Background: an optimization exercise with open tools, aiming at small area. Do not read the settings as production practice.
Only simulation tests tie the RTL to the original design; equivalence was not proved.
Some runs may be left out. An edit can pass the tests and still lose a function that they never use.
Power and IR drop assume default switching activity.

## design.v

```verilog
module spi_clk_gen #
(parameter integer C_DIVIDER_WIDTH = 8)
(
    input  sysclk,           
    input  rst_n,            
    input  enable,           
    input  go,               
    input  CPOL,             
    input  last_clk,         
    input  [C_DIVIDER_WIDTH-1:0] divider_i,  
    output reg clk_out,      
    output reg pos_edge,     
    output reg neg_edge      
);
wire cnt_zero;
wire cnt_one;
reg [C_DIVIDER_WIDTH-1:0] cnt;
assign cnt_zero = (cnt == {C_DIVIDER_WIDTH{1'b0}});
assign cnt_one  = (cnt == {{C_DIVIDER_WIDTH-1{1'b0}}, 1'b1});
always @(posedge sysclk )
begin
    if(rst_n == 1'b0)
        cnt <= {C_DIVIDER_WIDTH{1'b1}};
    else
    begin
        if(!enable || cnt_zero)
            cnt <= divider_i;
        else
            cnt <= cnt - {{C_DIVIDER_WIDTH-1{1'b0}}, 1'b1};
    end
end
always @(posedge sysclk )
begin
    if(rst_n == 1'b0)
        clk_out <= CPOL;
    else
        if (enable) begin
            clk_out <= (enable && cnt_zero && (!last_clk || clk_out)) ? ~clk_out : clk_out;
        end
        else begin
            clk_out <= CPOL;
        end
end
always @(posedge sysclk  )
begin
    if(rst_n == 1'b0)
    begin
        pos_edge  <= 1'b0;
        neg_edge  <= 1'b0;
    end
    else
    begin
        pos_edge  <= (enable && !clk_out && cnt_one) || (!(|divider_i) && clk_out) || (!(|divider_i) && go && !enable);
        neg_edge  <= (enable && clk_out && cnt_one) || (!(|divider_i) && !clk_out && enable);
    end
end
endmodule
module spi_intface # (parameter NCS = 4)
(
    input  wire S_SYSCLK,   
    input  wire S_RESETN,   
    input  wire [7:0] S_AWADDR,
    input  wire [31: 0] S_WDATA,
    input  wire [3 : 0] S_WSTRB,
    input  wire S_REG_WEN,
    input  wire [7 : 0]  S_ARADDR,
    output wire [31 : 0] S_RDATA,
    input  wire S_REG_RDEN,
    output wire S_INTERRUPT,
    output wire S_SPI_SCK,
    input  wire S_SPI_MISO,
    input  wire S_SPI_MOSI_I,
    output wire S_SPI_MOSI_O,
    output wire S_SPI_MOSI_OE,
    output wire [NCS-1:0] S_SPI_SEL
);
 localparam REG_WIDTH           = 32;
localparam NBITS_PER_WORD      = 32;
localparam NBITS_PER_BYTE      = 8;
localparam NBYTES_PER_WORD   = (NBITS_PER_WORD / NBITS_PER_BYTE);
localparam NBITS_CHAR_LEN_MAX  = 16;
localparam C_ADDR_WIDTH = 8;
localparam C_DATA_WIDTH = 32;
localparam ADDR_SPMODE       = 8'h00;
localparam ADDR_SPIE         = 8'h04;
localparam ADDR_SPIM         = 8'h08;
localparam ADDR_SPCOM        = 8'h0c;
localparam ADDR_SPITF        = 8'h10;
localparam ADDR_SPIRF        = 8'h14;
localparam ADDR_REV0         = 8'h18;
localparam ADDR_REV1         = 8'h1c;
localparam ADDR_CSMODE0      = 8'h20;
localparam ADDR_CSMODE1      = 8'h24;
localparam ADDR_CSMODE2      = 8'h28;
localparam ADDR_CSMODE3      = 8'h2c;
localparam SPMODE_EN         = 31;
localparam SPMODE_LOOP       = 30;
localparam SPMODE_TXTHR_HI   = 13;
localparam SPMODE_TXTHR_LO   = 8;
localparam SPMODE_RXTHR_HI   = 4;
localparam SPMODE_RXTHR_LO   = 0;
localparam SPIE_RXCNT_HI     = 29;
localparam SPIE_RXCNT_LO     = 24;
localparam SPIE_TXCNT_HI     = 21;
localparam SPIE_TXCNT_LO     = 16;
localparam SPIE_TXE          = 15;
localparam SPIE_DON          = 14;
localparam SPIE_RXT          = 13;
localparam SPIE_RXF          = 12;
localparam SPIE_TXT          = 11;
localparam SPIE_RNE          = 9;
localparam SPIE_TNF          = 8;
localparam SPIM_TXE          = SPIE_TXE;
localparam SPIM_DON          = SPIE_DON;
localparam SPIM_RXT          = SPIE_RXT;
localparam SPIM_RXF          = SPIE_RXF;
localparam SPIM_TXT          = SPIE_TXT;
localparam SPIM_RNE          = SPIE_RNE;
localparam SPIM_TNF          = SPIE_TNF;
localparam SPCOM_CS_HI       = 31;
localparam SPCOM_CS_LO       = 30;
localparam SPCOM_TO          = 27;  
localparam SPCOM_RSKIP_HI    = 23;  
localparam SPCOM_RSKIP_LO    = 16;
localparam SPCOM_TRANLEN_HI  = 15;
localparam SPCOM_TRANLEN_LO  = 0;
localparam CSMODE_CPOL      = 31;  
localparam CSMODE_CPHA      = 30;  
localparam CSMODE_REV       = 29;
localparam CSMODE_DIV16     = 28;
localparam CSMODE_PM_HI     = 27;
localparam CSMODE_PM_LO     = 24;
localparam CSMODE_3WIRE     = 23;
localparam CSMODE_POL       = 20;  
localparam CSMODE_LEN_HI    = 19;
localparam CSMODE_LEN_LO    = 16;
localparam CSMODE_CSBEF_HI  = 15;
localparam CSMODE_CSBEF_LO  = 12;
localparam CSMODE_CSAFT_HI  = 11;
localparam CSMODE_CSAFT_LO  = 8;
localparam CSMODE_CSCG_HI   = 7;
localparam CSMODE_CSCG_LO   = 3;
localparam NBITS_TXTHR      = SPMODE_TXTHR_HI - SPMODE_TXTHR_LO + 1;
localparam NBITS_RXTHR      = SPMODE_RXTHR_HI - SPMODE_RXTHR_LO + 1;
localparam NBITS_RXCNT      = SPIE_RXCNT_HI - SPIE_RXCNT_LO + 1;
localparam NBITS_TXCNT      = SPIE_TXCNT_HI - SPIE_TXCNT_LO + 1;
localparam NBITS_CS         = SPCOM_CS_HI - SPCOM_CS_LO + 1;
localparam NBITS_RSKIP      = SPCOM_RSKIP_HI - SPCOM_RSKIP_LO + 1;
localparam NBITS_TRANLEN    = SPCOM_TRANLEN_HI - SPCOM_TRANLEN_LO + 1;
localparam NBITS_PM         = CSMODE_PM_HI - CSMODE_PM_LO + 1;
localparam NBITS_CHARLEN    = CSMODE_LEN_HI - CSMODE_LEN_LO + 1;
localparam NBITS_CSBEF      = CSMODE_CSBEF_HI - CSMODE_CSBEF_LO + 1;
localparam NBITS_CSAFT      = CSMODE_CSAFT_HI - CSMODE_CSAFT_LO + 1;
localparam NBITS_CSCG       = CSMODE_CSCG_HI - CSMODE_CSCG_LO + 1;
localparam SPMODE_DEF       = (16 << SPMODE_TXTHR_LO)|(15 << SPMODE_RXTHR_LO);
localparam SPIE_DEF         = 32 << SPIE_TXCNT_LO|(1<<SPIE_TNF)|(1<<SPIE_TXE);
localparam SPIM_DEF         = 32'h0000_0000;
localparam SPCOM_DEF        = 32'h0000_0000;
localparam SPITF_DEF        = 32'h0000_0000;
localparam SPIRF_DEF        = 32'h0000_0000;
localparam CSMODE_DEF       = 1 << CSMODE_POL;
localparam NBYTES_TXFIFO     = 1 << (NBITS_TXCNT - 1);
localparam NBYTES_RXFIFO     = 1 << (NBITS_RXCNT - 1);
localparam NWORD_TXFIFO      = NBYTES_TXFIFO / NBYTES_PER_WORD;
localparam NWORD_RXFIFO      = NBYTES_TXFIFO / NBYTES_PER_WORD;
function integer clogb2 (input integer bit_depth);
begin
    for(clogb2=0; bit_depth > 0; clogb2=clogb2+1)
        bit_depth = bit_depth >> 1;
end
endfunction
localparam NBITS_WORD_TXFIFO = clogb2 (NWORD_TXFIFO-1);
localparam NBITS_WORD_RXFIFO = clogb2 (NWORD_RXFIFO-1);
reg [31: 0] SPMODE;
reg [31: 0] SPIE;
reg [31: 0] SPIM;
reg [31: 0] SPCOM;
wire [31: 0] SPITF;
reg [31: 0] SPIRF;
reg [31: 0] CSXMODE[0:NCS-1];
reg [31: 0] SPI_TXFIFO[0:NWORD_TXFIFO-1];
reg [31: 0] SPI_RXFIFO[0:NWORD_RXFIFO-1];
reg csmodex_updated;
reg [31: 0]  csmodex;
wire [31: 0] CSMODE;
wire [NBITS_PM-1:0]         CSMODE_PM;
wire [NBITS_CHARLEN-1:0]    CSMODE_LEN;
wire [NBITS_CSBEF-1:0]      CSMODE_CSBEF;
wire [NBITS_CSAFT-1:0]      CSMODE_CSAFT;
wire [NBITS_CSCG-1:0]       CSMODE_CSCG;
wire [NBITS_CS-1: 0]        SPCOM_CS;
wire [NBITS_TRANLEN-1:0]    SPCOM_RSKIP;
wire [NBITS_TRANLEN-1:0]    TXTHR;
wire [NBITS_TRANLEN-1:0]    RXTHR;
wire [NBITS_RXCNT-1:0]      SPIE_RXCNT;
wire [NBITS_TXCNT-1:0]      SPIE_TXCNT;
wire [NBITS_TRANLEN-1:0]    SPCOM_TRANLEN;
reg [NBITS_CSBEF-1:0]       cnt_csbef;
reg [NBITS_CSAFT-1:0]       cnt_csaft;
reg [NBITS_CSCG   :0]       cnt_cscg;
reg [NCS-1:0] spi_sel;
reg [31:0] reg_data_out;
reg frame_in_process;
reg frame_next_start;
reg frame_go;
reg frame_done;
reg [2:0] frame_state;  
reg  chr_go;
reg  chr_done;
reg  spirf_wr_updated;
localparam FRAME_SM_IDLE      = 0;
localparam FRAME_SM_BEF_WAIT  = 1;
localparam FRAME_SM_DATA_WAIT = 2;
localparam FRAME_SM_IN_TRANS  = 3;
localparam FRAME_SM_AFT_WAIT  = 4;
localparam FRAME_SM_CG_WAIT   = 5;
reg [3:0] char_bit_cnt;
localparam MAX_BITNO_OF_CHAR = 4'hf;
reg [15:0] data_rx;
reg [15:0] data_tx;
reg  spi_brg_go;
wire brg_clk;
wire brg_pos_edge;
wire brg_neg_edge;
localparam NBITS_BRG_DIVIDER = NBITS_PM + 4 + 2;
wire [NBITS_BRG_DIVIDER-1:0] csmode_pm;
wire [NBITS_BRG_DIVIDER-1:0] brg_divider;
wire [NBITS_TRANLEN-1:0] nbytes_to_spitf;
reg  [NBITS_TRANLEN-1:0] char_trx_idx;
reg  [NBITS_TRANLEN-1:0] char_rx_idx;  
reg  [NBITS_TRANLEN-1:0] num_spitf_upd;
wire [NBITS_TRANLEN-1:0] num_spitf_trx;
wire TXE;  
wire TNF;  
wire TXT;  
reg [1:0] cs_idx;
reg [NBITS_WORD_TXFIFO-1:0]  spitf_idx;
wire [NBITS_WORD_RXFIFO-1:0] spirf_wr_idx;  
reg [NBITS_TRANLEN-1:0] spirf_char_idx;  
reg [NBITS_WORD_RXFIFO-1:0] spirf_rd_idx;
wire [NBITS_WORD_TXFIFO-1:0] spitf_trx_idx;
wire [NBITS_WORD_TXFIFO-1:0] spitf_trx_char_off;
wire [NBITS_TRANLEN-1:0] num_bytes_to_mosi;
wire [NBITS_TRANLEN-1:0] nbytes_need_tx;
wire [NBITS_TRANLEN-1:0] TXCNT;
assign SPITF = SPI_TXFIFO[spitf_trx_idx];
assign spitf_trx_idx = CSMODE_LEN > 7 ?  char_trx_idx[NBITS_WORD_TXFIFO:1] : char_trx_idx[NBITS_WORD_TXFIFO+1:2];
assign spitf_trx_char_off = CSMODE_LEN > 7 ? {{(NBITS_WORD_TXFIFO-1){1'b0}}, char_trx_idx[0]}:{{(NBITS_WORD_TXFIFO-2){1'b0}}, char_trx_idx[1:0]};
assign num_bytes_to_mosi = CSMODE_LEN > 7 ? {char_trx_idx[NBITS_TRANLEN-2:0], 1'b0} : char_trx_idx;
wire [NBITS_TRANLEN-1:0] nbytes_word_aligned_trx;
wire [NBITS_TRANLEN-1:0] nword_need_tx_in_fifo;
assign nbytes_word_aligned_trx = (num_bytes_to_mosi + 3) & {{(NBITS_TRANLEN-2){1'b1}}, 2'b00};
assign num_spitf_trx = CSMODE_LEN > 7 ?  {1'b0, char_trx_idx[15:1]} : {2'b00, char_trx_idx[15:2]};
assign nbytes_to_spitf = {num_spitf_upd[NBITS_TRANLEN-3:0], 2'b00};
assign nbytes_need_tx = nbytes_to_spitf - num_bytes_to_mosi;
assign nword_need_tx_in_fifo = {2'b00, nbytes_need_tx[NBITS_TRANLEN-2:2]};
assign TXE = (num_spitf_trx == num_spitf_upd) ? 1'b1: 1'b0;
assign TXCNT = num_spitf_upd > 0 ? NBYTES_TXFIFO - nbytes_need_tx : NBYTES_TXFIFO;
assign TNF = TXCNT > (NBYTES_PER_WORD - 1) ? 1'b1 : 1'b0;
assign TXT = TXCNT < TXTHR ? 1'b1 : 1'b0;
wire   [NBITS_TRANLEN-1:0] nbytes_rx_from_miso;
wire   [NBITS_TRANLEN-1:0] nbytes_valid_in_rxfifo;
wire   RNE;    
wire   RXT;    
wire   RXF;    
wire   [NBITS_TRANLEN-1:0] RXCNT;  
reg    [NBITS_TRANLEN-1:0] nbytes_read_from_spirf;
assign nbytes_rx_from_miso = CSMODE_LEN > 7 ? {char_rx_idx[NBITS_TRANLEN-1:1], 1'b0} : char_rx_idx;
assign nbytes_valid_in_rxfifo = nbytes_rx_from_miso - nbytes_read_from_spirf;
assign spirf_wr_idx = CSMODE_LEN > 7 ? spirf_char_idx[NBITS_WORD_TXFIFO:1] : spirf_char_idx[NBITS_WORD_TXFIFO+1:2];
assign RNE   = nbytes_valid_in_rxfifo > 0 ? 1'b1 : 1'b0;
assign RXF   = nbytes_valid_in_rxfifo < NBYTES_RXFIFO ? 1'b0 : 1'b1;
assign RXT   = nbytes_valid_in_rxfifo > RXTHR ? 1'b1 : 1'b0;
assign RXCNT = nbytes_valid_in_rxfifo < NBYTES_RXFIFO ? nbytes_valid_in_rxfifo : NBYTES_RXFIFO;
reg spcom_updated;
reg spitf_updated;
reg spirf_updated;
integer idx;
integer byte_index;
wire i_spi_mosi;
wire o_spi_mosi;
reg  t_spi_mosi;
wire i_spi_miso;
wire din;
assign o_spi_mosi = (FRAME_SM_IN_TRANS == frame_state) ? data_tx[char_bit_cnt] : 1'b0;
assign S_SPI_SCK  = (FRAME_SM_IN_TRANS == frame_state) ? brg_clk : CSMODE[CSMODE_CPOL];
assign S_SPI_SEL  = spi_sel;
assign i_spi_miso = CSMODE[CSMODE_3WIRE] ? i_spi_mosi : S_SPI_MISO;
assign din = SPMODE[SPMODE_LOOP] ? o_spi_mosi : i_spi_miso;
assign S_SPI_MOSI_O  = o_spi_mosi;
assign S_SPI_MOSI_OE = ~t_spi_mosi;
assign i_spi_mosi    = t_spi_mosi ? S_SPI_MOSI_I : o_spi_mosi;
assign S_INTERRUPT = | (SPIM & SPIE);
assign SPCOM_CS     = SPCOM[SPCOM_CS_HI: SPCOM_CS_LO];
assign SPCOM_RSKIP  = {{(NBITS_TRANLEN-NBITS_RSKIP){1'b0}}, SPCOM[SPCOM_RSKIP_HI:SPCOM_RSKIP_LO]};
assign SPCOM_TRANLEN= SPCOM[SPCOM_TRANLEN_HI:SPCOM_TRANLEN_LO];
assign TXTHR = {{(NBITS_TRANLEN-NBITS_TXTHR){1'b0}},SPMODE[SPMODE_TXTHR_HI:SPMODE_TXTHR_LO]};
assign RXTHR = {{(NBITS_TRANLEN-NBITS_RXTHR){1'b0}},SPMODE[SPMODE_RXTHR_HI:SPMODE_RXTHR_LO]};
assign SPIE_RXCNT   = SPIE[SPIE_RXCNT_HI:SPIE_RXCNT_LO];
assign SPIE_TXCNT   = SPIE[SPIE_TXCNT_HI:SPIE_TXCNT_LO];
assign CSMODE       = CSXMODE[SPCOM_CS];
assign CSMODE_LEN   = CSMODE[CSMODE_LEN_HI  : CSMODE_LEN_LO];
assign CSMODE_PM    = CSMODE[CSMODE_PM_HI   : CSMODE_PM_LO];
assign CSMODE_CSBEF = CSMODE[CSMODE_CSBEF_HI: CSMODE_CSBEF_LO];
assign CSMODE_CSAFT = CSMODE[CSMODE_CSAFT_HI: CSMODE_CSAFT_LO];
assign CSMODE_CSCG  = CSMODE[CSMODE_CSCG_HI : CSMODE_CSCG_LO];
assign csmode_pm   = {{(NBITS_BRG_DIVIDER-NBITS_PM){1'b0}}, CSMODE_PM} + 1;
assign brg_divider = CSMODE[CSMODE_DIV16] ? (csmode_pm << 4)-1 : csmode_pm-1;
wire   char_go_wire;
assign char_go_wire = chr_go;
wire   brg_out_first_edge;
assign brg_out_first_edge = CSMODE[CSMODE_CPOL] ? brg_neg_edge : brg_pos_edge;
wire   brg_out_second_edge;
assign brg_out_second_edge = CSMODE[CSMODE_CPOL] ? brg_pos_edge : brg_neg_edge;
always @(posedge S_SYSCLK  )
begin
    if (1'b0 == S_RESETN) begin
        data_rx <= 0;
        spi_sel <= {NCS{1'b1}};
        cnt_csbef <= 0;
        cnt_csaft <= 0;
        cnt_cscg  <= 0;
        t_spi_mosi <= 0;
        spi_brg_go <= 0;
        chr_go       <= 0;
        chr_done     <= 0;
        char_bit_cnt <= 0;
        char_trx_idx <= 0;
        frame_go   <= 0;
        frame_done <= 0;
        frame_in_process <= 0;
        frame_next_start <= 0;
        frame_state <= FRAME_SM_IDLE;
        for (idx = 0; idx < NCS; idx = idx + 1) begin
            CSXMODE[idx] <= CSMODE_DEF;
        end
    end
    else begin
        if (csmodex_updated) begin
            CSXMODE[cs_idx] <= csmodex;
            spi_sel[cs_idx] <= csmodex[CSMODE_POL] ? 1'b1 : 1'b0;
        end
        if (frame_go) begin
            frame_go <= 0;
            t_spi_mosi <= 1'b0;
            char_trx_idx <= 0;
            spi_sel[SPCOM_CS] <= CSMODE[CSMODE_POL] ? 1'b0 : 1'b1;
            spi_brg_go <= 1;
        end
        if (1'b1 == frame_done) begin
            frame_done <= 0;
            char_trx_idx <= 0;
        end
        if (chr_done) begin
            chr_done <= 0;
            if (1'b0 == SPCOM[SPCOM_TO]) begin
                if (CSMODE[CSMODE_3WIRE]) begin
                    if ((SPCOM_RSKIP > 0) && (char_trx_idx == SPCOM_RSKIP)) begin
                        t_spi_mosi <= 1'b1;  
                    end
                end
            end
            if (frame_in_process) begin
                case(frame_state)
                    FRAME_SM_IN_TRANS:
                    begin
                        if (TXE) begin
                            frame_state <= FRAME_SM_DATA_WAIT;
                        end
                    end
                    default:;
                endcase
            end
        end
        if (chr_go) begin
            chr_go <= 0;
            data_rx <= 0;
        end
        if (char_go_wire || spcom_updated) begin
            if (CSMODE[CSMODE_CPHA]) begin
                if (CSMODE[CSMODE_REV]) begin
                    char_bit_cnt <= CSMODE_LEN + 1;
                end
                else begin
                    char_bit_cnt <= MAX_BITNO_OF_CHAR;
                end
            end
            else begin
                if (CSMODE[CSMODE_REV]) begin
                    char_bit_cnt <= CSMODE_LEN;
                end
                else begin
                    char_bit_cnt <= 0;
                end
            end
        end
        if (spcom_updated) begin
            char_trx_idx <= 0;
            if (FRAME_SM_IDLE == frame_state) begin
                frame_go <= 1;
                spi_brg_go <= 0;
                frame_in_process <= 1;
                frame_state <= FRAME_SM_BEF_WAIT;
                cnt_cscg <= CSMODE_CSCG;
            end
            else begin
                frame_next_start <= 1;
            end
            cnt_csbef <= CSMODE_CSBEF;
            cnt_csaft <= CSMODE_CSAFT;
        end
        if (1'b1 == brg_out_second_edge) begin
            if (FRAME_SM_IN_TRANS == frame_state) begin
                if (1'b1 == CSMODE[CSMODE_CPHA]) begin
                    data_rx[char_bit_cnt] <= din;
                end  
                else begin  
                    if (CSMODE[CSMODE_REV]) begin
                        char_bit_cnt <= char_bit_cnt - 1;
                    end
                    else begin
                        char_bit_cnt <= char_bit_cnt + 1;
                    end
                end
                if (CSMODE[CSMODE_REV]) begin
                    if (0 == char_bit_cnt) begin
                        chr_done <= 1;
                        char_trx_idx <= char_trx_idx + 1;
                        if (char_trx_idx == SPCOM_TRANLEN) begin
                            char_trx_idx <= 0;
                            frame_state <= FRAME_SM_AFT_WAIT;
                        end
                        else begin
                            chr_go <= 1;
                        end
                    end
                end
                else begin
                    if (CSMODE_LEN == char_bit_cnt) begin
                        chr_done <= 1;
                        char_trx_idx <= char_trx_idx + 1;
                        if (char_trx_idx == SPCOM_TRANLEN) begin
                            char_trx_idx <= 0;
                            frame_state <= FRAME_SM_AFT_WAIT;
                        end
                        else begin
                            chr_go <= 1;
                        end
                    end
                end
            end  
            case (frame_state)
                FRAME_SM_IDLE: ;
                FRAME_SM_BEF_WAIT:
                begin
                    if (cnt_csbef > 0) begin
                        cnt_csbef <= cnt_csbef - 1;
                    end
                    else begin
                        if (TXE) begin
                            frame_state <= FRAME_SM_DATA_WAIT;
                        end
                        else begin
                            chr_go <= 1;
                            frame_state <= FRAME_SM_IN_TRANS;
                        end
                    end
                end
                FRAME_SM_DATA_WAIT:
                begin
                    if (!TXE) begin
                        frame_state <= FRAME_SM_IN_TRANS;
                        chr_go <= 1;
                    end
                end
                FRAME_SM_IN_TRANS:;
                FRAME_SM_AFT_WAIT:
                begin
                    if (cnt_csaft > 0) begin
                        cnt_csaft <= cnt_csaft - 1;
                    end
                    else begin
                        frame_done <= 1;
                        frame_in_process <= 0;
                        frame_state <= FRAME_SM_CG_WAIT;
                        spi_sel[SPCOM_CS] <= CSMODE[CSMODE_POL] ? 1'b1 : 1'b0;
                    end
                end
                FRAME_SM_CG_WAIT:
                begin
                    if (cnt_cscg > 0) begin
                        cnt_cscg <= cnt_cscg - 1;
                    end
                    else begin
                        spi_brg_go <= 0;
                        if (frame_next_start) begin
                            frame_state <= FRAME_SM_BEF_WAIT;
                            frame_next_start <= 0;
                            frame_go <= 1;
                            frame_in_process <= 1;
                            cnt_cscg <= CSMODE_CSCG;
                        end
                        else begin
                            frame_state <= FRAME_SM_IDLE;
                        end
                    end
                end
                default:;
            endcase
        end  
        if (brg_out_first_edge) begin
            if (FRAME_SM_IN_TRANS == frame_state) begin
                if (1'b1 == CSMODE[CSMODE_CPHA])
                begin
                    if (CSMODE[CSMODE_REV]) begin
                        char_bit_cnt <= char_bit_cnt - 1;
                    end
                    else begin
                        char_bit_cnt <= char_bit_cnt + 1;
                    end
                end  
                else begin
                    data_rx[char_bit_cnt] <= din;
                end
            end
        end
    end
end
always @(posedge S_SYSCLK  )
begin
    if (1'b0 == S_RESETN || (1'b0 == SPMODE[SPMODE_EN])) begin
        for (byte_index = 0; byte_index < NWORD_TXFIFO; byte_index = byte_index + 1)
        begin
            SPI_RXFIFO[byte_index] <= 0;
        end
        SPIRF <= SPIRF_DEF;
        char_rx_idx <= 0;
        spirf_char_idx <= 0;
        spirf_wr_updated <= 0;
        spirf_rd_idx <= 0;
        nbytes_read_from_spirf <= 0;
    end
    else begin
        if (spcom_updated) begin
            char_rx_idx <= 0;
            spirf_rd_idx <= 0;
            spirf_char_idx <= 0;
            nbytes_read_from_spirf <= 0;
        end
        if (spirf_updated) begin
            if (1'b0 == SPCOM[SPCOM_TO]) begin
                if (RNE) begin
                    if (nbytes_valid_in_rxfifo < NBYTES_PER_WORD) begin
                        spirf_rd_idx <= 0;
                        spirf_char_idx <= 0;  
                        nbytes_read_from_spirf <= nbytes_read_from_spirf + nbytes_valid_in_rxfifo;
                    end
                    else begin
                        spirf_rd_idx <= spirf_rd_idx + 1;
                        nbytes_read_from_spirf <= nbytes_read_from_spirf + NBYTES_PER_WORD;
                    end
                end
            end
        end
        if (chr_done) begin  
            if (1'b0 == SPCOM[SPCOM_TO]) begin
                SPI_RXFIFO[spirf_wr_idx] <= SPIRF;
                if (char_rx_idx > 0) begin
                    spirf_char_idx <= spirf_char_idx + 1;
                end
                else begin
                    spirf_char_idx <= 0;
                end
            end
        end  
        if (1'b1 == brg_out_second_edge && (1'b0 == SPCOM[SPCOM_TO])) begin
            if (FRAME_SM_IN_TRANS == frame_state) begin
                if (CSMODE[CSMODE_CPHA]) begin
                    if (CSMODE[CSMODE_REV]) begin
                        if (0 == char_bit_cnt) begin
                            if (~(|SPCOM_RSKIP)) begin
                                char_rx_idx <= char_rx_idx + 1;
                            end
                            else begin
                                if (char_trx_idx > (SPCOM_RSKIP - 1)) begin
                                    char_rx_idx <= char_trx_idx + 1 - SPCOM_RSKIP;
                                end
                                else if (char_rx_idx > 0) begin
                                    char_rx_idx <= char_rx_idx + 1;
                                end
                            end
                            if (CSMODE_LEN > 7) begin
                                if (spirf_char_idx[0]) begin
                                    SPIRF[31:16] <= {data_rx[15:1], din};
                                end
                                else begin
                                    SPIRF <= {{16{1'b0}}, data_rx[15:1], din};
                                end
                            end
                            else begin
                                case(spirf_char_idx[1:0])
                                    0 : SPIRF        <= {{24{1'b0}}, data_rx[7:1], din};
                                    1 : SPIRF[15:8]  <= {data_rx[7:1], din};
                                    2 : SPIRF[23:16] <= {data_rx[7:1], din};
                                    3 : SPIRF[31:24] <= {data_rx[7:1], din};
                                endcase
                            end
                        end
                    end  
                    else begin  
                        if (CSMODE_LEN == char_bit_cnt) begin
                            if (~(|SPCOM_RSKIP)) begin
                                char_rx_idx <= char_rx_idx + 1;
                            end
                            else begin
                                if (char_trx_idx > (SPCOM_RSKIP - 1)) begin
                                    char_rx_idx <= char_trx_idx + 1 - SPCOM_RSKIP;
                                end
                                else if (char_rx_idx > 0) begin
                                    char_rx_idx <= char_rx_idx + 1;
                                end
                            end
                            if (CSMODE_LEN > 7) begin
                                if (spirf_char_idx[0]) begin
                                    case (CSMODE_LEN)
                                         8: SPIRF[31:16] <= {{7{1'b0}}, din, data_rx[7:0]};
                                         9: SPIRF[31:16] <= {{6{1'b0}}, din, data_rx[8:0]};
                                        10: SPIRF[31:16] <= {{5{1'b0}}, din, data_rx[9:0]};
                                        11: SPIRF[31:16] <= {{4{1'b0}}, din, data_rx[10:0]};
                                        12: SPIRF[31:16] <= {{3{1'b0}}, din, data_rx[11:0]};
                                        13: SPIRF[31:16] <= {{2{1'b0}}, din, data_rx[12:0]};
                                        14: SPIRF[31:16] <= {{1{1'b0}}, din, data_rx[13:0]};
                                        15: SPIRF[31:16] <= {           din, data_rx[14:0]};
                                    endcase
                                end
                                else begin
                                    case (CSMODE_LEN)
                                         8: SPIRF <= {{23{1'b0}}, din, data_rx[7:0]};
                                         9: SPIRF <= {{22{1'b0}}, din, data_rx[8:0]};
                                        10: SPIRF <= {{21{1'b0}}, din, data_rx[9:0]};
                                        11: SPIRF <= {{20{1'b0}}, din, data_rx[10:0]};
                                        12: SPIRF <= {{19{1'b0}}, din, data_rx[11:0]};
                                        13: SPIRF <= {{18{1'b0}}, din, data_rx[11:0]};
                                        14: SPIRF <= {{17{1'b0}}, din, data_rx[13:0]};
                                        15: SPIRF <= {{16{1'b0}}, din, data_rx[14:0]};
                                    endcase
                                end
                            end
                            else begin
                                if (0 == spirf_char_idx[1:0]) begin
                                    case (CSMODE_LEN)
                                        0: SPIRF <= {{31{1'b0}}, din               };
                                        1: SPIRF <= {{30{1'b0}}, din, data_rx[0]};
                                        2: SPIRF <= {{29{1'b0}}, din, data_rx[1:0]};
                                        3: SPIRF <= {{28{1'b0}}, din, data_rx[2:0]};
                                        4: SPIRF <= {{27{1'b0}}, din, data_rx[3:0]};
                                        5: SPIRF <= {{26{1'b0}}, din, data_rx[4:0]};
                                        6: SPIRF <= {{25{1'b0}}, din, data_rx[5:0]};
                                        7: SPIRF <= {{24{1'b0}}, din, data_rx[6:0]};
                                    endcase
                                end
                                if (1 == spirf_char_idx[1:0]) begin
                                    case (CSMODE_LEN)
                                        0: SPIRF[15:8] <= {{7{1'b0}}, din               };
                                        1: SPIRF[15:8] <= {{6{1'b0}}, din, data_rx[  0]};
                                        2: SPIRF[15:8] <= {{5{1'b0}}, din, data_rx[1:0]};
                                        3: SPIRF[15:8] <= {{4{1'b0}}, din, data_rx[2:0]};
                                        4: SPIRF[15:8] <= {{3{1'b0}}, din, data_rx[3:0]};
                                        5: SPIRF[15:8] <= {{2{1'b0}}, din, data_rx[4:0]};
                                        6: SPIRF[15:8] <= {{1{1'b0}}, din, data_rx[5:0]};
                                        7: SPIRF[15:8] <= {           din, data_rx[6:0]};
                                    endcase
                                end
                                if (2 == spirf_char_idx[1:0]) begin
                                    case (CSMODE_LEN)
                                        0: SPIRF[23:16] <= {{7{1'b0}}, din               };
                                        1: SPIRF[23:16] <= {{6{1'b0}}, din, data_rx[  0]};
                                        2: SPIRF[23:16] <= {{5{1'b0}}, din, data_rx[1:0]};
                                        3: SPIRF[23:16] <= {{4{1'b0}}, din, data_rx[2:0]};
                                        4: SPIRF[23:16] <= {{3{1'b0}}, din, data_rx[3:0]};
                                        5: SPIRF[23:16] <= {{2{1'b0}}, din, data_rx[4:0]};
                                        6: SPIRF[23:16] <= {{1{1'b0}}, din, data_rx[5:0]};
                                        7: SPIRF[23:16] <= {           din, data_rx[6:0]};
                                    endcase
                                end
                                if (3 == spirf_char_idx[1:0]) begin
                                    case (CSMODE_LEN)
                                        0: SPIRF[31:24] <= {{7{1'b0}}, din               };
                                        1: SPIRF[31:24] <= {{6{1'b0}}, din, data_rx[  0]};
                                        2: SPIRF[31:24] <= {{5{1'b0}}, din, data_rx[1:0]};
                                        3: SPIRF[31:24] <= {{4{1'b0}}, din, data_rx[2:0]};
                                        4: SPIRF[31:24] <= {{3{1'b0}}, din, data_rx[3:0]};
                                        5: SPIRF[31:24] <= {{2{1'b0}}, din, data_rx[4:0]};
                                        6: SPIRF[31:24] <= {{1{1'b0}}, din, data_rx[5:0]};
                                        7: SPIRF[31:24] <= {           din, data_rx[6:0]};
                                    endcase
                                end
                            end
                        end
                    end  
                end  
                else begin
                    if ((CSMODE[CSMODE_REV] && ~(|char_bit_cnt)) || (!CSMODE[CSMODE_REV] && (CSMODE_LEN == char_bit_cnt))) begin
                        if (~(|SPCOM_RSKIP)) begin
                            char_rx_idx <= char_rx_idx + 1;
                        end
                        else begin
                            if (char_trx_idx > (SPCOM_RSKIP - 1)) begin
                                char_rx_idx <= char_trx_idx + 1 - SPCOM_RSKIP;
                            end
                            else if (char_rx_idx > 0) begin
                                char_rx_idx <= char_rx_idx + 1;
                            end
                        end
                        if (CSMODE_LEN > 7) begin
                            if (spirf_char_idx[0]) begin
                                SPIRF[31:16] <= data_rx;
                            end
                            else begin
                                SPIRF <= {{16{1'b0}}, data_rx};
                            end
                        end
                        else begin
                            case(spirf_char_idx[1:0])
                                0 : SPIRF        <= {{24{1'b0}}, data_rx};
                                1 : SPIRF[15:8]  <= data_rx[7:0];
                                2 : SPIRF[23:16] <= data_rx[7:0];
                                3 : SPIRF[31:24] <= data_rx[7:0];
                            endcase
                        end
                    end
                end  
            end  
        end  
    end  
end
always @(posedge S_SYSCLK  )
begin
    if (1'b0 == S_RESETN)
    begin
        data_tx <= 16'h0000;
    end
    else begin
        if (CSMODE_LEN > 7) begin
            if (spitf_trx_char_off[0]) begin
                data_tx <= SPITF[31:16];
            end
            else begin
                data_tx <= SPITF[15:0];
            end
        end
        else begin
            case (spitf_trx_char_off[1:0])
                0: data_tx <= {8'h00, SPITF[7:0]};
                1: data_tx <= {8'h00, SPITF[15:8]};
                2: data_tx <= {8'h00, SPITF[23:16]};
                3: data_tx <= {8'h00, SPITF[31:24]};
                default :;
            endcase
        end
    end
end
always @(posedge S_SYSCLK  )
begin
    if (S_RESETN == 1'b0 )
    begin
        SPMODE  <= SPMODE_DEF;
        SPIE    <= SPIE_DEF;
        SPIM    <= SPIM_DEF;
        SPCOM   <= SPCOM_DEF;
        cs_idx <= 0;
        csmodex <= CSMODE_DEF;
        csmodex_updated <= 0;
        spcom_updated <= 0;
        spitf_updated <= 0;
        spirf_updated <= 0;
        spitf_idx <= 0;
        num_spitf_upd <= 0;
        for (byte_index = 0; byte_index < NWORD_TXFIFO; byte_index = byte_index + 1)
        begin
            SPI_TXFIFO[byte_index] <= 0;
        end
    end
    else begin
        if (1'b0 == SPMODE[SPMODE_EN]) begin
            spitf_idx <= 0;
            num_spitf_upd <= 0;
            spirf_updated <= 0;
        end
        SPIE[SPIE_TXE] <= TXE;
        SPIE[SPIE_TNF] <= TNF;
        SPIE[SPIE_TXT] <= TXT;
        SPIE[SPIE_RNE] <= RNE;
        SPIE[SPIE_RXF] <= RXF;
        SPIE[SPIE_RXT] <= RXT;
        SPIE[SPIE_RXCNT_HI:SPIE_RXCNT_LO] <= RXCNT[NBITS_RXCNT-1: 0];
        SPIE[SPIE_TXCNT_HI:SPIE_TXCNT_LO] <= TXCNT[NBITS_TXCNT-1: 0];
        if (frame_done) begin
            SPIE[SPIE_DON] <= 1'b1;
            spitf_idx <= 0;
            num_spitf_upd <= 0;
        end
        if (frame_go) begin
            spirf_updated <= 0;
        end
        if (1'b1 == spcom_updated) begin
            spcom_updated <= 0;
        end
        if (1'b1 == spitf_updated) begin
            spitf_updated <= 0;
        end
        if (1'b1 == spirf_updated) begin
            spirf_updated <= 0;
        end
        if (csmodex_updated) begin
            csmodex_updated <= 0;
        end
        if (S_REG_RDEN)
        begin
            case (S_ARADDR)
                ADDR_SPIRF  :
                begin
                    spirf_updated <= 1;
                end
                default: ;
            endcase
        end
        if (S_REG_WEN) begin
            if (S_WSTRB == {4{1'b1}}) begin  
                case (S_AWADDR[7:2])
                    ADDR_SPMODE : SPMODE <= S_WDATA;
                    ADDR_SPIE[7:2]:
                    begin
                        for (idx = 0; idx < NBITS_PER_WORD; idx = idx + 1) begin
                            if (S_WDATA[idx]) begin
                                SPIE[idx] <= 1'b0;
                            end
                        end
                    end
                    ADDR_SPIM[7:2]: SPIM <= S_WDATA;
                    ADDR_SPCOM[7:2]:
                    begin
                        if ((FRAME_SM_IDLE == frame_state) || (FRAME_SM_CG_WAIT == frame_state)) begin
                            SPCOM <= S_WDATA;
                            if (1'b1 == SPMODE[SPMODE_EN]) begin
                                spcom_updated <= 1;  
                            end
                        end
                    end
                    ADDR_SPITF[7:2]:
                    begin
                        if (SPMODE[SPMODE_EN]) begin
                            if (TNF)
                            begin
                                spitf_updated <= 1;
                                SPI_TXFIFO[spitf_idx] <= S_WDATA;
                                spitf_idx <= spitf_idx + 1;
                                num_spitf_upd <= num_spitf_upd  + 1;
                            end
                        end
                    end
                    ADDR_SPIRF[7:2]: ;  
                    ADDR_CSMODE0[7:2], ADDR_CSMODE1[7:2], ADDR_CSMODE2[7:2], ADDR_CSMODE3[7:2]:
                    begin
                        cs_idx <= S_AWADDR[7:2] - ADDR_CSMODE0[7:2];
                        csmodex <= S_WDATA;
                        csmodex_updated <= 1;
                    end
                    default : begin
                    end
                endcase
            end
        end
    end
end
spi_clk_gen # (.C_DIVIDER_WIDTH(NBITS_BRG_DIVIDER)) spi_brg (
    .sysclk(S_SYSCLK),            
    .rst_n(S_RESETN),             
    .enable(spi_brg_go & SPMODE[SPMODE_EN]),   
    .go(spi_brg_go),                  
    .CPOL(CSMODE[CSMODE_CPOL]),            
    .last_clk(1'b0),      
    .divider_i(brg_divider),      
    .clk_out(brg_clk),            
    .pos_edge(brg_pos_edge),      
    .neg_edge(brg_neg_edge)       
);
assign S_RDATA = reg_data_out;
always @(*)
begin
    case (S_ARADDR)
        ADDR_SPMODE : reg_data_out <= SPMODE;
        ADDR_SPIE   : reg_data_out <= SPIE;      
        ADDR_SPCOM  : reg_data_out <= SPCOM;
        ADDR_SPIM   : reg_data_out <= SPIM;
        ADDR_CSMODE0: reg_data_out <= CSXMODE[0];
        ADDR_CSMODE1: reg_data_out <= NCS < 2? {32{1'b0}} : CSXMODE[1];
        ADDR_CSMODE2: reg_data_out <= NCS < 3? {32{1'b0}} : CSXMODE[2];
        ADDR_CSMODE3: reg_data_out <= NCS < 4? {32{1'b0}} : CSXMODE[3];
        ADDR_SPITF  : reg_data_out <= (|spitf_idx) ? SPI_TXFIFO[spitf_idx-1] : 0;
        ADDR_SPIRF  : reg_data_out <= RNE ? SPI_RXFIFO[spirf_rd_idx] : 0;
        default     : reg_data_out <= 0;
    endcase
end
endmodule
localparam REG_WIDTH           = 32;
localparam NBITS_PER_WORD      = 32;
localparam NBITS_PER_BYTE      = 8;
localparam NBYTES_PER_WORD   = (NBITS_PER_WORD / NBITS_PER_BYTE);
localparam NBITS_CHAR_LEN_MAX  = 16;
localparam C_ADDR_WIDTH = 8;
localparam C_DATA_WIDTH = 32;
localparam ADDR_SPMODE       = 8'h00;
localparam ADDR_SPIE         = 8'h04;
localparam ADDR_SPIM         = 8'h08;
localparam ADDR_SPCOM        = 8'h0c;
localparam ADDR_SPITF        = 8'h10;
localparam ADDR_SPIRF        = 8'h14;
localparam ADDR_REV0         = 8'h18;
localparam ADDR_REV1         = 8'h1c;
localparam ADDR_CSMODE0      = 8'h20;
localparam ADDR_CSMODE1      = 8'h24;
localparam ADDR_CSMODE2      = 8'h28;
localparam ADDR_CSMODE3      = 8'h2c;
localparam SPMODE_EN         = 31;
localparam SPMODE_LOOP       = 30;
localparam SPMODE_TXTHR_HI   = 13;
localparam SPMODE_TXTHR_LO   = 8;
localparam SPMODE_RXTHR_HI   = 4;
localparam SPMODE_RXTHR_LO   = 0;
localparam SPIE_RXCNT_HI     = 29;
localparam SPIE_RXCNT_LO     = 24;
localparam SPIE_TXCNT_HI     = 21;
localparam SPIE_TXCNT_LO     = 16;
localparam SPIE_TXE          = 15;
localparam SPIE_DON          = 14;
localparam SPIE_RXT          = 13;
localparam SPIE_RXF          = 12;
localparam SPIE_TXT          = 11;
localparam SPIE_RNE          = 9;
localparam SPIE_TNF          = 8;
localparam SPIM_TXE          = SPIE_TXE;
localparam SPIM_DON          = SPIE_DON;
localparam SPIM_RXT          = SPIE_RXT;
localparam SPIM_RXF          = SPIE_RXF;
localparam SPIM_TXT          = SPIE_TXT;
localparam SPIM_RNE          = SPIE_RNE;
localparam SPIM_TNF          = SPIE_TNF;
localparam SPCOM_CS_HI       = 31;
localparam SPCOM_CS_LO       = 30;
localparam SPCOM_TO          = 27;  
localparam SPCOM_RSKIP_HI    = 23;  
localparam SPCOM_RSKIP_LO    = 16;
localparam SPCOM_TRANLEN_HI  = 15;
localparam SPCOM_TRANLEN_LO  = 0;
localparam CSMODE_CPOL      = 31;  
localparam CSMODE_CPHA      = 30;  
localparam CSMODE_REV       = 29;
localparam CSMODE_DIV16     = 28;
localparam CSMODE_PM_HI     = 27;
localparam CSMODE_PM_LO     = 24;
localparam CSMODE_3WIRE     = 23;
localparam CSMODE_POL       = 20;  
localparam CSMODE_LEN_HI    = 19;
localparam CSMODE_LEN_LO    = 16;
localparam CSMODE_CSBEF_HI  = 15;
localparam CSMODE_CSBEF_LO  = 12;
localparam CSMODE_CSAFT_HI  = 11;
localparam CSMODE_CSAFT_LO  = 8;
localparam CSMODE_CSCG_HI   = 7;
localparam CSMODE_CSCG_LO   = 3;
localparam NBITS_TXTHR      = SPMODE_TXTHR_HI - SPMODE_TXTHR_LO + 1;
localparam NBITS_RXTHR      = SPMODE_RXTHR_HI - SPMODE_RXTHR_LO + 1;
localparam NBITS_RXCNT      = SPIE_RXCNT_HI - SPIE_RXCNT_LO + 1;
localparam NBITS_TXCNT      = SPIE_TXCNT_HI - SPIE_TXCNT_LO + 1;
localparam NBITS_CS         = SPCOM_CS_HI - SPCOM_CS_LO + 1;
localparam NBITS_RSKIP      = SPCOM_RSKIP_HI - SPCOM_RSKIP_LO + 1;
localparam NBITS_TRANLEN    = SPCOM_TRANLEN_HI - SPCOM_TRANLEN_LO + 1;
localparam NBITS_PM         = CSMODE_PM_HI - CSMODE_PM_LO + 1;
localparam NBITS_CHARLEN    = CSMODE_LEN_HI - CSMODE_LEN_LO + 1;
localparam NBITS_CSBEF      = CSMODE_CSBEF_HI - CSMODE_CSBEF_LO + 1;
localparam NBITS_CSAFT      = CSMODE_CSAFT_HI - CSMODE_CSAFT_LO + 1;
localparam NBITS_CSCG       = CSMODE_CSCG_HI - CSMODE_CSCG_LO + 1;
localparam SPMODE_DEF       = (16 << SPMODE_TXTHR_LO)|(15 << SPMODE_RXTHR_LO);
localparam SPIE_DEF         = 32 << SPIE_TXCNT_LO|(1<<SPIE_TNF)|(1<<SPIE_TXE);
localparam SPIM_DEF         = 32'h0000_0000;
localparam SPCOM_DEF        = 32'h0000_0000;
localparam SPITF_DEF        = 32'h0000_0000;
localparam SPIRF_DEF        = 32'h0000_0000;
localparam CSMODE_DEF       = 1 << CSMODE_POL;
localparam NBYTES_TXFIFO     = 1 << (NBITS_TXCNT - 1);
localparam NBYTES_RXFIFO     = 1 << (NBITS_RXCNT - 1);
localparam NWORD_TXFIFO      = NBYTES_TXFIFO / NBYTES_PER_WORD;
localparam NWORD_RXFIFO      = NBYTES_TXFIFO / NBYTES_PER_WORD;
function integer clogb2 (input integer bit_depth);
begin
    for(clogb2=0; bit_depth > 0; clogb2=clogb2+1)
        bit_depth = bit_depth >> 1;
end
endfunction
```

## run.sh

```bash
#!/bin/bash
# synth_recipe.tcl (not shown) runs the flow's synth.tcl, then flattens the netlist and writes it again
# the make line also repeats each setting of config.mk as NAME=value (left out here)
make -C /OpenROAD-flow-scripts/flow DESIGN_CONFIG=/design/flow/config.mk WORK_HOME=/design/flow/orfs CLKGATE_MAP_FILE= SYNTH_SCRIPT=/design/flow/synth_recipe.tcl finish
```

## config.mk

```make
export PLATFORM = sky130hd
export DESIGN_NAME = spi_intface
export DESIGN_NICKNAME = spi_intface
export VERILOG_FILES = /design/flow/design.v
export SDC_FILE = /design/flow/constraint.sdc
export NUM_CORES = 4
export LEC_CHECK = 0
export CAP_MARGIN = 20
export CORE_MARGIN = 2
export CORE_UTILIZATION = 40
export SLEW_MARGIN = 20
```

## constraint.sdc

```tcl
create_clock -name core_clock -period 12.0 [get_ports {S_SYSCLK}]
set_input_delay 2.4000 -clock core_clock [delete_from_list [all_inputs] [get_ports {S_SYSCLK}]]
set_output_delay 2.4000 -clock core_clock [all_outputs]
set_load 0.01 [all_outputs]
```

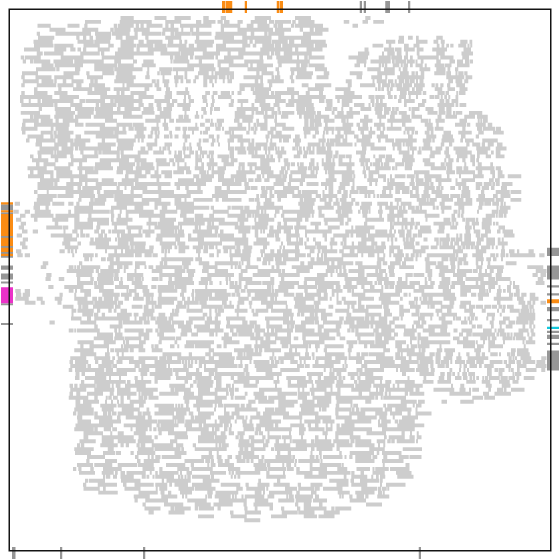
**Above:** run 1 (I/O pins on the die edge).
Pins as bars across the die edge, other pins in grey.
- cyan: `S_INTERRUPT` (pins 1; direction output; edge right)
- orange: `S_RDATA` (pins 32; direction output; edge 20 left, 10 top, 2 right)
- magenta: `S_ARADDR` (pins 8; direction input; edge left)
- all pins by edge: 44 left, 33 right, 16 top, 5 bottom

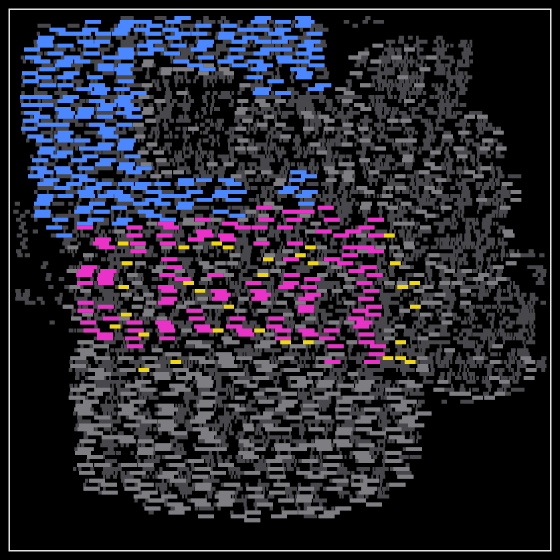
**Above:** run 1 (sequential cells coloured by netlist name).
Other sequential cells in the stronger grey, the rest of the logic in the fainter grey.
- magenta: `CSXMODE` (flops 128)
- yellow: `SPMODE` (flops 32)
- blue: `SPI_RXFIFO` (flops 256)
- not coloured: 563
sequential group power: 0.00366 W
storage element area: 26030 µm²
fraction of area in registers: 43.25%
Final Core Density: 45.04%

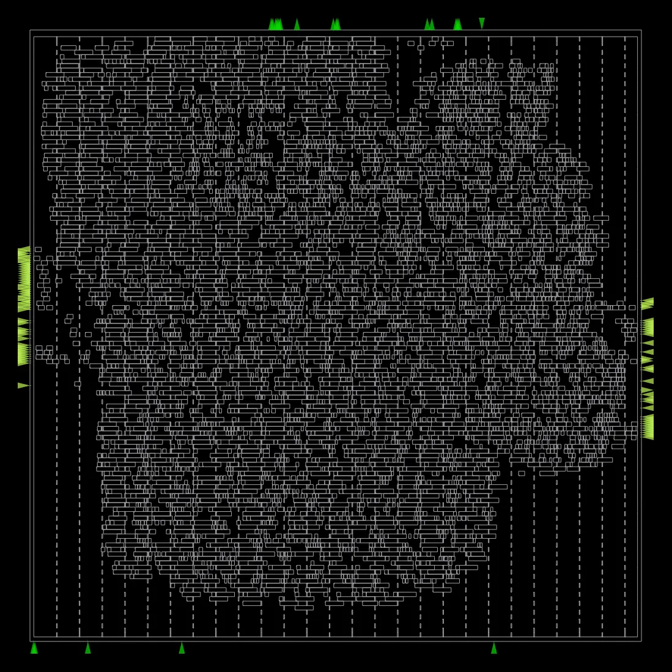
**Above:** run 1 (placement view).
fillers: 12360
row count: 134
n_taps: 1768

==> out/metrics.yaml, run 1 <==
outcome:
  run_status: "timing/DRC/antenna clean"
clocking:
  clkLatencyLatePin_ns: 0.77
  tritoncts: "built"
  cts_resized: 0
  cts_setup_buffers: 0
  numCtsBuffers: 109
cells_and_area:
  diodes: 0
  num-nets-final: 5472
sta:
  finalHoldViolCount: 0
  setup_tns_ns: 0
  max_freq_ghz: 0.1059
  slew_headroom_pct: 20.11
  period_needed_ns: 9.443
  drv_slew: 0
  tightest_slew_ns: 1.189
power:
  switching_share_pct: 23.39
  p_leak_nw: 21.87
  pwr-share-clk_pct: 45.9
  switching_power_w: 0.001721
  seqPwrFrac_pct: 49.8
  p_int_w: 0.005634
setup_path:
  crit_fanout: 22
  worstPathRequired_ns: 9.60
  crit_type: "reg2out"
  rr_worst_depth: 19
  critical_path.startpoint_type: "register"
logic_synthesis:
  ys_ff_latch: 979
  synth_edf_count: 641
  synth_top_cells_by_count: "nand2_1 (820), edfxtp_1 (641), and2_1 (630), a21oi_1 (365), dfxtp_1 (338)"
  synth.most_common_cell: "nand2_1"
  synth_mux_area_share_pct: 8.793
  yosys.area_share.simple_pct: 21.52
  synth_area_leader_cell: "edfxtp_1"
  synth_adder_area_share_pct: 3.140
  synth-compound-area-share_pct: 12.54
  synth_top_area_share_pct: 35.67
  synthTopCellsByArea: "edfxtp_1 (36%), dfxtp_1 (13%), and2_1 (7.3%)"
  synthesis.nets: 5555
grt:
  grt_use_met2_pct: 39.28
  first_global_vias: 40450
routing:
  wl_met1_um: 79880
  wl_met3_um: 21820
  top_layer_used: "met5"
  vias: 43110
  routed-wl-met2_um: 80380
min_path:
  hp-class: "reg2reg"
placed_design:
  port_buffers: 95
floorplan:
  dieWidth_um: 371.3
[run 1: logic make-up (layout without fill, tap and decap cells)]
kind of cell	count (synthesis)	count (layout)
simple gates	2304	2304
compound gates	1050	1050
fa+ha+maj	133	133
xor+xnor	124	124
flops	979	979
buf+inv	501	514
mux	273	273
[run 1: through the flow]
step                      std cells  hold slack [ns]  setup slack [ns]  instance area [µm²]
final                          7145           0.4532             2.557                60180
after global routing           7145           0.4693             2.040                60180
after CTS                      7144           0.4515             2.514                60140
after detailed placement       6937           0.4454             3.182                56520
after global placement         6936           0.4371             3.201                56510
after floorplan                5364           0.4312             4.703                53960
[run 1: state kept, by name, indices dropped and copies added, names as in the netlist, 19 cells and up, named ones only]
| name | count |
|---|---|
| SPI_RXFIFO | 256 |
| SPI_TXFIFO | 256 |
| CSXMODE | 128 |
| SPCOM | 32 |
| SPIM | 32 |
| SPIRF | 32 |
| SPMODE | 32 |
| csmodex | 32 |
| SPIE | 19 |
[run 1: path summary, 6_finish.rpt]
| kind | slack (ns) | startpoint | endpoint |
|---|---|---|---|
| hold reg to reg | 0.45 | SPIM[5] | SPIM[5] |
| setup reg to reg | 3.49 | register | SPI_TXFIFO[3][13] |
| setup / recovery | 2.56 | register | S_RDATA[13] |
| hold / removal | 0.45 | SPIM[5] | SPIM[5] |
[run 1: cell type report]
| type | count | area [µm²] | share of cell area, % |
|---|---|---|---|
| flip-flops and latches | 979 | 26030 | 43.25 |
| multi-input cells | 3884 | 26210 | 43.54 |
| inverters | 115 | 437.9 | 0.7277 |
| clock buffers | 153 | 3107 | 5.162 |
| clock inverters | 54 | 508.0 | 0.8441 |
| well taps | 1768 | 2212 | 3.676 |
| repair buffers | 192 | 1684 | 2.798 |
[run 1: power groups by stage]
stage	clock network, W	logic (W)	registers [W]
5_1_grt	0.00354	0.000334	0.00367
4_1_cts	0.00340	0.000311	0.00366
3_3_place_gp	0	0.000306	0.00373
6_report	0.00337	0.000319	0.00366
2_1_floorplan	0	0.000171	0.00372
3_5_place_dp	0	0.000309	0.00373
[run 1: cells in the final DEF, fill, tap and decap left out, drive strengths merged, types with 99 or more instances in the layout]
master / instances
a21oi: 365
and2: 633
buf: 99
clkbuf: 153
dfxtp: 338
edfxtp: 641
ha: 129
inv: 117
mux2i: 108
mux4: 160
nand2: 820
nand3: 161
nor2: 247
o21ai: 188
==> run 2: changes to the inputs <==
--- a/config.mk
+++ b/config.mk
@@ -7,5 +7,6 @@
 export LEC_CHECK = 0
+export ABC_AREA = 1
 export CAP_MARGIN = 20
 export CORE_MARGIN = 2
-export CORE_UTILIZATION = 40
+export CORE_UTILIZATION = 60
 export SLEW_MARGIN = 20
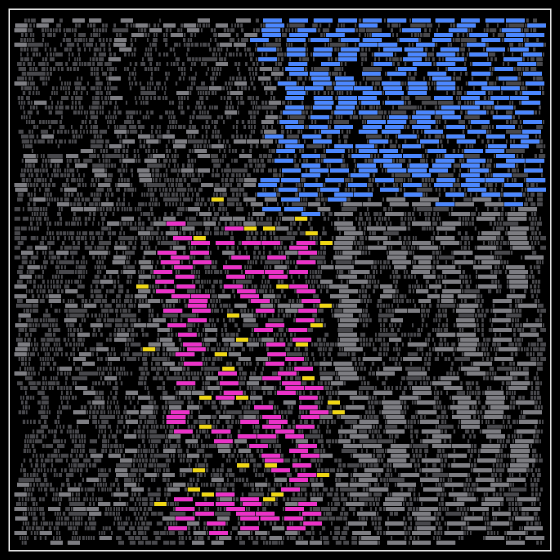
**Above:** run 2 (sequential cells coloured by netlist name).
Other sequential cells in the stronger grey, the rest of the logic in the fainter grey.
- magenta: `CSXMODE` (flops 128)
- yellow: `SPMODE` (flops 32)
- blue: `SPI_RXFIFO` (flops 256)
- not coloured: 563
sequential group power: 0.00364 W
fraction of area in registers: 44.03%
Final Core Density: 66.57%
storage element area: 26030 µm²

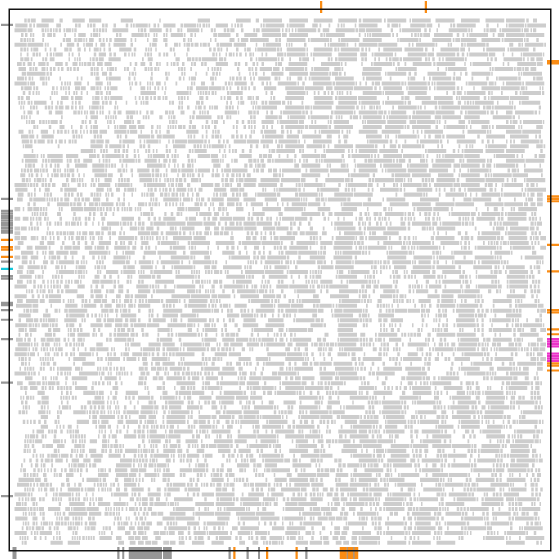
**Above:** run 2 (I/O pins on the die edge).
Pins as bars across the die edge, other pins in grey.
- orange: `S_RDATA` (pins 32; direction output; edge 14 right, 12 bottom, 4 left, 2 top)
- magenta: `S_ARADDR` (pins 8; direction input; edge right)
- cyan: `S_INTERRUPT` (pins 1; direction output; edge left)
- all pins by edge: 47 bottom, 27 left, 22 right, 2 top
IO buf count: 95
die extent in x: 303.8 µm
chip height: 303.8 µm

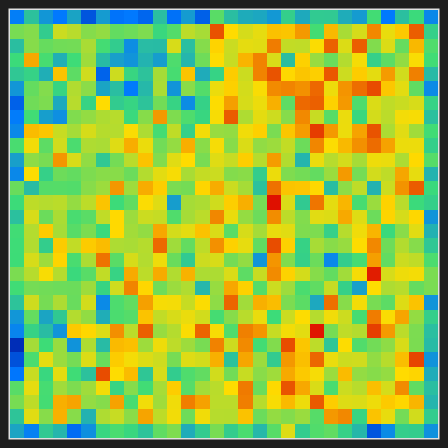
**Above:** run 2 (placement density heat map).
The die is cut into 30 by 30 equal tiles; dark blue is low, red is high, 0 to 100% covered.
- tiles over 75% full: 21%
- fullest tile: 98%
- mean over tiles: 63%
core area: 88780 µm²
Initial Utilization: 60.73%

==> run 2 against run 1 <==
  * Routed wire length up 4.2%
  * Sequential power about the same
  * Core utilization up 22 points
  * Flip-flop and latch count unchanged
  * Clock power about the same
  * Maximum frequency up 3.5%
  * Largest power group unchanged
  * Via count up 18%
  * First-iteration DRC count up 29%
  * Synthesized area about the same
==> out/metrics.yaml, run 2 <==
logic_synthesis:
  synth.most_common_cell: "nor2_1"
  ys_ff_latch: 979
  synth_edf_count: 641
  synthArstFlopShare_pct: 0
  synthCells: 6641
  yosysUniqueCellTypes: 67
  synthesis.nets: 6832
  syn_avg_cell_area_um2: 8.119
  synth_flop_cell: "edfxtp_1"
  synth_top_area_share_pct: 35.70
  synth_top_cells_by_count: "nor2_1 (1227), nand2_1 (830), o21ai_0 (762), edfxtp_1 (641), a21oi_1 (533)"
  synthTopCellsByArea: "edfxtp_1 (36%), dfxtp_1 (13%), nor2_1 (8.5%)"
  synth_warnings: 2
  ys_seq_area_share_pct: 48.25
  synthesis.area_um2: 53920
  synth_area_leader_cell: "edfxtp_1"
grt:
  grt.met3_usage_pct: 10.84
  grt_max_degree: 100
  grt_pass1_wl_um: 289400
  overflow: 0
  first_global_vias: 46460
  grt-busiest-layer: "met2"
  gr-usage-all-layers_pct: 41.39
  grt_use_met2_pct: 61.14
  antenna_found_initial: 9
  met1_usage_pct: 56.32
sta:
  finalSetupViolCount: 0
  fin_skew_ns: 0.01786
  setup_tns_ns: 0
  rsz0062_at_grt: "no"
  max_freq_ghz: 0.1096
  period_needed_ns: 9.122
  slew_headroom_pct: 22.97
  fin_crit_sh_pct: 76.02
  drv_slew: 0
  tightest_slew_ns: 1.149
  finalHoldViolCount: 0
cells_and_area:
  area_delta_synth_final_pct: 9.609
  fill_cells: 7504
  num-nets-final: 6710
  layout_common_cells: "nor2_1 (1223), nand2_1 (814), o21ai_0 (761)"
  multi_input_area_um2: 24130
  drive_above_1_share_pct: 5.687
  largest_registers: "SPI_RXFIFO x256, SPI_TXFIFO x256, CSXMODE x128"
  final_common_cell: "nor2_1"
clocking:
  tritoncts: "built"
  cts_setup_buffers: 0
  ctsHoldBuffers: 0
  cts_resized: 0
  cts_root_buf: "clkbuf_16"
  htreeDepth: 3
  cts_sinks: 979
  clock_path_buffers: 3
  clk_pin_slew_ns: 0.06
  numCtsBuffers: 104
  clkLatencyLatePin_ns: 0.70
routing:
  routed-wl-met2_um: 83170
  drt_first_pass_iters: 9
  wl_met1_um: 74290
  drt-total-wl_um: 196600
  wl_met3_um: 27990
  viasPerCell: 6.521
  top_layer_used: "met5"
  routedWlPerCell_um: 25.28
  drc_errors: 0
  antenna_left: 0
  vias: 50720
  drt-initial-drc-count: 7332
placed_design:
  dp_hpwl_um: 126000
  place_congestion: 0.9846
floorplan:
  dieArea_um2: 92280
  rows: 109
  ios: 98
setup_path:
  crit_end: "S_RDATA[13]"
  worstPathRequired_ns: 9.60
  r2r_slack_ns: 4.59
  arrival_ns: 6.72
  crit_fanout: 21
  cp-end-kind: "primary output"
  rr_worst_depth: 24
  crit_start: "S_ARADDR[7]"
  critical_path.startpoint_type: "input pin"
  r2r-end: "SPI_TXFIFO[7][17]"
  crit_type: "in2out"
power:
  peakVddDrop_mv: 0.1167
  p_per_area_nw_per_um2: 124.0
  power.total_w: 0.007327
  p_leak_nw: 22.99
job:
  drv_cap: 0
min_path:
  hp-class: "reg2reg"
outcome:
  run_status: "timing/DRC/antenna clean"
run 2: cell types whose count changed in the layout (fill, tap and decap cells not counted), moves of 145 or more:
cell / before / now
nor2_1: 233 / 1223
a21oi_1: 365 / 533
and2_1: 629 / 0
inv_1: 110 / 527
o21ai_0: 177 / 761
nand3_1: 160 / 305
mux4_2: 160 / 0
run 2: critical path: stages:
cell and delay [ns]:
clkdlybuf4s50_1 0.40, nor2_1 0.14, inv_1 0.07, nor3_1 0.64
nand2_1 0.67, inv_1 1.01, a221oi_1 0.22, nand2_1 0.38
a31oi_1 0.09, o31ai_1 0.11, clkdlybuf4s50_1 0.57
run 2: power by group:
part           internal, W  switching (W)  total [W]
registers          0.00362      0.0000267    0.00364
clock network      0.00195        0.00142    0.00337
logic            0.0000827       0.000233   0.000316
total              0.00565        0.00168    0.00733
run 2: kinds of logic after synthesis:
kind of cell               after synthesis  synth area share, %
AOI/OAI and AO/OA                     1754                18.84
adders and majority gates              133                3.142
buffers and inverters                  996                7.312
and+or+nand+nor                       2653                20.42
DFF                                    979                48.25
xor gates and xnor gates               126                2.047
run 2: worst min path at each step:
stage	start	end	slack (ns)	cells past startpoint
floorplan	SPMODE[12]	SPMODE[12]	0.45	2
global placement	SPIRF[21]	SPIRF[21]	0.46	2
detailed placement	SPIRF[24]	SPIRF[24]	0.46	2
CTS	SPIRF[21]	SPIRF[21]	0.47	2
global route	SPIRF[25]	SPIRF[25]	0.49	2
finish	SPIRF[26]	SPIRF[26]	0.47	2
run 2: layout make-up:
cell class                      instances  area share (%)
Antenna cell                            1        0.004234
Clock buffer                          143           5.015
Clock inverter                         55          0.9971
Inverter                              583           3.724
Multi-Input combinational cell       4666           40.83
Sequential cell                       979           44.03
Tap cell                             1165           2.466
Timing Repair Buffer                  185           2.926
run 2: metrics by stage:
stage / utilization (%) / setup slack [ns] / cell area (µm²) / std cells / hold WS (ns)
finish: 66.57 / 2.878 / 59100 / 7777 / 0.4669
global route: 66.57 / 2.797 / 59100 / 7776 / 0.4860
CTS: 66.41 / 3.032 / 58960 / 7770 / 0.4687
detailed placement: 62.40 / 3.054 / 55400 / 7572 / 0.4597
global placement: 62.36 / 3.005 / 55370 / 7570 / 0.4561
floorplan: - / 5.800 / 53920 / 6641 / 0.4460
## Run 3: files that changed since run 2, shown whole
==> design.v <==
module spi_clk_gen #
(parameter integer C_DIVIDER_WIDTH = 8)
(
    input  sysclk,
    input  rst_n,
    input  enable,
    input  go,
    input  CPOL,
    input  [C_DIVIDER_WIDTH-1:0] divider_i,
    output reg clk_out,
    output reg pos_edge,
    output reg neg_edge
);
reg [C_DIVIDER_WIDTH-1:0] cnt;
wire cnt_zero = (cnt == {C_DIVIDER_WIDTH{1'b0}});
wire cnt_one  = (cnt == {{C_DIVIDER_WIDTH-1{1'b0}}, 1'b1});
wire div_zero = ~(|divider_i);
always @(posedge sysclk)
begin
    if (rst_n == 1'b0)
        cnt <= {C_DIVIDER_WIDTH{1'b1}};
    else if (!enable || cnt_zero)
        cnt <= divider_i;
    else
        cnt <= cnt - 1'b1;
end
always @(posedge sysclk)
begin
    if (rst_n == 1'b0)
        clk_out <= CPOL;
    else if (enable)
        clk_out <= clk_out ^ cnt_zero;
    else
        clk_out <= CPOL;
end
always @(posedge sysclk)
begin
    if (rst_n == 1'b0) begin
        pos_edge <= 1'b0;
        neg_edge <= 1'b0;
    end
    else begin
        pos_edge <= (enable && !clk_out && cnt_one) || (div_zero && clk_out) || (div_zero && go && !enable);
        neg_edge <= (enable && clk_out && cnt_one) || (div_zero && !clk_out && enable);
    end
end
endmodule
module spi_intface # (parameter NCS = 4)
(
    input  wire S_SYSCLK,   
    input  wire S_RESETN,   
    input  wire [7:0] S_AWADDR,
    input  wire [31: 0] S_WDATA,
    input  wire [3 : 0] S_WSTRB,
    input  wire S_REG_WEN,
    input  wire [7 : 0]  S_ARADDR,
    output wire [31 : 0] S_RDATA,
    input  wire S_REG_RDEN,
    output wire S_INTERRUPT,
    output wire S_SPI_SCK,
    input  wire S_SPI_MISO,
    input  wire S_SPI_MOSI_I,
    output wire S_SPI_MOSI_O,
    output wire S_SPI_MOSI_OE,
    output wire [NCS-1:0] S_SPI_SEL
);
 localparam REG_WIDTH           = 32;
localparam NBITS_PER_WORD      = 32;
localparam NBITS_PER_BYTE      = 8;
localparam NBYTES_PER_WORD   = (NBITS_PER_WORD / NBITS_PER_BYTE);
localparam NBITS_CHAR_LEN_MAX  = 16;
localparam C_ADDR_WIDTH = 8;
localparam C_DATA_WIDTH = 32;
localparam ADDR_SPMODE       = 8'h00;
localparam ADDR_SPIE         = 8'h04;
localparam ADDR_SPIM         = 8'h08;
localparam ADDR_SPCOM        = 8'h0c;
localparam ADDR_SPITF        = 8'h10;
localparam ADDR_SPIRF        = 8'h14;
localparam ADDR_REV0         = 8'h18;
localparam ADDR_REV1         = 8'h1c;
localparam ADDR_CSMODE0      = 8'h20;
localparam ADDR_CSMODE1      = 8'h24;
localparam ADDR_CSMODE2      = 8'h28;
localparam ADDR_CSMODE3      = 8'h2c;
localparam SPMODE_EN         = 31;
localparam SPMODE_LOOP       = 30;
localparam SPMODE_TXTHR_HI   = 13;
localparam SPMODE_TXTHR_LO   = 8;
localparam SPMODE_RXTHR_HI   = 4;
localparam SPMODE_RXTHR_LO   = 0;
localparam SPIE_RXCNT_HI     = 29;
localparam SPIE_RXCNT_LO     = 24;
localparam SPIE_TXCNT_HI     = 21;
localparam SPIE_TXCNT_LO     = 16;
localparam SPIE_TXE          = 15;
localparam SPIE_DON          = 14;
localparam SPIE_RXT          = 13;
localparam SPIE_RXF          = 12;
localparam SPIE_TXT          = 11;
localparam SPIE_RNE          = 9;
localparam SPIE_TNF          = 8;
localparam SPIM_TXE          = SPIE_TXE;
localparam SPIM_DON          = SPIE_DON;
localparam SPIM_RXT          = SPIE_RXT;
localparam SPIM_RXF          = SPIE_RXF;
localparam SPIM_TXT          = SPIE_TXT;
localparam SPIM_RNE          = SPIE_RNE;
localparam SPIM_TNF          = SPIE_TNF;
localparam SPCOM_CS_HI       = 31;
localparam SPCOM_CS_LO       = 30;
localparam SPCOM_TO          = 27;  
localparam SPCOM_RSKIP_HI    = 23;  
localparam SPCOM_RSKIP_LO    = 16;
localparam SPCOM_TRANLEN_HI  = 15;
localparam SPCOM_TRANLEN_LO  = 0;
localparam CSMODE_CPOL      = 31;  
localparam CSMODE_CPHA      = 30;  
localparam CSMODE_REV       = 29;
localparam CSMODE_DIV16     = 28;
localparam CSMODE_PM_HI     = 27;
localparam CSMODE_PM_LO     = 24;
localparam CSMODE_3WIRE     = 23;
localparam CSMODE_POL       = 20;  
localparam CSMODE_LEN_HI    = 19;
localparam CSMODE_LEN_LO    = 16;
localparam CSMODE_CSBEF_HI  = 15;
localparam CSMODE_CSBEF_LO  = 12;
localparam CSMODE_CSAFT_HI  = 11;
localparam CSMODE_CSAFT_LO  = 8;
localparam CSMODE_CSCG_HI   = 7;
localparam CSMODE_CSCG_LO   = 3;
localparam NBITS_TXTHR      = SPMODE_TXTHR_HI - SPMODE_TXTHR_LO + 1;
localparam NBITS_RXTHR      = SPMODE_RXTHR_HI - SPMODE_RXTHR_LO + 1;
localparam NBITS_RXCNT      = SPIE_RXCNT_HI - SPIE_RXCNT_LO + 1;
localparam NBITS_TXCNT      = SPIE_TXCNT_HI - SPIE_TXCNT_LO + 1;
localparam NBITS_CS         = SPCOM_CS_HI - SPCOM_CS_LO + 1;
localparam NBITS_RSKIP      = SPCOM_RSKIP_HI - SPCOM_RSKIP_LO + 1;
localparam NBITS_TRANLEN    = SPCOM_TRANLEN_HI - SPCOM_TRANLEN_LO + 1;
localparam NBITS_PM         = CSMODE_PM_HI - CSMODE_PM_LO + 1;
localparam NBITS_CHARLEN    = CSMODE_LEN_HI - CSMODE_LEN_LO + 1;
localparam NBITS_CSBEF      = CSMODE_CSBEF_HI - CSMODE_CSBEF_LO + 1;
localparam NBITS_CSAFT      = CSMODE_CSAFT_HI - CSMODE_CSAFT_LO + 1;
localparam NBITS_CSCG       = CSMODE_CSCG_HI - CSMODE_CSCG_LO + 1;
localparam SPMODE_DEF       = (16 << SPMODE_TXTHR_LO)|(15 << SPMODE_RXTHR_LO);
localparam SPIE_DEF         = 32 << SPIE_TXCNT_LO|(1<<SPIE_TNF)|(1<<SPIE_TXE);
localparam SPIM_DEF         = 32'h0000_0000;
localparam SPCOM_DEF        = 32'h0000_0000;
localparam SPITF_DEF        = 32'h0000_0000;
localparam SPIRF_DEF        = 32'h0000_0000;
localparam CSMODE_DEF       = 1 << CSMODE_POL;
localparam NBYTES_TXFIFO     = 1 << (NBITS_TXCNT - 1);
localparam NBYTES_RXFIFO     = 1 << (NBITS_RXCNT - 1);
localparam NWORD_TXFIFO      = NBYTES_TXFIFO / NBYTES_PER_WORD;
localparam NWORD_RXFIFO      = NBYTES_TXFIFO / NBYTES_PER_WORD;
localparam FRAME_SM_IDLE      = 3'd0;
localparam FRAME_SM_BEF_WAIT  = 3'd1;
localparam FRAME_SM_DATA_WAIT = 3'd2;
localparam FRAME_SM_IN_TRANS  = 3'd3;
localparam FRAME_SM_AFT_WAIT  = 3'd4;
localparam FRAME_SM_CG_WAIT   = 3'd5;
wire rstn = S_RESETN;
reg [31:0] SPMODE;
reg [31:0] SPIM;
reg [31:0] SPCOM;
reg [31:0] SPIRF;
reg [31:0] CSXMODE [0:3];
reg [31:0] SPI_TXFIFO [0:7];
reg [31:0] SPI_RXFIFO [0:7];
reg        ie_txe, ie_don, ie_rxt, ie_rxf, ie_txt, ie_rne, ie_tnf;
reg [5:0]  ie_rxcnt, ie_txcnt;
wire [31:0] SPIE = {2'b00, ie_rxcnt, 2'b00, ie_txcnt, ie_txe, ie_don, ie_rxt,
                    ie_rxf, ie_txt, 1'b0, ie_rne, ie_tnf, 8'h00};
reg        csmodex_updated;
reg [31:0] csmodex;
reg [1:0]  cs_idx;
reg        spcom_updated;
reg        spirf_updated;
reg [2:0]  spitf_idx;
reg [15:0] num_spitf_upd;
reg [3:0]  spi_sel;
reg [3:0]  cnt_csbef;
reg [3:0]  cnt_csaft;
reg [4:0]  cnt_cscg;
reg        t_spi_mosi;
reg        spi_brg_go;
reg        chr_go;
reg        chr_done;
reg [3:0]  char_bit_cnt;
reg [15:0] char_trx_idx;
reg        frame_go;
reg        frame_done;
reg        frame_next_start;
reg [2:0]  frame_state;
reg [15:0] data_rx;
reg        mosi_r;
reg [15:0] char_rx_idx;
reg [4:0]  spirf_char_idx;
reg [2:0]  spirf_rd_idx;
reg [15:0] nbytes_read_from_spirf;
wire        EN     = SPMODE[SPMODE_EN];
wire        LOOP   = SPMODE[SPMODE_LOOP];
wire [5:0]  TXTHR  = SPMODE[SPMODE_TXTHR_HI:SPMODE_TXTHR_LO];
wire [4:0]  RXTHR  = SPMODE[SPMODE_RXTHR_HI:SPMODE_RXTHR_LO];
wire [1:0]  SPCOM_CS = SPCOM[SPCOM_CS_HI:SPCOM_CS_LO];
wire        TO     = SPCOM[SPCOM_TO];
wire [7:0]  RSKIP  = SPCOM[SPCOM_RSKIP_HI:SPCOM_RSKIP_LO];
wire [15:0] TRANLEN = SPCOM[SPCOM_TRANLEN_HI:SPCOM_TRANLEN_LO];
wire [31:0] CSMODE = CSXMODE[SPCOM_CS];
wire        CPOL   = CSMODE[CSMODE_CPOL];
wire        CPHA   = CSMODE[CSMODE_CPHA];
wire        REV    = CSMODE[CSMODE_REV];
wire        DIV16  = CSMODE[CSMODE_DIV16];
wire [3:0]  PM     = CSMODE[CSMODE_PM_HI:CSMODE_PM_LO];
wire        W3     = CSMODE[CSMODE_3WIRE];
wire        POL    = CSMODE[CSMODE_POL];
wire [3:0]  LEN    = CSMODE[CSMODE_LEN_HI:CSMODE_LEN_LO];
wire [3:0]  CSBEF  = CSMODE[CSMODE_CSBEF_HI:CSMODE_CSBEF_LO];
wire [3:0]  CSAFT  = CSMODE[CSMODE_CSAFT_HI:CSMODE_CSAFT_LO];
wire [4:0]  CSCG   = CSMODE[CSMODE_CSCG_HI:CSMODE_CSCG_LO];
wire        WIDE   = LEN[3];           
wire st_idle  = (frame_state == FRAME_SM_IDLE);
wire st_trans = (frame_state == FRAME_SM_IN_TRANS);
wire st_cg    = (frame_state == FRAME_SM_CG_WAIT);
wire [15:0] num_spitf_trx = WIDE ? {1'b0, char_trx_idx[15:1]} : {2'b00, char_trx_idx[15:2]};
wire        TXE = (num_spitf_trx == num_spitf_upd);
wire [15:0] num_bytes_to_mosi = WIDE ? {char_trx_idx[14:0], 1'b0} : char_trx_idx;
wire [15:0] nbytes_need_tx = {num_spitf_upd[13:0], 2'b00} - num_bytes_to_mosi;
wire [15:0] TXCNT = (|num_spitf_upd) ? 16'd32 - nbytes_need_tx : 16'd32;
wire        TNF = (TXCNT > 16'd3);
wire        TXT = (TXCNT < {10'd0, TXTHR});
wire [15:0] nbytes_rx_from_miso = WIDE ? {char_rx_idx[15:1], 1'b0} : char_rx_idx;
wire [15:0] nvalid = nbytes_rx_from_miso - nbytes_read_from_spirf;
wire        RNE = |nvalid;
wire        RXF = |nvalid[15:5];
wire        RXT = RXF | (nvalid[4:0] > RXTHR);
wire [5:0]  RXCNT = RXF ? 6'd32 : {1'b0, nvalid[4:0]};
wire brg_clk, brg_pos_edge, brg_neg_edge;
wire o_spi_mosi = st_trans & mosi_r;
wire i_spi_mosi = t_spi_mosi ? S_SPI_MOSI_I : o_spi_mosi;
wire i_spi_miso = W3 ? i_spi_mosi : S_SPI_MISO;
wire din = LOOP ? o_spi_mosi : i_spi_miso;
assign S_SPI_SCK     = st_trans ? brg_clk : CPOL;
assign S_SPI_SEL     = spi_sel;
assign S_SPI_MOSI_O  = o_spi_mosi;
assign S_SPI_MOSI_OE = ~t_spi_mosi;
assign S_INTERRUPT   = |(SPIM & SPIE);
wire first_edge  = CPOL ? brg_neg_edge : brg_pos_edge;
wire second_edge = CPOL ? brg_pos_edge : brg_neg_edge;
wire char_end = REV ? (char_bit_cnt == 4'd0) : (char_bit_cnt == LEN);
wire [3:0] cbc_step = REV ? char_bit_cnt - 4'd1 : char_bit_cnt + 4'd1;
wire [3:0] cbc_init = CPHA ? (REV ? LEN + 4'd1 : 4'hf) : (REV ? LEN : 4'h0);
wire wr_ok   = S_REG_WEN & (&S_WSTRB);
wire [5:0] wa = S_AWADDR[7:2];
wire wr_spmode = wr_ok & (wa == 6'd0);
wire wr_spie   = wr_ok & (wa == 6'd1);
wire wr_spim   = wr_ok & (wa == 6'd2);
wire wr_spcom  = wr_ok & (wa == 6'd3) & (st_idle | st_cg);
wire wr_spitf  = wr_ok & (wa == 6'd4) & EN & TNF;
wire wr_csm    = wr_ok & (wa[5:2] == 4'd2);
wire [31:0] wd0 = S_WDATA & {32{rstn}};
wire [31:0] wd1 = S_WDATA | {32{~rstn}};
always @(posedge S_SYSCLK) begin
    if (~rstn | wr_spmode)
        SPMODE <= {wd0[31:13], wd1[12], wd0[11:4], wd1[3:0]};
    if (~rstn | wr_spim)
        SPIM <= wd0;
    if (~rstn | wr_spcom)
        SPCOM <= wd0;
    if (~rstn | wr_csm)
        csmodex <= {wd0[31:21], wd1[20], wd0[19:0]};
end
integer i, j, k, m;
always @(posedge S_SYSCLK) begin
    for (i = 0; i < 8; i = i + 1)
        if (~rstn | (wr_spitf & (spitf_idx == i)))
            SPI_TXFIFO[i] <= wd0;
end
always @(posedge S_SYSCLK) begin
    if (!rstn) begin
        cs_idx <= 0;
        csmodex_updated <= 0;
        spcom_updated <= 0;
        spirf_updated <= 0;
        spitf_idx <= 0;
        num_spitf_upd <= 0;
    end
    else begin
        csmodex_updated <= wr_csm;
        if (wr_csm)
            cs_idx <= wa[1:0];
        spcom_updated <= wr_spcom & EN;
        spirf_updated <= S_REG_RDEN & (S_ARADDR == ADDR_SPIRF);
        if (!EN || frame_done) begin
            spitf_idx <= 0;
            num_spitf_upd <= 0;
        end
        if (wr_spitf) begin
            spitf_idx <= spitf_idx + 1'b1;
            num_spitf_upd <= num_spitf_upd + 1'b1;
        end
    end
end
always @(posedge S_SYSCLK) begin
    if (!rstn) begin
        ie_txe <= 1'b1; ie_tnf <= 1'b1; ie_txt <= 1'b0; ie_rne <= 1'b0;
        ie_rxf <= 1'b0; ie_rxt <= 1'b0; ie_don <= 1'b0;
        ie_rxcnt <= 6'd0; ie_txcnt <= 6'd32;
    end
    else begin
        ie_txe   <= TXE & ~(wr_spie & S_WDATA[SPIE_TXE]);
        ie_tnf   <= TNF & ~(wr_spie & S_WDATA[SPIE_TNF]);
        ie_txt   <= TXT & ~(wr_spie & S_WDATA[SPIE_TXT]);
        ie_rne   <= RNE & ~(wr_spie & S_WDATA[SPIE_RNE]);
        ie_rxf   <= RXF & ~(wr_spie & S_WDATA[SPIE_RXF]);
        ie_rxt   <= RXT & ~(wr_spie & S_WDATA[SPIE_RXT]);
        ie_don   <= (ie_don | frame_done) & ~(wr_spie & S_WDATA[SPIE_DON]);
        ie_rxcnt <= RXCNT & ~({6{wr_spie}} & S_WDATA[SPIE_RXCNT_HI:SPIE_RXCNT_LO]);
        ie_txcnt <= TXCNT[5:0] & ~({6{wr_spie}} & S_WDATA[SPIE_TXCNT_HI:SPIE_TXCNT_LO]);
    end
end
wire [31:0] cm0 = csmodex & {32{rstn}};
wire [31:0] cm1 = csmodex | {32{~rstn}};
always @(posedge S_SYSCLK) begin
    for (j = 0; j < 4; j = j + 1)
        if (~rstn | (csmodex_updated & (cs_idx == j)))
            CSXMODE[j] <= {cm0[31:21], cm1[20], cm0[19:0]};
end
reg [3:0] cbc_nx;
always @(*) begin
    cbc_nx = char_bit_cnt;
    if (chr_go || spcom_updated)
        cbc_nx = cbc_init;
    if (second_edge && st_trans && !CPHA)
        cbc_nx = cbc_step;
    if (first_edge && st_trans && CPHA)
        cbc_nx = cbc_step;
    if (!rstn)
        cbc_nx = 4'd0;
end
always @(posedge S_SYSCLK)
    char_bit_cnt <= cbc_nx;
always @(posedge S_SYSCLK)
begin
    if (!rstn) begin
        data_rx <= 0;
        spi_sel <= 4'hf;
        cnt_csbef <= 0;
        cnt_csaft <= 0;
        cnt_cscg  <= 0;
        t_spi_mosi <= 0;
        spi_brg_go <= 0;
        chr_go       <= 0;
        chr_done     <= 0;
        char_trx_idx <= 0;
        frame_go   <= 0;
        frame_done <= 0;
        frame_next_start <= 0;
        frame_state <= FRAME_SM_IDLE;
    end
    else begin
        if (csmodex_updated)
            spi_sel[cs_idx] <= csmodex[CSMODE_POL];
        if (frame_go) begin
            frame_go <= 0;
            t_spi_mosi <= 1'b0;
            char_trx_idx <= 0;
            spi_sel[SPCOM_CS] <= ~POL;
            spi_brg_go <= 1;
        end
        if (frame_done) begin
            frame_done <= 0;
            char_trx_idx <= 0;
        end
        if (chr_done) begin
            chr_done <= 0;
            if (!TO && W3 && (|RSKIP) && (char_trx_idx == {8'd0, RSKIP}))
                t_spi_mosi <= 1'b1;
            if (st_trans && TXE)
                frame_state <= FRAME_SM_DATA_WAIT;
        end
        if (chr_go) begin
            chr_go <= 0;
            data_rx <= 0;
        end
        if (spcom_updated) begin
            char_trx_idx <= 0;
            if (st_idle) begin
                frame_go <= 1;
                spi_brg_go <= 0;
                frame_state <= FRAME_SM_BEF_WAIT;
                cnt_cscg <= CSCG;
            end
            else begin
                frame_next_start <= 1;
            end
            cnt_csbef <= CSBEF;
            cnt_csaft <= CSAFT;
        end
        if (second_edge) begin
            if (st_trans) begin
                if (CPHA)
                    data_rx[char_bit_cnt] <= din;
                if (char_end) begin
                    chr_done <= 1;
                    if (char_trx_idx == TRANLEN) begin
                        char_trx_idx <= 0;
                        frame_state <= FRAME_SM_AFT_WAIT;
                    end
                    else begin
                        char_trx_idx <= char_trx_idx + 1'b1;
                        chr_go <= 1;
                    end
                end
            end
            case (frame_state)
                FRAME_SM_BEF_WAIT:
                    if (|cnt_csbef)
                        cnt_csbef <= cnt_csbef - 1'b1;
                    else if (TXE)
                        frame_state <= FRAME_SM_DATA_WAIT;
                    else begin
                        chr_go <= 1;
                        frame_state <= FRAME_SM_IN_TRANS;
                    end
                FRAME_SM_DATA_WAIT:
                    if (!TXE) begin
                        frame_state <= FRAME_SM_IN_TRANS;
                        chr_go <= 1;
                    end
                FRAME_SM_AFT_WAIT:
                    if (|cnt_csaft)
                        cnt_csaft <= cnt_csaft - 1'b1;
                    else begin
                        frame_done <= 1;
                        frame_state <= FRAME_SM_CG_WAIT;
                        spi_sel[SPCOM_CS] <= POL;
                    end
                FRAME_SM_CG_WAIT:
                    if (|cnt_cscg)
                        cnt_cscg <= cnt_cscg - 1'b1;
                    else begin
                        spi_brg_go <= 0;
                        if (frame_next_start) begin
                            frame_state <= FRAME_SM_BEF_WAIT;
                            frame_next_start <= 0;
                            frame_go <= 1;
                            cnt_cscg <= CSCG;
                        end
                        else
                            frame_state <= FRAME_SM_IDLE;
                    end
                default: ;
            endcase
        end
        if (first_edge && st_trans && !CPHA)
            data_rx[char_bit_cnt] <= din;
    end
end
wire [255:0] txbits = {SPI_TXFIFO[7], SPI_TXFIFO[6], SPI_TXFIFO[5], SPI_TXFIFO[4],
                       SPI_TXFIFO[3], SPI_TXFIFO[2], SPI_TXFIFO[1], SPI_TXFIFO[0]};
wire [7:0] tx_addr = WIDE ? {char_trx_idx[3:0], cbc_nx[3:0]} : {char_trx_idx[4:0], cbc_nx[2:0]};
always @(posedge S_SYSCLK)
    mosi_r <= rstn & ~(~WIDE & cbc_nx[3]) & txbits[tx_addr];
wire rx_ev = second_edge & ~TO & st_trans & char_end;
wire [3:0] llen = (LEN == 4'd13 && !spirf_char_idx[0]) ? 4'd12 : LEN;
reg  [15:0] rx_char;
always @(*) begin
    if (CPHA) begin
        if (REV)
            rx_char = {data_rx[15:1], din};
        else begin
            for (k = 0; k < 16; k = k + 1)
                rx_char[k] = (k < llen) ? data_rx[k] : ((k == llen) ? din : 1'b0);
        end
    end
    else
        rx_char = data_rx;
    if (!WIDE && CPHA)
        rx_char[15:8] = 8'h00;
end
wire [31:0] rf0 = SPIRF & {32{rstn & EN}};
always @(posedge S_SYSCLK) begin
    for (m = 0; m < 8; m = m + 1)
        if (~(rstn & EN) | (chr_done & ~TO & ((WIDE ? spirf_char_idx[3:1] : spirf_char_idx[4:2]) == m)))
            SPI_RXFIFO[m] <= rf0;
end
always @(posedge S_SYSCLK)
begin
    if (!rstn || !EN) begin
        SPIRF <= 0;
        char_rx_idx <= 0;
        spirf_char_idx <= 0;
        spirf_rd_idx <= 0;
        nbytes_read_from_spirf <= 0;
    end
    else begin
        if (spcom_updated) begin
            char_rx_idx <= 0;
            spirf_rd_idx <= 0;
            spirf_char_idx <= 0;
            nbytes_read_from_spirf <= 0;
        end
        if (spirf_updated && !TO && RNE) begin
            if (nvalid < 16'd4) begin
                spirf_rd_idx <= 0;
                spirf_char_idx <= 0;
                nbytes_read_from_spirf <= nbytes_rx_from_miso;
            end
            else begin
                spirf_rd_idx <= spirf_rd_idx + 1'b1;
                nbytes_read_from_spirf <= nbytes_read_from_spirf + 16'd4;
            end
        end
        if (chr_done && !TO) begin
            if (|char_rx_idx)
                spirf_char_idx <= spirf_char_idx + 1'b1;
            else
                spirf_char_idx <= 0;
        end
        if (rx_ev) begin
            if (~(|RSKIP))
                char_rx_idx <= char_rx_idx + 1'b1;
            else if (char_trx_idx >= {8'd0, RSKIP})
                char_rx_idx <= char_trx_idx + 1'b1 - {8'd0, RSKIP};
            else if (|char_rx_idx)
                char_rx_idx <= char_rx_idx + 1'b1;
            if (WIDE) begin
                if (spirf_char_idx[0])
                    SPIRF[31:16] <= rx_char;
                else
                    SPIRF <= {16'h0000, rx_char};
            end
            else begin
                case (spirf_char_idx[1:0])
                    2'd0: SPIRF        <= {16'h0000, rx_char};
                    2'd1: SPIRF[15:8]  <= rx_char[7:0];
                    2'd2: SPIRF[23:16] <= rx_char[7:0];
                    2'd3: SPIRF[31:24] <= rx_char[7:0];
                endcase
            end
        end
    end
end
spi_clk_gen #(.C_DIVIDER_WIDTH(8)) spi_brg (
    .sysclk(S_SYSCLK),
    .rst_n(rstn),
    .enable(spi_brg_go & EN),
    .go(spi_brg_go),
    .CPOL(CPOL),
    .divider_i(DIV16 ? {PM, 4'hf} : {4'h0, PM}),
    .clk_out(brg_clk),
    .pos_edge(brg_pos_edge),
    .neg_edge(brg_neg_edge)
);
reg [31:0] rdata;
always @(*) begin
    case (S_ARADDR)
        ADDR_SPMODE : rdata = SPMODE;
        ADDR_SPIE   : rdata = SPIE;
        ADDR_SPCOM  : rdata = SPCOM;
        ADDR_SPIM   : rdata = SPIM;
        ADDR_CSMODE0: rdata = CSXMODE[0];
        ADDR_CSMODE1: rdata = CSXMODE[1];
        ADDR_CSMODE2: rdata = CSXMODE[2];
        ADDR_CSMODE3: rdata = CSXMODE[3];
        ADDR_SPITF  : rdata = (|spitf_idx) ? SPI_TXFIFO[spitf_idx - 1'b1] : 32'd0;
        ADDR_SPIRF  : rdata = RNE ? SPI_RXFIFO[spirf_rd_idx] : 32'd0;
        default     : rdata = 32'd0;
    endcase
end
assign S_RDATA = rdata;
endmodule
localparam REG_WIDTH           = 32;
localparam NBITS_PER_WORD      = 32;
localparam NBITS_PER_BYTE      = 8;
localparam NBYTES_PER_WORD   = (NBITS_PER_WORD / NBITS_PER_BYTE);
localparam NBITS_CHAR_LEN_MAX  = 16;
localparam C_ADDR_WIDTH = 8;
localparam C_DATA_WIDTH = 32;
localparam ADDR_SPMODE       = 8'h00;
localparam ADDR_SPIE         = 8'h04;
localparam ADDR_SPIM         = 8'h08;
localparam ADDR_SPCOM        = 8'h0c;
localparam ADDR_SPITF        = 8'h10;
localparam ADDR_SPIRF        = 8'h14;
localparam ADDR_REV0         = 8'h18;
localparam ADDR_REV1         = 8'h1c;
localparam ADDR_CSMODE0      = 8'h20;
localparam ADDR_CSMODE1      = 8'h24;
localparam ADDR_CSMODE2      = 8'h28;
localparam ADDR_CSMODE3      = 8'h2c;
localparam SPMODE_EN         = 31;
localparam SPMODE_LOOP       = 30;
localparam SPMODE_TXTHR_HI   = 13;
localparam SPMODE_TXTHR_LO   = 8;
localparam SPMODE_RXTHR_HI   = 4;
localparam SPMODE_RXTHR_LO   = 0;
localparam SPIE_RXCNT_HI     = 29;
localparam SPIE_RXCNT_LO     = 24;
localparam SPIE_TXCNT_HI     = 21;
localparam SPIE_TXCNT_LO     = 16;
localparam SPIE_TXE          = 15;
localparam SPIE_DON          = 14;
localparam SPIE_RXT          = 13;
localparam SPIE_RXF          = 12;
localparam SPIE_TXT          = 11;
localparam SPIE_RNE          = 9;
localparam SPIE_TNF          = 8;
localparam SPIM_TXE          = SPIE_TXE;
localparam SPIM_DON          = SPIE_DON;
localparam SPIM_RXT          = SPIE_RXT;
localparam SPIM_RXF          = SPIE_RXF;
localparam SPIM_TXT          = SPIE_TXT;
localparam SPIM_RNE          = SPIE_RNE;
localparam SPIM_TNF          = SPIE_TNF;
localparam SPCOM_CS_HI       = 31;
localparam SPCOM_CS_LO       = 30;
localparam SPCOM_TO          = 27;  
localparam SPCOM_RSKIP_HI    = 23;  
localparam SPCOM_RSKIP_LO    = 16;
localparam SPCOM_TRANLEN_HI  = 15;
localparam SPCOM_TRANLEN_LO  = 0;
localparam CSMODE_CPOL      = 31;  
localparam CSMODE_CPHA      = 30;  
localparam CSMODE_REV       = 29;
localparam CSMODE_DIV16     = 28;
localparam CSMODE_PM_HI     = 27;
localparam CSMODE_PM_LO     = 24;
localparam CSMODE_3WIRE     = 23;
localparam CSMODE_POL       = 20;  
localparam CSMODE_LEN_HI    = 19;
localparam CSMODE_LEN_LO    = 16;
localparam CSMODE_CSBEF_HI  = 15;
localparam CSMODE_CSBEF_LO  = 12;
localparam CSMODE_CSAFT_HI  = 11;
localparam CSMODE_CSAFT_LO  = 8;
localparam CSMODE_CSCG_HI   = 7;
localparam CSMODE_CSCG_LO   = 3;
localparam NBITS_TXTHR      = SPMODE_TXTHR_HI - SPMODE_TXTHR_LO + 1;
localparam NBITS_RXTHR      = SPMODE_RXTHR_HI - SPMODE_RXTHR_LO + 1;
localparam NBITS_RXCNT      = SPIE_RXCNT_HI - SPIE_RXCNT_LO + 1;
localparam NBITS_TXCNT      = SPIE_TXCNT_HI - SPIE_TXCNT_LO + 1;
localparam NBITS_CS         = SPCOM_CS_HI - SPCOM_CS_LO + 1;
localparam NBITS_RSKIP      = SPCOM_RSKIP_HI - SPCOM_RSKIP_LO + 1;
localparam NBITS_TRANLEN    = SPCOM_TRANLEN_HI - SPCOM_TRANLEN_LO + 1;
localparam NBITS_PM         = CSMODE_PM_HI - CSMODE_PM_LO + 1;
localparam NBITS_CHARLEN    = CSMODE_LEN_HI - CSMODE_LEN_LO + 1;
localparam NBITS_CSBEF      = CSMODE_CSBEF_HI - CSMODE_CSBEF_LO + 1;
localparam NBITS_CSAFT      = CSMODE_CSAFT_HI - CSMODE_CSAFT_LO + 1;
localparam NBITS_CSCG       = CSMODE_CSCG_HI - CSMODE_CSCG_LO + 1;
localparam SPMODE_DEF       = (16 << SPMODE_TXTHR_LO)|(15 << SPMODE_RXTHR_LO);
localparam SPIE_DEF         = 32 << SPIE_TXCNT_LO|(1<<SPIE_TNF)|(1<<SPIE_TXE);
localparam SPIM_DEF         = 32'h0000_0000;
localparam SPCOM_DEF        = 32'h0000_0000;
localparam SPITF_DEF        = 32'h0000_0000;
localparam SPIRF_DEF        = 32'h0000_0000;
localparam CSMODE_DEF       = 1 << CSMODE_POL;
localparam NBYTES_TXFIFO     = 1 << (NBITS_TXCNT - 1);
localparam NBYTES_RXFIFO     = 1 << (NBITS_RXCNT - 1);
localparam NWORD_TXFIFO      = NBYTES_TXFIFO / NBYTES_PER_WORD;
localparam NWORD_RXFIFO      = NBYTES_TXFIFO / NBYTES_PER_WORD;
function integer clogb2 (input integer bit_depth);
begin
    for(clogb2=0; bit_depth > 0; clogb2=clogb2+1)
        bit_depth = bit_depth >> 1;
end
endfunction
==> config.mk <==
export PLATFORM = sky130hd
export DESIGN_NAME = spi_intface
export DESIGN_NICKNAME = spi_intface
export VERILOG_FILES = /design/flow/design.v
export SDC_FILE = /design/flow/constraint.sdc
export NUM_CORES = 4
export LEC_CHECK = 0
export CAP_MARGIN = 20
export CORE_MARGIN = 2
export CORE_UTILIZATION = 40
export SLEW_MARGIN = 20
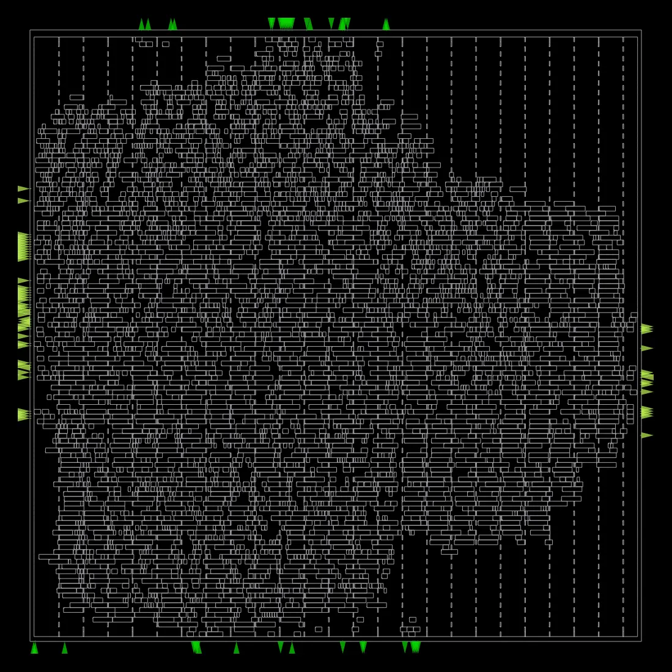
**Above:** run 3 (placement view).
Cell Count, Final, Fillers Out: 5730
core area: 114500 µm²
fraction of area in registers: 50.95%
fillers: 10620
row count: 124

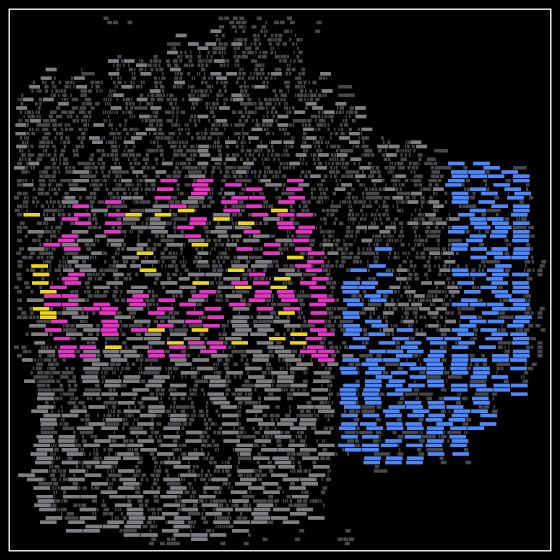
**Above:** run 3 (sequential cells coloured by netlist name).
Other sequential cells in the stronger grey, the rest of the logic in the fainter grey.
sequential group power: 0.00390 W
Final Core Density: 46.05%
storage element area: 26870 µm²

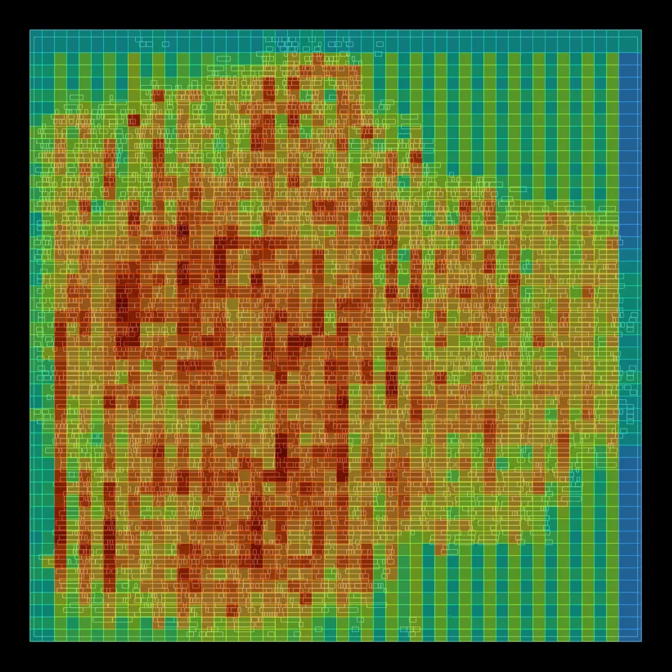
**Above:** run 3 (track usage over the die).
met2 GRT Util: 40.16%
Overall Global Routing Usage: 25.84%

==> run 3 against run 2 <==
  * Synthesized cell count shrank 39%
  * Worst hold slack improved by 0.0097 ns
  * Core utilization shrank 21 points
  * Sequential share of layout area rose by 6.9 points
  * Combinational power up 58%
  * Synthesized area shrank 14%
  * Global-route usage is 16 points lower
  * Sequential power up 7.1%
  * Worst setup slack got worse by 1.1 ns
  * Routed wire length decreased by 21%
  * Largest cell class unchanged
==> out/metrics.yaml, run 3 <==
outcome:
  run_status: "timing/DRC/antenna clean"
power:
  p_per_area_nw_per_um2: 146.2
  p_leak_nw: 18.82
  peakVddDrop_mv: 0.1151
cells_and_area:
  design_area_um2: 52730
  largest_registers: "SPI_RXFIFO x256, SPI_TXFIFO x256, CSXMODE x128"
  final_common_cell: "edfxtp_1"
  area_delta_synth_final_pct: 14.07
  multi_input_area_um2: 18210
  layout_common_cells: "edfxtp_1 (768), nand2_1 (528), nor2_1 (255)"
  drive_above_1_share_pct: 9.231
clocking:
  tritoncts: "built"
  clkLatencyLatePin_ns: 0.72
  cts_root_buf: "clkbuf_16"
  cts_resized: 0
  cts_sinks: 958
  ctsHoldBuffers: 0
  clock_path_buffers: 3
  htreeDepth: 3
  clk_pin_slew_ns: 0.06
routing:
  vias: 35040
  wl_met1_um: 64210
  routedWlPerCell_um: 27.17
  viasPerCell: 6.115
  drt-total-wl_um: 155700
  drt-initial-drc-count: 4324
  routed-wl-met2_um: 69570
  wl_met3_um: 16410
floorplan:
  ios: 98
  die_h_um: 344.0
  start_util_pct: 40.37
  dieWidth_um: 344.0
placed_design:
  dp_hpwl_um: 104500
  place_congestion: 0.9400
  port_buffers: 95
  dpl_cell_area_um2: 49120
sta:
  drv_slew: 0
  rsz0062_at_grt: "no"
  slew_headroom_pct: 17.85
  fin_skew_ns: 0.06859
  fin_crit_sh_pct: 85.22
  period_needed_ns: 10.23
  max_freq_ghz: 0.09779
  finalSetupViolCount: 0
  finalHoldViolCount: 0
  tightest_slew_ns: 1.232
  setup_tns_ns: 0
logic_synthesis:
  synth_top_area_share_pct: 49.89
  synthesis.nets: 4259
  synth.most_common_cell: "edfxtp_1"
  synth_area_leader_cell: "edfxtp_1"
  synth_flop_cell: "edfxtp_1"
  synthCells: 4078
  synthArstFlopShare_pct: 0
  synthesis.area_um2: 46230
  synth_warnings: 5
  synth_edf_count: 768
  ys_seq_area_share_pct: 58.12
  yosysUniqueCellTypes: 84
grt:
  grt_max_degree: 91
  first_global_vias: 32930
  grt.met3_usage_pct: 5.842
  grt_pass1_wl_um: 225500
  antenna_found_initial: 4
setup_path:
  r2r_slack_ns: 3.88
  crit_fanout: 33
  timing.rr.start: "SPCOM[30]"
  arrival_ns: 7.83
  cp-end-kind: "primary output"
  worstPathRequired_ns: 9.60
  crit_type: "reg2out"
  r2r-end: "num_spitf_upd[2]"
  rr_worst_depth: 24
  critical_path.startpoint_type: "register"
min_path:
  hold_end: "spirf_char_idx[4]"
  whs_path_depth: 1
  min-delay-start: "spirf_char_idx[4]"
## run 3: cell types whose count changed after synthesis, moves of 165 or more
cell,previous run,this run
nand2_1,830,534
o21ai_0,762,174
inv_1,532,129
nor2_1,1227,261
mux2i_1,0,165
a21oi_1,533,222
nand3_1,309,108
## run 3: cell families after synthesis
kind of cell	count (synthesis)	synth area share, %
and+or+nand+nor	1293	12.95
AOI/OAI and AO/OA	982	14.96
DFF	958	58.12
buffers and inverters	383	3.210
muxes	234	5.400
adders and majority gates	123	3.378
xor gates and xnor gates	105	1.989
## run 3: worst max-delay path, cell delays in order (launching register included)
cell and delay (ns):
edfxtp_1 0.53, inv_1 0.22, ha_1 0.70, inv_1 0.09, buf_4 0.32, a21o_2 0.28, nand2_1 0.10, ha_1 0.19
fa_1 0.22, nor2b_1 0.06, o21ai_0 0.15, nand2_1 0.10, a21o_1 0.19, a21o_1 0.20, a211o_1 0.33, a41oi_1 0.36
mux2i_1 0.17, nor4_2 0.28, buf_4 0.22, nand3_1 0.28, nand2_1 0.52, buf_4 0.49, o221ai_1 0.41, clkdlybuf4s50_1 0.63
## run 3: power by group
part | total [W] | internal, W | switching, W
sequential | 0.00390 | 0.00380 | 0.0000960
combinational | 0.000499 | 0.000146 | 0.000352
clock | 0.00331 | 0.00192 | 0.00139
total | 0.00771 | 0.00587 | 0.00184
## run 3: worst max-delay path by stage
stage	from	to	depth (start not counted)
floorplan	SPCOM[30]	S_RDATA[10]	25
global placement	SPCOM[30]	S_RDATA[10]	23
detailed placement	SPCOM[30]	S_RDATA[19]	23
CTS	SPCOM[30]	S_RDATA[19]	23
global route	SPCOM[30]	S_RDATA[10]	23
finish	SPCOM[30]	S_RDATA[10]	23
## run 3: area by class of cell
type                       instances  area share, %
antenna                            4        0.01898
sequential                       958          50.95
clock inverter                    65          1.464
timing repair buffer             191          3.279
inverter                         132         0.9396
multi-input combinational       2737          34.54
tap                             1512          3.588
clock buffer                     131          5.222
## run 3: through the flow
step	total power (W)	hold slack (ns)	utilization, %	instances	setup WS (ns)
after floorplan	0.004211	0.4314	-	4078	3.724
final	0.007708	0.4766	46.05	5730	1.774
after global placement	0.004445	0.4525	42.89	5525	2.742
after detailed placement	0.004455	0.4630	42.90	5526	2.741
after CTS	0.007727	0.4742	45.98	5722	1.933
after global routing	0.007910	0.4939	46.05	5726	1.552
==> run 4: changes to the inputs <==
--- a/config.mk
+++ b/config.mk
@@ -10,2 +10,5 @@
 export CORE_UTILIZATION = 40
+export CTS_BUF_LIST = sky130_fd_sc_hd__clkbuf_16
+export CTS_CLUSTER_DIAMETER = 80
+export CTS_CLUSTER_SIZE = 25
 export SLEW_MARGIN = 20
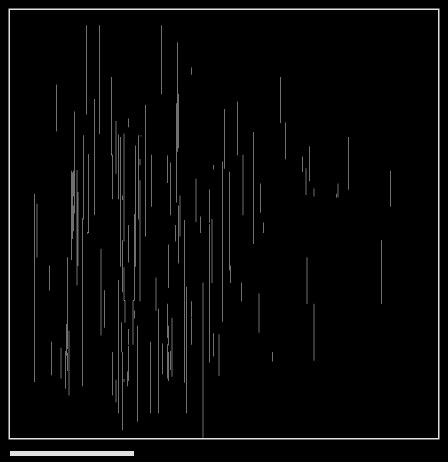
**Above:** run 4 (met4 routing).
The bar under the picture is 100 µm long.
- main direction: vertical
- wire length on this layer: 5300 µm
- nets with wire on the layer: 79
- longest straight run: 151 µm
- share of all routed wire: 3.4%

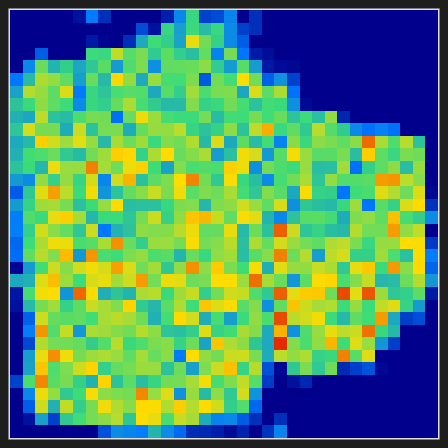
**Above:** run 4 (placement density heat map).
The die is cut into 34 by 34 equal tiles; dark blue is low, red is high, 0 to 100% covered.
- mean over tiles: 41%
- emptiest ninth of the die: top right
- nearly empty tiles: 22%
Final Core Density: 44.42%
Initial Utilization: 40.37%

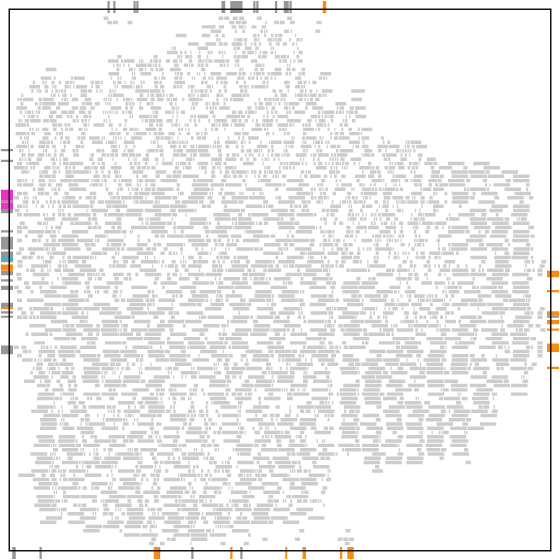
**Above:** run 4 (I/O pins on the die edge).
Pins as bars across the die edge, other pins in grey.
- magenta: `S_ARADDR` (pins 8; direction input; edge left)
- orange: `S_RDATA` (pins 32; direction output; edge 14 right, 12 bottom, 4 left, 2 top)
- cyan: `S_INTERRUPT` (pins 1; direction output; edge left)
- all pins by edge: 42 left, 23 top, 18 bottom, 15 right

==> run 4 against run 3 <==
  * Total power fell by 17%
  * Largest cell class unchanged
  * Worst setup slack better by 0.025 ns
  * Routed wire length fell by 0.64%
  * Highest routed layer unchanged
==> out/metrics.yaml, run 4 <==
floorplan:
  ios: 98
  die_h_um: 344.0
  dieArea_um2: 118300
  dieWidth_um: 344.0
routing:
  viasPerCell: 6.156
  vias: 34630
  routedWlPerCell_um: 27.49
  drt-initial-drc-count: 4689
  drc_errors: 0
sta:
  tightest_slew_ns: 1.233
  slew_headroom_pct: 17.81
  fin_skew_ns: 0.05539
  finalHoldViolCount: 0
  rsz0062_at_grt: "no"
  period_needed_ns: 10.20
  fin_crit_sh_pct: 85.01
  finalSetupViolCount: 0
clocking:
  cts_resized: 0
  numCtsBuffers: 51
  tritoncts: "built"
  cts_setup_buffers: 0
  clk_pin_slew_ns: 0.09
  ctsHoldBuffers: 0
  clock_path_buffers: 3
  htreeDepth: 2
logic_synthesis:
  ys_ff_latch: 958
  synthCells: 4078
  synthesis.nets: 4259
  yosysUniqueCellTypes: 84
  synth_warnings: 5
  syn_avg_cell_area_um2: 11.34
  ys_seq_area_share_pct: 58.12
  synth_area_leader_cell: "edfxtp_1"
  synth_edf_count: 768
  synth.most_common_cell: "edfxtp_1"
  synth_top_cells_by_count: "edfxtp_1 (768), nand2_1 (534), nor2_1 (261), a21oi_1 (222), clkbuf_1 (204)"
grt:
  antenna_found_initial: 6
  grt_max_degree: 91
  first_global_vias: 32220
  grt_pass1_wl_um: 223100
power:
  p_leak_nw: 17.99
  peakVddDrop_mv: 0.1044
job:
  drv_cap: 0
setup_path:
  crit_type: "reg2out"
  cpMaxStageDelayCell: "ha_1"
  rr_worst_depth: 24
  critical_path.startpoint_type: "register"
  cp.depth: 23
  crit_fanout: 33
  max_stage_delay_ns: 0.68
  arrival_ns: 7.80
  critical_path.top_delay_family: "buffers and inverters"
  r2r_slack_ns: 3.85
  path_buf_inv: 6
placed_design:
  place_ws_ns: 2.741
  port_buffers: 95
  dp_hpwl_um: 104500
min_path:
  min-delay-start: "spirf_char_idx[4]"
  hp-class: "reg2reg"
cells_and_area:
  layout_common_cells: "edfxtp_1 (768), nand2_1 (528), nor2_1 (255)"
  fill_cells: 10810
  largest_registers: "SPI_RXFIFO x256, SPI_TXFIFO x256, CSXMODE x128"
  final_common_cell: "edfxtp_1"
outcome:
  run_status: "timing/DRC/antenna clean"
[run 4: cell counts after synthesis]
No cell type changed its count.
[run 4: cells by family (layout without fill, tap and decap cells)]
| group | after synthesis | count (layout) | share of synthesized area (%) |
|---|---|---|---|
| XOR/XNOR | 105 | 105 | 1.989 |
| other | 0 | 2 | 0 |
| AO/OA/AOI/OAI | 982 | 982 | 14.96 |
| multiplexers | 234 | 234 | 5.400 |
| buffers and inverters | 383 | 417 | 3.210 |
| AND/OR/NAND/NOR | 1293 | 1293 | 12.95 |
| adder cells (fa/ha/maj) | 123 | 123 | 3.378 |
| flip-flops | 958 | 958 | 58.12 |
[run 4: cell type report]
class / instances / area (µm²) / area share (%)
Antenna cell: 2 / 5.005 / 0.009841
Clock buffer: 52 / 1301 / 2.559
Clock inverter: 44 / 370.4 / 0.7282
Inverter: 132 / 495.5 / 0.9742
Multi-Input combinational cell: 2737 / 18210 / 35.81
Sequential cell: 958 / 26870 / 52.83
Tap cell: 1512 / 1892 / 3.720
Timing Repair Buffer: 189 / 1714 / 3.370
[run 4: power by group]
group          leakage, nW  switching, W  internal [W]
clock network        0.887       0.00117      0.000854
logic                 7.80      0.000352      0.000146
registers             9.30     0.0000956       0.00380
total                 18.0       0.00162       0.00480
[run 4: stage by stage]
| step | util [%] | cells | hold WS [ns] |
|---|---|---|---|
| finish | 44.42 | 5626 | 0.4828 |
| global placement | 42.89 | 5525 | 0.4525 |
| global route | 44.41 | 5624 | 0.4974 |
| floorplan | - | 4078 | 0.4314 |
| CTS | 44.36 | 5622 | 0.4774 |
| detailed placement | 42.90 | 5526 | 0.4630 |
[run 4: routing by layer]
metal | vias up | global-route usage (%) | part of all wire, %
met4 | 4 | 7.636 | 3.4
met1 | 17170 | 36.32 | 42
met5 | - | 0 | 0.016
met2 | 1769 | 39.92 | 45
li1 | 15440 | - | -
met3 | 248 | 4.602 | 9.9
[run 4: worst min-delay path by stage]
stage,to,slack (ns),depth (start not counted)
after floorplan,spirf_char_idx[4],0.43,1
after global placement,spirf_char_idx[4],0.45,1
after detailed placement,spirf_char_idx[4],0.46,1
after CTS,spirf_char_idx[4],0.48,1
after global routing,spirf_char_idx[4],0.50,1
final,spirf_char_idx[4],0.48,1
==> run 5: changes to the inputs <==
--- a/design.v
+++ b/design.v
@@ -273,2 +273,6 @@
 integer i, j, k, m;
+reg [31:0] tf_last;
+always @(posedge S_SYSCLK)
+    if (~rstn | wr_spitf)
+        tf_last <= wd0;
 always @(posedge S_SYSCLK) begin
@@ -459,7 +463,7 @@
 end
-wire [255:0] txbits = {SPI_TXFIFO[7], SPI_TXFIFO[6], SPI_TXFIFO[5], SPI_TXFIFO[4],
-                       SPI_TXFIFO[3], SPI_TXFIFO[2], SPI_TXFIFO[1], SPI_TXFIFO[0]};
-wire [7:0] tx_addr = WIDE ? {char_trx_idx[3:0], cbc_nx[3:0]} : {char_trx_idx[4:0], cbc_nx[2:0]};
+wire [2:0] tx_word = WIDE ? char_trx_idx[3:1] : char_trx_idx[4:2];
+wire [4:0] tx_bit  = WIDE ? {char_trx_idx[0], cbc_nx[3:0]} : {char_trx_idx[1:0], cbc_nx[2:0]};
+wire [31:0] tx_w = SPI_TXFIFO[tx_word];
 always @(posedge S_SYSCLK)
-    mosi_r <= rstn & ~(~WIDE & cbc_nx[3]) & txbits[tx_addr];
+    mosi_r <= rstn & ~(~WIDE & cbc_nx[3]) & tx_w[tx_bit];
 wire rx_ev = second_edge & ~TO & st_trans & char_end;
@@ -566,3 +570,3 @@
         ADDR_CSMODE3: rdata = CSXMODE[3];
-        ADDR_SPITF  : rdata = (|spitf_idx) ? SPI_TXFIFO[spitf_idx - 1'b1] : 32'd0;
+        ADDR_SPITF  : rdata = (|spitf_idx) ? tf_last : 32'd0;
         ADDR_SPIRF  : rdata = RNE ? SPI_RXFIFO[spirf_rd_idx] : 32'd0;
==> run 5 against run 4 <==
  * Still clean
  * Combinational power fell by 7.4%
  * Sequential share of layout area grew 3.1 points
  * Flip-flop and latch count up 32
  * Total power grew 1.0%
  * Clock-buffer cell count grew 1
  * Largest cell class unchanged
==> out/metrics.yaml, run 5 <==
sta:
  period_needed_ns: 10.15
  fin_crit_sh_pct: 84.55
  tightest_slew_ns: 1.249
  max_freq_ghz: 0.09856
  setup_tns_ns: 0
  slew_headroom_pct: 16.72
  finalHoldViolCount: 0
  fin_skew_ns: 0.07120
setup_path:
  crit_fanout: 17
  arrival_ns: 7.75
  worstPathRequired_ns: 9.60
  cp-end-kind: "primary output"
  crit_type: "reg2out"
  critical_path.startpoint_type: "register"
logic_synthesis:
  synth_top_cells_by_count: "edfxtp_1 (800), nand2_1 (314), nor2_1 (256), dfxtp_1 (190), a21oi_1 (185)"
  synthTopCellsByArea: "edfxtp_1 (53%), dfxtp_1 (8.4%), ha_1 (3.3%)"
  synth.most_common_cell: "edfxtp_1"
  synth_top_area_share_pct: 53.21
  synth_flop_cell: "edfxtp_1"
  syn_avg_cell_area_um2: 12.05
  synth_warnings: 5
  synthesis.area_um2: 45150
  ys_ff_latch: 990
placed_design:
  dp_hpwl_um: 93180
  port_buffers: 95
  place_congestion: 0.9181
cells_and_area:
  area_delta_synth_final_pct: 10.12
  largest_registers: "SPI_RXFIFO x256, SPI_TXFIFO x256, CSXMODE x128"
  layout_common_cells: "edfxtp_1 (800), nand2_1 (309), nor2_1 (247)"
  final_common_cell: "edfxtp_1"
  num-nets-final: 3948
floorplan:
  ios: 98
  dieArea_um2: 115600
  start_util_pct: 40.24
  rows: 123
clocking:
  htreeDepth: 2
  cts_setup_buffers: 0
  numCtsBuffers: 50
  cts_sinks: 990
  cts_resized: 0
  clkLatencyLatePin_ns: 0.71
  clk_pin_slew_ns: 0.10
  tritoncts: "built"
routing:
  wl_met1_um: 59450
  drt_first_pass_iters: 9
  drc_errors: 0
  routedWlPerCell_um: 26.83
  top_layer_used: "met5"
  antenna_left: 0
  drt-initial-drc-count: 4423
  wl_met3_um: 14180
  viasPerCell: 6.094
power:
  p_leak_nw: 17.63
  peakVddDrop_mv: 0.1101
  power.total_w: 0.006484
outcome:
  run_status: "timing/DRC/antenna clean"
job:
  drv_cap: 0
grt:
  grt.met3_usage_pct: 5.055
  gr-usage-all-layers_pct: 23.86
  overflow: 0
  grt_max_degree: 69
  first_global_vias: 29990
run 5: metrics by stage:
stage	cell area, µm²	hold WS [ns]	utilization, %	std cells	setup slack, ns
detailed placement	48030	0.4754	42.81	5214	2.732
finish	49720	0.4827	44.31	5312	1.854
global placement	48030	0.4689	42.81	5214	2.783
global route	49710	0.5164	44.31	5311	1.598
floorplan	45150	0.4463	-	3748	3.999
CTS	49670	0.4873	44.28	5308	1.959
run 5: area by class of cell:
| class | count | area (µm²) |
|---|---|---|
| antenna | 1 | 2.502 |
| clock buffer | 53 | 1326 |
| clock inverter | 41 | 315.3 |
| fill | 10250 | 62470 |
| inverter | 131 | 491.7 |
| multi-input combinational | 2405 | 16190 |
| sequential | 990 | 27830 |
| tap | 1500 | 1877 |
| timing repair buffer | 191 | 1682 |
run 5: worst paths after layout:
path | startpoint | endpoint | slack, ns | cells past startpoint
worst max-delay path | SPCOM[30] | S_RDATA[20] | 1.85 | 19
worst min-delay path | nbytes_read_from_spirf[0] | nbytes_read_from_spirf[0] | 0.48 | 2
worst max register to register | SPCOM[30] | tf_last[0] | 4.20 | 21
worst min register to register | nbytes_read_from_spirf[0] | nbytes_read_from_spirf[0] | 0.48 | 2
run 5: power breakdown:
part | switching, W | total, W | internal, W | leakage, nW
Sequential | 0.0000801 | 0.00401 | 0.00393 | 9.61
Combinational | 0.000339 | 0.000462 | 0.000122 | 7.12
Clock | 0.00116 | 0.00201 | 0.000855 | 0.894
run 5: critical path, stage by stage (launching register included):
cell	delay (ns)
edfxtp_1	0.55
inv_1	0.16
ha_1	0.32
a22o_1	0.30
o21ai_4	0.21
nand2_1	0.11
ha_1	0.23
fa_1	0.41
nor2b_1	0.18
o2111ai_1	0.22
a21oi_1	0.32
or4_1	0.17
nand3_1	0.09
a2111oi_2	0.50
nand4_1	0.24
nor4_1	0.95
nand2b_1	0.95
buf_4	0.41
o211ai_1	0.20
clkdlybuf4s50_1	0.54
run 5: logic make-up (layout without fill, tap and decap cells):
kind of cell	count (synthesis)	in the layout	synth area share, %
AOI/OAI and AO/OA	1038	1038	16.60
xor gates and xnor gates	98	98	1.918
adders and majority gates	121	121	3.403
buffers and inverters	353	416	3.062
DFF	990	990	61.64
muxes	75	75	1.812
other	0	1	0
and+or+nand+nor	1073	1073	11.57
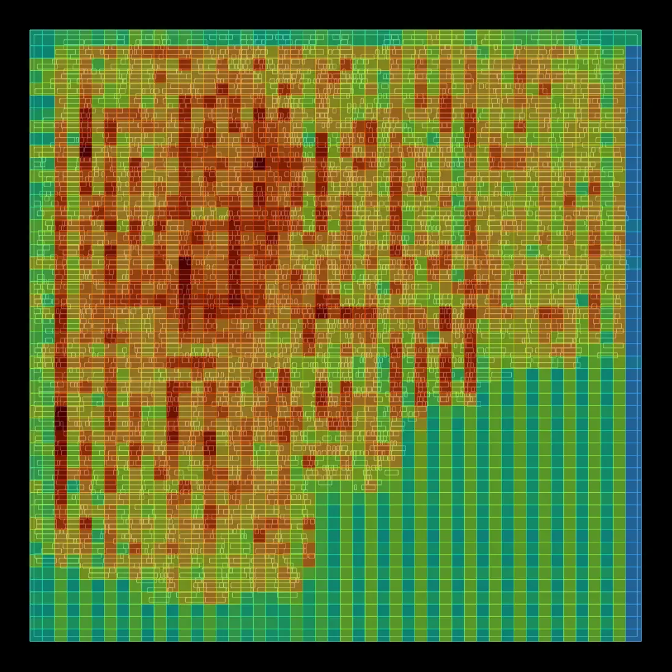
**Above:** run 5 (track usage over the die).
Final Core Density: 44.31%
met2 GRT Util: 37.42%
M1 GR Usage: 33.32%
grt peak-use layer: met2

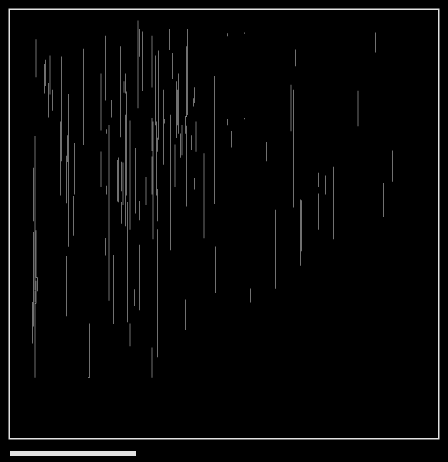
**Above:** run 5 (met4 routing).
The bar under the picture is 100 µm long.
- nets with wire on the layer: 70
- longest straight run: 139 µm
final wirelength: 142500 µm
routed vias: 32370

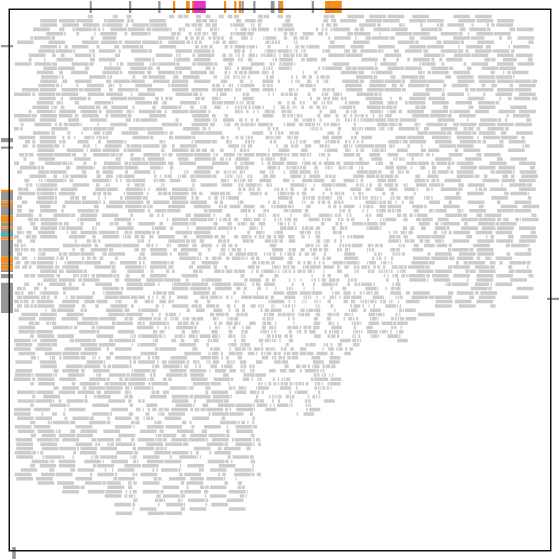
**Above:** run 5 (I/O pins on the die edge).
Pins as bars across the die edge, other pins in grey.
- orange: `S_RDATA` (pins 32; direction output; edge 19 top, 13 left)
- cyan: `S_INTERRUPT` (pins 1; direction output; edge left)
- magenta: `S_ARADDR` (pins 8; direction input; edge top)
chip height: 340.0 µm
die extent in x: 340.0 µm

==> run 6: changes to the inputs <==
==> flow/run.sh (new file) <==
#!/bin/bash
# Standard layout (standard.sh) with two changes: clock-tree synthesis
# without dummy loads and with larger sink clusters, and single-drive port buffers.
set -e
export CTS_ARGS="-sink_clustering_enable -repair_clock_nets -dont_use_dummy_load -buf_list sky130_fd_sc_hd__clkbuf_16 -sink_clustering_size 25 -sink_clustering_max_diameter 80"
export BUFFER_PORTS_ARGS="-buffer_cell sky130_fd_sc_hd__buf_1"
bash standard.sh > standard.log 2>&1
==> standard.sh (new file) <==
#!/bin/bash
# synth_recipe.tcl (not shown) runs the flow's synth.tcl, then flattens the netlist and writes it again
# the make line also repeats each setting of config.mk as NAME=value (left out here)
make -C /OpenROAD-flow-scripts/flow DESIGN_CONFIG=/design/flow/config.mk WORK_HOME=/design/flow/orfs CLKGATE_MAP_FILE= SYNTH_SCRIPT=/design/flow/synth_recipe.tcl "${@:-finish}"
--- a/config.mk
+++ b/config.mk
@@ -10,5 +10,2 @@
 export CORE_UTILIZATION = 40
-export CTS_BUF_LIST = sky130_fd_sc_hd__clkbuf_16
-export CTS_CLUSTER_DIAMETER = 80
-export CTS_CLUSTER_SIZE = 25
 export SLEW_MARGIN = 20
removed: run.sh
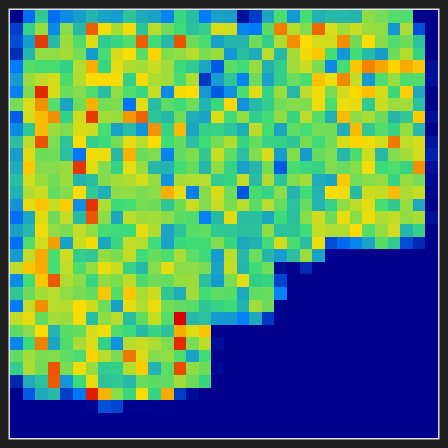
**Above:** run 6 (placement density heat map).
The die is cut into 34 by 34 equal tiles; dark blue is low, red is high, 0 to 100% covered.
Final Core Density: 43.48%
core area: 112200 µm²
Initial Utilization: 40.24%

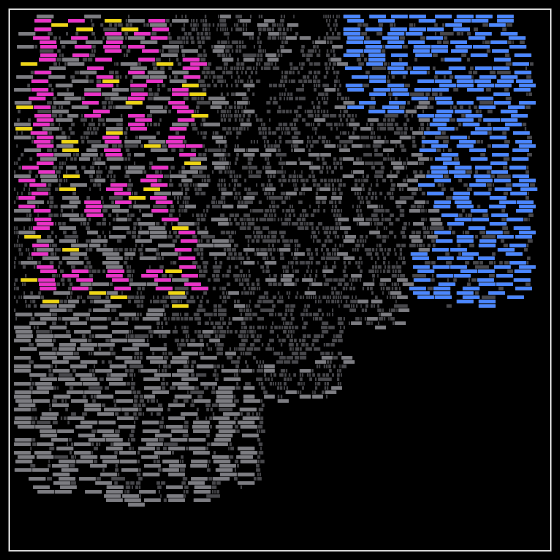
**Above:** run 6 (sequential cells coloured by netlist name).
Other sequential cells in the stronger grey, the rest of the logic in the fainter grey.
fraction of area in registers: 57.04%
storage element area: 27830 µm²
sequential group power: 0.00401 W

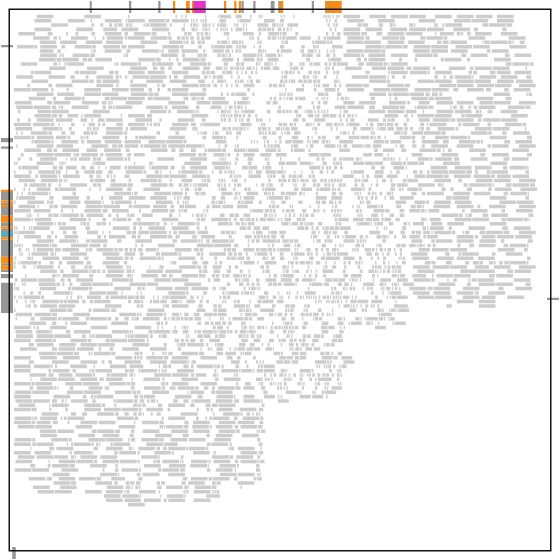
**Above:** run 6 (I/O pins on the die edge).
Pins as bars across the die edge, other pins in grey.

==> run 6 against run 5 <==
  * Still clean
  * Die area unchanged
  * Worst hold slack worse by 0.00078 ns
  * Register-to-register slack better by 0.31 ns
  * Synthesized area unchanged
  * Routed wire length up 0.79%
  * Global-route usage up 0.32 points
  * Maximum frequency up 5.9%
  * Critical endpoint is now S_RDATA[19]
  * Largest cell class unchanged
==> out/metrics.yaml, run 6 <==
outcome:
  run_status: "timing/DRC/antenna clean"
logic_synthesis:
  synth_flop_cell: "edfxtp_1"
  synthCells: 3748
  synth_warnings: 5
  synthesis.nets: 3927
  syn_avg_cell_area_um2: 12.05
  synth_top_cells_by_count: "edfxtp_1 (800), nand2_1 (314), nor2_1 (256), dfxtp_1 (190), a21oi_1 (185)"
  synth_top_area_share_pct: 53.21
  synthTopCellsByArea: "edfxtp_1 (53%), dfxtp_1 (8.4%), ha_1 (3.3%)"
sta:
  setup_tns_ns: 0
  rsz0062_at_grt: "no"
  drv_slew: 0
  fin_skew_ns: 0.1403
  finalHoldViolCount: 0
  slew_headroom_pct: 7.013
  fin_crit_sh_pct: 79.86
  max_freq_ghz: 0.1044
  tightest_slew_ns: 1.395
  period_needed_ns: 9.583
setup_path:
  worstPathRequired_ns: 9.60
  crit_type: "reg2out"
  critical_path.top_delay_family: "simple AND/OR/NAND/NOR gates"
  timing.rr.start: "SPCOM[30]"
  path_buf_inv: 5
  r2r_slack_ns: 4.51
  critical_path.startpoint_type: "register"
  rr_worst_depth: 20
  worstPathCellList: "inv_1 -> ha_1 -> buf_4 -> nand2b_1 -> o21ai_4 -> nand2_1 -> ha_1 -> fa_1 -> nor2b_1 -> o2111ai_1 -> a21oi_1 -> or4_1 -> nand3_1 -> a2111oi_2 -> nand4_1 -> nor4_1 -> buf_4 -> nand2b_1 -> buf_4 -> o211ai_1 -> buf_1"
  r2r-end: "tf_last[7]"
  cpMaxStageDelayCell: "nand2b_1"
cells_and_area:
  num-nets-final: 3951
  final_cells: 5271
  area_delta_synth_final_pct: 8.059
  final_common_cell: "edfxtp_1"
  layout_common_cells: "edfxtp_1 (800), nand2_1 (308), nor2_1 (247)"
  drive_above_1_share_pct: 7.321
  largest_registers: "SPI_RXFIFO x256, SPI_TXFIFO x256, CSXMODE x128"
  design_area_um2: 48790
min_path:
  hold_end: "num_spitf_upd[5]"
  hp-class: "reg2reg"
  min-delay-start: "num_spitf_upd[5]"
  whs_path_depth: 2
clocking:
  ctsHoldBuffers: 0
  htreeDepth: 2
  numCtsBuffers: 51
  clk_pin_slew_ns: 0.10
  tritoncts: "built"
  cts_resized: 0
  cts_sinks: 990
  clock_path_buffers: 3
floorplan:
  rows: 123
  ios: 98
  dieArea_um2: 115600
  die_h_um: 340.0
job:
  drv_cap: 0
routing:
  vias: 32400
  antenna_left: 0
  drt-initial-drc-count: 4036
  drc_errors: 0
  drt-total-wl_um: 143700
placed_design:
  port_buffers: 95
  dp_hpwl_um: 93540
  place_congestion: 0.9306
grt:
  first_global_vias: 30550
  grt_pass1_wl_um: 208200
  overflow: 0
  grt_max_degree: 69
power:
  p_leak_nw: 17.13
[run 6: cell types whose count changed in the layout (fill, tap and decap cells not counted), sizes merged]
cell,previous run,this run
inv,161,130
clkdlybuf4s50,94,0
clkbuf,55,53
bufinv,1,0
clkinv,10,1
buf,95,191
[run 6: worst min-delay path, cell delays in order, from the launching register on]
cell,delay (ns)
dfxtp_1,0.33
nand2_1,0.06
nand2_1,0.04
[run 6: worst max-delay path by stage]
stage               startpoint               end  slack, ns  depth (start not counted)
detailed placement   SPCOM[30]       S_RDATA[19]       3.31                         20
global route         SPCOM[30]       S_RDATA[19]       2.19                         21
global placement     SPCOM[30]       S_RDATA[19]       3.35                         20
floorplan            SPCOM[30]  SPI_TXFIFO[4][0]       4.00                         23
CTS                  SPCOM[30]       S_RDATA[19]       2.52                         20
finish               SPCOM[30]       S_RDATA[19]       2.42                         21
[run 6: stage by stage]
step           total power, W  util [%]  hold slack [ns]  worst slack [ns]
4_1_cts              0.006283     43.46           0.4837             2.519
2_1_floorplan        0.004306         -           0.4463             3.999
5_1_grt              0.006447     43.48           0.5040             2.192
6_report             0.006276     43.48           0.4820             2.417
3_3_place_gp         0.004511     42.29           0.4601             3.352
3_5_place_dp         0.004523     42.32           0.4680             3.307
[run 6: metal layers]
layer	track usage, %	up-vias	wire (µm)
met4	7.946	8	5025
met2	37.82	1580	64930
met3	5.016	224	14070
met5	0	-	98
met1	33.58	16130	59530
li1	-	14460	-
[run 6: where the power goes]
group / internal (W) / total [W] / switching [W]
Clock: 0.000756 / 0.00182 / 0.00106
Combinational: 0.000108 / 0.000448 / 0.000340
Sequential: 0.00393 / 0.00401 / 0.0000809
[run 6: layout make-up]
class	count	area, µm²
diodes	1	2.502
clock buffers	51	1276
fillers	10370	63410
inverters	131	491.7
multi-input cells	2405	16200
flip-flops and latches	990	27830
well taps	1500	1877
repair buffers	193	1106
[run 6: cells by family (layout without fill, tap and decap cells)]
kind of cell               Yosys count  count (layout)  synth area share, %
and+or+nand+nor                   1073            1073                11.57
AOI/OAI and AO/OA                 1038            1038                16.60
DFF                                990             990                61.64
buffers and inverters              353             375                3.062
adders and majority gates          121             121                3.403
xor gates and xnor gates            98              98                1.918
muxes                               75              75                1.812
other                                0               1                    0
==> run 7: changes to the inputs <==
--- a/design.v
+++ b/design.v
@@ -185,3 +185,2 @@
 reg        t_spi_mosi;
-reg        spi_brg_go;
 reg        chr_go;
@@ -224,2 +223,3 @@
 wire st_cg    = (frame_state == FRAME_SM_CG_WAIT);
+wire spi_brg_go = ~st_idle & ~frame_go;
 wire [15:0] num_spitf_trx = WIDE ? {1'b0, char_trx_idx[15:1]} : {2'b00, char_trx_idx[15:2]};
@@ -269,4 +269,4 @@
         SPCOM <= wd0;
-    if (~rstn | wr_csm)
-        csmodex <= {wd0[31:21], wd1[20], wd0[19:0]};
+    csmodex <= {wd0[31:21], wd1[20], wd0[19:0]};
+    cs_idx  <= S_AWADDR[3:2] & {2{rstn}};
 end
@@ -284,3 +284,2 @@
     if (!rstn) begin
-        cs_idx <= 0;
         csmodex_updated <= 0;
@@ -293,4 +292,2 @@
         csmodex_updated <= wr_csm;
-        if (wr_csm)
-            cs_idx <= wa[1:0];
         spcom_updated <= wr_spcom & EN;
@@ -355,3 +352,2 @@
         t_spi_mosi <= 0;
-        spi_brg_go <= 0;
         chr_go       <= 0;
@@ -372,3 +368,2 @@
             spi_sel[SPCOM_CS] <= ~POL;
-            spi_brg_go <= 1;
         end
@@ -393,3 +388,2 @@
                 frame_go <= 1;
-                spi_brg_go <= 0;
                 frame_state <= FRAME_SM_BEF_WAIT;
@@ -446,3 +440,2 @@
                     else begin
-                        spi_brg_go <= 0;
                         if (frame_next_start) begin
==> run 7 against run 6 <==
  * Register-to-register slack about the same
  * Final area grew 0.63%
  * Die area up 0.64%
==> out/metrics.yaml, run 7 <==
outcome:
  run_status: "timing/DRC/antenna clean"
logic_synthesis:
  synth_edf_count: 768
  ys_ff_latch: 989
  synth_area_leader_cell: "edfxtp_1"
  synth_flop_cell: "edfxtp_1"
  ys_seq_area_share_pct: 60.49
  synthArstFlopShare_pct: 0
  synthesis.nets: 4020
  yosysUniqueCellTypes: 90
  synthesis.area_um2: 45440
  synthCells: 3841
  synth_top_area_share_pct: 50.75
  synthTopCellsByArea: "edfxtp_1 (51%), dfxtp_1 (9.7%), ha_1 (3.2%)"
  synth_top_cells_by_count: "edfxtp_1 (768), nand2_1 (312), nor2_1 (273), dfxtp_1 (221), clkbuf_1 (191)"
  synth_warnings: 5
  synth.most_common_cell: "edfxtp_1"
  syn_avg_cell_area_um2: 11.83
cells_and_area:
  final_common_cell: "edfxtp_1"
  drive_above_1_share_pct: 6.911
  multi_input_area_um2: 16930
  area_delta_synth_final_pct: 8.038
  fill_cells: 10460
  seq_area_um2: 27490
  layout_common_cells: "edfxtp_1 (768), nand2_1 (310), nor2_1 (270)"
  num-nets-final: 4030
power:
  pwr-share-clk_pct: 28.9
  switching_share_pct: 23.78
  switching_power_w: 0.001483
  power.total_w: 0.006234
  seqPwrFrac_pct: 63.7
  p_leak_nw: 17.03
  p_per_area_nw_per_um2: 127.0
  pwr-share-comb_pct: 7.4
  peakVddDrop_mv: 0.1268
  p_int_w: 0.004752
grt:
  grt_max_degree: 83
  first_global_vias: 30510
  grt_pass1_wl_um: 211500
  gr-usage-all-layers_pct: 24.51
  antenna_found_initial: 11
  overflow: 0
clocking:
  htreeDepth: 2
  cts_root_buf: "clkbuf_16"
  clkLatencyLatePin_ns: 0.68
  ctsHoldBuffers: 0
  numCtsBuffers: 50
  cts_setup_buffers: 0
  clock_path_buffers: 3
  cts_resized: 0
  clk_pin_slew_ns: 0.09
  cts_sinks: 989
  tritoncts: "built"
setup_path:
  crit_fanout: 29
  crit_type: "reg2out"
  r2r_slack_ns: 4.51
  cp-end-kind: "primary output"
  critical_path.startpoint_type: "register"
  worstPathRequired_ns: 9.60
routing:
  routedWlPerCell_um: 27.42
  viasPerCell: 6.148
  drt-initial-drc-count: 4405
  drt_first_pass_iters: 8
  antenna_left: 0
  drc_errors: 0
sta:
  rsz0062_at_grt: "no"
  slew_headroom_pct: 22.97
  finalHoldViolCount: 0
  fin_skew_ns: 0.08701
  tightest_slew_ns: 1.140
  period_needed_ns: 9.882
  finalSetupViolCount: 0
  drv_slew: 0
  max_freq_ghz: 0.1012
  fin_crit_sh_pct: 82.35
  setup_tns_ns: 0
  whs_ns: 0.4730
min_path:
  hp-class: "reg2reg"
placed_design:
  port_buffers: 95
  dp_hpwl_um: 98360
  place_inst: 5299
  place_congestion: 0.9376
floorplan:
  start_util_pct: 40.33
  dieWidth_um: 341.0
  dieArea_um2: 116300
  ios: 98
  rows: 123
job:
  drv_cap: 0
## run 7: area by class of cell
| type | instances | share of cell area (%) |
|---|---|---|
| multi-input combinational | 2495 | 34.48 |
| inverter | 128 | 0.9787 |
| clock buffer | 50 | 2.549 |
| timing repair buffer | 187 | 2.149 |
| antenna | 5 | 0.02549 |
| tap | 1500 | 3.823 |
| sequential | 989 | 56.00 |
## run 7: kinds of logic (layout without fill, tap and decap cells)
kind of cell             Yosys count  in the layout  synth area share (%)
flip-flops                       989            989                 60.49
multiplexers                     122            122                 2.800
adder cells (fa/ha/maj)          121            121                 3.381
AO/OA/AOI/OAI                   1059           1059                 16.81
other                              0              5                     0
XOR/XNOR                          93             93                 1.809
AND/OR/NAND/NOR                 1100           1100                 11.70
buffers and inverters            357            365                 3.007
## run 7: path summary, 6_finish.rpt
kind                     startpoint                 to  cells past startpoint
setup reg to reg          SPCOM[30]  SPI_TXFIFO[5][19]                     20
hold / removal    spirf_char_idx[4]  spirf_char_idx[4]                      1
hold reg to reg   spirf_char_idx[4]  spirf_char_idx[4]                      1
setup / recovery          SPCOM[30]        S_RDATA[23]                     19
## run 7: metal layers
layer	GRT usage [%]	routed length, µm	up-vias
li1	-	-	14780
met3	4.540	13480	255
met5	0	42	-
met2	39.63	67780	1505
met4	8.370	5632	8
met1	33.13	59890	16370
## run 7: worst max-delay path: stages, from the launching register on
cell and delay [ns]:
edfxtp_1 0.53, ha_1 0.54, a22o_1 0.40, o21ai_4 0.60, nand2_1 0.17, ha_1 0.25
fa_1 0.41, nor2b_1 0.15, o21a_1 0.16, o21a_1 0.26, o31ai_1 0.13, o211a_1 0.22
nor4b_1 0.28, nand4_1 0.41, nor4_1 0.62, buf_4 0.24, nand2b_1 0.24, buf_4 0.42
o21ai_0 0.51, buf_1 0.27
## run 7: power by group through the flow
stage          Clock (W)  Sequential (W)  Combinational, W
2_1_floorplan          0         0.00403          0.000258
3_3_place_gp           0         0.00404          0.000448
3_5_place_dp           0         0.00405          0.000450
4_1_cts          0.00181         0.00397          0.000452
5_1_grt          0.00192         0.00399          0.000485
6_report         0.00180         0.00397          0.000460
## run 7: stage by stage
step	setup WS (ns)	cell area, µm²
4_1_cts	2.416	49060
6_report	2.118	49090
3_5_place_dp	3.166	47800
5_1_grt	1.925	49080
3_3_place_gp	3.306	47800
2_1_floorplan	4.029	45440
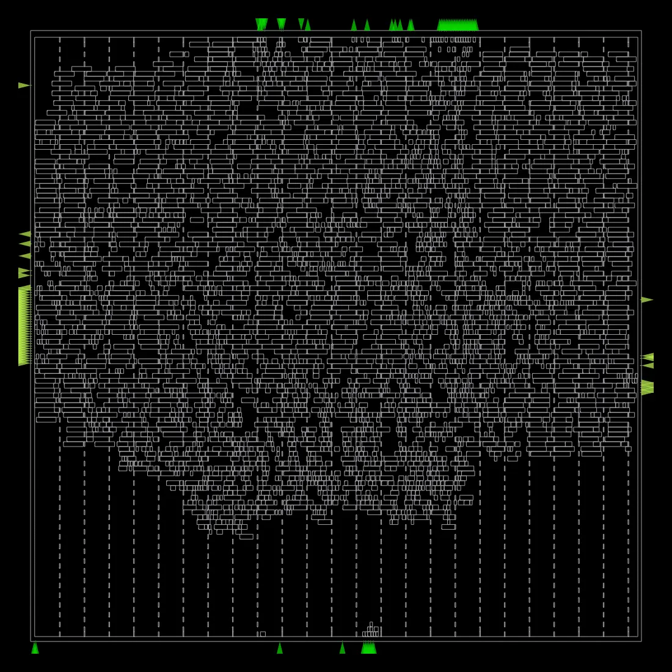
**Above:** run 7 (placement view).
Cell Count, Final, Fillers Out: 5354
n_taps: 1500

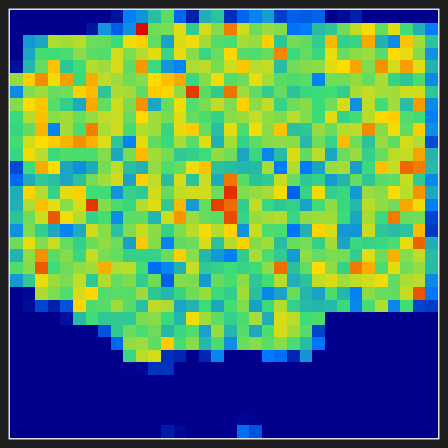
**Above:** run 7 (placement density heat map).
The die is cut into 34 by 34 equal tiles; dark blue is low, red is high, 0 to 100% covered.
- emptiest ninth of the die: bottom right
- mean over tiles: 41%
- fullest tile: 99%
- tiles over 75% full: 7.9%
- nearly empty tiles: 25%
Final Core Density: 43.58%
core area: 112700 µm²

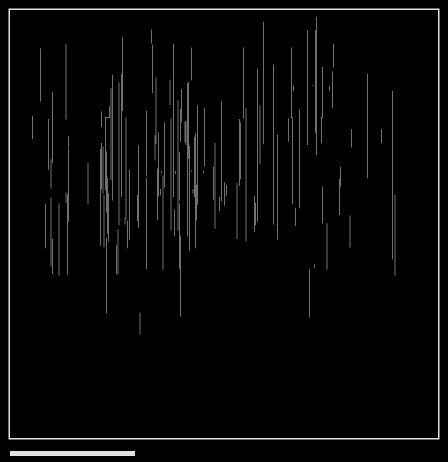
**Above:** run 7 (met4 routing).
The bar under the picture is 100 µm long.
final wirelength: 146800 µm
routed vias: 32920

==> run 8: changes to the inputs <==
==> run.sh (new file) <==
#!/bin/bash
# synth_recipe.tcl (not shown) runs the flow's synth.tcl, then flattens the netlist and writes it again
# the make line also repeats each setting of config.mk as NAME=value (left out here)
make -C /OpenROAD-flow-scripts/flow DESIGN_CONFIG=/design/flow/config.mk WORK_HOME=/design/flow/orfs CLKGATE_MAP_FILE= SYNTH_SCRIPT=/design/flow/synth_recipe.tcl finish
--- a/config.mk
+++ b/config.mk
@@ -10,2 +10,5 @@
 export CORE_UTILIZATION = 40
+export CTS_BUF_LIST = sky130_fd_sc_hd__clkbuf_16
+export CTS_CLUSTER_DIAMETER = 80
+export CTS_CLUSTER_SIZE = 25
 export SLEW_MARGIN = 20
removed: flow/run.sh
removed: standard.sh
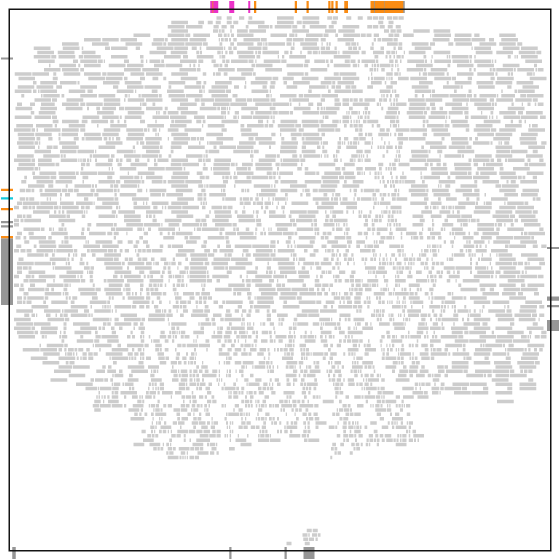
**Above:** run 8 (I/O pins on the die edge).
Pins as bars across the die edge, other pins in grey.
chip height: 341.0 µm
die extent in x: 341.0 µm

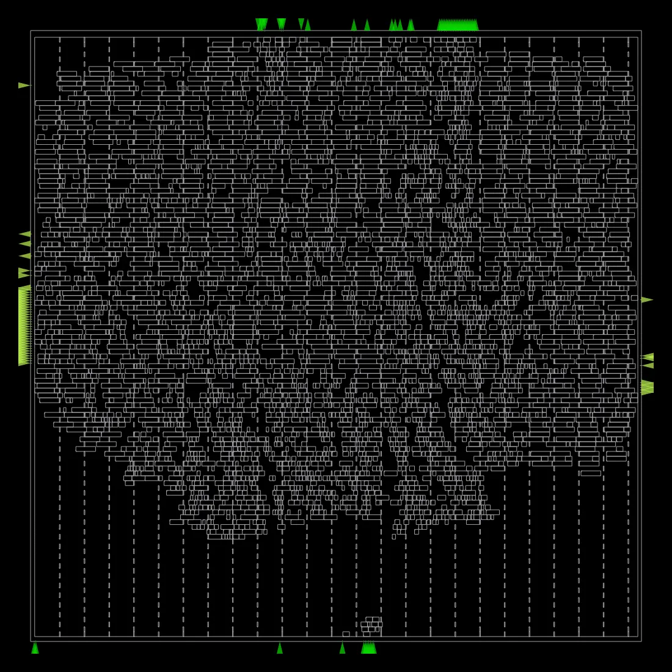
**Above:** run 8 (placement view).
Cell Count, Final, Fillers Out: 5394
FF+latch count: 989
Final Core Density: 44.36%
row count: 123
fraction of area in registers: 55.00%

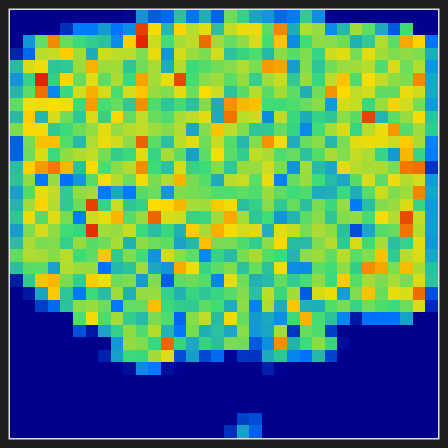
**Above:** run 8 (placement density heat map).
The die is cut into 34 by 34 equal tiles; dark blue is low, red is high, 0 to 100% covered.
- nearly empty tiles: 24%
- fullest tile: 96%
- tiles over 75% full: 7.6%
- mean over tiles: 41%
Initial Utilization: 40.33%

==> run 8 against run 7 <==
  * Via count is 0.51% higher
  * Synthesized area stayed put
  * Core utilization is 0.79 points higher
  * Clock-buffer cell count is 1 higher
  * Final area is 1.8% higher
  * First-iteration DRC count is 9.7% lower
  * Still clean on timing, DRC and antenna
  * Die area stayed put
  * Largest cell class unchanged
  * Critical endpoint unchanged
  * Largest power group unchanged
  * Combinational power is 4.3% higher
  * Worst setup slack better by 0.086 ns
  * Synthesized cell count stayed put
  * Non-clock buffer count is 4 higher
==> out/metrics.yaml, run 8 <==
logic_synthesis:
  synthesis.nets: 4020
  synth_edf_count: 768
  synthCells: 3841
  ys_seq_area_share_pct: 60.49
  synth_top_cells_by_count: "edfxtp_1 (768), nand2_1 (312), nor2_1 (273), dfxtp_1 (221), clkbuf_1 (191)"
  synth_top_area_share_pct: 50.75
  synth_warnings: 5
  synth_area_leader_cell: "edfxtp_1"
  synth.most_common_cell: "edfxtp_1"
  syn_avg_cell_area_um2: 11.83
  ys_ff_latch: 989
  synth_flop_cell: "edfxtp_1"
  synthTopCellsByArea: "edfxtp_1 (51%), dfxtp_1 (9.7%), ha_1 (3.2%)"
  yosysUniqueCellTypes: 90
clocking:
  cts_sinks: 989
  clock_path_buffers: 3
  cts_resized: 0
  clkLatencyLatePin_ns: 0.68
  ctsHoldBuffers: 0
  tritoncts: "built"
  numCtsBuffers: 49
  htreeDepth: 2
routing:
  drt-total-wl_um: 148400
  drt_first_pass_iters: 13
  routedWlPerCell_um: 27.51
  antenna_left: 0
  vias: 33080
  drc_errors: 0
  viasPerCell: 6.133
power:
  peakVddDrop_mv: 0.1107
  switching_power_w: 0.001576
  switching_share_pct: 24.63
  p_leak_nw: 17.50
  p_per_area_nw_per_um2: 128.1
  p_int_w: 0.004824
  pwr-share-clk_pct: 30.4
  pwr-share-comb_pct: 7.5
grt:
  overflow: 0
  met1_usage_pct: 33.56
  grt_use_met2_pct: 39.35
  grt_pass1_wl_um: 213800
  antenna_found_initial: 5
  grt-busiest-layer: "met2"
  grt_max_degree: 67
  grt.met3_usage_pct: 4.696
  gr-usage-all-layers_pct: 24.79
floorplan:
  ios: 98
  core_um2: 112700
  dieArea_um2: 116300
outcome:
  run_status: "timing/DRC/antenna clean"
sta:
  period_needed_ns: 9.795
  finalSetupViolCount: 0
  finalHoldViolCount: 0
  fin_skew_ns: 0.03451
  rsz0062_at_grt: "no"
  max_freq_ghz: 0.1021
  tightest_slew_ns: 1.250
  whs_ns: 0.4781
  setup_tns_ns: 0
  fin_crit_sh_pct: 81.63
  drv_slew: 0
  slew_headroom_pct: 16.69
setup_path:
  arrival_ns: 7.40
  crit_end: "S_RDATA[23]"
  crit_start: "SPCOM[30]"
  critical_path.top_delay_family: "compound AO/OA/AOI/OAI gates"
  path_buf_inv: 4
  rr_worst_depth: 21
  max_stage_delay_ns: 0.63
  cpMaxStageDelayCell: "ha_1"
  r2r_slack_ns: 4.70
  worstPathCellList: "inv_1 -> ha_1 -> a22o_1 -> o21ai_4 -> nand2_1 -> ha_1 -> nor2b_1 -> o21a_1 -> o21ai_0 -> a211oi_1 -> or3_1 -> a222oi_1 -> nand4_1 -> nor4_1 -> buf_4 -> nand2b_1 -> buf_4 -> o21ai_0 -> clkdlybuf4s50_1"
  cp.depth: 19
  worstPathRequired_ns: 9.60
  cp-end-kind: "primary output"
  r2r-end: "SPI_TXFIFO[5][9]"
  timing.rr.start: "SPCOM[30]"
min_path:
  hp-class: "reg2reg"
  min-delay-start: "spirf_char_idx[4]"
job:
  drv_cap: 0
cells_and_area:
  fill_cells: 10400
  num-nets-final: 4033
  layout_common_cells: "edfxtp_1 (768), nand2_1 (310), nor2_1 (270)"
  drive_above_1_share_pct: 7.297
  area_delta_synth_final_pct: 9.990
  largest_registers: "SPI_RXFIFO x256, SPI_TXFIFO x256, CSXMODE x128"
placed_design:
  port_buffers: 95
  dpl_cell_area_um2: 48400
  dp_hpwl_um: 98950
  place_inst: 5302
  place_congestion: 0.9237
==> run 8: per-stage QoR <==
stage               setup WS, ns  total power, W
floorplan                  4.029        0.004283
global placement           3.224        0.004508
detailed placement         3.158        0.004519
CTS                        2.384        0.006408
global route               1.765        0.006568
finish                     2.205        0.006400
==> run 8: final cells by class <==
cell class	count	area, µm²	share of cell area, %
sequential	989	27490	55.00
multi-input combinational	2495	16910	33.84
tap	1500	1877	3.755
timing repair buffer	191	1683	3.367
clock buffer	51	1276	2.554
inverter	128	480.5	0.9613
clock inverter	38	254.0	0.5082
antenna	2	5.005	0.01001
==> run 8: kinds of logic (layout without fill, tap and decap cells) <==
kind of cell	Yosys count	in the layout	share of synthesized area (%)
other cells	0	2	0
flops	989	989	60.49
simple gates	1100	1100	11.70
xor+xnor	93	93	1.809
mux	122	122	2.800
compound gates	1059	1059	16.81
buf+inv	357	408	3.007
fa+ha+maj	121	121	3.381
==> run 8: worst min path at each step <==
stage / end / cells after the start
final: spirf_char_idx[4] / 1
after global routing: spirf_char_idx[4] / 1
after CTS: spirf_char_idx[4] / 1
after detailed placement: spirf_char_idx[4] / 1
after floorplan: spirf_char_idx[4] / 1
after global placement: nbytes_read_from_spirf[6] / 2
==> run 8: metal layers <==
metal	share of wire [%]	routed length [µm]
met1	40	59680
met5	0.025	37
met3	9.8	14480
met2	46	67860
met4	4.3	6319
==> run 8: power groups by stage <==
stage          combinational [W]  clock, W  sequential (W)
6_report                0.000480   0.00195         0.00397
5_1_grt                 0.000504   0.00207         0.00399
4_1_cts                 0.000470   0.00197         0.00397
3_5_place_dp            0.000468         0         0.00405
3_3_place_gp            0.000464         0         0.00404
2_1_floorplan           0.000258         0         0.00403
==> run 9: changes to the inputs <==
==> flow/run.sh (new file) <==
#!/bin/bash
# Layout flow: the standard synthesis, then the combinational logic between
# the registers is re-mapped by ABC for area (registers are kept untouched, with
# their names and cell types), then the rest of the standard layout with
# clock-tree synthesis without dummy loads and larger sink clusters, single-drive
# port buffers, and power recovery (downsizing) after global routing.
set -euo pipefail
LIB=$FLOW_HOME/platforms/sky130hd/lib/sky130_fd_sc_hd__tt_025C_1v80.lib
R=orfs/results/sky130hd/spi_intface/base
export CTS_ARGS="-sink_clustering_enable -repair_clock_nets -dont_use_dummy_load -buf_list sky130_fd_sc_hd__clkbuf_16 -sink_clustering_size 25 -sink_clustering_max_diameter 80"
export BUFFER_PORTS_ARGS="-buffer_cell sky130_fd_sc_hd__buf_1"
export RECOVER_POWER=100

# 1. standard synthesis
bash standard.sh synth > standard_synth.log 2>&1

# 2. re-map the combinational logic
python3 flow/mkmap.py $LIB cellmap.v > mkmap.log 2>&1
cp $R/1_2_yosys.v synth_standard.v
DU=""
for c in sky130_fd_sc_hd__lpflow_bleeder_1 sky130_fd_sc_hd__lpflow_clkbufkapwr_1 sky130_fd_sc_hd__lpflow_clkbufkapwr_16 \
         sky130_fd_sc_hd__lpflow_clkbufkapwr_2 sky130_fd_sc_hd__lpflow_clkbufkapwr_4 sky130_fd_sc_hd__lpflow_clkbufkapwr_8 \
         sky130_fd_sc_hd__lpflow_clkinvkapwr_1 sky130_fd_sc_hd__lpflow_clkinvkapwr_16 sky130_fd_sc_hd__lpflow_clkinvkapwr_2 \
         sky130_fd_sc_hd__lpflow_clkinvkapwr_4 sky130_fd_sc_hd__lpflow_clkinvkapwr_8 sky130_fd_sc_hd__lpflow_decapkapwr_12 \
         sky130_fd_sc_hd__lpflow_decapkapwr_3 sky130_fd_sc_hd__lpflow_decapkapwr_4 sky130_fd_sc_hd__lpflow_decapkapwr_6 \
         sky130_fd_sc_hd__lpflow_decapkapwr_8 sky130_fd_sc_hd__lpflow_inputiso0n_1 sky130_fd_sc_hd__lpflow_inputiso0p_1 \
         sky130_fd_sc_hd__lpflow_inputiso1n_1 sky130_fd_sc_hd__lpflow_inputiso1p_1 sky130_fd_sc_hd__lpflow_inputisolatch_1 \
         sky130_fd_sc_hd__lpflow_isobufsrc_1 sky130_fd_sc_hd__lpflow_isobufsrc_16 sky130_fd_sc_hd__lpflow_isobufsrc_2 \
         sky130_fd_sc_hd__lpflow_isobufsrc_4 sky130_fd_sc_hd__lpflow_isobufsrc_8 sky130_fd_sc_hd__lpflow_isobufsrckapwr_16 \
         sky130_fd_sc_hd__lpflow_lsbuf_lh_hl_isowell_tap_1 sky130_fd_sc_hd__lpflow_lsbuf_lh_hl_isowell_tap_2 sky130_fd_sc_hd__probe_p_8 \
         sky130_fd_sc_hd__probec_p_8; do
  DU="$DU -dont_use $c"
done
yosys -l resynth.log -p "
  read_liberty -lib $LIB
  read_verilog cellmap.v
  read_verilog synth_standard.v
  hierarchy -top spi_intface
  flatten
  proc
  techmap
  opt -fast
  opt_clean
  rename -hide w:*.*
  abc -liberty $LIB $DU -script flow/resynth.abc
  opt_clean -purge
  hilomap -singleton -hicell sky130_fd_sc_hd__conb_1 HI -locell sky130_fd_sc_hd__conb_1 LO
  splitnets
  opt_clean -purge
  insbuf -buf sky130_fd_sc_hd__buf_4 A X
  stat -liberty $LIB
  write_verilog -noattr -noexpr -nohex -nodec synth_resynth.v
" > resynth.stdout 2>&1
cp synth_resynth.v $R/1_2_yosys.v
rm -f $R/1_synth.odb $R/1_synth.sdc

# 3. the rest of the standard layout
bash standard.sh > standard.log 2>&1
==> flow/mkmap.py (new file) <==
# Writes a Verilog model (assign statements) of every combinational cell of a
# liberty file, so that yosys can flatten a mapped netlist back into logic.
import re, sys
lib = open(sys.argv[1]).read()
out = []
for c in re.split(r'\n\s*cell\s*\(', lib)[1:]:
    name = c.split(')')[0].strip('"')
    if re.search(r'\b(ff|latch|statetable)\s*\(', c):
        continue
    pins = re.findall(r'\n\s*pin\s*\(\s*"?(\w+)"?\s*\)\s*\{(.*?)\n\s{8}\}', c, re.S)
    ins, outs, ok = [], [], True
    for pn, body in pins:
        d = re.search(r'direction\s*:\s*"?(\w+)"?', body)
        if not d:
            continue
        if d.group(1) == 'input':
            ins.append(pn)
        elif d.group(1) == 'output':
            f = re.search(r'function\s*:\s*"([^"]*)"', body)
            if not f:
                ok = False
                break
            outs.append((pn, f.group(1).replace('!', '~')))
    if not ok or not outs or not ins:
        continue
    out.append("module %s(%s);\n%s\n%s\n%s\nendmodule\n" % (
        name, ", ".join(ins + [o for o, _ in outs]),
        "\n".join("  input %s;" % i for i in ins),
        "\n".join("  output %s;" % o for o, _ in outs),
        "\n".join("  assign %s = %s;" % (o, f) for o, f in outs)))
open(sys.argv[2], 'w').write("\n".join(out))
print("%d cells" % len(out))
==> flow/resynth.abc (new file) <==
strash
&get -n
&deepsyn -T 240
&put
dch -f
map -a
topo
==> standard.sh (new file) <==
#!/bin/bash
# synth_recipe.tcl (not shown) runs the flow's synth.tcl, then flattens the netlist and writes it again
# the make line also repeats each setting of config.mk as NAME=value (left out here)
make -C /OpenROAD-flow-scripts/flow DESIGN_CONFIG=/design/flow/config.mk WORK_HOME=/design/flow/orfs CLKGATE_MAP_FILE= SYNTH_SCRIPT=/design/flow/synth_recipe.tcl "${@:-finish}"
--- a/config.mk
+++ b/config.mk
@@ -10,5 +10,2 @@
 export CORE_UTILIZATION = 40
-export CTS_BUF_LIST = sky130_fd_sc_hd__clkbuf_16
-export CTS_CLUSTER_DIAMETER = 80
-export CTS_CLUSTER_SIZE = 25
 export SLEW_MARGIN = 20
removed: run.sh
==> run 9 against run 8 <==
  * Now fails the layout checks on max-capacitance violations, max-slew violations
  * Die area decreased by 11%
  * Global-route usage increased by 0.10 points
  * Combinational power down 26%
  * Final area is 11% lower
  * Cell count decreased by 6.3%
  * Worst setup slack worse by 0.0022 ns
  * Largest cell class unchanged
  * Largest power group unchanged
  * Highest routed layer unchanged
==> out/metrics.yaml, run 9 <==
outcome:
  run_status: "finished with violations"
  violations: "max-capacitance violations, max-slew violations"
setup_path:
  critical_path.startpoint_type: "register"
  cp-end-kind: "register"
  crit_fanout: 45
  max_stage_delay_ns: 1.83
  arrival_ns: 10.01
  worstPathCellList: "clkinv_1 -> nor2_1 -> a22oi_1 -> nand3_1 -> clkbuf_1 -> clkinv_1 -> a21oi_1 -> clkinv_1 -> nor2_1 -> nand2_1 -> nand2_1 -> nor2_1 -> a21oi_1 -> mux2_1 -> nand2_1 -> o32ai_1 -> nand2_1 -> nor4_1 -> nand2_1 -> nand2_1 -> o21ai_4 -> clkbuf_1"
  crit_type: "reg2reg"
  crit_path_frequent_cell: "nand2_1"
  worstPathRequired_ns: 12.22
clocking:
  clk_pin_slew_ns: 0.10
  cts_sinks: 989
  tritoncts: "built"
  numCtsBuffers: 50
  cts_resized: 0
  cts_root_buf: "clkbuf_16"
  clock_path_buffers: 3
  clkLatencyLatePin_ns: 0.67
  htreeDepth: 2
floorplan:
  dieArea_um2: 103400
  rows: 116
  die_h_um: 321.5
  start_util_pct: 40.33
  dieWidth_um: 321.5
sta:
  drv_slew: 766
  tightest_slew_ns: 2.910
  fin_skew_ns: 0.1172
  fin_crit_sh_pct: 81.65
  rsz0062_at_grt: "no"
  worst_slack_ns: 2.202
  max_freq_ghz: 0.1021
  slew_headroom_pct: -94.02
  setup_tns_ns: 0
  finalSetupViolCount: 0
logic_synthesis:
  synth_warnings: 5
  syn_avg_cell_area_um2: 11.48
  synthesis.area_um2: 40330
  synthCells: 3512
  synthesis.nets: 3570
power:
  p_leak_nw: 14.69
  pwr-share-clk_pct: 29.4
  switching_share_pct: 22.96
  power.total_w: 0.006100
  p_int_w: 0.004700
  p_per_area_nw_per_um2: 137.7
  seqPwrFrac_pct: 64.8
  peakVddDrop_mv: 0.1306
  pwr-share-comb_pct: 5.8
cells_and_area:
  num-nets-final: 3813
  final_common_cell: "edfxtp_1"
  design_area_um2: 44310
  drive_above_1_share_pct: 4.743
grt:
  grt_pass1_wl_um: 188000
  grt_max_degree: 46
  antenna_found_initial: 5
routing:
  drt-initial-drc-count: 3697
  drt_first_pass_iters: 7
  drt-total-wl_um: 131100
  viasPerCell: 5.881
  drc_errors: 0
  vias: 29720
  antenna_left: 0
  routedWlPerCell_um: 25.94
placed_design:
  place_congestion: 0.9229
  dp_hpwl_um: 89080
  dpl_cell_area_um2: 43280
  port_buffers: 95
job:
  drv_cap: 24
-- run 9: cell count changes in the layout (fill, tap and decap cells not counted), moves of 44 or more --
cell	before	now
a22oi_1	96	251
nand4_1	16	73
ha_1	117	0
mux2i_1	81	2
a222oi_1	110	0
and3_1	63	0
clkdlybuf4s50_1	93	0
clkinv_1	4	445
and2_1	82	0
buf_4	96	52
nor2_1	270	498
inv_1	144	0
nand2_1	310	381
buf_1	0	94
-- run 9: final cells by class --
| cell class | instances | area, µm² | area share [%] |
|---|---|---|---|
| well taps | 1298 | 1624 | 3.665 |
| inverters | 446 | 1675 | 3.781 |
| flip-flops and latches | 989 | 27490 | 62.03 |
| repair buffers | 191 | 917.1 | 2.070 |
| clock buffers | 50 | 1251 | 2.824 |
| diodes | 3 | 7.507 | 0.01694 |
| multi-input cells | 2077 | 11350 | 25.62 |
-- run 9: final timing paths --
kind	endpoint	slack [ns]	depth (start not counted)	startpoint
worst max-delay path	tf_last[27]	2.20	22	SPCOM[30]
worst min-delay path	spirf_char_idx[4]	0.48	1	spirf_char_idx[4]
worst max register to register	tf_last[27]	2.20	22	SPCOM[30]
worst min register to register	spirf_char_idx[4]	0.48	1	spirf_char_idx[4]
-- run 9: routing by layer --
layer | vias up | track usage, % | wire, µm
li1 | 13470 | - | -
met4 | 4 | 8.453 | 4769
met2 | 1472 | 38.96 | 58620
met3 | 212 | 4.389 | 13640
met5 | - | 0 | 26
met1 | 14570 | 35.00 | 54070
-- run 9: critical path: cells and delay by family, from the launching register on --
kind                   cells  cell delay [ns]
AOI/OAI and AO/OA          5             1.99
buffers and inverters      5             5.16
DFF                        1             0.45
muxes                      1             0.39
and+or+nand+nor           11             1.32
-- run 9: power by group through the flow --
stage               combinational, W  sequential, W  clock [W]
global route                0.000376        0.00397    0.00191
global placement            0.000352        0.00402          0
detailed placement          0.000355        0.00403          0
CTS                         0.000356        0.00395    0.00180
finish                      0.000355        0.00395    0.00179
floorplan                   0.000180        0.00401          0
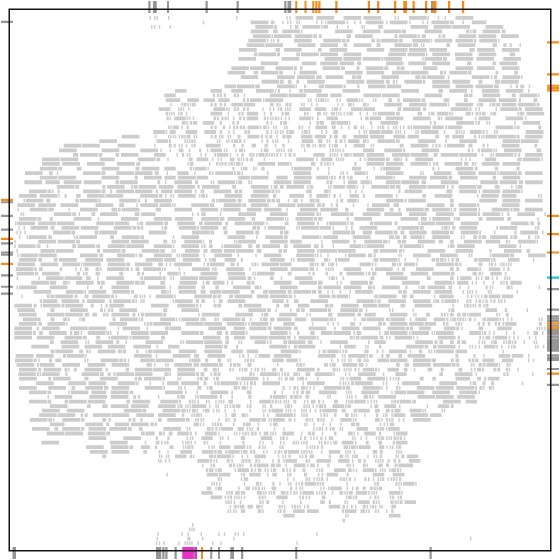
**Above:** run 9 (I/O pins on the die edge).
Pins as bars across the die edge, other pins in grey.
- magenta: `S_ARADDR` (pins 8; direction input; edge bottom)
- cyan: `S_INTERRUPT` (pins 1; direction output; edge right)
- orange: `S_RDATA` (pins 32; direction output; edge 17 top, 11 right, 3 left, 1 bottom)
- all pins by edge: 33 right, 27 top, 25 bottom, 13 left

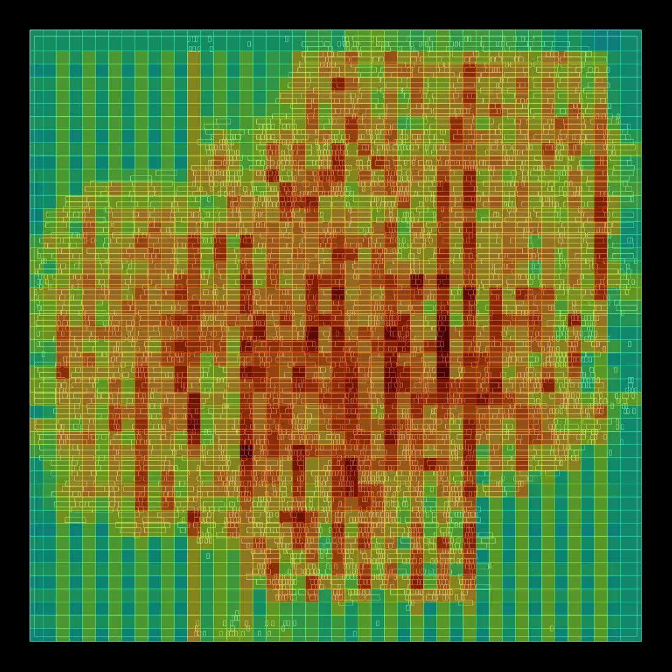
**Above:** run 9 (track usage over the die).
M1 GR Usage: 35.00%
met3 Use GR: 4.389%
Final Core Density: 44.31%
met2 GRT Util: 38.96%
Overall Global Routing Usage: 24.89%

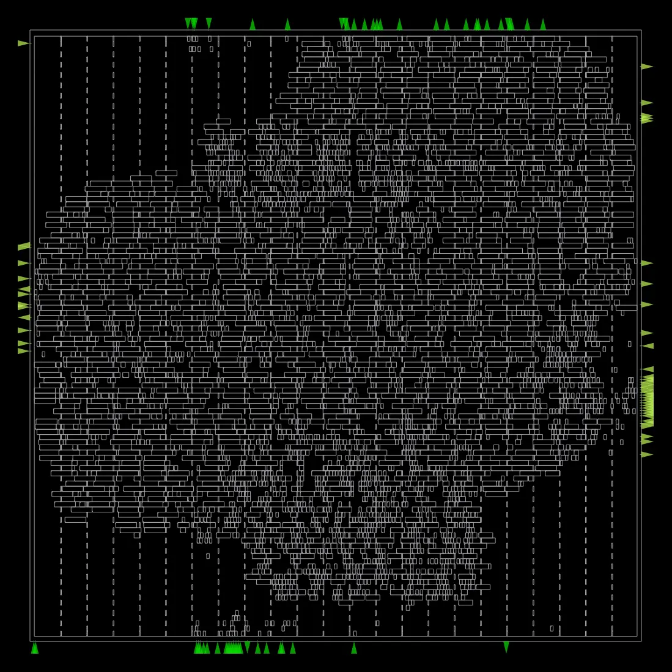
**Above:** run 9 (placement view).
Cell Count, Final, Fillers Out: 5054
core area: 100000 µm²
fillers: 9274

==> run 10: changes to the inputs <==
--- a/flow/run.sh
+++ b/flow/run.sh
@@ -5,3 +5,3 @@
 # clock-tree synthesis without dummy loads and larger sink clusters, single-drive
-# port buffers, and power recovery (downsizing) after global routing.
+# port buffers.
 set -euo pipefail
@@ -11,3 +11,2 @@
 export BUFFER_PORTS_ARGS="-buffer_cell sky130_fd_sc_hd__buf_1"
-export RECOVER_POWER=100
 
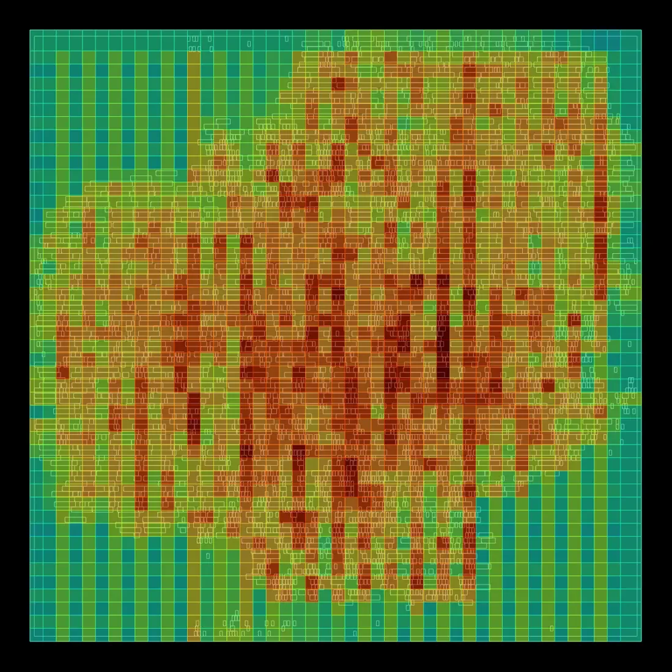
**Above:** run 10 (track usage over the die).
Final Core Density: 44.58%
routed len/inst: 25.89 µm

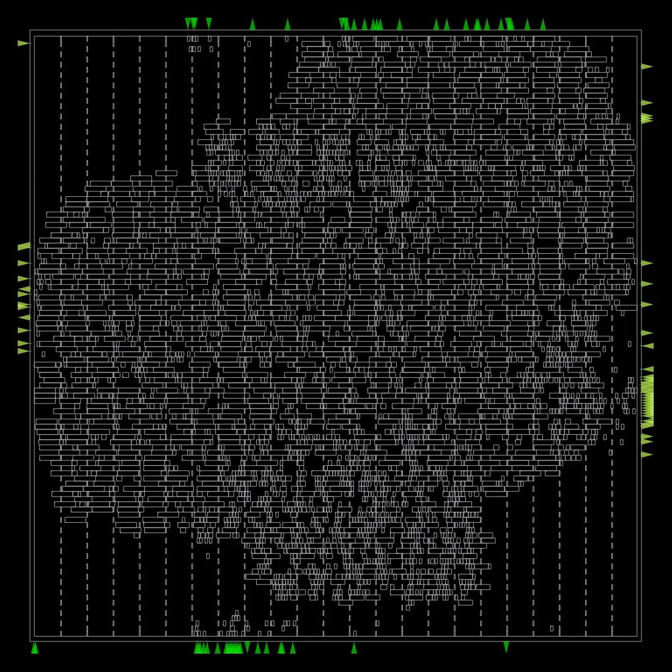
**Above:** run 10 (placement view).
fillers: 9239
fraction of area in registers: 61.65%
row count: 116

==> run 10 against run 9 <==
  * The run now finishes clean
  * Via count increased by 0.13%
  * Synthesized cell count unchanged
  * Sequential power about the same
  * Routed wire length decreased by 0.24%
  * Critical path depth decreased by 6
  * Global-route usage unchanged
  * Clock skew increased by 0.00053 ns
  * Largest cell class unchanged
==> out/metrics.yaml, run 10 <==
grt:
  first_global_vias: 27630
  grt_max_degree: 46
  grt_pass1_wl_um: 188000
  antenna_found_initial: 5
  gr-usage-all-layers_pct: 24.89
  overflow: 0
clocking:
  ctsHoldBuffers: 0
  cts_resized: 0
  clkLatencyLatePin_ns: 0.67
  tritoncts: "built"
  clk_pin_slew_ns: 0.09
  numCtsBuffers: 50
  cts_sinks: 989
  clock_path_buffers: 3
logic_synthesis:
  synthesis.area_um2: 40330
  synth_warnings: 5
  synthCells: 3512
  synthesis.nets: 3570
sta:
  slew_headroom_pct: 19.52
  setup_tns_ns: 0
  finalHoldViolCount: 0
  max_freq_ghz: 0.1167
  tightest_slew_ns: 1.203
  whs_ns: 0.4725
  rsz0062_at_grt: "no"
  period_needed_ns: 8.572
  fin_crit_sh_pct: 71.44
  drv_slew: 0
  fin_skew_ns: 0.1177
routing:
  routed-wl-met2_um: 58380
  drt-initial-drc-count: 3595
  drc_errors: 0
  vias: 29760
  wl_met3_um: 13020
  antenna_left: 0
  drt-total-wl_um: 130800
  drt_first_pass_iters: 6
  viasPerCell: 5.891
cells_and_area:
  num-nets-final: 3813
  multi_input_area_um2: 11460
  layout_common_cells: "edfxtp_1 (768), nor2_1 (490), clkinv_1 (445)"
power:
  peakVddDrop_mv: 0.1299
  p_per_area_nw_per_um2: 136.7
setup_path:
  worstPathRequired_ns: 9.60
  cp-end-kind: "primary output"
  critical_path.startpoint_type: "input pin"
  arrival_ns: 6.17
  crit_type: "in2out"
outcome:
  run_status: "timing/DRC/antenna clean"
min_path:
  hp-class: "reg2reg"
placed_design:
  place_congestion: 0.9229
  dp_hpwl_um: 89080
  port_buffers: 95
floorplan:
  start_util_pct: 40.33
  die_h_um: 321.5
  ios: 98
  dieWidth_um: 321.5
job:
  drv_cap: 0
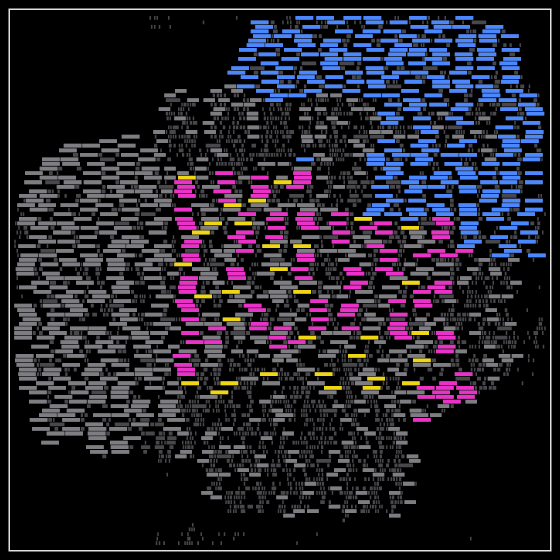
**Above:** run 10 (sequential cells coloured by netlist name).
Other sequential cells in the stronger grey, the rest of the logic in the fainter grey.
- yellow: `SPMODE` (flops 32; where middle)
- blue: `SPI_RXFIFO` (flops 256)
- magenta: `CSXMODE` (flops 128)
- not coloured: 573
storage element area: 27490 µm²
sequential group power: 0.00395 W

run 10: where the power goes:
| part | internal, W | switching (W) |
|---|---|---|
| combinational | 0.0000776 | 0.000285 |
| clock | 0.000742 | 0.00104 |
| sequential | 0.00388 | 0.0000675 |
| total | 0.00470 | 0.00140 |
run 10: through the flow:
stage                     std cells  instance area [µm²]  worst slack (ns)
after floorplan                3512                40330             4.077
after global placement         4994                43260             3.520
after detailed placement       4996                43280             3.457
after CTS                      5046                44530             3.461
after global routing           5051                44580             3.145
final                          5052                44580             3.428
run 10: layout make-up:
type                       instances  area share [%]
antenna                            1        0.005613
clock buffer                      50           2.806
inverter                         446           3.761
multi-input combinational       2077           25.71
sequential                       989           61.65
tap                             1298           3.643
timing repair buffer             191           2.422
run 10: worst paths after layout:
path	from	cells after the start	slack, ns	endpoint
setup / recovery	S_ARADDR[7]	16	3.43	S_RDATA[9]
hold / removal	spirf_char_idx[4]	1	0.47	spirf_char_idx[4]
setup reg to reg	SPCOM[30]	28	4.73	char_rx_idx[10]
hold reg to reg	spirf_char_idx[4]	1	0.47	spirf_char_idx[4]
run 10: routing by layer:
metal | global-route usage (%) | vias up
li1 | - | 13500
met1 | 35.00 | 14590
met2 | 38.96 | 1446
met3 | 4.389 | 223
met4 | 8.453 | 4
met5 | 0 | -
run 10: worst max-delay path, stage by stage:
cell and delay [ns]:
buf_1 0.07, nor4_1 0.37, clkinv_1 0.11, nor2_1 0.10, clkinv_1 0.13, nor2_1 0.45, clkinv_1 0.31, nor2_2 0.15
buf_4 0.49, clkinv_1 0.42, o21ai_0 0.27, a221oi_1 0.08, o2111ai_1 0.34, a21oi_1 0.14, nand4_1 0.14, buf_1 0.17
==> run 11: changes to the inputs <==
==> flow/resynth.abc (replaced) <==
strash
&get -n
&deepsyn -T 240
&put
dch -f
amap
topo
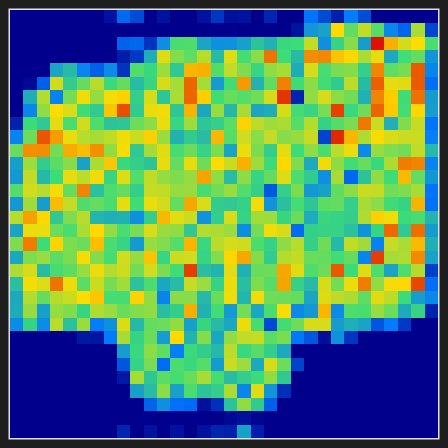
**Above:** run 11 (placement density heat map).
The die is cut into 32 by 32 equal tiles; dark blue is low, red is high, 0 to 100% covered.
- emptiest ninth of the die: bottom right
- mean over tiles: 42%
- tiles over 75% full: 8.4%
- nearly empty tiles: 22%
- fullest tile: 98%

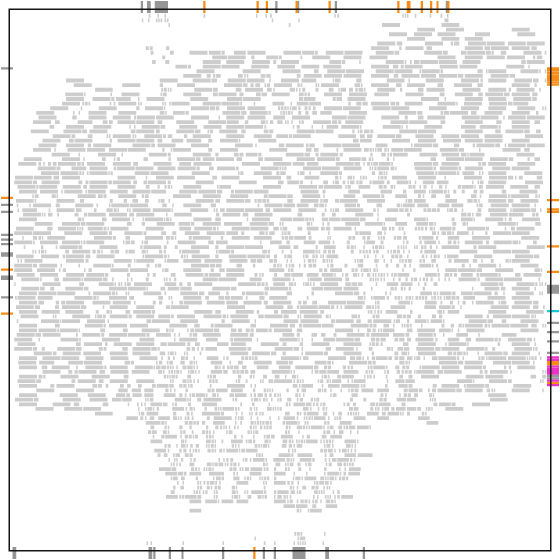
**Above:** run 11 (I/O pins on the die edge).
Pins as bars across the die edge, other pins in grey.
- orange: `S_RDATA` (pins 32; direction output; edge 16 right, 12 top, 3 left, 1 bottom)
- magenta: `S_ARADDR` (pins 8; direction input; edge right)
- cyan: `S_INTERRUPT` (pins 1; direction output; edge right)
- all pins by edge: 35 right, 27 top, 22 bottom, 14 left

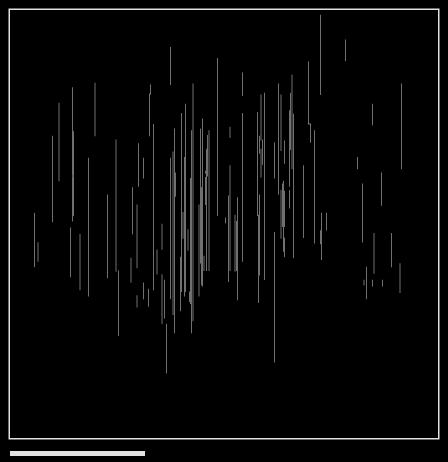
**Above:** run 11 (met4 routing).
The bar under the picture is 100 µm long.
- nets with wire on the layer: 74
- share of all routed wire: 4.2%
- longest straight run: 176 µm
- main direction: vertical

==> run 11 against run 10 <==
  * Worst setup slack worse by 1.6 ns
  * Non-clock buffer count down 9
  * Critical path depth is 9 higher
  * Final area is 2.4% lower
  * Maximum frequency down 16%
  * Flip-flop and latch count unchanged
  * Sequential share of layout area rose by 1.5 points
  * Sequential power is 1% higher
  * Clock power down 2%
  * Cell count is 8.6% lower
  * Critical path type is now reg2out
  * Critical endpoint is now S_RDATA[10]
==> out/metrics.yaml, run 11 <==
outcome:
  run_status: "timing/DRC/antenna clean"
sta:
  whs_ns: 0.4805
  tightest_slew_ns: 1.201
  rsz0062_at_grt: "no"
  drv_slew: 0
  slew_headroom_pct: 19.80
  period_needed_ns: 10.17
  finalSetupViolCount: 0
  fin_skew_ns: 0.09562
  setup_tns_ns: 0
floorplan:
  dieArea_um2: 100800
  core_um2: 97990
  rows: 115
  ios: 98
  die_h_um: 317.6
clocking:
  cts_setup_buffers: 0
  clock_path_buffers: 3
  clk_pin_slew_ns: 0.10
  tritoncts: "built"
  cts_sinks: 989
  ctsHoldBuffers: 0
  htreeDepth: 2
grt:
  overflow: 0
  grt_max_degree: 47
  grt_pass1_wl_um: 184800
  antenna_found_initial: 9
cells_and_area:
  drive_above_1_share_pct: 5.833
  fill_cells: 8825
  multi_input_area_um2: 11110
  largest_registers: "SPI_RXFIFO x256, SPI_TXFIFO x256, CSXMODE x128"
  layout_common_cells: "edfxtp_1 (768), nor2_1 (352), clkinv_1 (291)"
  area_delta_synth_final_pct: 10.67
  final_common_cell: "edfxtp_1"
  seq_area_um2: 27490
  num-nets-final: 3386
power:
  seqPwrFrac_pct: 64.2
  p_per_area_nw_per_um2: 142.6
  seq_power_w: 0.00399
  pwr-share-comb_pct: 7.8
  powerComb_w: 0.000483
  pg_clk_w: 0.00174
  switching_share_pct: 23.83
  peakVddDrop_mv: 0.1397
  pwr-share-clk_pct: 28.0
  p_int_w: 0.004729
setup_path:
  critical_path.top_delay_family: "buffers and inverters"
  worstPathRequired_ns: 9.60
  arrival_ns: 7.77
  max_stage_delay_ns: 0.87
  crit_path_frequent_cell: "clkinv_1"
  critical_path.startpoint_type: "register"
  crit_fanout: 19
  crit_type: "reg2out"
  cp-end-kind: "primary output"
routing:
  drt_first_pass_iters: 7
  antenna_left: 0
  drc_errors: 0
  drt-initial-drc-count: 4223
  drt-total-wl_um: 129300
job:
  drv_cap: 0
logic_synthesis:
  synthesis.area_um2: 39330
  syn_avg_cell_area_um2: 12.70
  synthCells: 3096
min_path:
  hp-class: "reg2reg"
placed_design:
  dp_hpwl_um: 86190
  place_congestion: 0.9707
## run 11: through the flow
stage	setup slack, ns	power (W)	cells	util, %
2_1_floorplan	1.253	0.004288	3096	-
3_3_place_gp	2.732	0.004524	4565	43.15
3_5_place_dp	2.667	0.004533	4565	43.15
4_1_cts	1.925	0.006208	4613	44.38
5_1_grt	1.488	0.006380	4613	44.41
6_report	1.829	0.006208	4616	44.42
## run 11: per-layer routing
| layer | GRT usage, % | up-vias | share of wire, % |
|---|---|---|---|
| met3 | 3.694 | 243 | 10 |
| met4 | 9.386 | 6 | 4.2 |
| met1 | 34.87 | 14180 | 41 |
| li1 | - | 12720 | - |
| met5 | 0 | - | 0.022 |
| met2 | 39.10 | 1604 | 45 |
## run 11: cell type report
| type | count | area share, % |
|---|---|---|
| diodes | 3 | 0.01725 |
| clock buffers | 48 | 2.760 |
| inverters | 292 | 2.524 |
| multi-input cells | 1815 | 25.52 |
| flip-flops and latches | 989 | 63.15 |
| well taps | 1287 | 3.700 |
| repair buffers | 182 | 2.328 |
## run 11: path summary, 6_finish.rpt
| check | slack (ns) | endpoint | cells after the start | start |
|---|---|---|---|---|
| setup / recovery | 1.83 | S_RDATA[10] | 25 | SPCOM[30] |
| hold / removal | 0.48 | num_spitf_upd[15] | 2 | num_spitf_upd[15] |
| setup reg to reg | 4.30 | SPI_TXFIFO[4][1] | 26 | SPCOM[30] |
| hold reg to reg | 0.48 | num_spitf_upd[15] | 2 | num_spitf_upd[15] |
## run 11: worst reg2reg max path: stages, from the launching register on
cell and delay [ns]:
edfxtp_1 0.49, clkinv_1 0.53, a32o_1 0.45, a221oi_4 0.24, clkinv_1 0.13, buf_4 0.31, nor2_1 0.21, clkinv_1 0.10
o21ai_1 0.12, clkinv_1 0.63, o22ai_1 0.47, nand2_1 0.12, o21ai_0 0.17, clkinv_1 0.21, nand2_1 0.10, o21ai_0 0.10
a21oi_1 0.13, a211oi_1 0.05, o21ai_0 0.30, or4_1 0.19, nor2_1 0.07, nor3_1 0.29, clkinv_1 0.25, nor2_1 0.23
nand2_1 0.29, o21ai_4 0.69, buf_4 0.42
==> run 12: changes to the inputs <==
==> flow/resynth.abc (replaced) <==
strash
&get -n
&deepsyn -T 360
&put
dch -f
amap -F 4 -A 8
topo
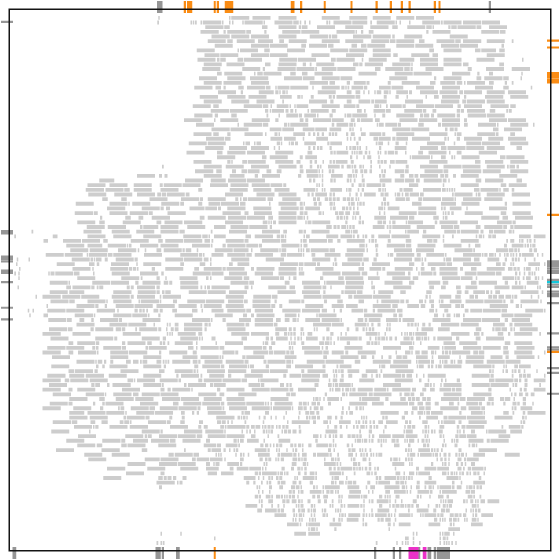
**Above:** run 12 (I/O pins on the die edge).
Pins as bars across the die edge, other pins in grey.
- orange: `S_RDATA` (pins 32; direction output; edge 22 top, 9 right, 1 bottom)
- magenta: `S_ARADDR` (pins 8; direction input; edge bottom)
- cyan: `S_INTERRUPT` (pins 1; direction output; edge right)
die extent in x: 316.1 µm
chip height: 316.1 µm

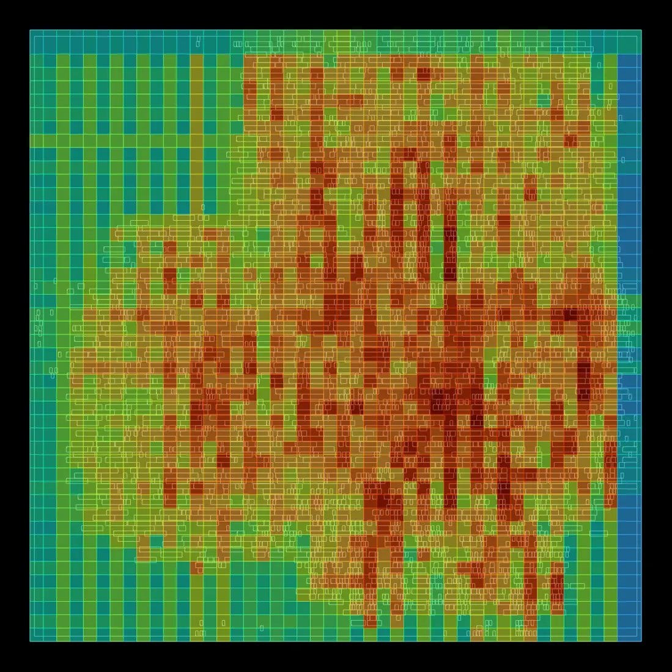
**Above:** run 12 (track usage over the die).
Final Core Density: 44.69%
routed len/inst: 28.27 µm
met2 GRT Util: 39.59%
M1 GR Usage: 34.52%
Overall Global Routing Usage: 25.07%

==> run 12 against run 11 <==
  * Still clean
  * Clock skew fell by 0.015 ns
  * Total power rose by 0.53%
  * Maximum frequency rose by 7.5%
  * Cell count fell by 2.1%
  * Core utilization rose by 0.27 points
  * Final area fell by 0.86%
  * Critical path depth fell by 1
  * First-iteration DRC count fell by 3.1%
  * Critical endpoint is now S_RDATA[5]
  * Largest cell class unchanged
  * Highest routed layer unchanged
==> out/metrics.yaml, run 12 <==
cells_and_area:
  largest_registers: "SPI_RXFIFO x256, SPI_TXFIFO x256, CSXMODE x128"
  area_delta_synth_final_pct: 10.78
  num-nets-final: 3301
clocking:
  numCtsBuffers: 50
  clkLatencyLatePin_ns: 0.65
  tritoncts: "built"
  cts_sinks: 989
  htreeDepth: 2
  clk_pin_slew_ns: 0.08
  cts_resized: 0
routing:
  drt_first_pass_iters: 9
  antenna_left: 0
  top_layer_used: "met5"
  routed-wl-met2_um: 57750
  viasPerCell: 6.250
  wl_met1_um: 52050
setup_path:
  timing.rr.start: "SPCOM[30]"
  arrival_ns: 7.06
  crit_fanout: 24
  critical_path.startpoint_type: "register"
  worstPathRequired_ns: 9.60
outcome:
  run_status: "timing/DRC/antenna clean"
sta:
  rsz0062_at_grt: "no"
  finalHoldViolCount: 0
  finalSetupViolCount: 0
  max_freq_ghz: 0.1057
grt:
  overflow: 0
  first_global_vias: 26520
  grt_max_degree: 44
  grt_pass1_wl_um: 183100
  antenna_found_initial: 3
power:
  p_leak_nw: 14.03
  peakVddDrop_mv: 0.1000
floorplan:
  rows: 114
  dieArea_um2: 99890
  ios: 98
job:
  drv_cap: 0
placed_design:
  place_congestion: 0.9735
logic_synthesis:
  synthCells: 3011
min_path:
  hp-class: "reg2reg"
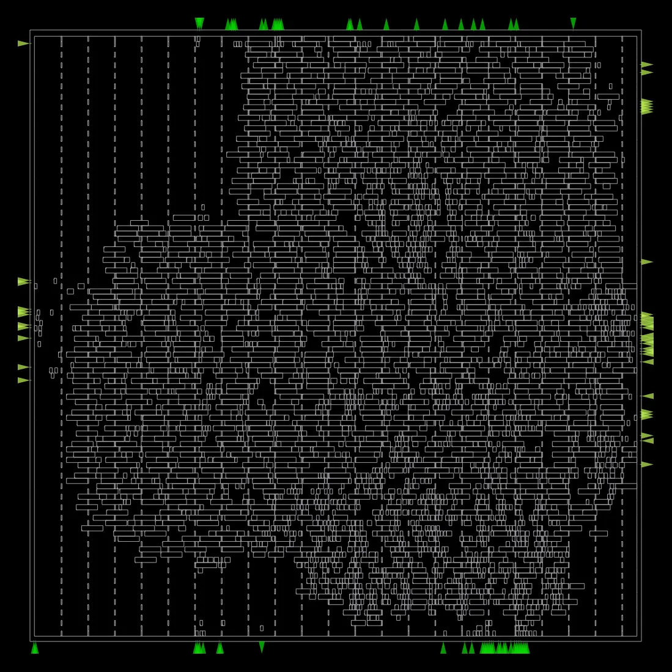
**Above:** run 12 (placement view).
n_taps: 1276
core area: 96570 µm²
fillers: 8766
fraction of area in registers: 63.70%

[run 12: cell type report]
| class | instances | area, µm² |
|---|---|---|
| clock buffer | 50 | 1251 |
| inverter | 274 | 1031 |
| sequential | 989 | 27490 |
| fill | 8766 | 53420 |
| timing repair buffer | 180 | 998.5 |
| tap | 1276 | 1597 |
| multi-input combinational | 1748 | 10780 |
| antenna | 1 | 2.502 |
[run 12: worst max-delay path, cell delays in order, from the launching register on]
cell and delay (ns):
edfxtp_1 0.42, clkinv_1 0.09, nor2_1 0.05, buf_4 0.20, a22o_1 0.28, a221oi_4 0.36
nand2_1 0.15, nand2_1 0.14, o21ai_0 0.09, o21ai_0 0.11, nor2_1 0.08, a21oi_1 0.17
nor2_1 0.08, a21oi_1 0.20, nor2_1 0.06, a21oi_1 0.57, and4_1 0.35, nor3b_1 0.32
or3_1 0.56, or2_0 0.90, nor2_2 0.02, buf_4 0.30, a221oi_1 0.45, nand4_1 0.24
buf_1 0.20
[run 12: metal layers]
layer,global-route usage [%],vias to the layer above
met1,34.52,14040
met4,9.511,2
met5,0,-
met2,39.59,1479
li1,-,12500
met3,4.650,218
[run 12: worst max-delay path by stage]
stage | from | to | cells past startpoint
6_report | SPCOM[30] | S_RDATA[5] | 24
5_1_grt | SPCOM[30] | S_RDATA[0] | 27
4_1_cts | SPCOM[30] | S_RDATA[1] | 25
3_5_place_dp | SPCOM[31] | S_RDATA[1] | 25
3_3_place_gp | SPCOM[31] | S_RDATA[1] | 25
2_1_floorplan | SPCOM[31] | SPI_TXFIFO[1][0] | 24
[run 12: power breakdown]
group / leakage [nW] / internal (W) / switching (W)
logic: 3.85 / 0.000116 / 0.000367
clock network: 0.616 / 0.000743 / 0.00103
registers: 9.57 / 0.00390 / 0.0000892
total: 14.0 / 0.00476 / 0.00149
[run 12: stage by stage]
step / hold slack (ns) / cell area (µm²) / util, % / cells
finish: 0.4637 / 43150 / 44.69 / 4518
global route: 0.4939 / 43150 / 44.68 / 4517
CTS: 0.4660 / 43140 / 44.67 / 4517
detailed placement: 0.4560 / 41880 / 43.37 / 4467
global placement: 0.4481 / 41880 / 43.37 / 4467
floorplan: 0.4387 / 38950 / - / 3011
==> run 13: changes to the inputs <==
==> flow/resynth.abc (replaced) <==
strash
&get -n
&deepsyn -T 660
&put
dch -f
amap -F 4 -A 8
topo
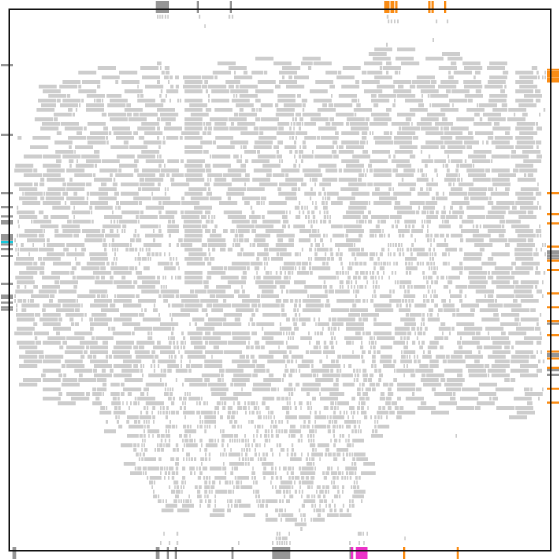
**Above:** run 13 (I/O pins on the die edge).
Pins as bars across the die edge, other pins in grey.
die extent in x: 315.4 µm
chip height: 315.4 µm

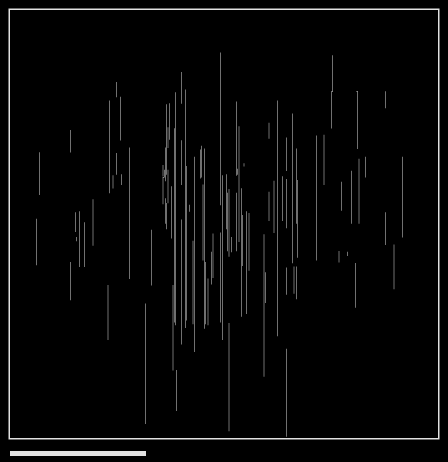
**Above:** run 13 (met4 routing).
The bar under the picture is 100 µm long.
- longest straight run: 175 µm
- share of all routed wire: 3.7%

==> run 13 against run 12 <==
  * Sequential power hardly changed
  * Critical endpoint is now S_RDATA[26]
  * Via count fell by 1.9%
  * Maximum frequency up 5.8%
  * Total power rose by 1.2%
  * Non-clock buffer count is 11 lower
  * Flip-flop and latch count unchanged
  * Global-route usage fell by 0.69 points
==> out/metrics.yaml, run 13 <==
placed_design:
  place_congestion: 0.9424
  port_buffers: 95
  place_ws_ns: 3.414
  dp_hpwl_um: 79610
logic_synthesis:
  synthCells: 2964
  synthesis.area_um2: 38790
  synth_warnings: 5
  synthesis.nets: 3022
  syn_avg_cell_area_um2: 13.09
sta:
  drv_slew: 0
  tightest_slew_ns: 1.247
  fin_skew_ns: 0.08231
  fin_crit_sh_pct: 74.51
  max_freq_ghz: 0.1118
  worst_slack_ns: 3.059
  finalHoldViolCount: 0
  period_needed_ns: 8.941
  finalSetupViolCount: 0
  setup_tns_ns: 0
  rsz0062_at_grt: "no"
  slew_headroom_pct: 16.68
setup_path:
  arrival_ns: 6.54
  rr_worst_depth: 41
  path_buf_inv: 5
  crit_path_frequent_cell: "o21ai_0"
  worstPathRequired_ns: 9.60
  crit_fanout: 32
  timing.rr.start: "SPCOM[30]"
  critical_path.startpoint_type: "register"
  critical_path.top_delay_family: "compound AO/OA/AOI/OAI gates"
  cp-end-kind: "primary output"
  worstPathCellList: "clkinv_1 -> nor2_1 -> buf_4 -> clkinv_1 -> o221ai_2 -> nand2_1 -> nand2_1 -> o21ai_0 -> o21ai_0 -> o22ai_1 -> o21ai_0 -> and4_1 -> and2_0 -> or3_1 -> or2_0 -> nor3_2 -> buf_4 -> a221o_1 -> a21oi_1 -> nand3_1 -> buf_1"
  max_stage_delay_ns: 0.86
  r2r_slack_ns: 3.10
  r2r-end: "num_spitf_upd[15]"
  cpMaxStageDelayCell: "o21ai_0"
  crit_type: "reg2out"
cells_and_area:
  layout_common_cells: "edfxtp_1 (768), nor2_1 (268), clkinv_1 (257)"
  num-nets-final: 3242
  largest_registers: "SPI_RXFIFO x256, SPI_TXFIFO x256, CSXMODE x128"
  area_delta_synth_final_pct: 10.46
  final_common_cell: "edfxtp_1"
  drive_above_1_share_pct: 5.468
grt:
  gr-usage-all-layers_pct: 24.39
  grt_pass1_wl_um: 178000
  first_global_vias: 25770
  antenna_found_initial: 6
  overflow: 0
  grt_max_degree: 56
clocking:
  cts_sinks: 989
  clock_path_buffers: 3
  numCtsBuffers: 49
  clkLatencyLatePin_ns: 0.66
  cts_setup_buffers: 0
  clk_pin_slew_ns: 0.10
  cts_resized: 0
  htreeDepth: 2
  tritoncts: "built"
  cts_root_buf: "clkbuf_16"
  ctsHoldBuffers: 0
power:
  p_per_area_nw_per_um2: 147.4
  p_leak_nw: 13.91
  peakVddDrop_mv: 0.1235
min_path:
  hold_end: "spirf_rd_idx[2]"
  hp-class: "reg2reg"
  whs_path_depth: 1
  min-delay-start: "spirf_rd_idx[2]"
routing:
  viasPerCell: 6.210
  vias: 27700
  antenna_left: 0
  drt-initial-drc-count: 4104
  drt_first_pass_iters: 9
  routedWlPerCell_um: 27.61
  drt-total-wl_um: 123200
  drc_errors: 0
  wl_met1_um: 50400
  wl_met3_um: 11020
  top_layer_used: "met5"
  routed-wl-met2_um: 57090
floorplan:
  rows: 114
  ios: 98
  dieArea_um2: 99470
  core_um2: 96420
  start_util_pct: 40.23
outcome:
  run_status: "timing/DRC/antenna clean"
job:
  drv_cap: 0
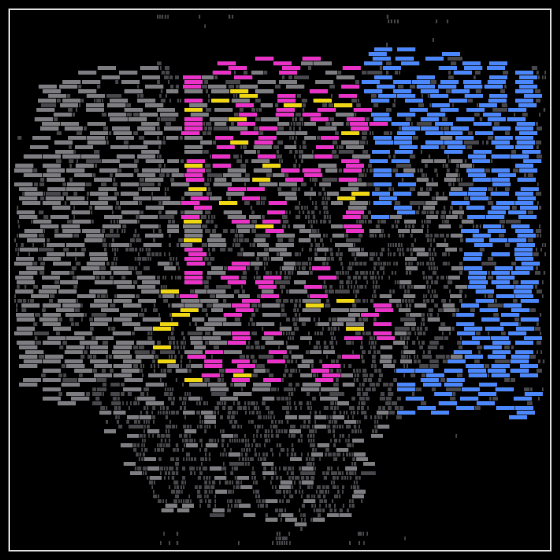
**Above:** run 13 (sequential cells coloured by netlist name).
Other sequential cells in the stronger grey, the rest of the logic in the fainter grey.
- magenta: `CSXMODE` (flops 128)
- yellow: `SPMODE` (flops 32)
- blue: `SPI_RXFIFO` (flops 256)
Final Core Density: 44.43%
sequential group power: 0.00399 W
fraction of area in registers: 64.16%

run 13: cell types whose count changed in the layout (fill, tap and decap cells not counted), sizes merged, moves of 16 or more:
cell / before / now
a21oi: 120 / 93
clkinv: 273 / 257
nor2: 301 / 273
a211oi: 14 / 31
o22ai: 169 / 144
a22oi: 65 / 88
run 13: where the power goes:
group / switching, W / leakage, nW / internal, W
Clock: 0.00102 / 0.604 / 0.000729
Sequential: 0.0000886 / 9.57 / 0.00390
Combinational: 0.000427 / 3.74 / 0.000151
run 13: how the worst max path moves through the flow:
stage / depth (start not counted) / to / slack [ns] / from
CTS: 20 / S_RDATA[28] / 3.09 / SPCOM[30]
global placement: 41 / num_spitf_upd[15] / 3.36 / SPCOM[30]
finish: 21 / S_RDATA[26] / 3.06 / SPCOM[30]
detailed placement: 41 / num_spitf_upd[15] / 3.41 / SPCOM[30]
floorplan: 21 / SPI_TXFIFO[4][0] / 1.25 / SPCOM[30]
global route: 41 / num_spitf_upd[15] / 2.46 / SPCOM[30]
run 13: cell type report:
cell class	count	area [µm²]
Timing Repair Buffer	169	915.9
Clock buffer	49	1226
Fill cell	8884	53580
Tap cell	1276	1597
Inverter	258	970.9
Multi-Input combinational cell	1717	10640
Sequential cell	989	27490
Antenna cell	3	7.507
run 13: metrics by stage:
stage | hold slack [ns] | power (W) | instance area, µm² | instances | util [%]
after floorplan | 0.4391 | 0.004347 | 38790 | 2964 | -
after global placement | 0.4594 | 0.004622 | 41590 | 4409 | 43.13
after detailed placement | 0.4650 | 0.004631 | 41590 | 4409 | 43.14
after CTS | 0.4851 | 0.006325 | 42820 | 4458 | 44.41
after global routing | 0.5116 | 0.006511 | 42840 | 4459 | 44.43
final | 0.4827 | 0.006316 | 42840 | 4461 | 44.43
run 13: metal layers:
metal | GRT usage, % | vias up
met2 | 39.28 | 1310
met4 | 8.660 | 6
met3 | 3.667 | 218
li1 | - | 12340
met5 | 0 | -
met1 | 33.72 | 13830
==> run 14: changes to the inputs <==
==> flow/resynth.abc (replaced) <==
strash
&get -n
&deepsyn -T 1200
&put
dch -f
amap -F 4 -A 8
topo
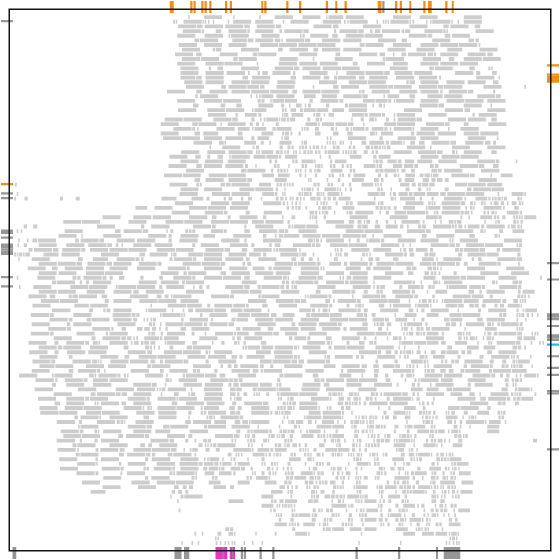
**Above:** run 14 (I/O pins on the die edge).
Pins as bars across the die edge, other pins in grey.
chip height: 315.6 µm
die extent in x: 315.6 µm

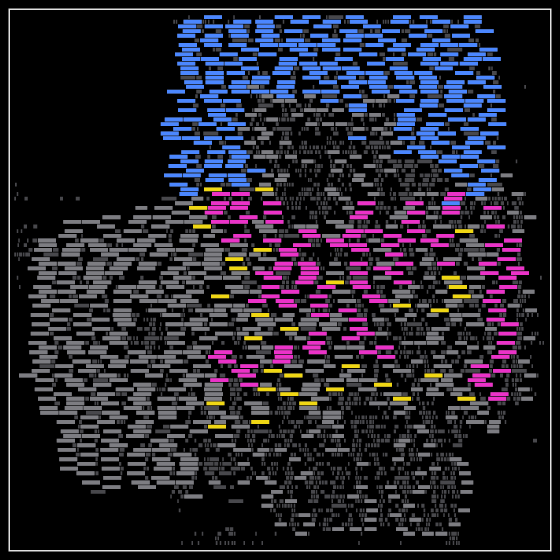
**Above:** run 14 (sequential cells coloured by netlist name).
Other sequential cells in the stronger grey, the rest of the logic in the fainter grey.
- magenta: `CSXMODE` (flops 128)
- blue: `SPI_RXFIFO` (flops 256)
- yellow: `SPMODE` (flops 32)

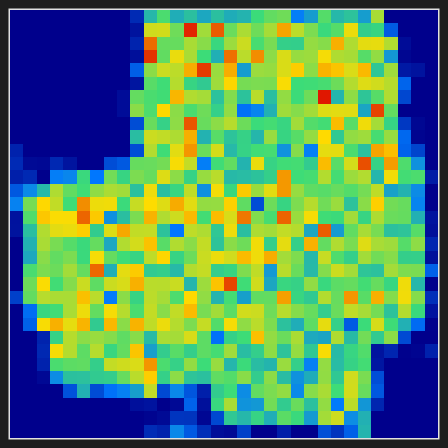
**Above:** run 14 (placement density heat map).
The die is cut into 32 by 32 equal tiles; dark blue is low, red is high, 0 to 100% covered.
Final Core Density: 44.66%
core area: 96420 µm²
Initial Utilization: 40.28%

==> run 14 against run 13 <==
  * Worst hold slack got worse by 0.011 ns
  * Cell count is 0.92% higher
  * Total power decreased by 0.59%
  * Critical endpoint is now S_RDATA[21]
  * Sequential power barely moved
  * Critical path type unchanged
  * Core utilization rose by 0.23 points
==> out/metrics.yaml, run 14 <==
outcome:
  run_status: "timing/DRC/antenna clean"
routing:
  drt-initial-drc-count: 4087
  drt_first_pass_iters: 9
  viasPerCell: 6.198
  drc_errors: 0
  vias: 27900
  routedWlPerCell_um: 27.50
  drt-total-wl_um: 123800
  antenna_left: 0
logic_synthesis:
  syn_avg_cell_area_um2: 12.97
  synthesis.area_um2: 38840
  synthesis.nets: 3052
  synthCells: 2994
  synth_warnings: 5
cells_and_area:
  drive_above_1_share_pct: 5.983
  area_delta_synth_final_pct: 10.89
  layout_common_cells: "edfxtp_1 (768), clkinv_1 (295), nor2_1 (244)"
  final_cells: 4502
  largest_registers: "SPI_RXFIFO x256, SPI_TXFIFO x256, CSXMODE x128"
  num-nets-final: 3286
  fill_cells: 8869
  diodes: 0
  multi_input_area_um2: 10610
  final_common_cell: "edfxtp_1"
  seq_area_um2: 27490
grt:
  grt_pass1_wl_um: 178800
  gr-usage-all-layers_pct: 24.40
  grt_max_degree: 52
  antenna_found_initial: 2
  overflow: 0
  first_global_vias: 25970
clocking:
  tritoncts: "built"
  cts_sinks: 989
  clk_pin_slew_ns: 0.10
  clock_path_buffers: 3
  numCtsBuffers: 50
  cts_resized: 0
  clkLatencyLatePin_ns: 0.66
  ctsHoldBuffers: 0
  htreeDepth: 2
  cts_setup_buffers: 0
  cts_root_buf: "clkbuf_16"
sta:
  period_needed_ns: 10.19
  max_freq_ghz: 0.09810
  setup_tns_ns: 0
  rsz0062_at_grt: "no"
  finalSetupViolCount: 0
  fin_skew_ns: 0.07134
  drv_slew: 0
  finalHoldViolCount: 0
  slew_headroom_pct: 22.63
  tightest_slew_ns: 1.156
  fin_crit_sh_pct: 84.95
floorplan:
  dieArea_um2: 99600
  rows: 114
  ios: 98
setup_path:
  arrival_ns: 7.79
  worstPathRequired_ns: 9.60
  crit_fanout: 32
  cp-end-kind: "primary output"
  crit_type: "reg2out"
  critical_path.startpoint_type: "register"
power:
  pwr-share-clk_pct: 28.3
  p_per_area_nw_per_um2: 145.8
  peakVddDrop_mv: 0.1290
  p_leak_nw: 14.07
  seqPwrFrac_pct: 63.4
  switching_power_w: 0.001507
  pwr-share-comb_pct: 8.3
  switching_share_pct: 24.01
  p_int_w: 0.004771
placed_design:
  dp_hpwl_um: 80610
  place_congestion: 0.9212
  place_inst: 4451
  port_buffers: 95
min_path:
  hp-class: "reg2reg"
job:
  drv_cap: 0
run 14: routing by layer:
metal  vias to the layer above  GRT usage (%)  share of wire (%)
li1                      12410              -                  -
met1                     13920          33.70                 41
met2                      1344          38.54                 46
met3                       223          3.981                9.4
met4                         4          9.834                4.4
met5                         -              0              0.027
run 14: area by class of cell:
cell class	count	share of cell area (%)
Multi-Input combinational cell	1709	24.63
Sequential cell	989	63.82
Clock buffer	50	2.905
Tap cell	1276	3.707
Inverter	296	2.586
Timing Repair Buffer	182	2.347
run 14: critical path: stages, from the launching register on:
cell and delay [ns]:
edfxtp_1 0.47, nor2_1 0.82, clkinv_1 0.23, o22ai_1 0.26, nor2_4 0.05, clkinv_1 0.09
nand2_1 0.08, nand2_1 0.13, o21ai_0 0.10, o21ai_0 0.13, nor2_1 0.09, a21oi_1 0.16
nor2_1 0.07, a21oi_1 0.19, nor2_1 0.08, a21oi_1 0.18, clkinv_1 0.08, o221ai_1 0.78
clkinv_1 0.58, nand2_1 0.19, nor3_1 0.10, a21o_1 0.22, or2_0 0.35, nor2_4 0.90
a222oi_1 0.29, nand4_1 0.26, buf_1 0.18
run 14: final timing paths:
| path | slack (ns) | to | start | depth (start not counted) |
|---|---|---|---|---|
| max | 1.81 | S_RDATA[21] | SPCOM[30] | 26 |
| min | 0.47 | spi_brg.cnt[7] | spi_brg.cnt[7] | 2 |
| min reg2reg | 0.47 | spi_brg.cnt[7] | spi_brg.cnt[7] | 2 |
| max reg2reg | 4.28 | num_spitf_upd[15] | SPCOM[30] | 28 |
run 14: stage by stage:
stage / util [%] / instance area (µm²) / hold slack (ns) / setup slack, ns / total power, W
2_1_floorplan: - / 38840 / 0.4367 / 2.215 / 0.004306
3_3_place_gp: 43.35 / 41800 / 0.4458 / 2.892 / 0.004560
3_5_place_dp: 43.35 / 41800 / 0.4501 / 2.775 / 0.004571
4_1_cts: 44.65 / 43050 / 0.4642 / 1.984 / 0.006296
5_1_grt: 44.66 / 43070 / 0.4942 / 1.379 / 0.006462
6_report: 44.66 / 43070 / 0.4712 / 1.806 / 0.006278
run 14: power by group through the flow:
stage	clock, W	combinational (W)	sequential [W]
6_report	0.00178	0.000521	0.00398
2_1_floorplan	0	0.000274	0.00403
4_1_cts	0.00180	0.000514	0.00398
3_5_place_dp	0	0.000513	0.00406
3_3_place_gp	0	0.000510	0.00405
5_1_grt	0.00191	0.000554	0.00400
==> run 15: changes to the inputs <==
--- a/flow/run.sh
+++ b/flow/run.sh
@@ -9,3 +9,3 @@
 R=orfs/results/sky130hd/spi_intface/base
-export CTS_ARGS="-sink_clustering_enable -repair_clock_nets -dont_use_dummy_load -buf_list sky130_fd_sc_hd__clkbuf_16 -sink_clustering_size 25 -sink_clustering_max_diameter 80"
+export CTS_ARGS="-sink_clustering_enable -repair_clock_nets -dont_use_dummy_load -buf_list sky130_fd_sc_hd__clkbuf_16 -sink_clustering_size 30 -sink_clustering_max_diameter 100"
 export BUFFER_PORTS_ARGS="-buffer_cell sky130_fd_sc_hd__buf_1"
==> flow/resynth.abc (replaced) <==
strash
&get -n
&deepsyn -T 360
&put
dch -f
amap -F 4 -A 8
topo
==> run 15 against run 14 <==
  * Non-clock buffer count rose by 1
  * Worst hold slack got worse by 0.0077 ns
  * Sequential power barely moved
==> out/metrics.yaml, run 15 <==
cells_and_area:
  largest_registers: "SPI_RXFIFO x256, SPI_TXFIFO x256, CSXMODE x128"
  multi_input_area_um2: 10840
  area_delta_synth_final_pct: 10.16
  final_cells: 4519
  num-nets-final: 3303
  layout_common_cells: "edfxtp_1 (768), nor2_1 (283), clkinv_1 (282)"
  final_common_cell: "edfxtp_1"
  drive_above_1_share_pct: 5.766
  fill_cells: 8888
  seq_area_um2: 27490
sta:
  tightest_slew_ns: 1.178
  rsz0062_at_grt: "no"
  setup_tns_ns: 0
  finalHoldViolCount: 0
  fin_skew_ns: 0.06655
  drv_slew: 0
  max_freq_ghz: 0.1079
  slew_headroom_pct: 21.29
  fin_crit_sh_pct: 77.25
  period_needed_ns: 9.269
  finalSetupViolCount: 0
routing:
  viasPerCell: 6.236
  drc_errors: 0
  drt-initial-drc-count: 4295
  routedWlPerCell_um: 27.86
  vias: 28180
  drt_first_pass_iters: 7
  drt-total-wl_um: 125900
  antenna_left: 0
clocking:
  clk_pin_slew_ns: 0.11
  clock_path_buffers: 3
  tritoncts: "built"
  ctsHoldBuffers: 0
  cts_setup_buffers: 0
  numCtsBuffers: 40
  htreeDepth: 2
  cts_resized: 0
  cts_root_buf: "clkbuf_16"
  clkLatencyLatePin_ns: 0.63
  cts_sinks: 989
placed_design:
  place_congestion: 0.9504
  place_inst: 4476
  dp_hpwl_um: 82300
grt:
  grt_pass1_wl_um: 180200
  grt_max_degree: 46
  gr-usage-all-layers_pct: 24.59
  first_global_vias: 26250
  overflow: 0
  antenna_found_initial: 6
setup_path:
  crit_path_frequent_cell: "nor2_1"
  r2r-end: "num_spitf_upd[13]"
  r2r_slack_ns: 4.85
  max_stage_delay_ns: 0.92
  rr_worst_depth: 22
  timing.rr.start: "SPCOM[30]"
  cpMaxStageDelayCell: "a21oi_1"
  crit_type: "reg2out"
  critical_path.startpoint_type: "register"
  crit_fanout: 21
  arrival_ns: 6.87
  cp-end-kind: "primary output"
  worstPathRequired_ns: 9.60
power:
  p_per_area_nw_per_um2: 138.9
  peakVddDrop_mv: 0.08971
  power.total_w: 0.005974
  p_leak_nw: 13.98
floorplan:
  start_util_pct: 40.38
  dieArea_um2: 100100
  dieWidth_um: 316.4
  die_h_um: 316.4
  ios: 98
  rows: 114
  core_um2: 96710
min_path:
  hold_end: "num_spitf_upd[15]"
  hp-class: "reg2reg"
  min-delay-start: "num_spitf_upd[15]"
  whs_path_depth: 2
outcome:
  run_status: "timing/DRC/antenna clean"
logic_synthesis:
  synthesis.nets: 3078
  synthCells: 3020
  synth_warnings: 5
  syn_avg_cell_area_um2: 12.93
  synthesis.area_um2: 39050
job:
  drv_cap: 0
-- run 15: worst max-delay path by stage --
stage | end | slack, ns | startpoint | cells past startpoint
after floorplan | S_RDATA[25] | 1.82 | S_ARADDR[6] | 8
after global placement | S_RDATA[6] | 3.41 | S_ARADDR[6] | 12
after detailed placement | S_RDATA[6] | 3.42 | S_ARADDR[6] | 12
after CTS | S_RDATA[18] | 2.89 | SPCOM[30] | 26
after global routing | S_RDATA[6] | 2.36 | SPCOM[30] | 26
final | S_RDATA[18] | 2.73 | SPCOM[30] | 26
-- run 15: area by class of cell --
type	count	share of cell area, %
inverters	283	2.475
flip-flops and latches	989	63.90
well taps	1276	3.712
repair buffers	183	2.374
clock buffers	40	2.327
multi-input cells	1748	25.21
-- run 15: routing by layer --
metal  vias up  global-route usage (%)  share of wire [%]
li1      12520                       -                  -
met1     13910                   34.63                 41
met2      1553                   38.19                 45
met3       200                   3.937                 11
met4         0                   9.734                4.2
met5         -                       0                  0
-- run 15: critical path: cells and delay by family (launching register included) --
family / cells / cell delay [ns]
simple gates: 12 / 2.23
buf+inv: 4 / 0.70
flops: 1 / 0.48
compound gates: 10 / 2.81
-- run 15: power breakdown --
group / total [W] / leakage (nW) / switching [W] / internal, W
logic: 0.000391 / 3.92 / 0.000296 / 0.0000956
clock network: 0.00161 / 0.493 / 0.00100 / 0.000605
registers: 0.00398 / 9.57 / 0.0000829 / 0.00389
total: 0.00597 / 14.0 / 0.00138 / 0.00459
-- run 15: through the flow --
step / hold WS (ns) / worst slack, ns / area [µm²]
after floorplan: 0.4329 / 1.817 / 39050
after global placement: 0.4480 / 3.410 / 41960
after detailed placement: 0.4562 / 3.423 / 41970
after CTS: 0.4702 / 2.887 / 42970
after global routing: 0.5000 / 2.357 / 43010
final: 0.4636 / 2.731 / 43010
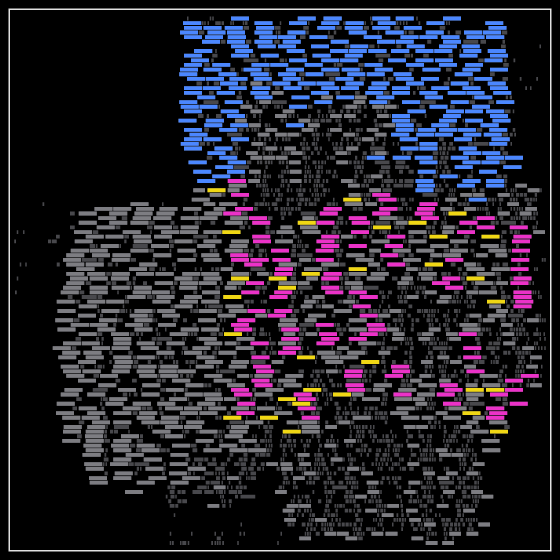
**Above:** run 15 (sequential cells coloured by netlist name).
Other sequential cells in the stronger grey, the rest of the logic in the fainter grey.
Final Core Density: 44.48%
fraction of area in registers: 63.90%

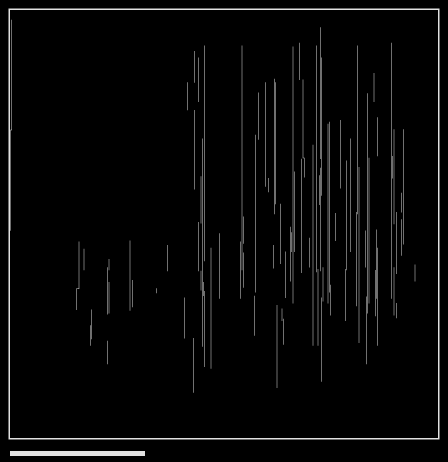
**Above:** run 15 (met4 routing).
The bar under the picture is 100 µm long.
- nets with wire on the layer: 67
- wire length on this layer: 5340 µm
- share of all routed wire: 4.2%
- main direction: vertical
- longest straight run: 190 µm

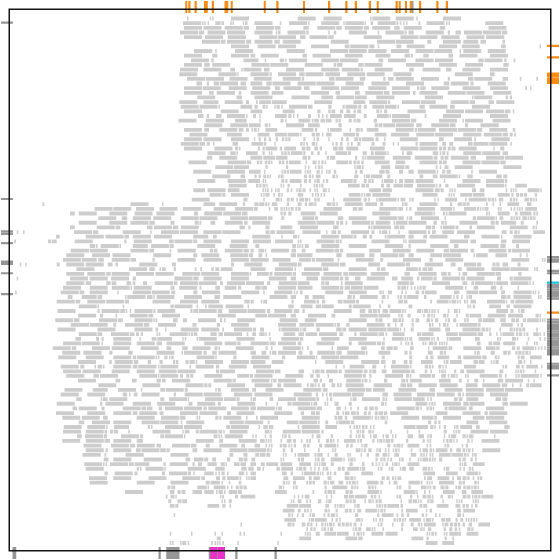
**Above:** run 15 (I/O pins on the die edge).
Pins as bars across the die edge, other pins in grey.
- cyan: `S_INTERRUPT` (pins 1; direction output; edge right)
- magenta: `S_ARADDR` (pins 8; direction input; edge bottom)
- orange: `S_RDATA` (pins 32; direction output; edge 24 top, 8 right)
- all pins by edge: 41 right, 25 top, 23 bottom, 9 left


## Gallery

Placement view.
(a)
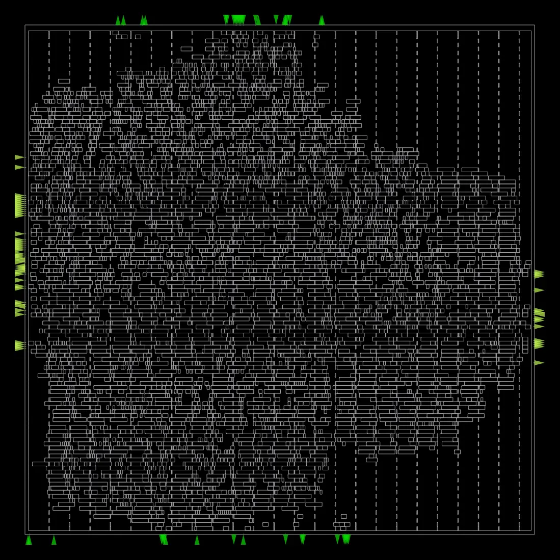
(b)
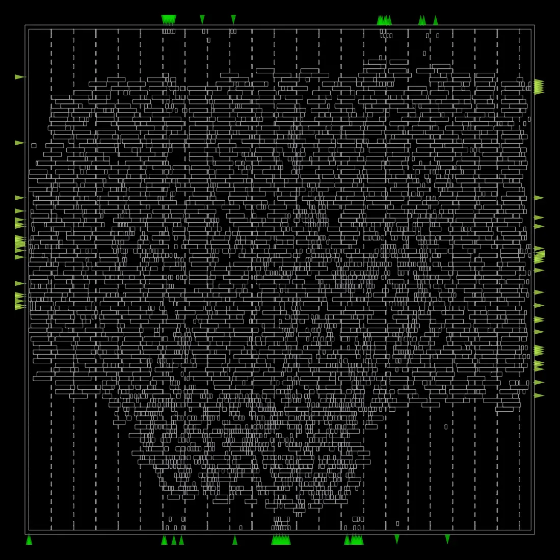
(c)
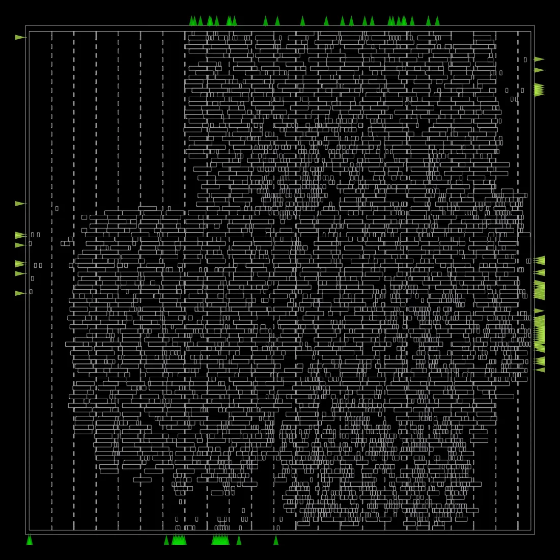
(d)
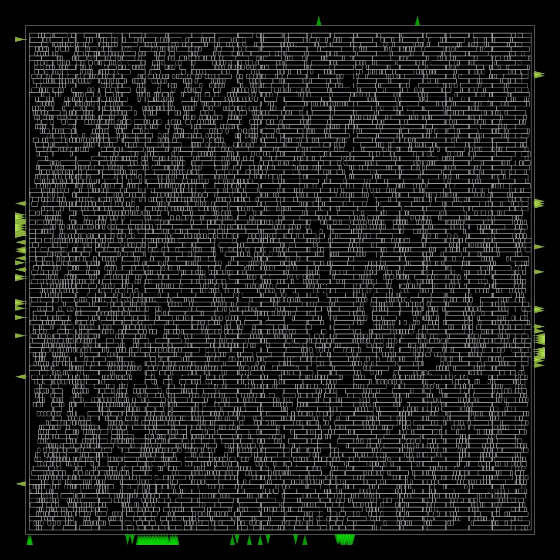
(e)
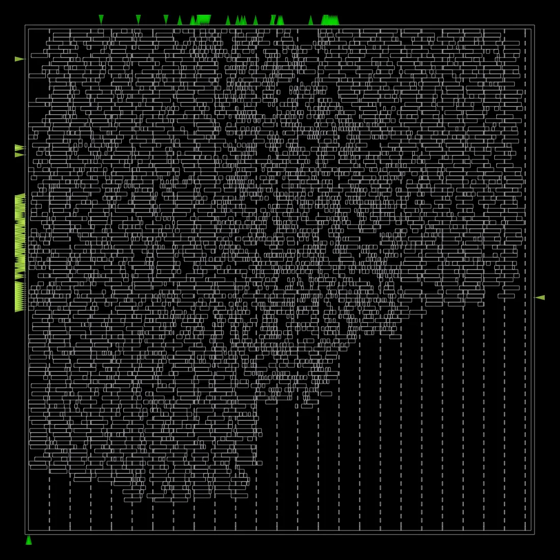
- (a) = run 4
- (d) = run 2
- (b) = run 13
- (e) = run 5
- (c) = run 15
The one with the most cells is (d).


==> gallery <==
Sequential cells coloured by netlist name.
Other sequential cells in the stronger grey, the rest of the logic in the fainter grey.
picture 1
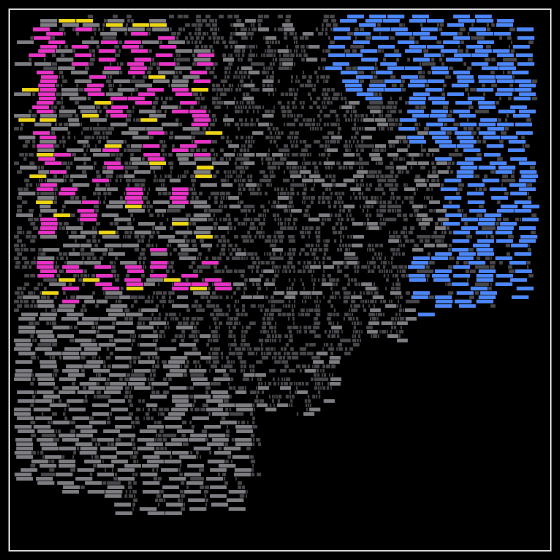
picture 2
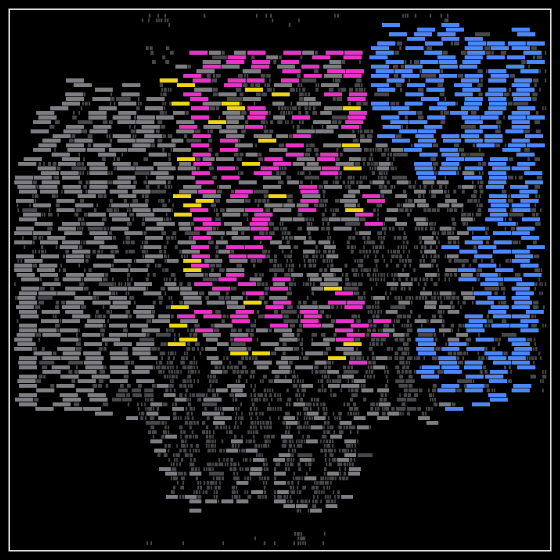
picture 3
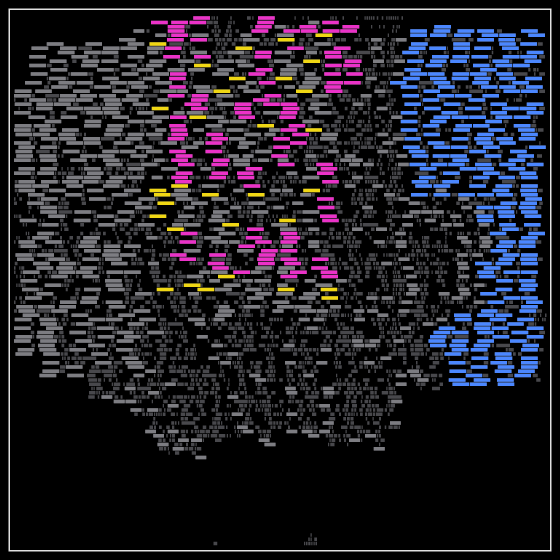
picture 4
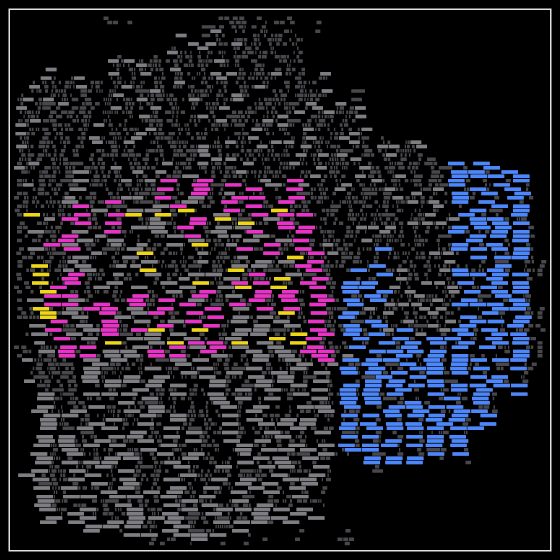
picture 5
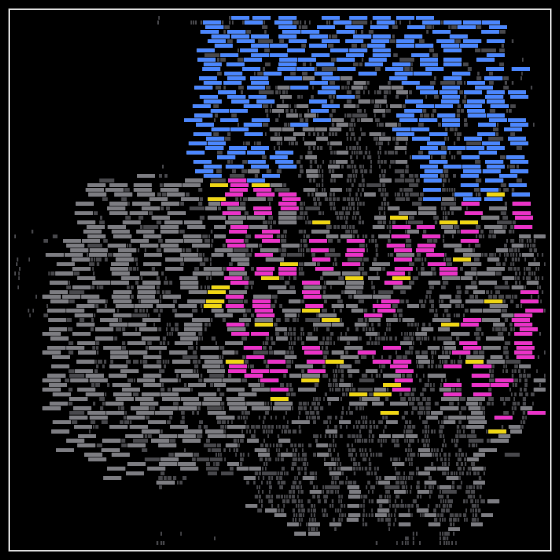
picture 6
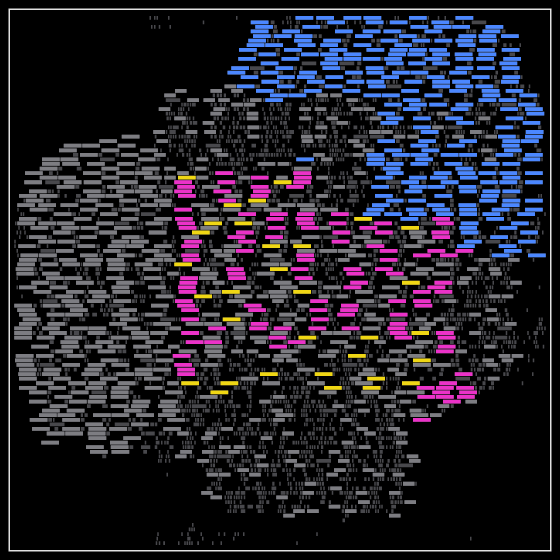
run 4 -> picture 4
run 7 -> picture 3
run 12 -> picture 5
run 9 -> picture 6
run 5 -> picture 1
run 11 -> picture 2

Key to picture 2:
- magenta: `CSXMODE` (flops 128)
- yellow: `SPMODE` (flops 32)
- blue: `SPI_RXFIFO` (flops 256)

port drivers added, routing unchanged:
The flow's constraints put no driver on any port. The routed layouts listed below were extracted and timed again, unchanged, in two steps. Step 1, drivers: a clkbuf_16 drives S_SYSCLK and a buf_2 each remaining input, both assumed. Step 2 times the ports against the registers' clock, not the clock port: input delays grow and output delays shrink by t, the midpoint of the rising clock arrivals with the driver on. Slacks: ideal / step 1 / step 2; pairs: ideal / step 1.
run	shift t [ns]	setup WS [ns]	clock arrival spread, ns	worst register clock-pin slew, ns	pins driven straight from the clock port
run 1	0.799	2.557 / 2.483 / 2.947	0.086 / 0.087	0.07 / 0.07	1
run 2	0.764	2.878 / 2.855 / 2.855	0.020 / 0.021	0.07 / 0.07	1
run 3	0.758	1.774 / 1.706 / 2.464	0.069 / 0.069	0.07 / 0.07	1
run 4	0.744	1.798 / 1.729 / 2.473	0.063 / 0.062	0.11 / 0.11	1
run 5	0.750	1.854 / 1.778 / 2.527	0.071 / 0.071	0.10 / 0.10	1
run 6	0.707	2.417 / 2.341 / 3.048	0.149 / 0.149	0.11 / 0.11	1
run 7	0.712	2.118 / 2.043 / 2.754	0.087 / 0.087	0.11 / 0.11	1
run 8	0.738	2.205 / 2.130 / 2.868	0.034 / 0.034	0.11 / 0.11	1
run 9	0.678	2.202 / 2.202 / 2.075	0.119 / 0.119	0.10 / 0.10	1
run 10	0.678	3.428 / 3.408 / 3.408	0.119 / 0.120	0.10 / 0.10	1
run 11	0.690	1.829 / 1.761 / 2.451	0.096 / 0.097	0.11 / 0.11	1
run 12	0.680	2.542 / 2.474 / 3.083	0.085 / 0.085	0.11 / 0.11	1
run 13	0.684	3.059 / 2.992 / 3.101	0.084 / 0.083	0.10 / 0.10	1
run 14	0.694	1.806 / 1.741 / 2.435	0.072 / 0.072	0.11 / 0.11	1
run 15	0.662	2.731 / 2.663 / 3.325	0.071 / 0.072	0.12 / 0.12	1
The setup slack of run 9, which loses most, moves by 0.000 ns with the drivers and by -0.127 ns with both steps.
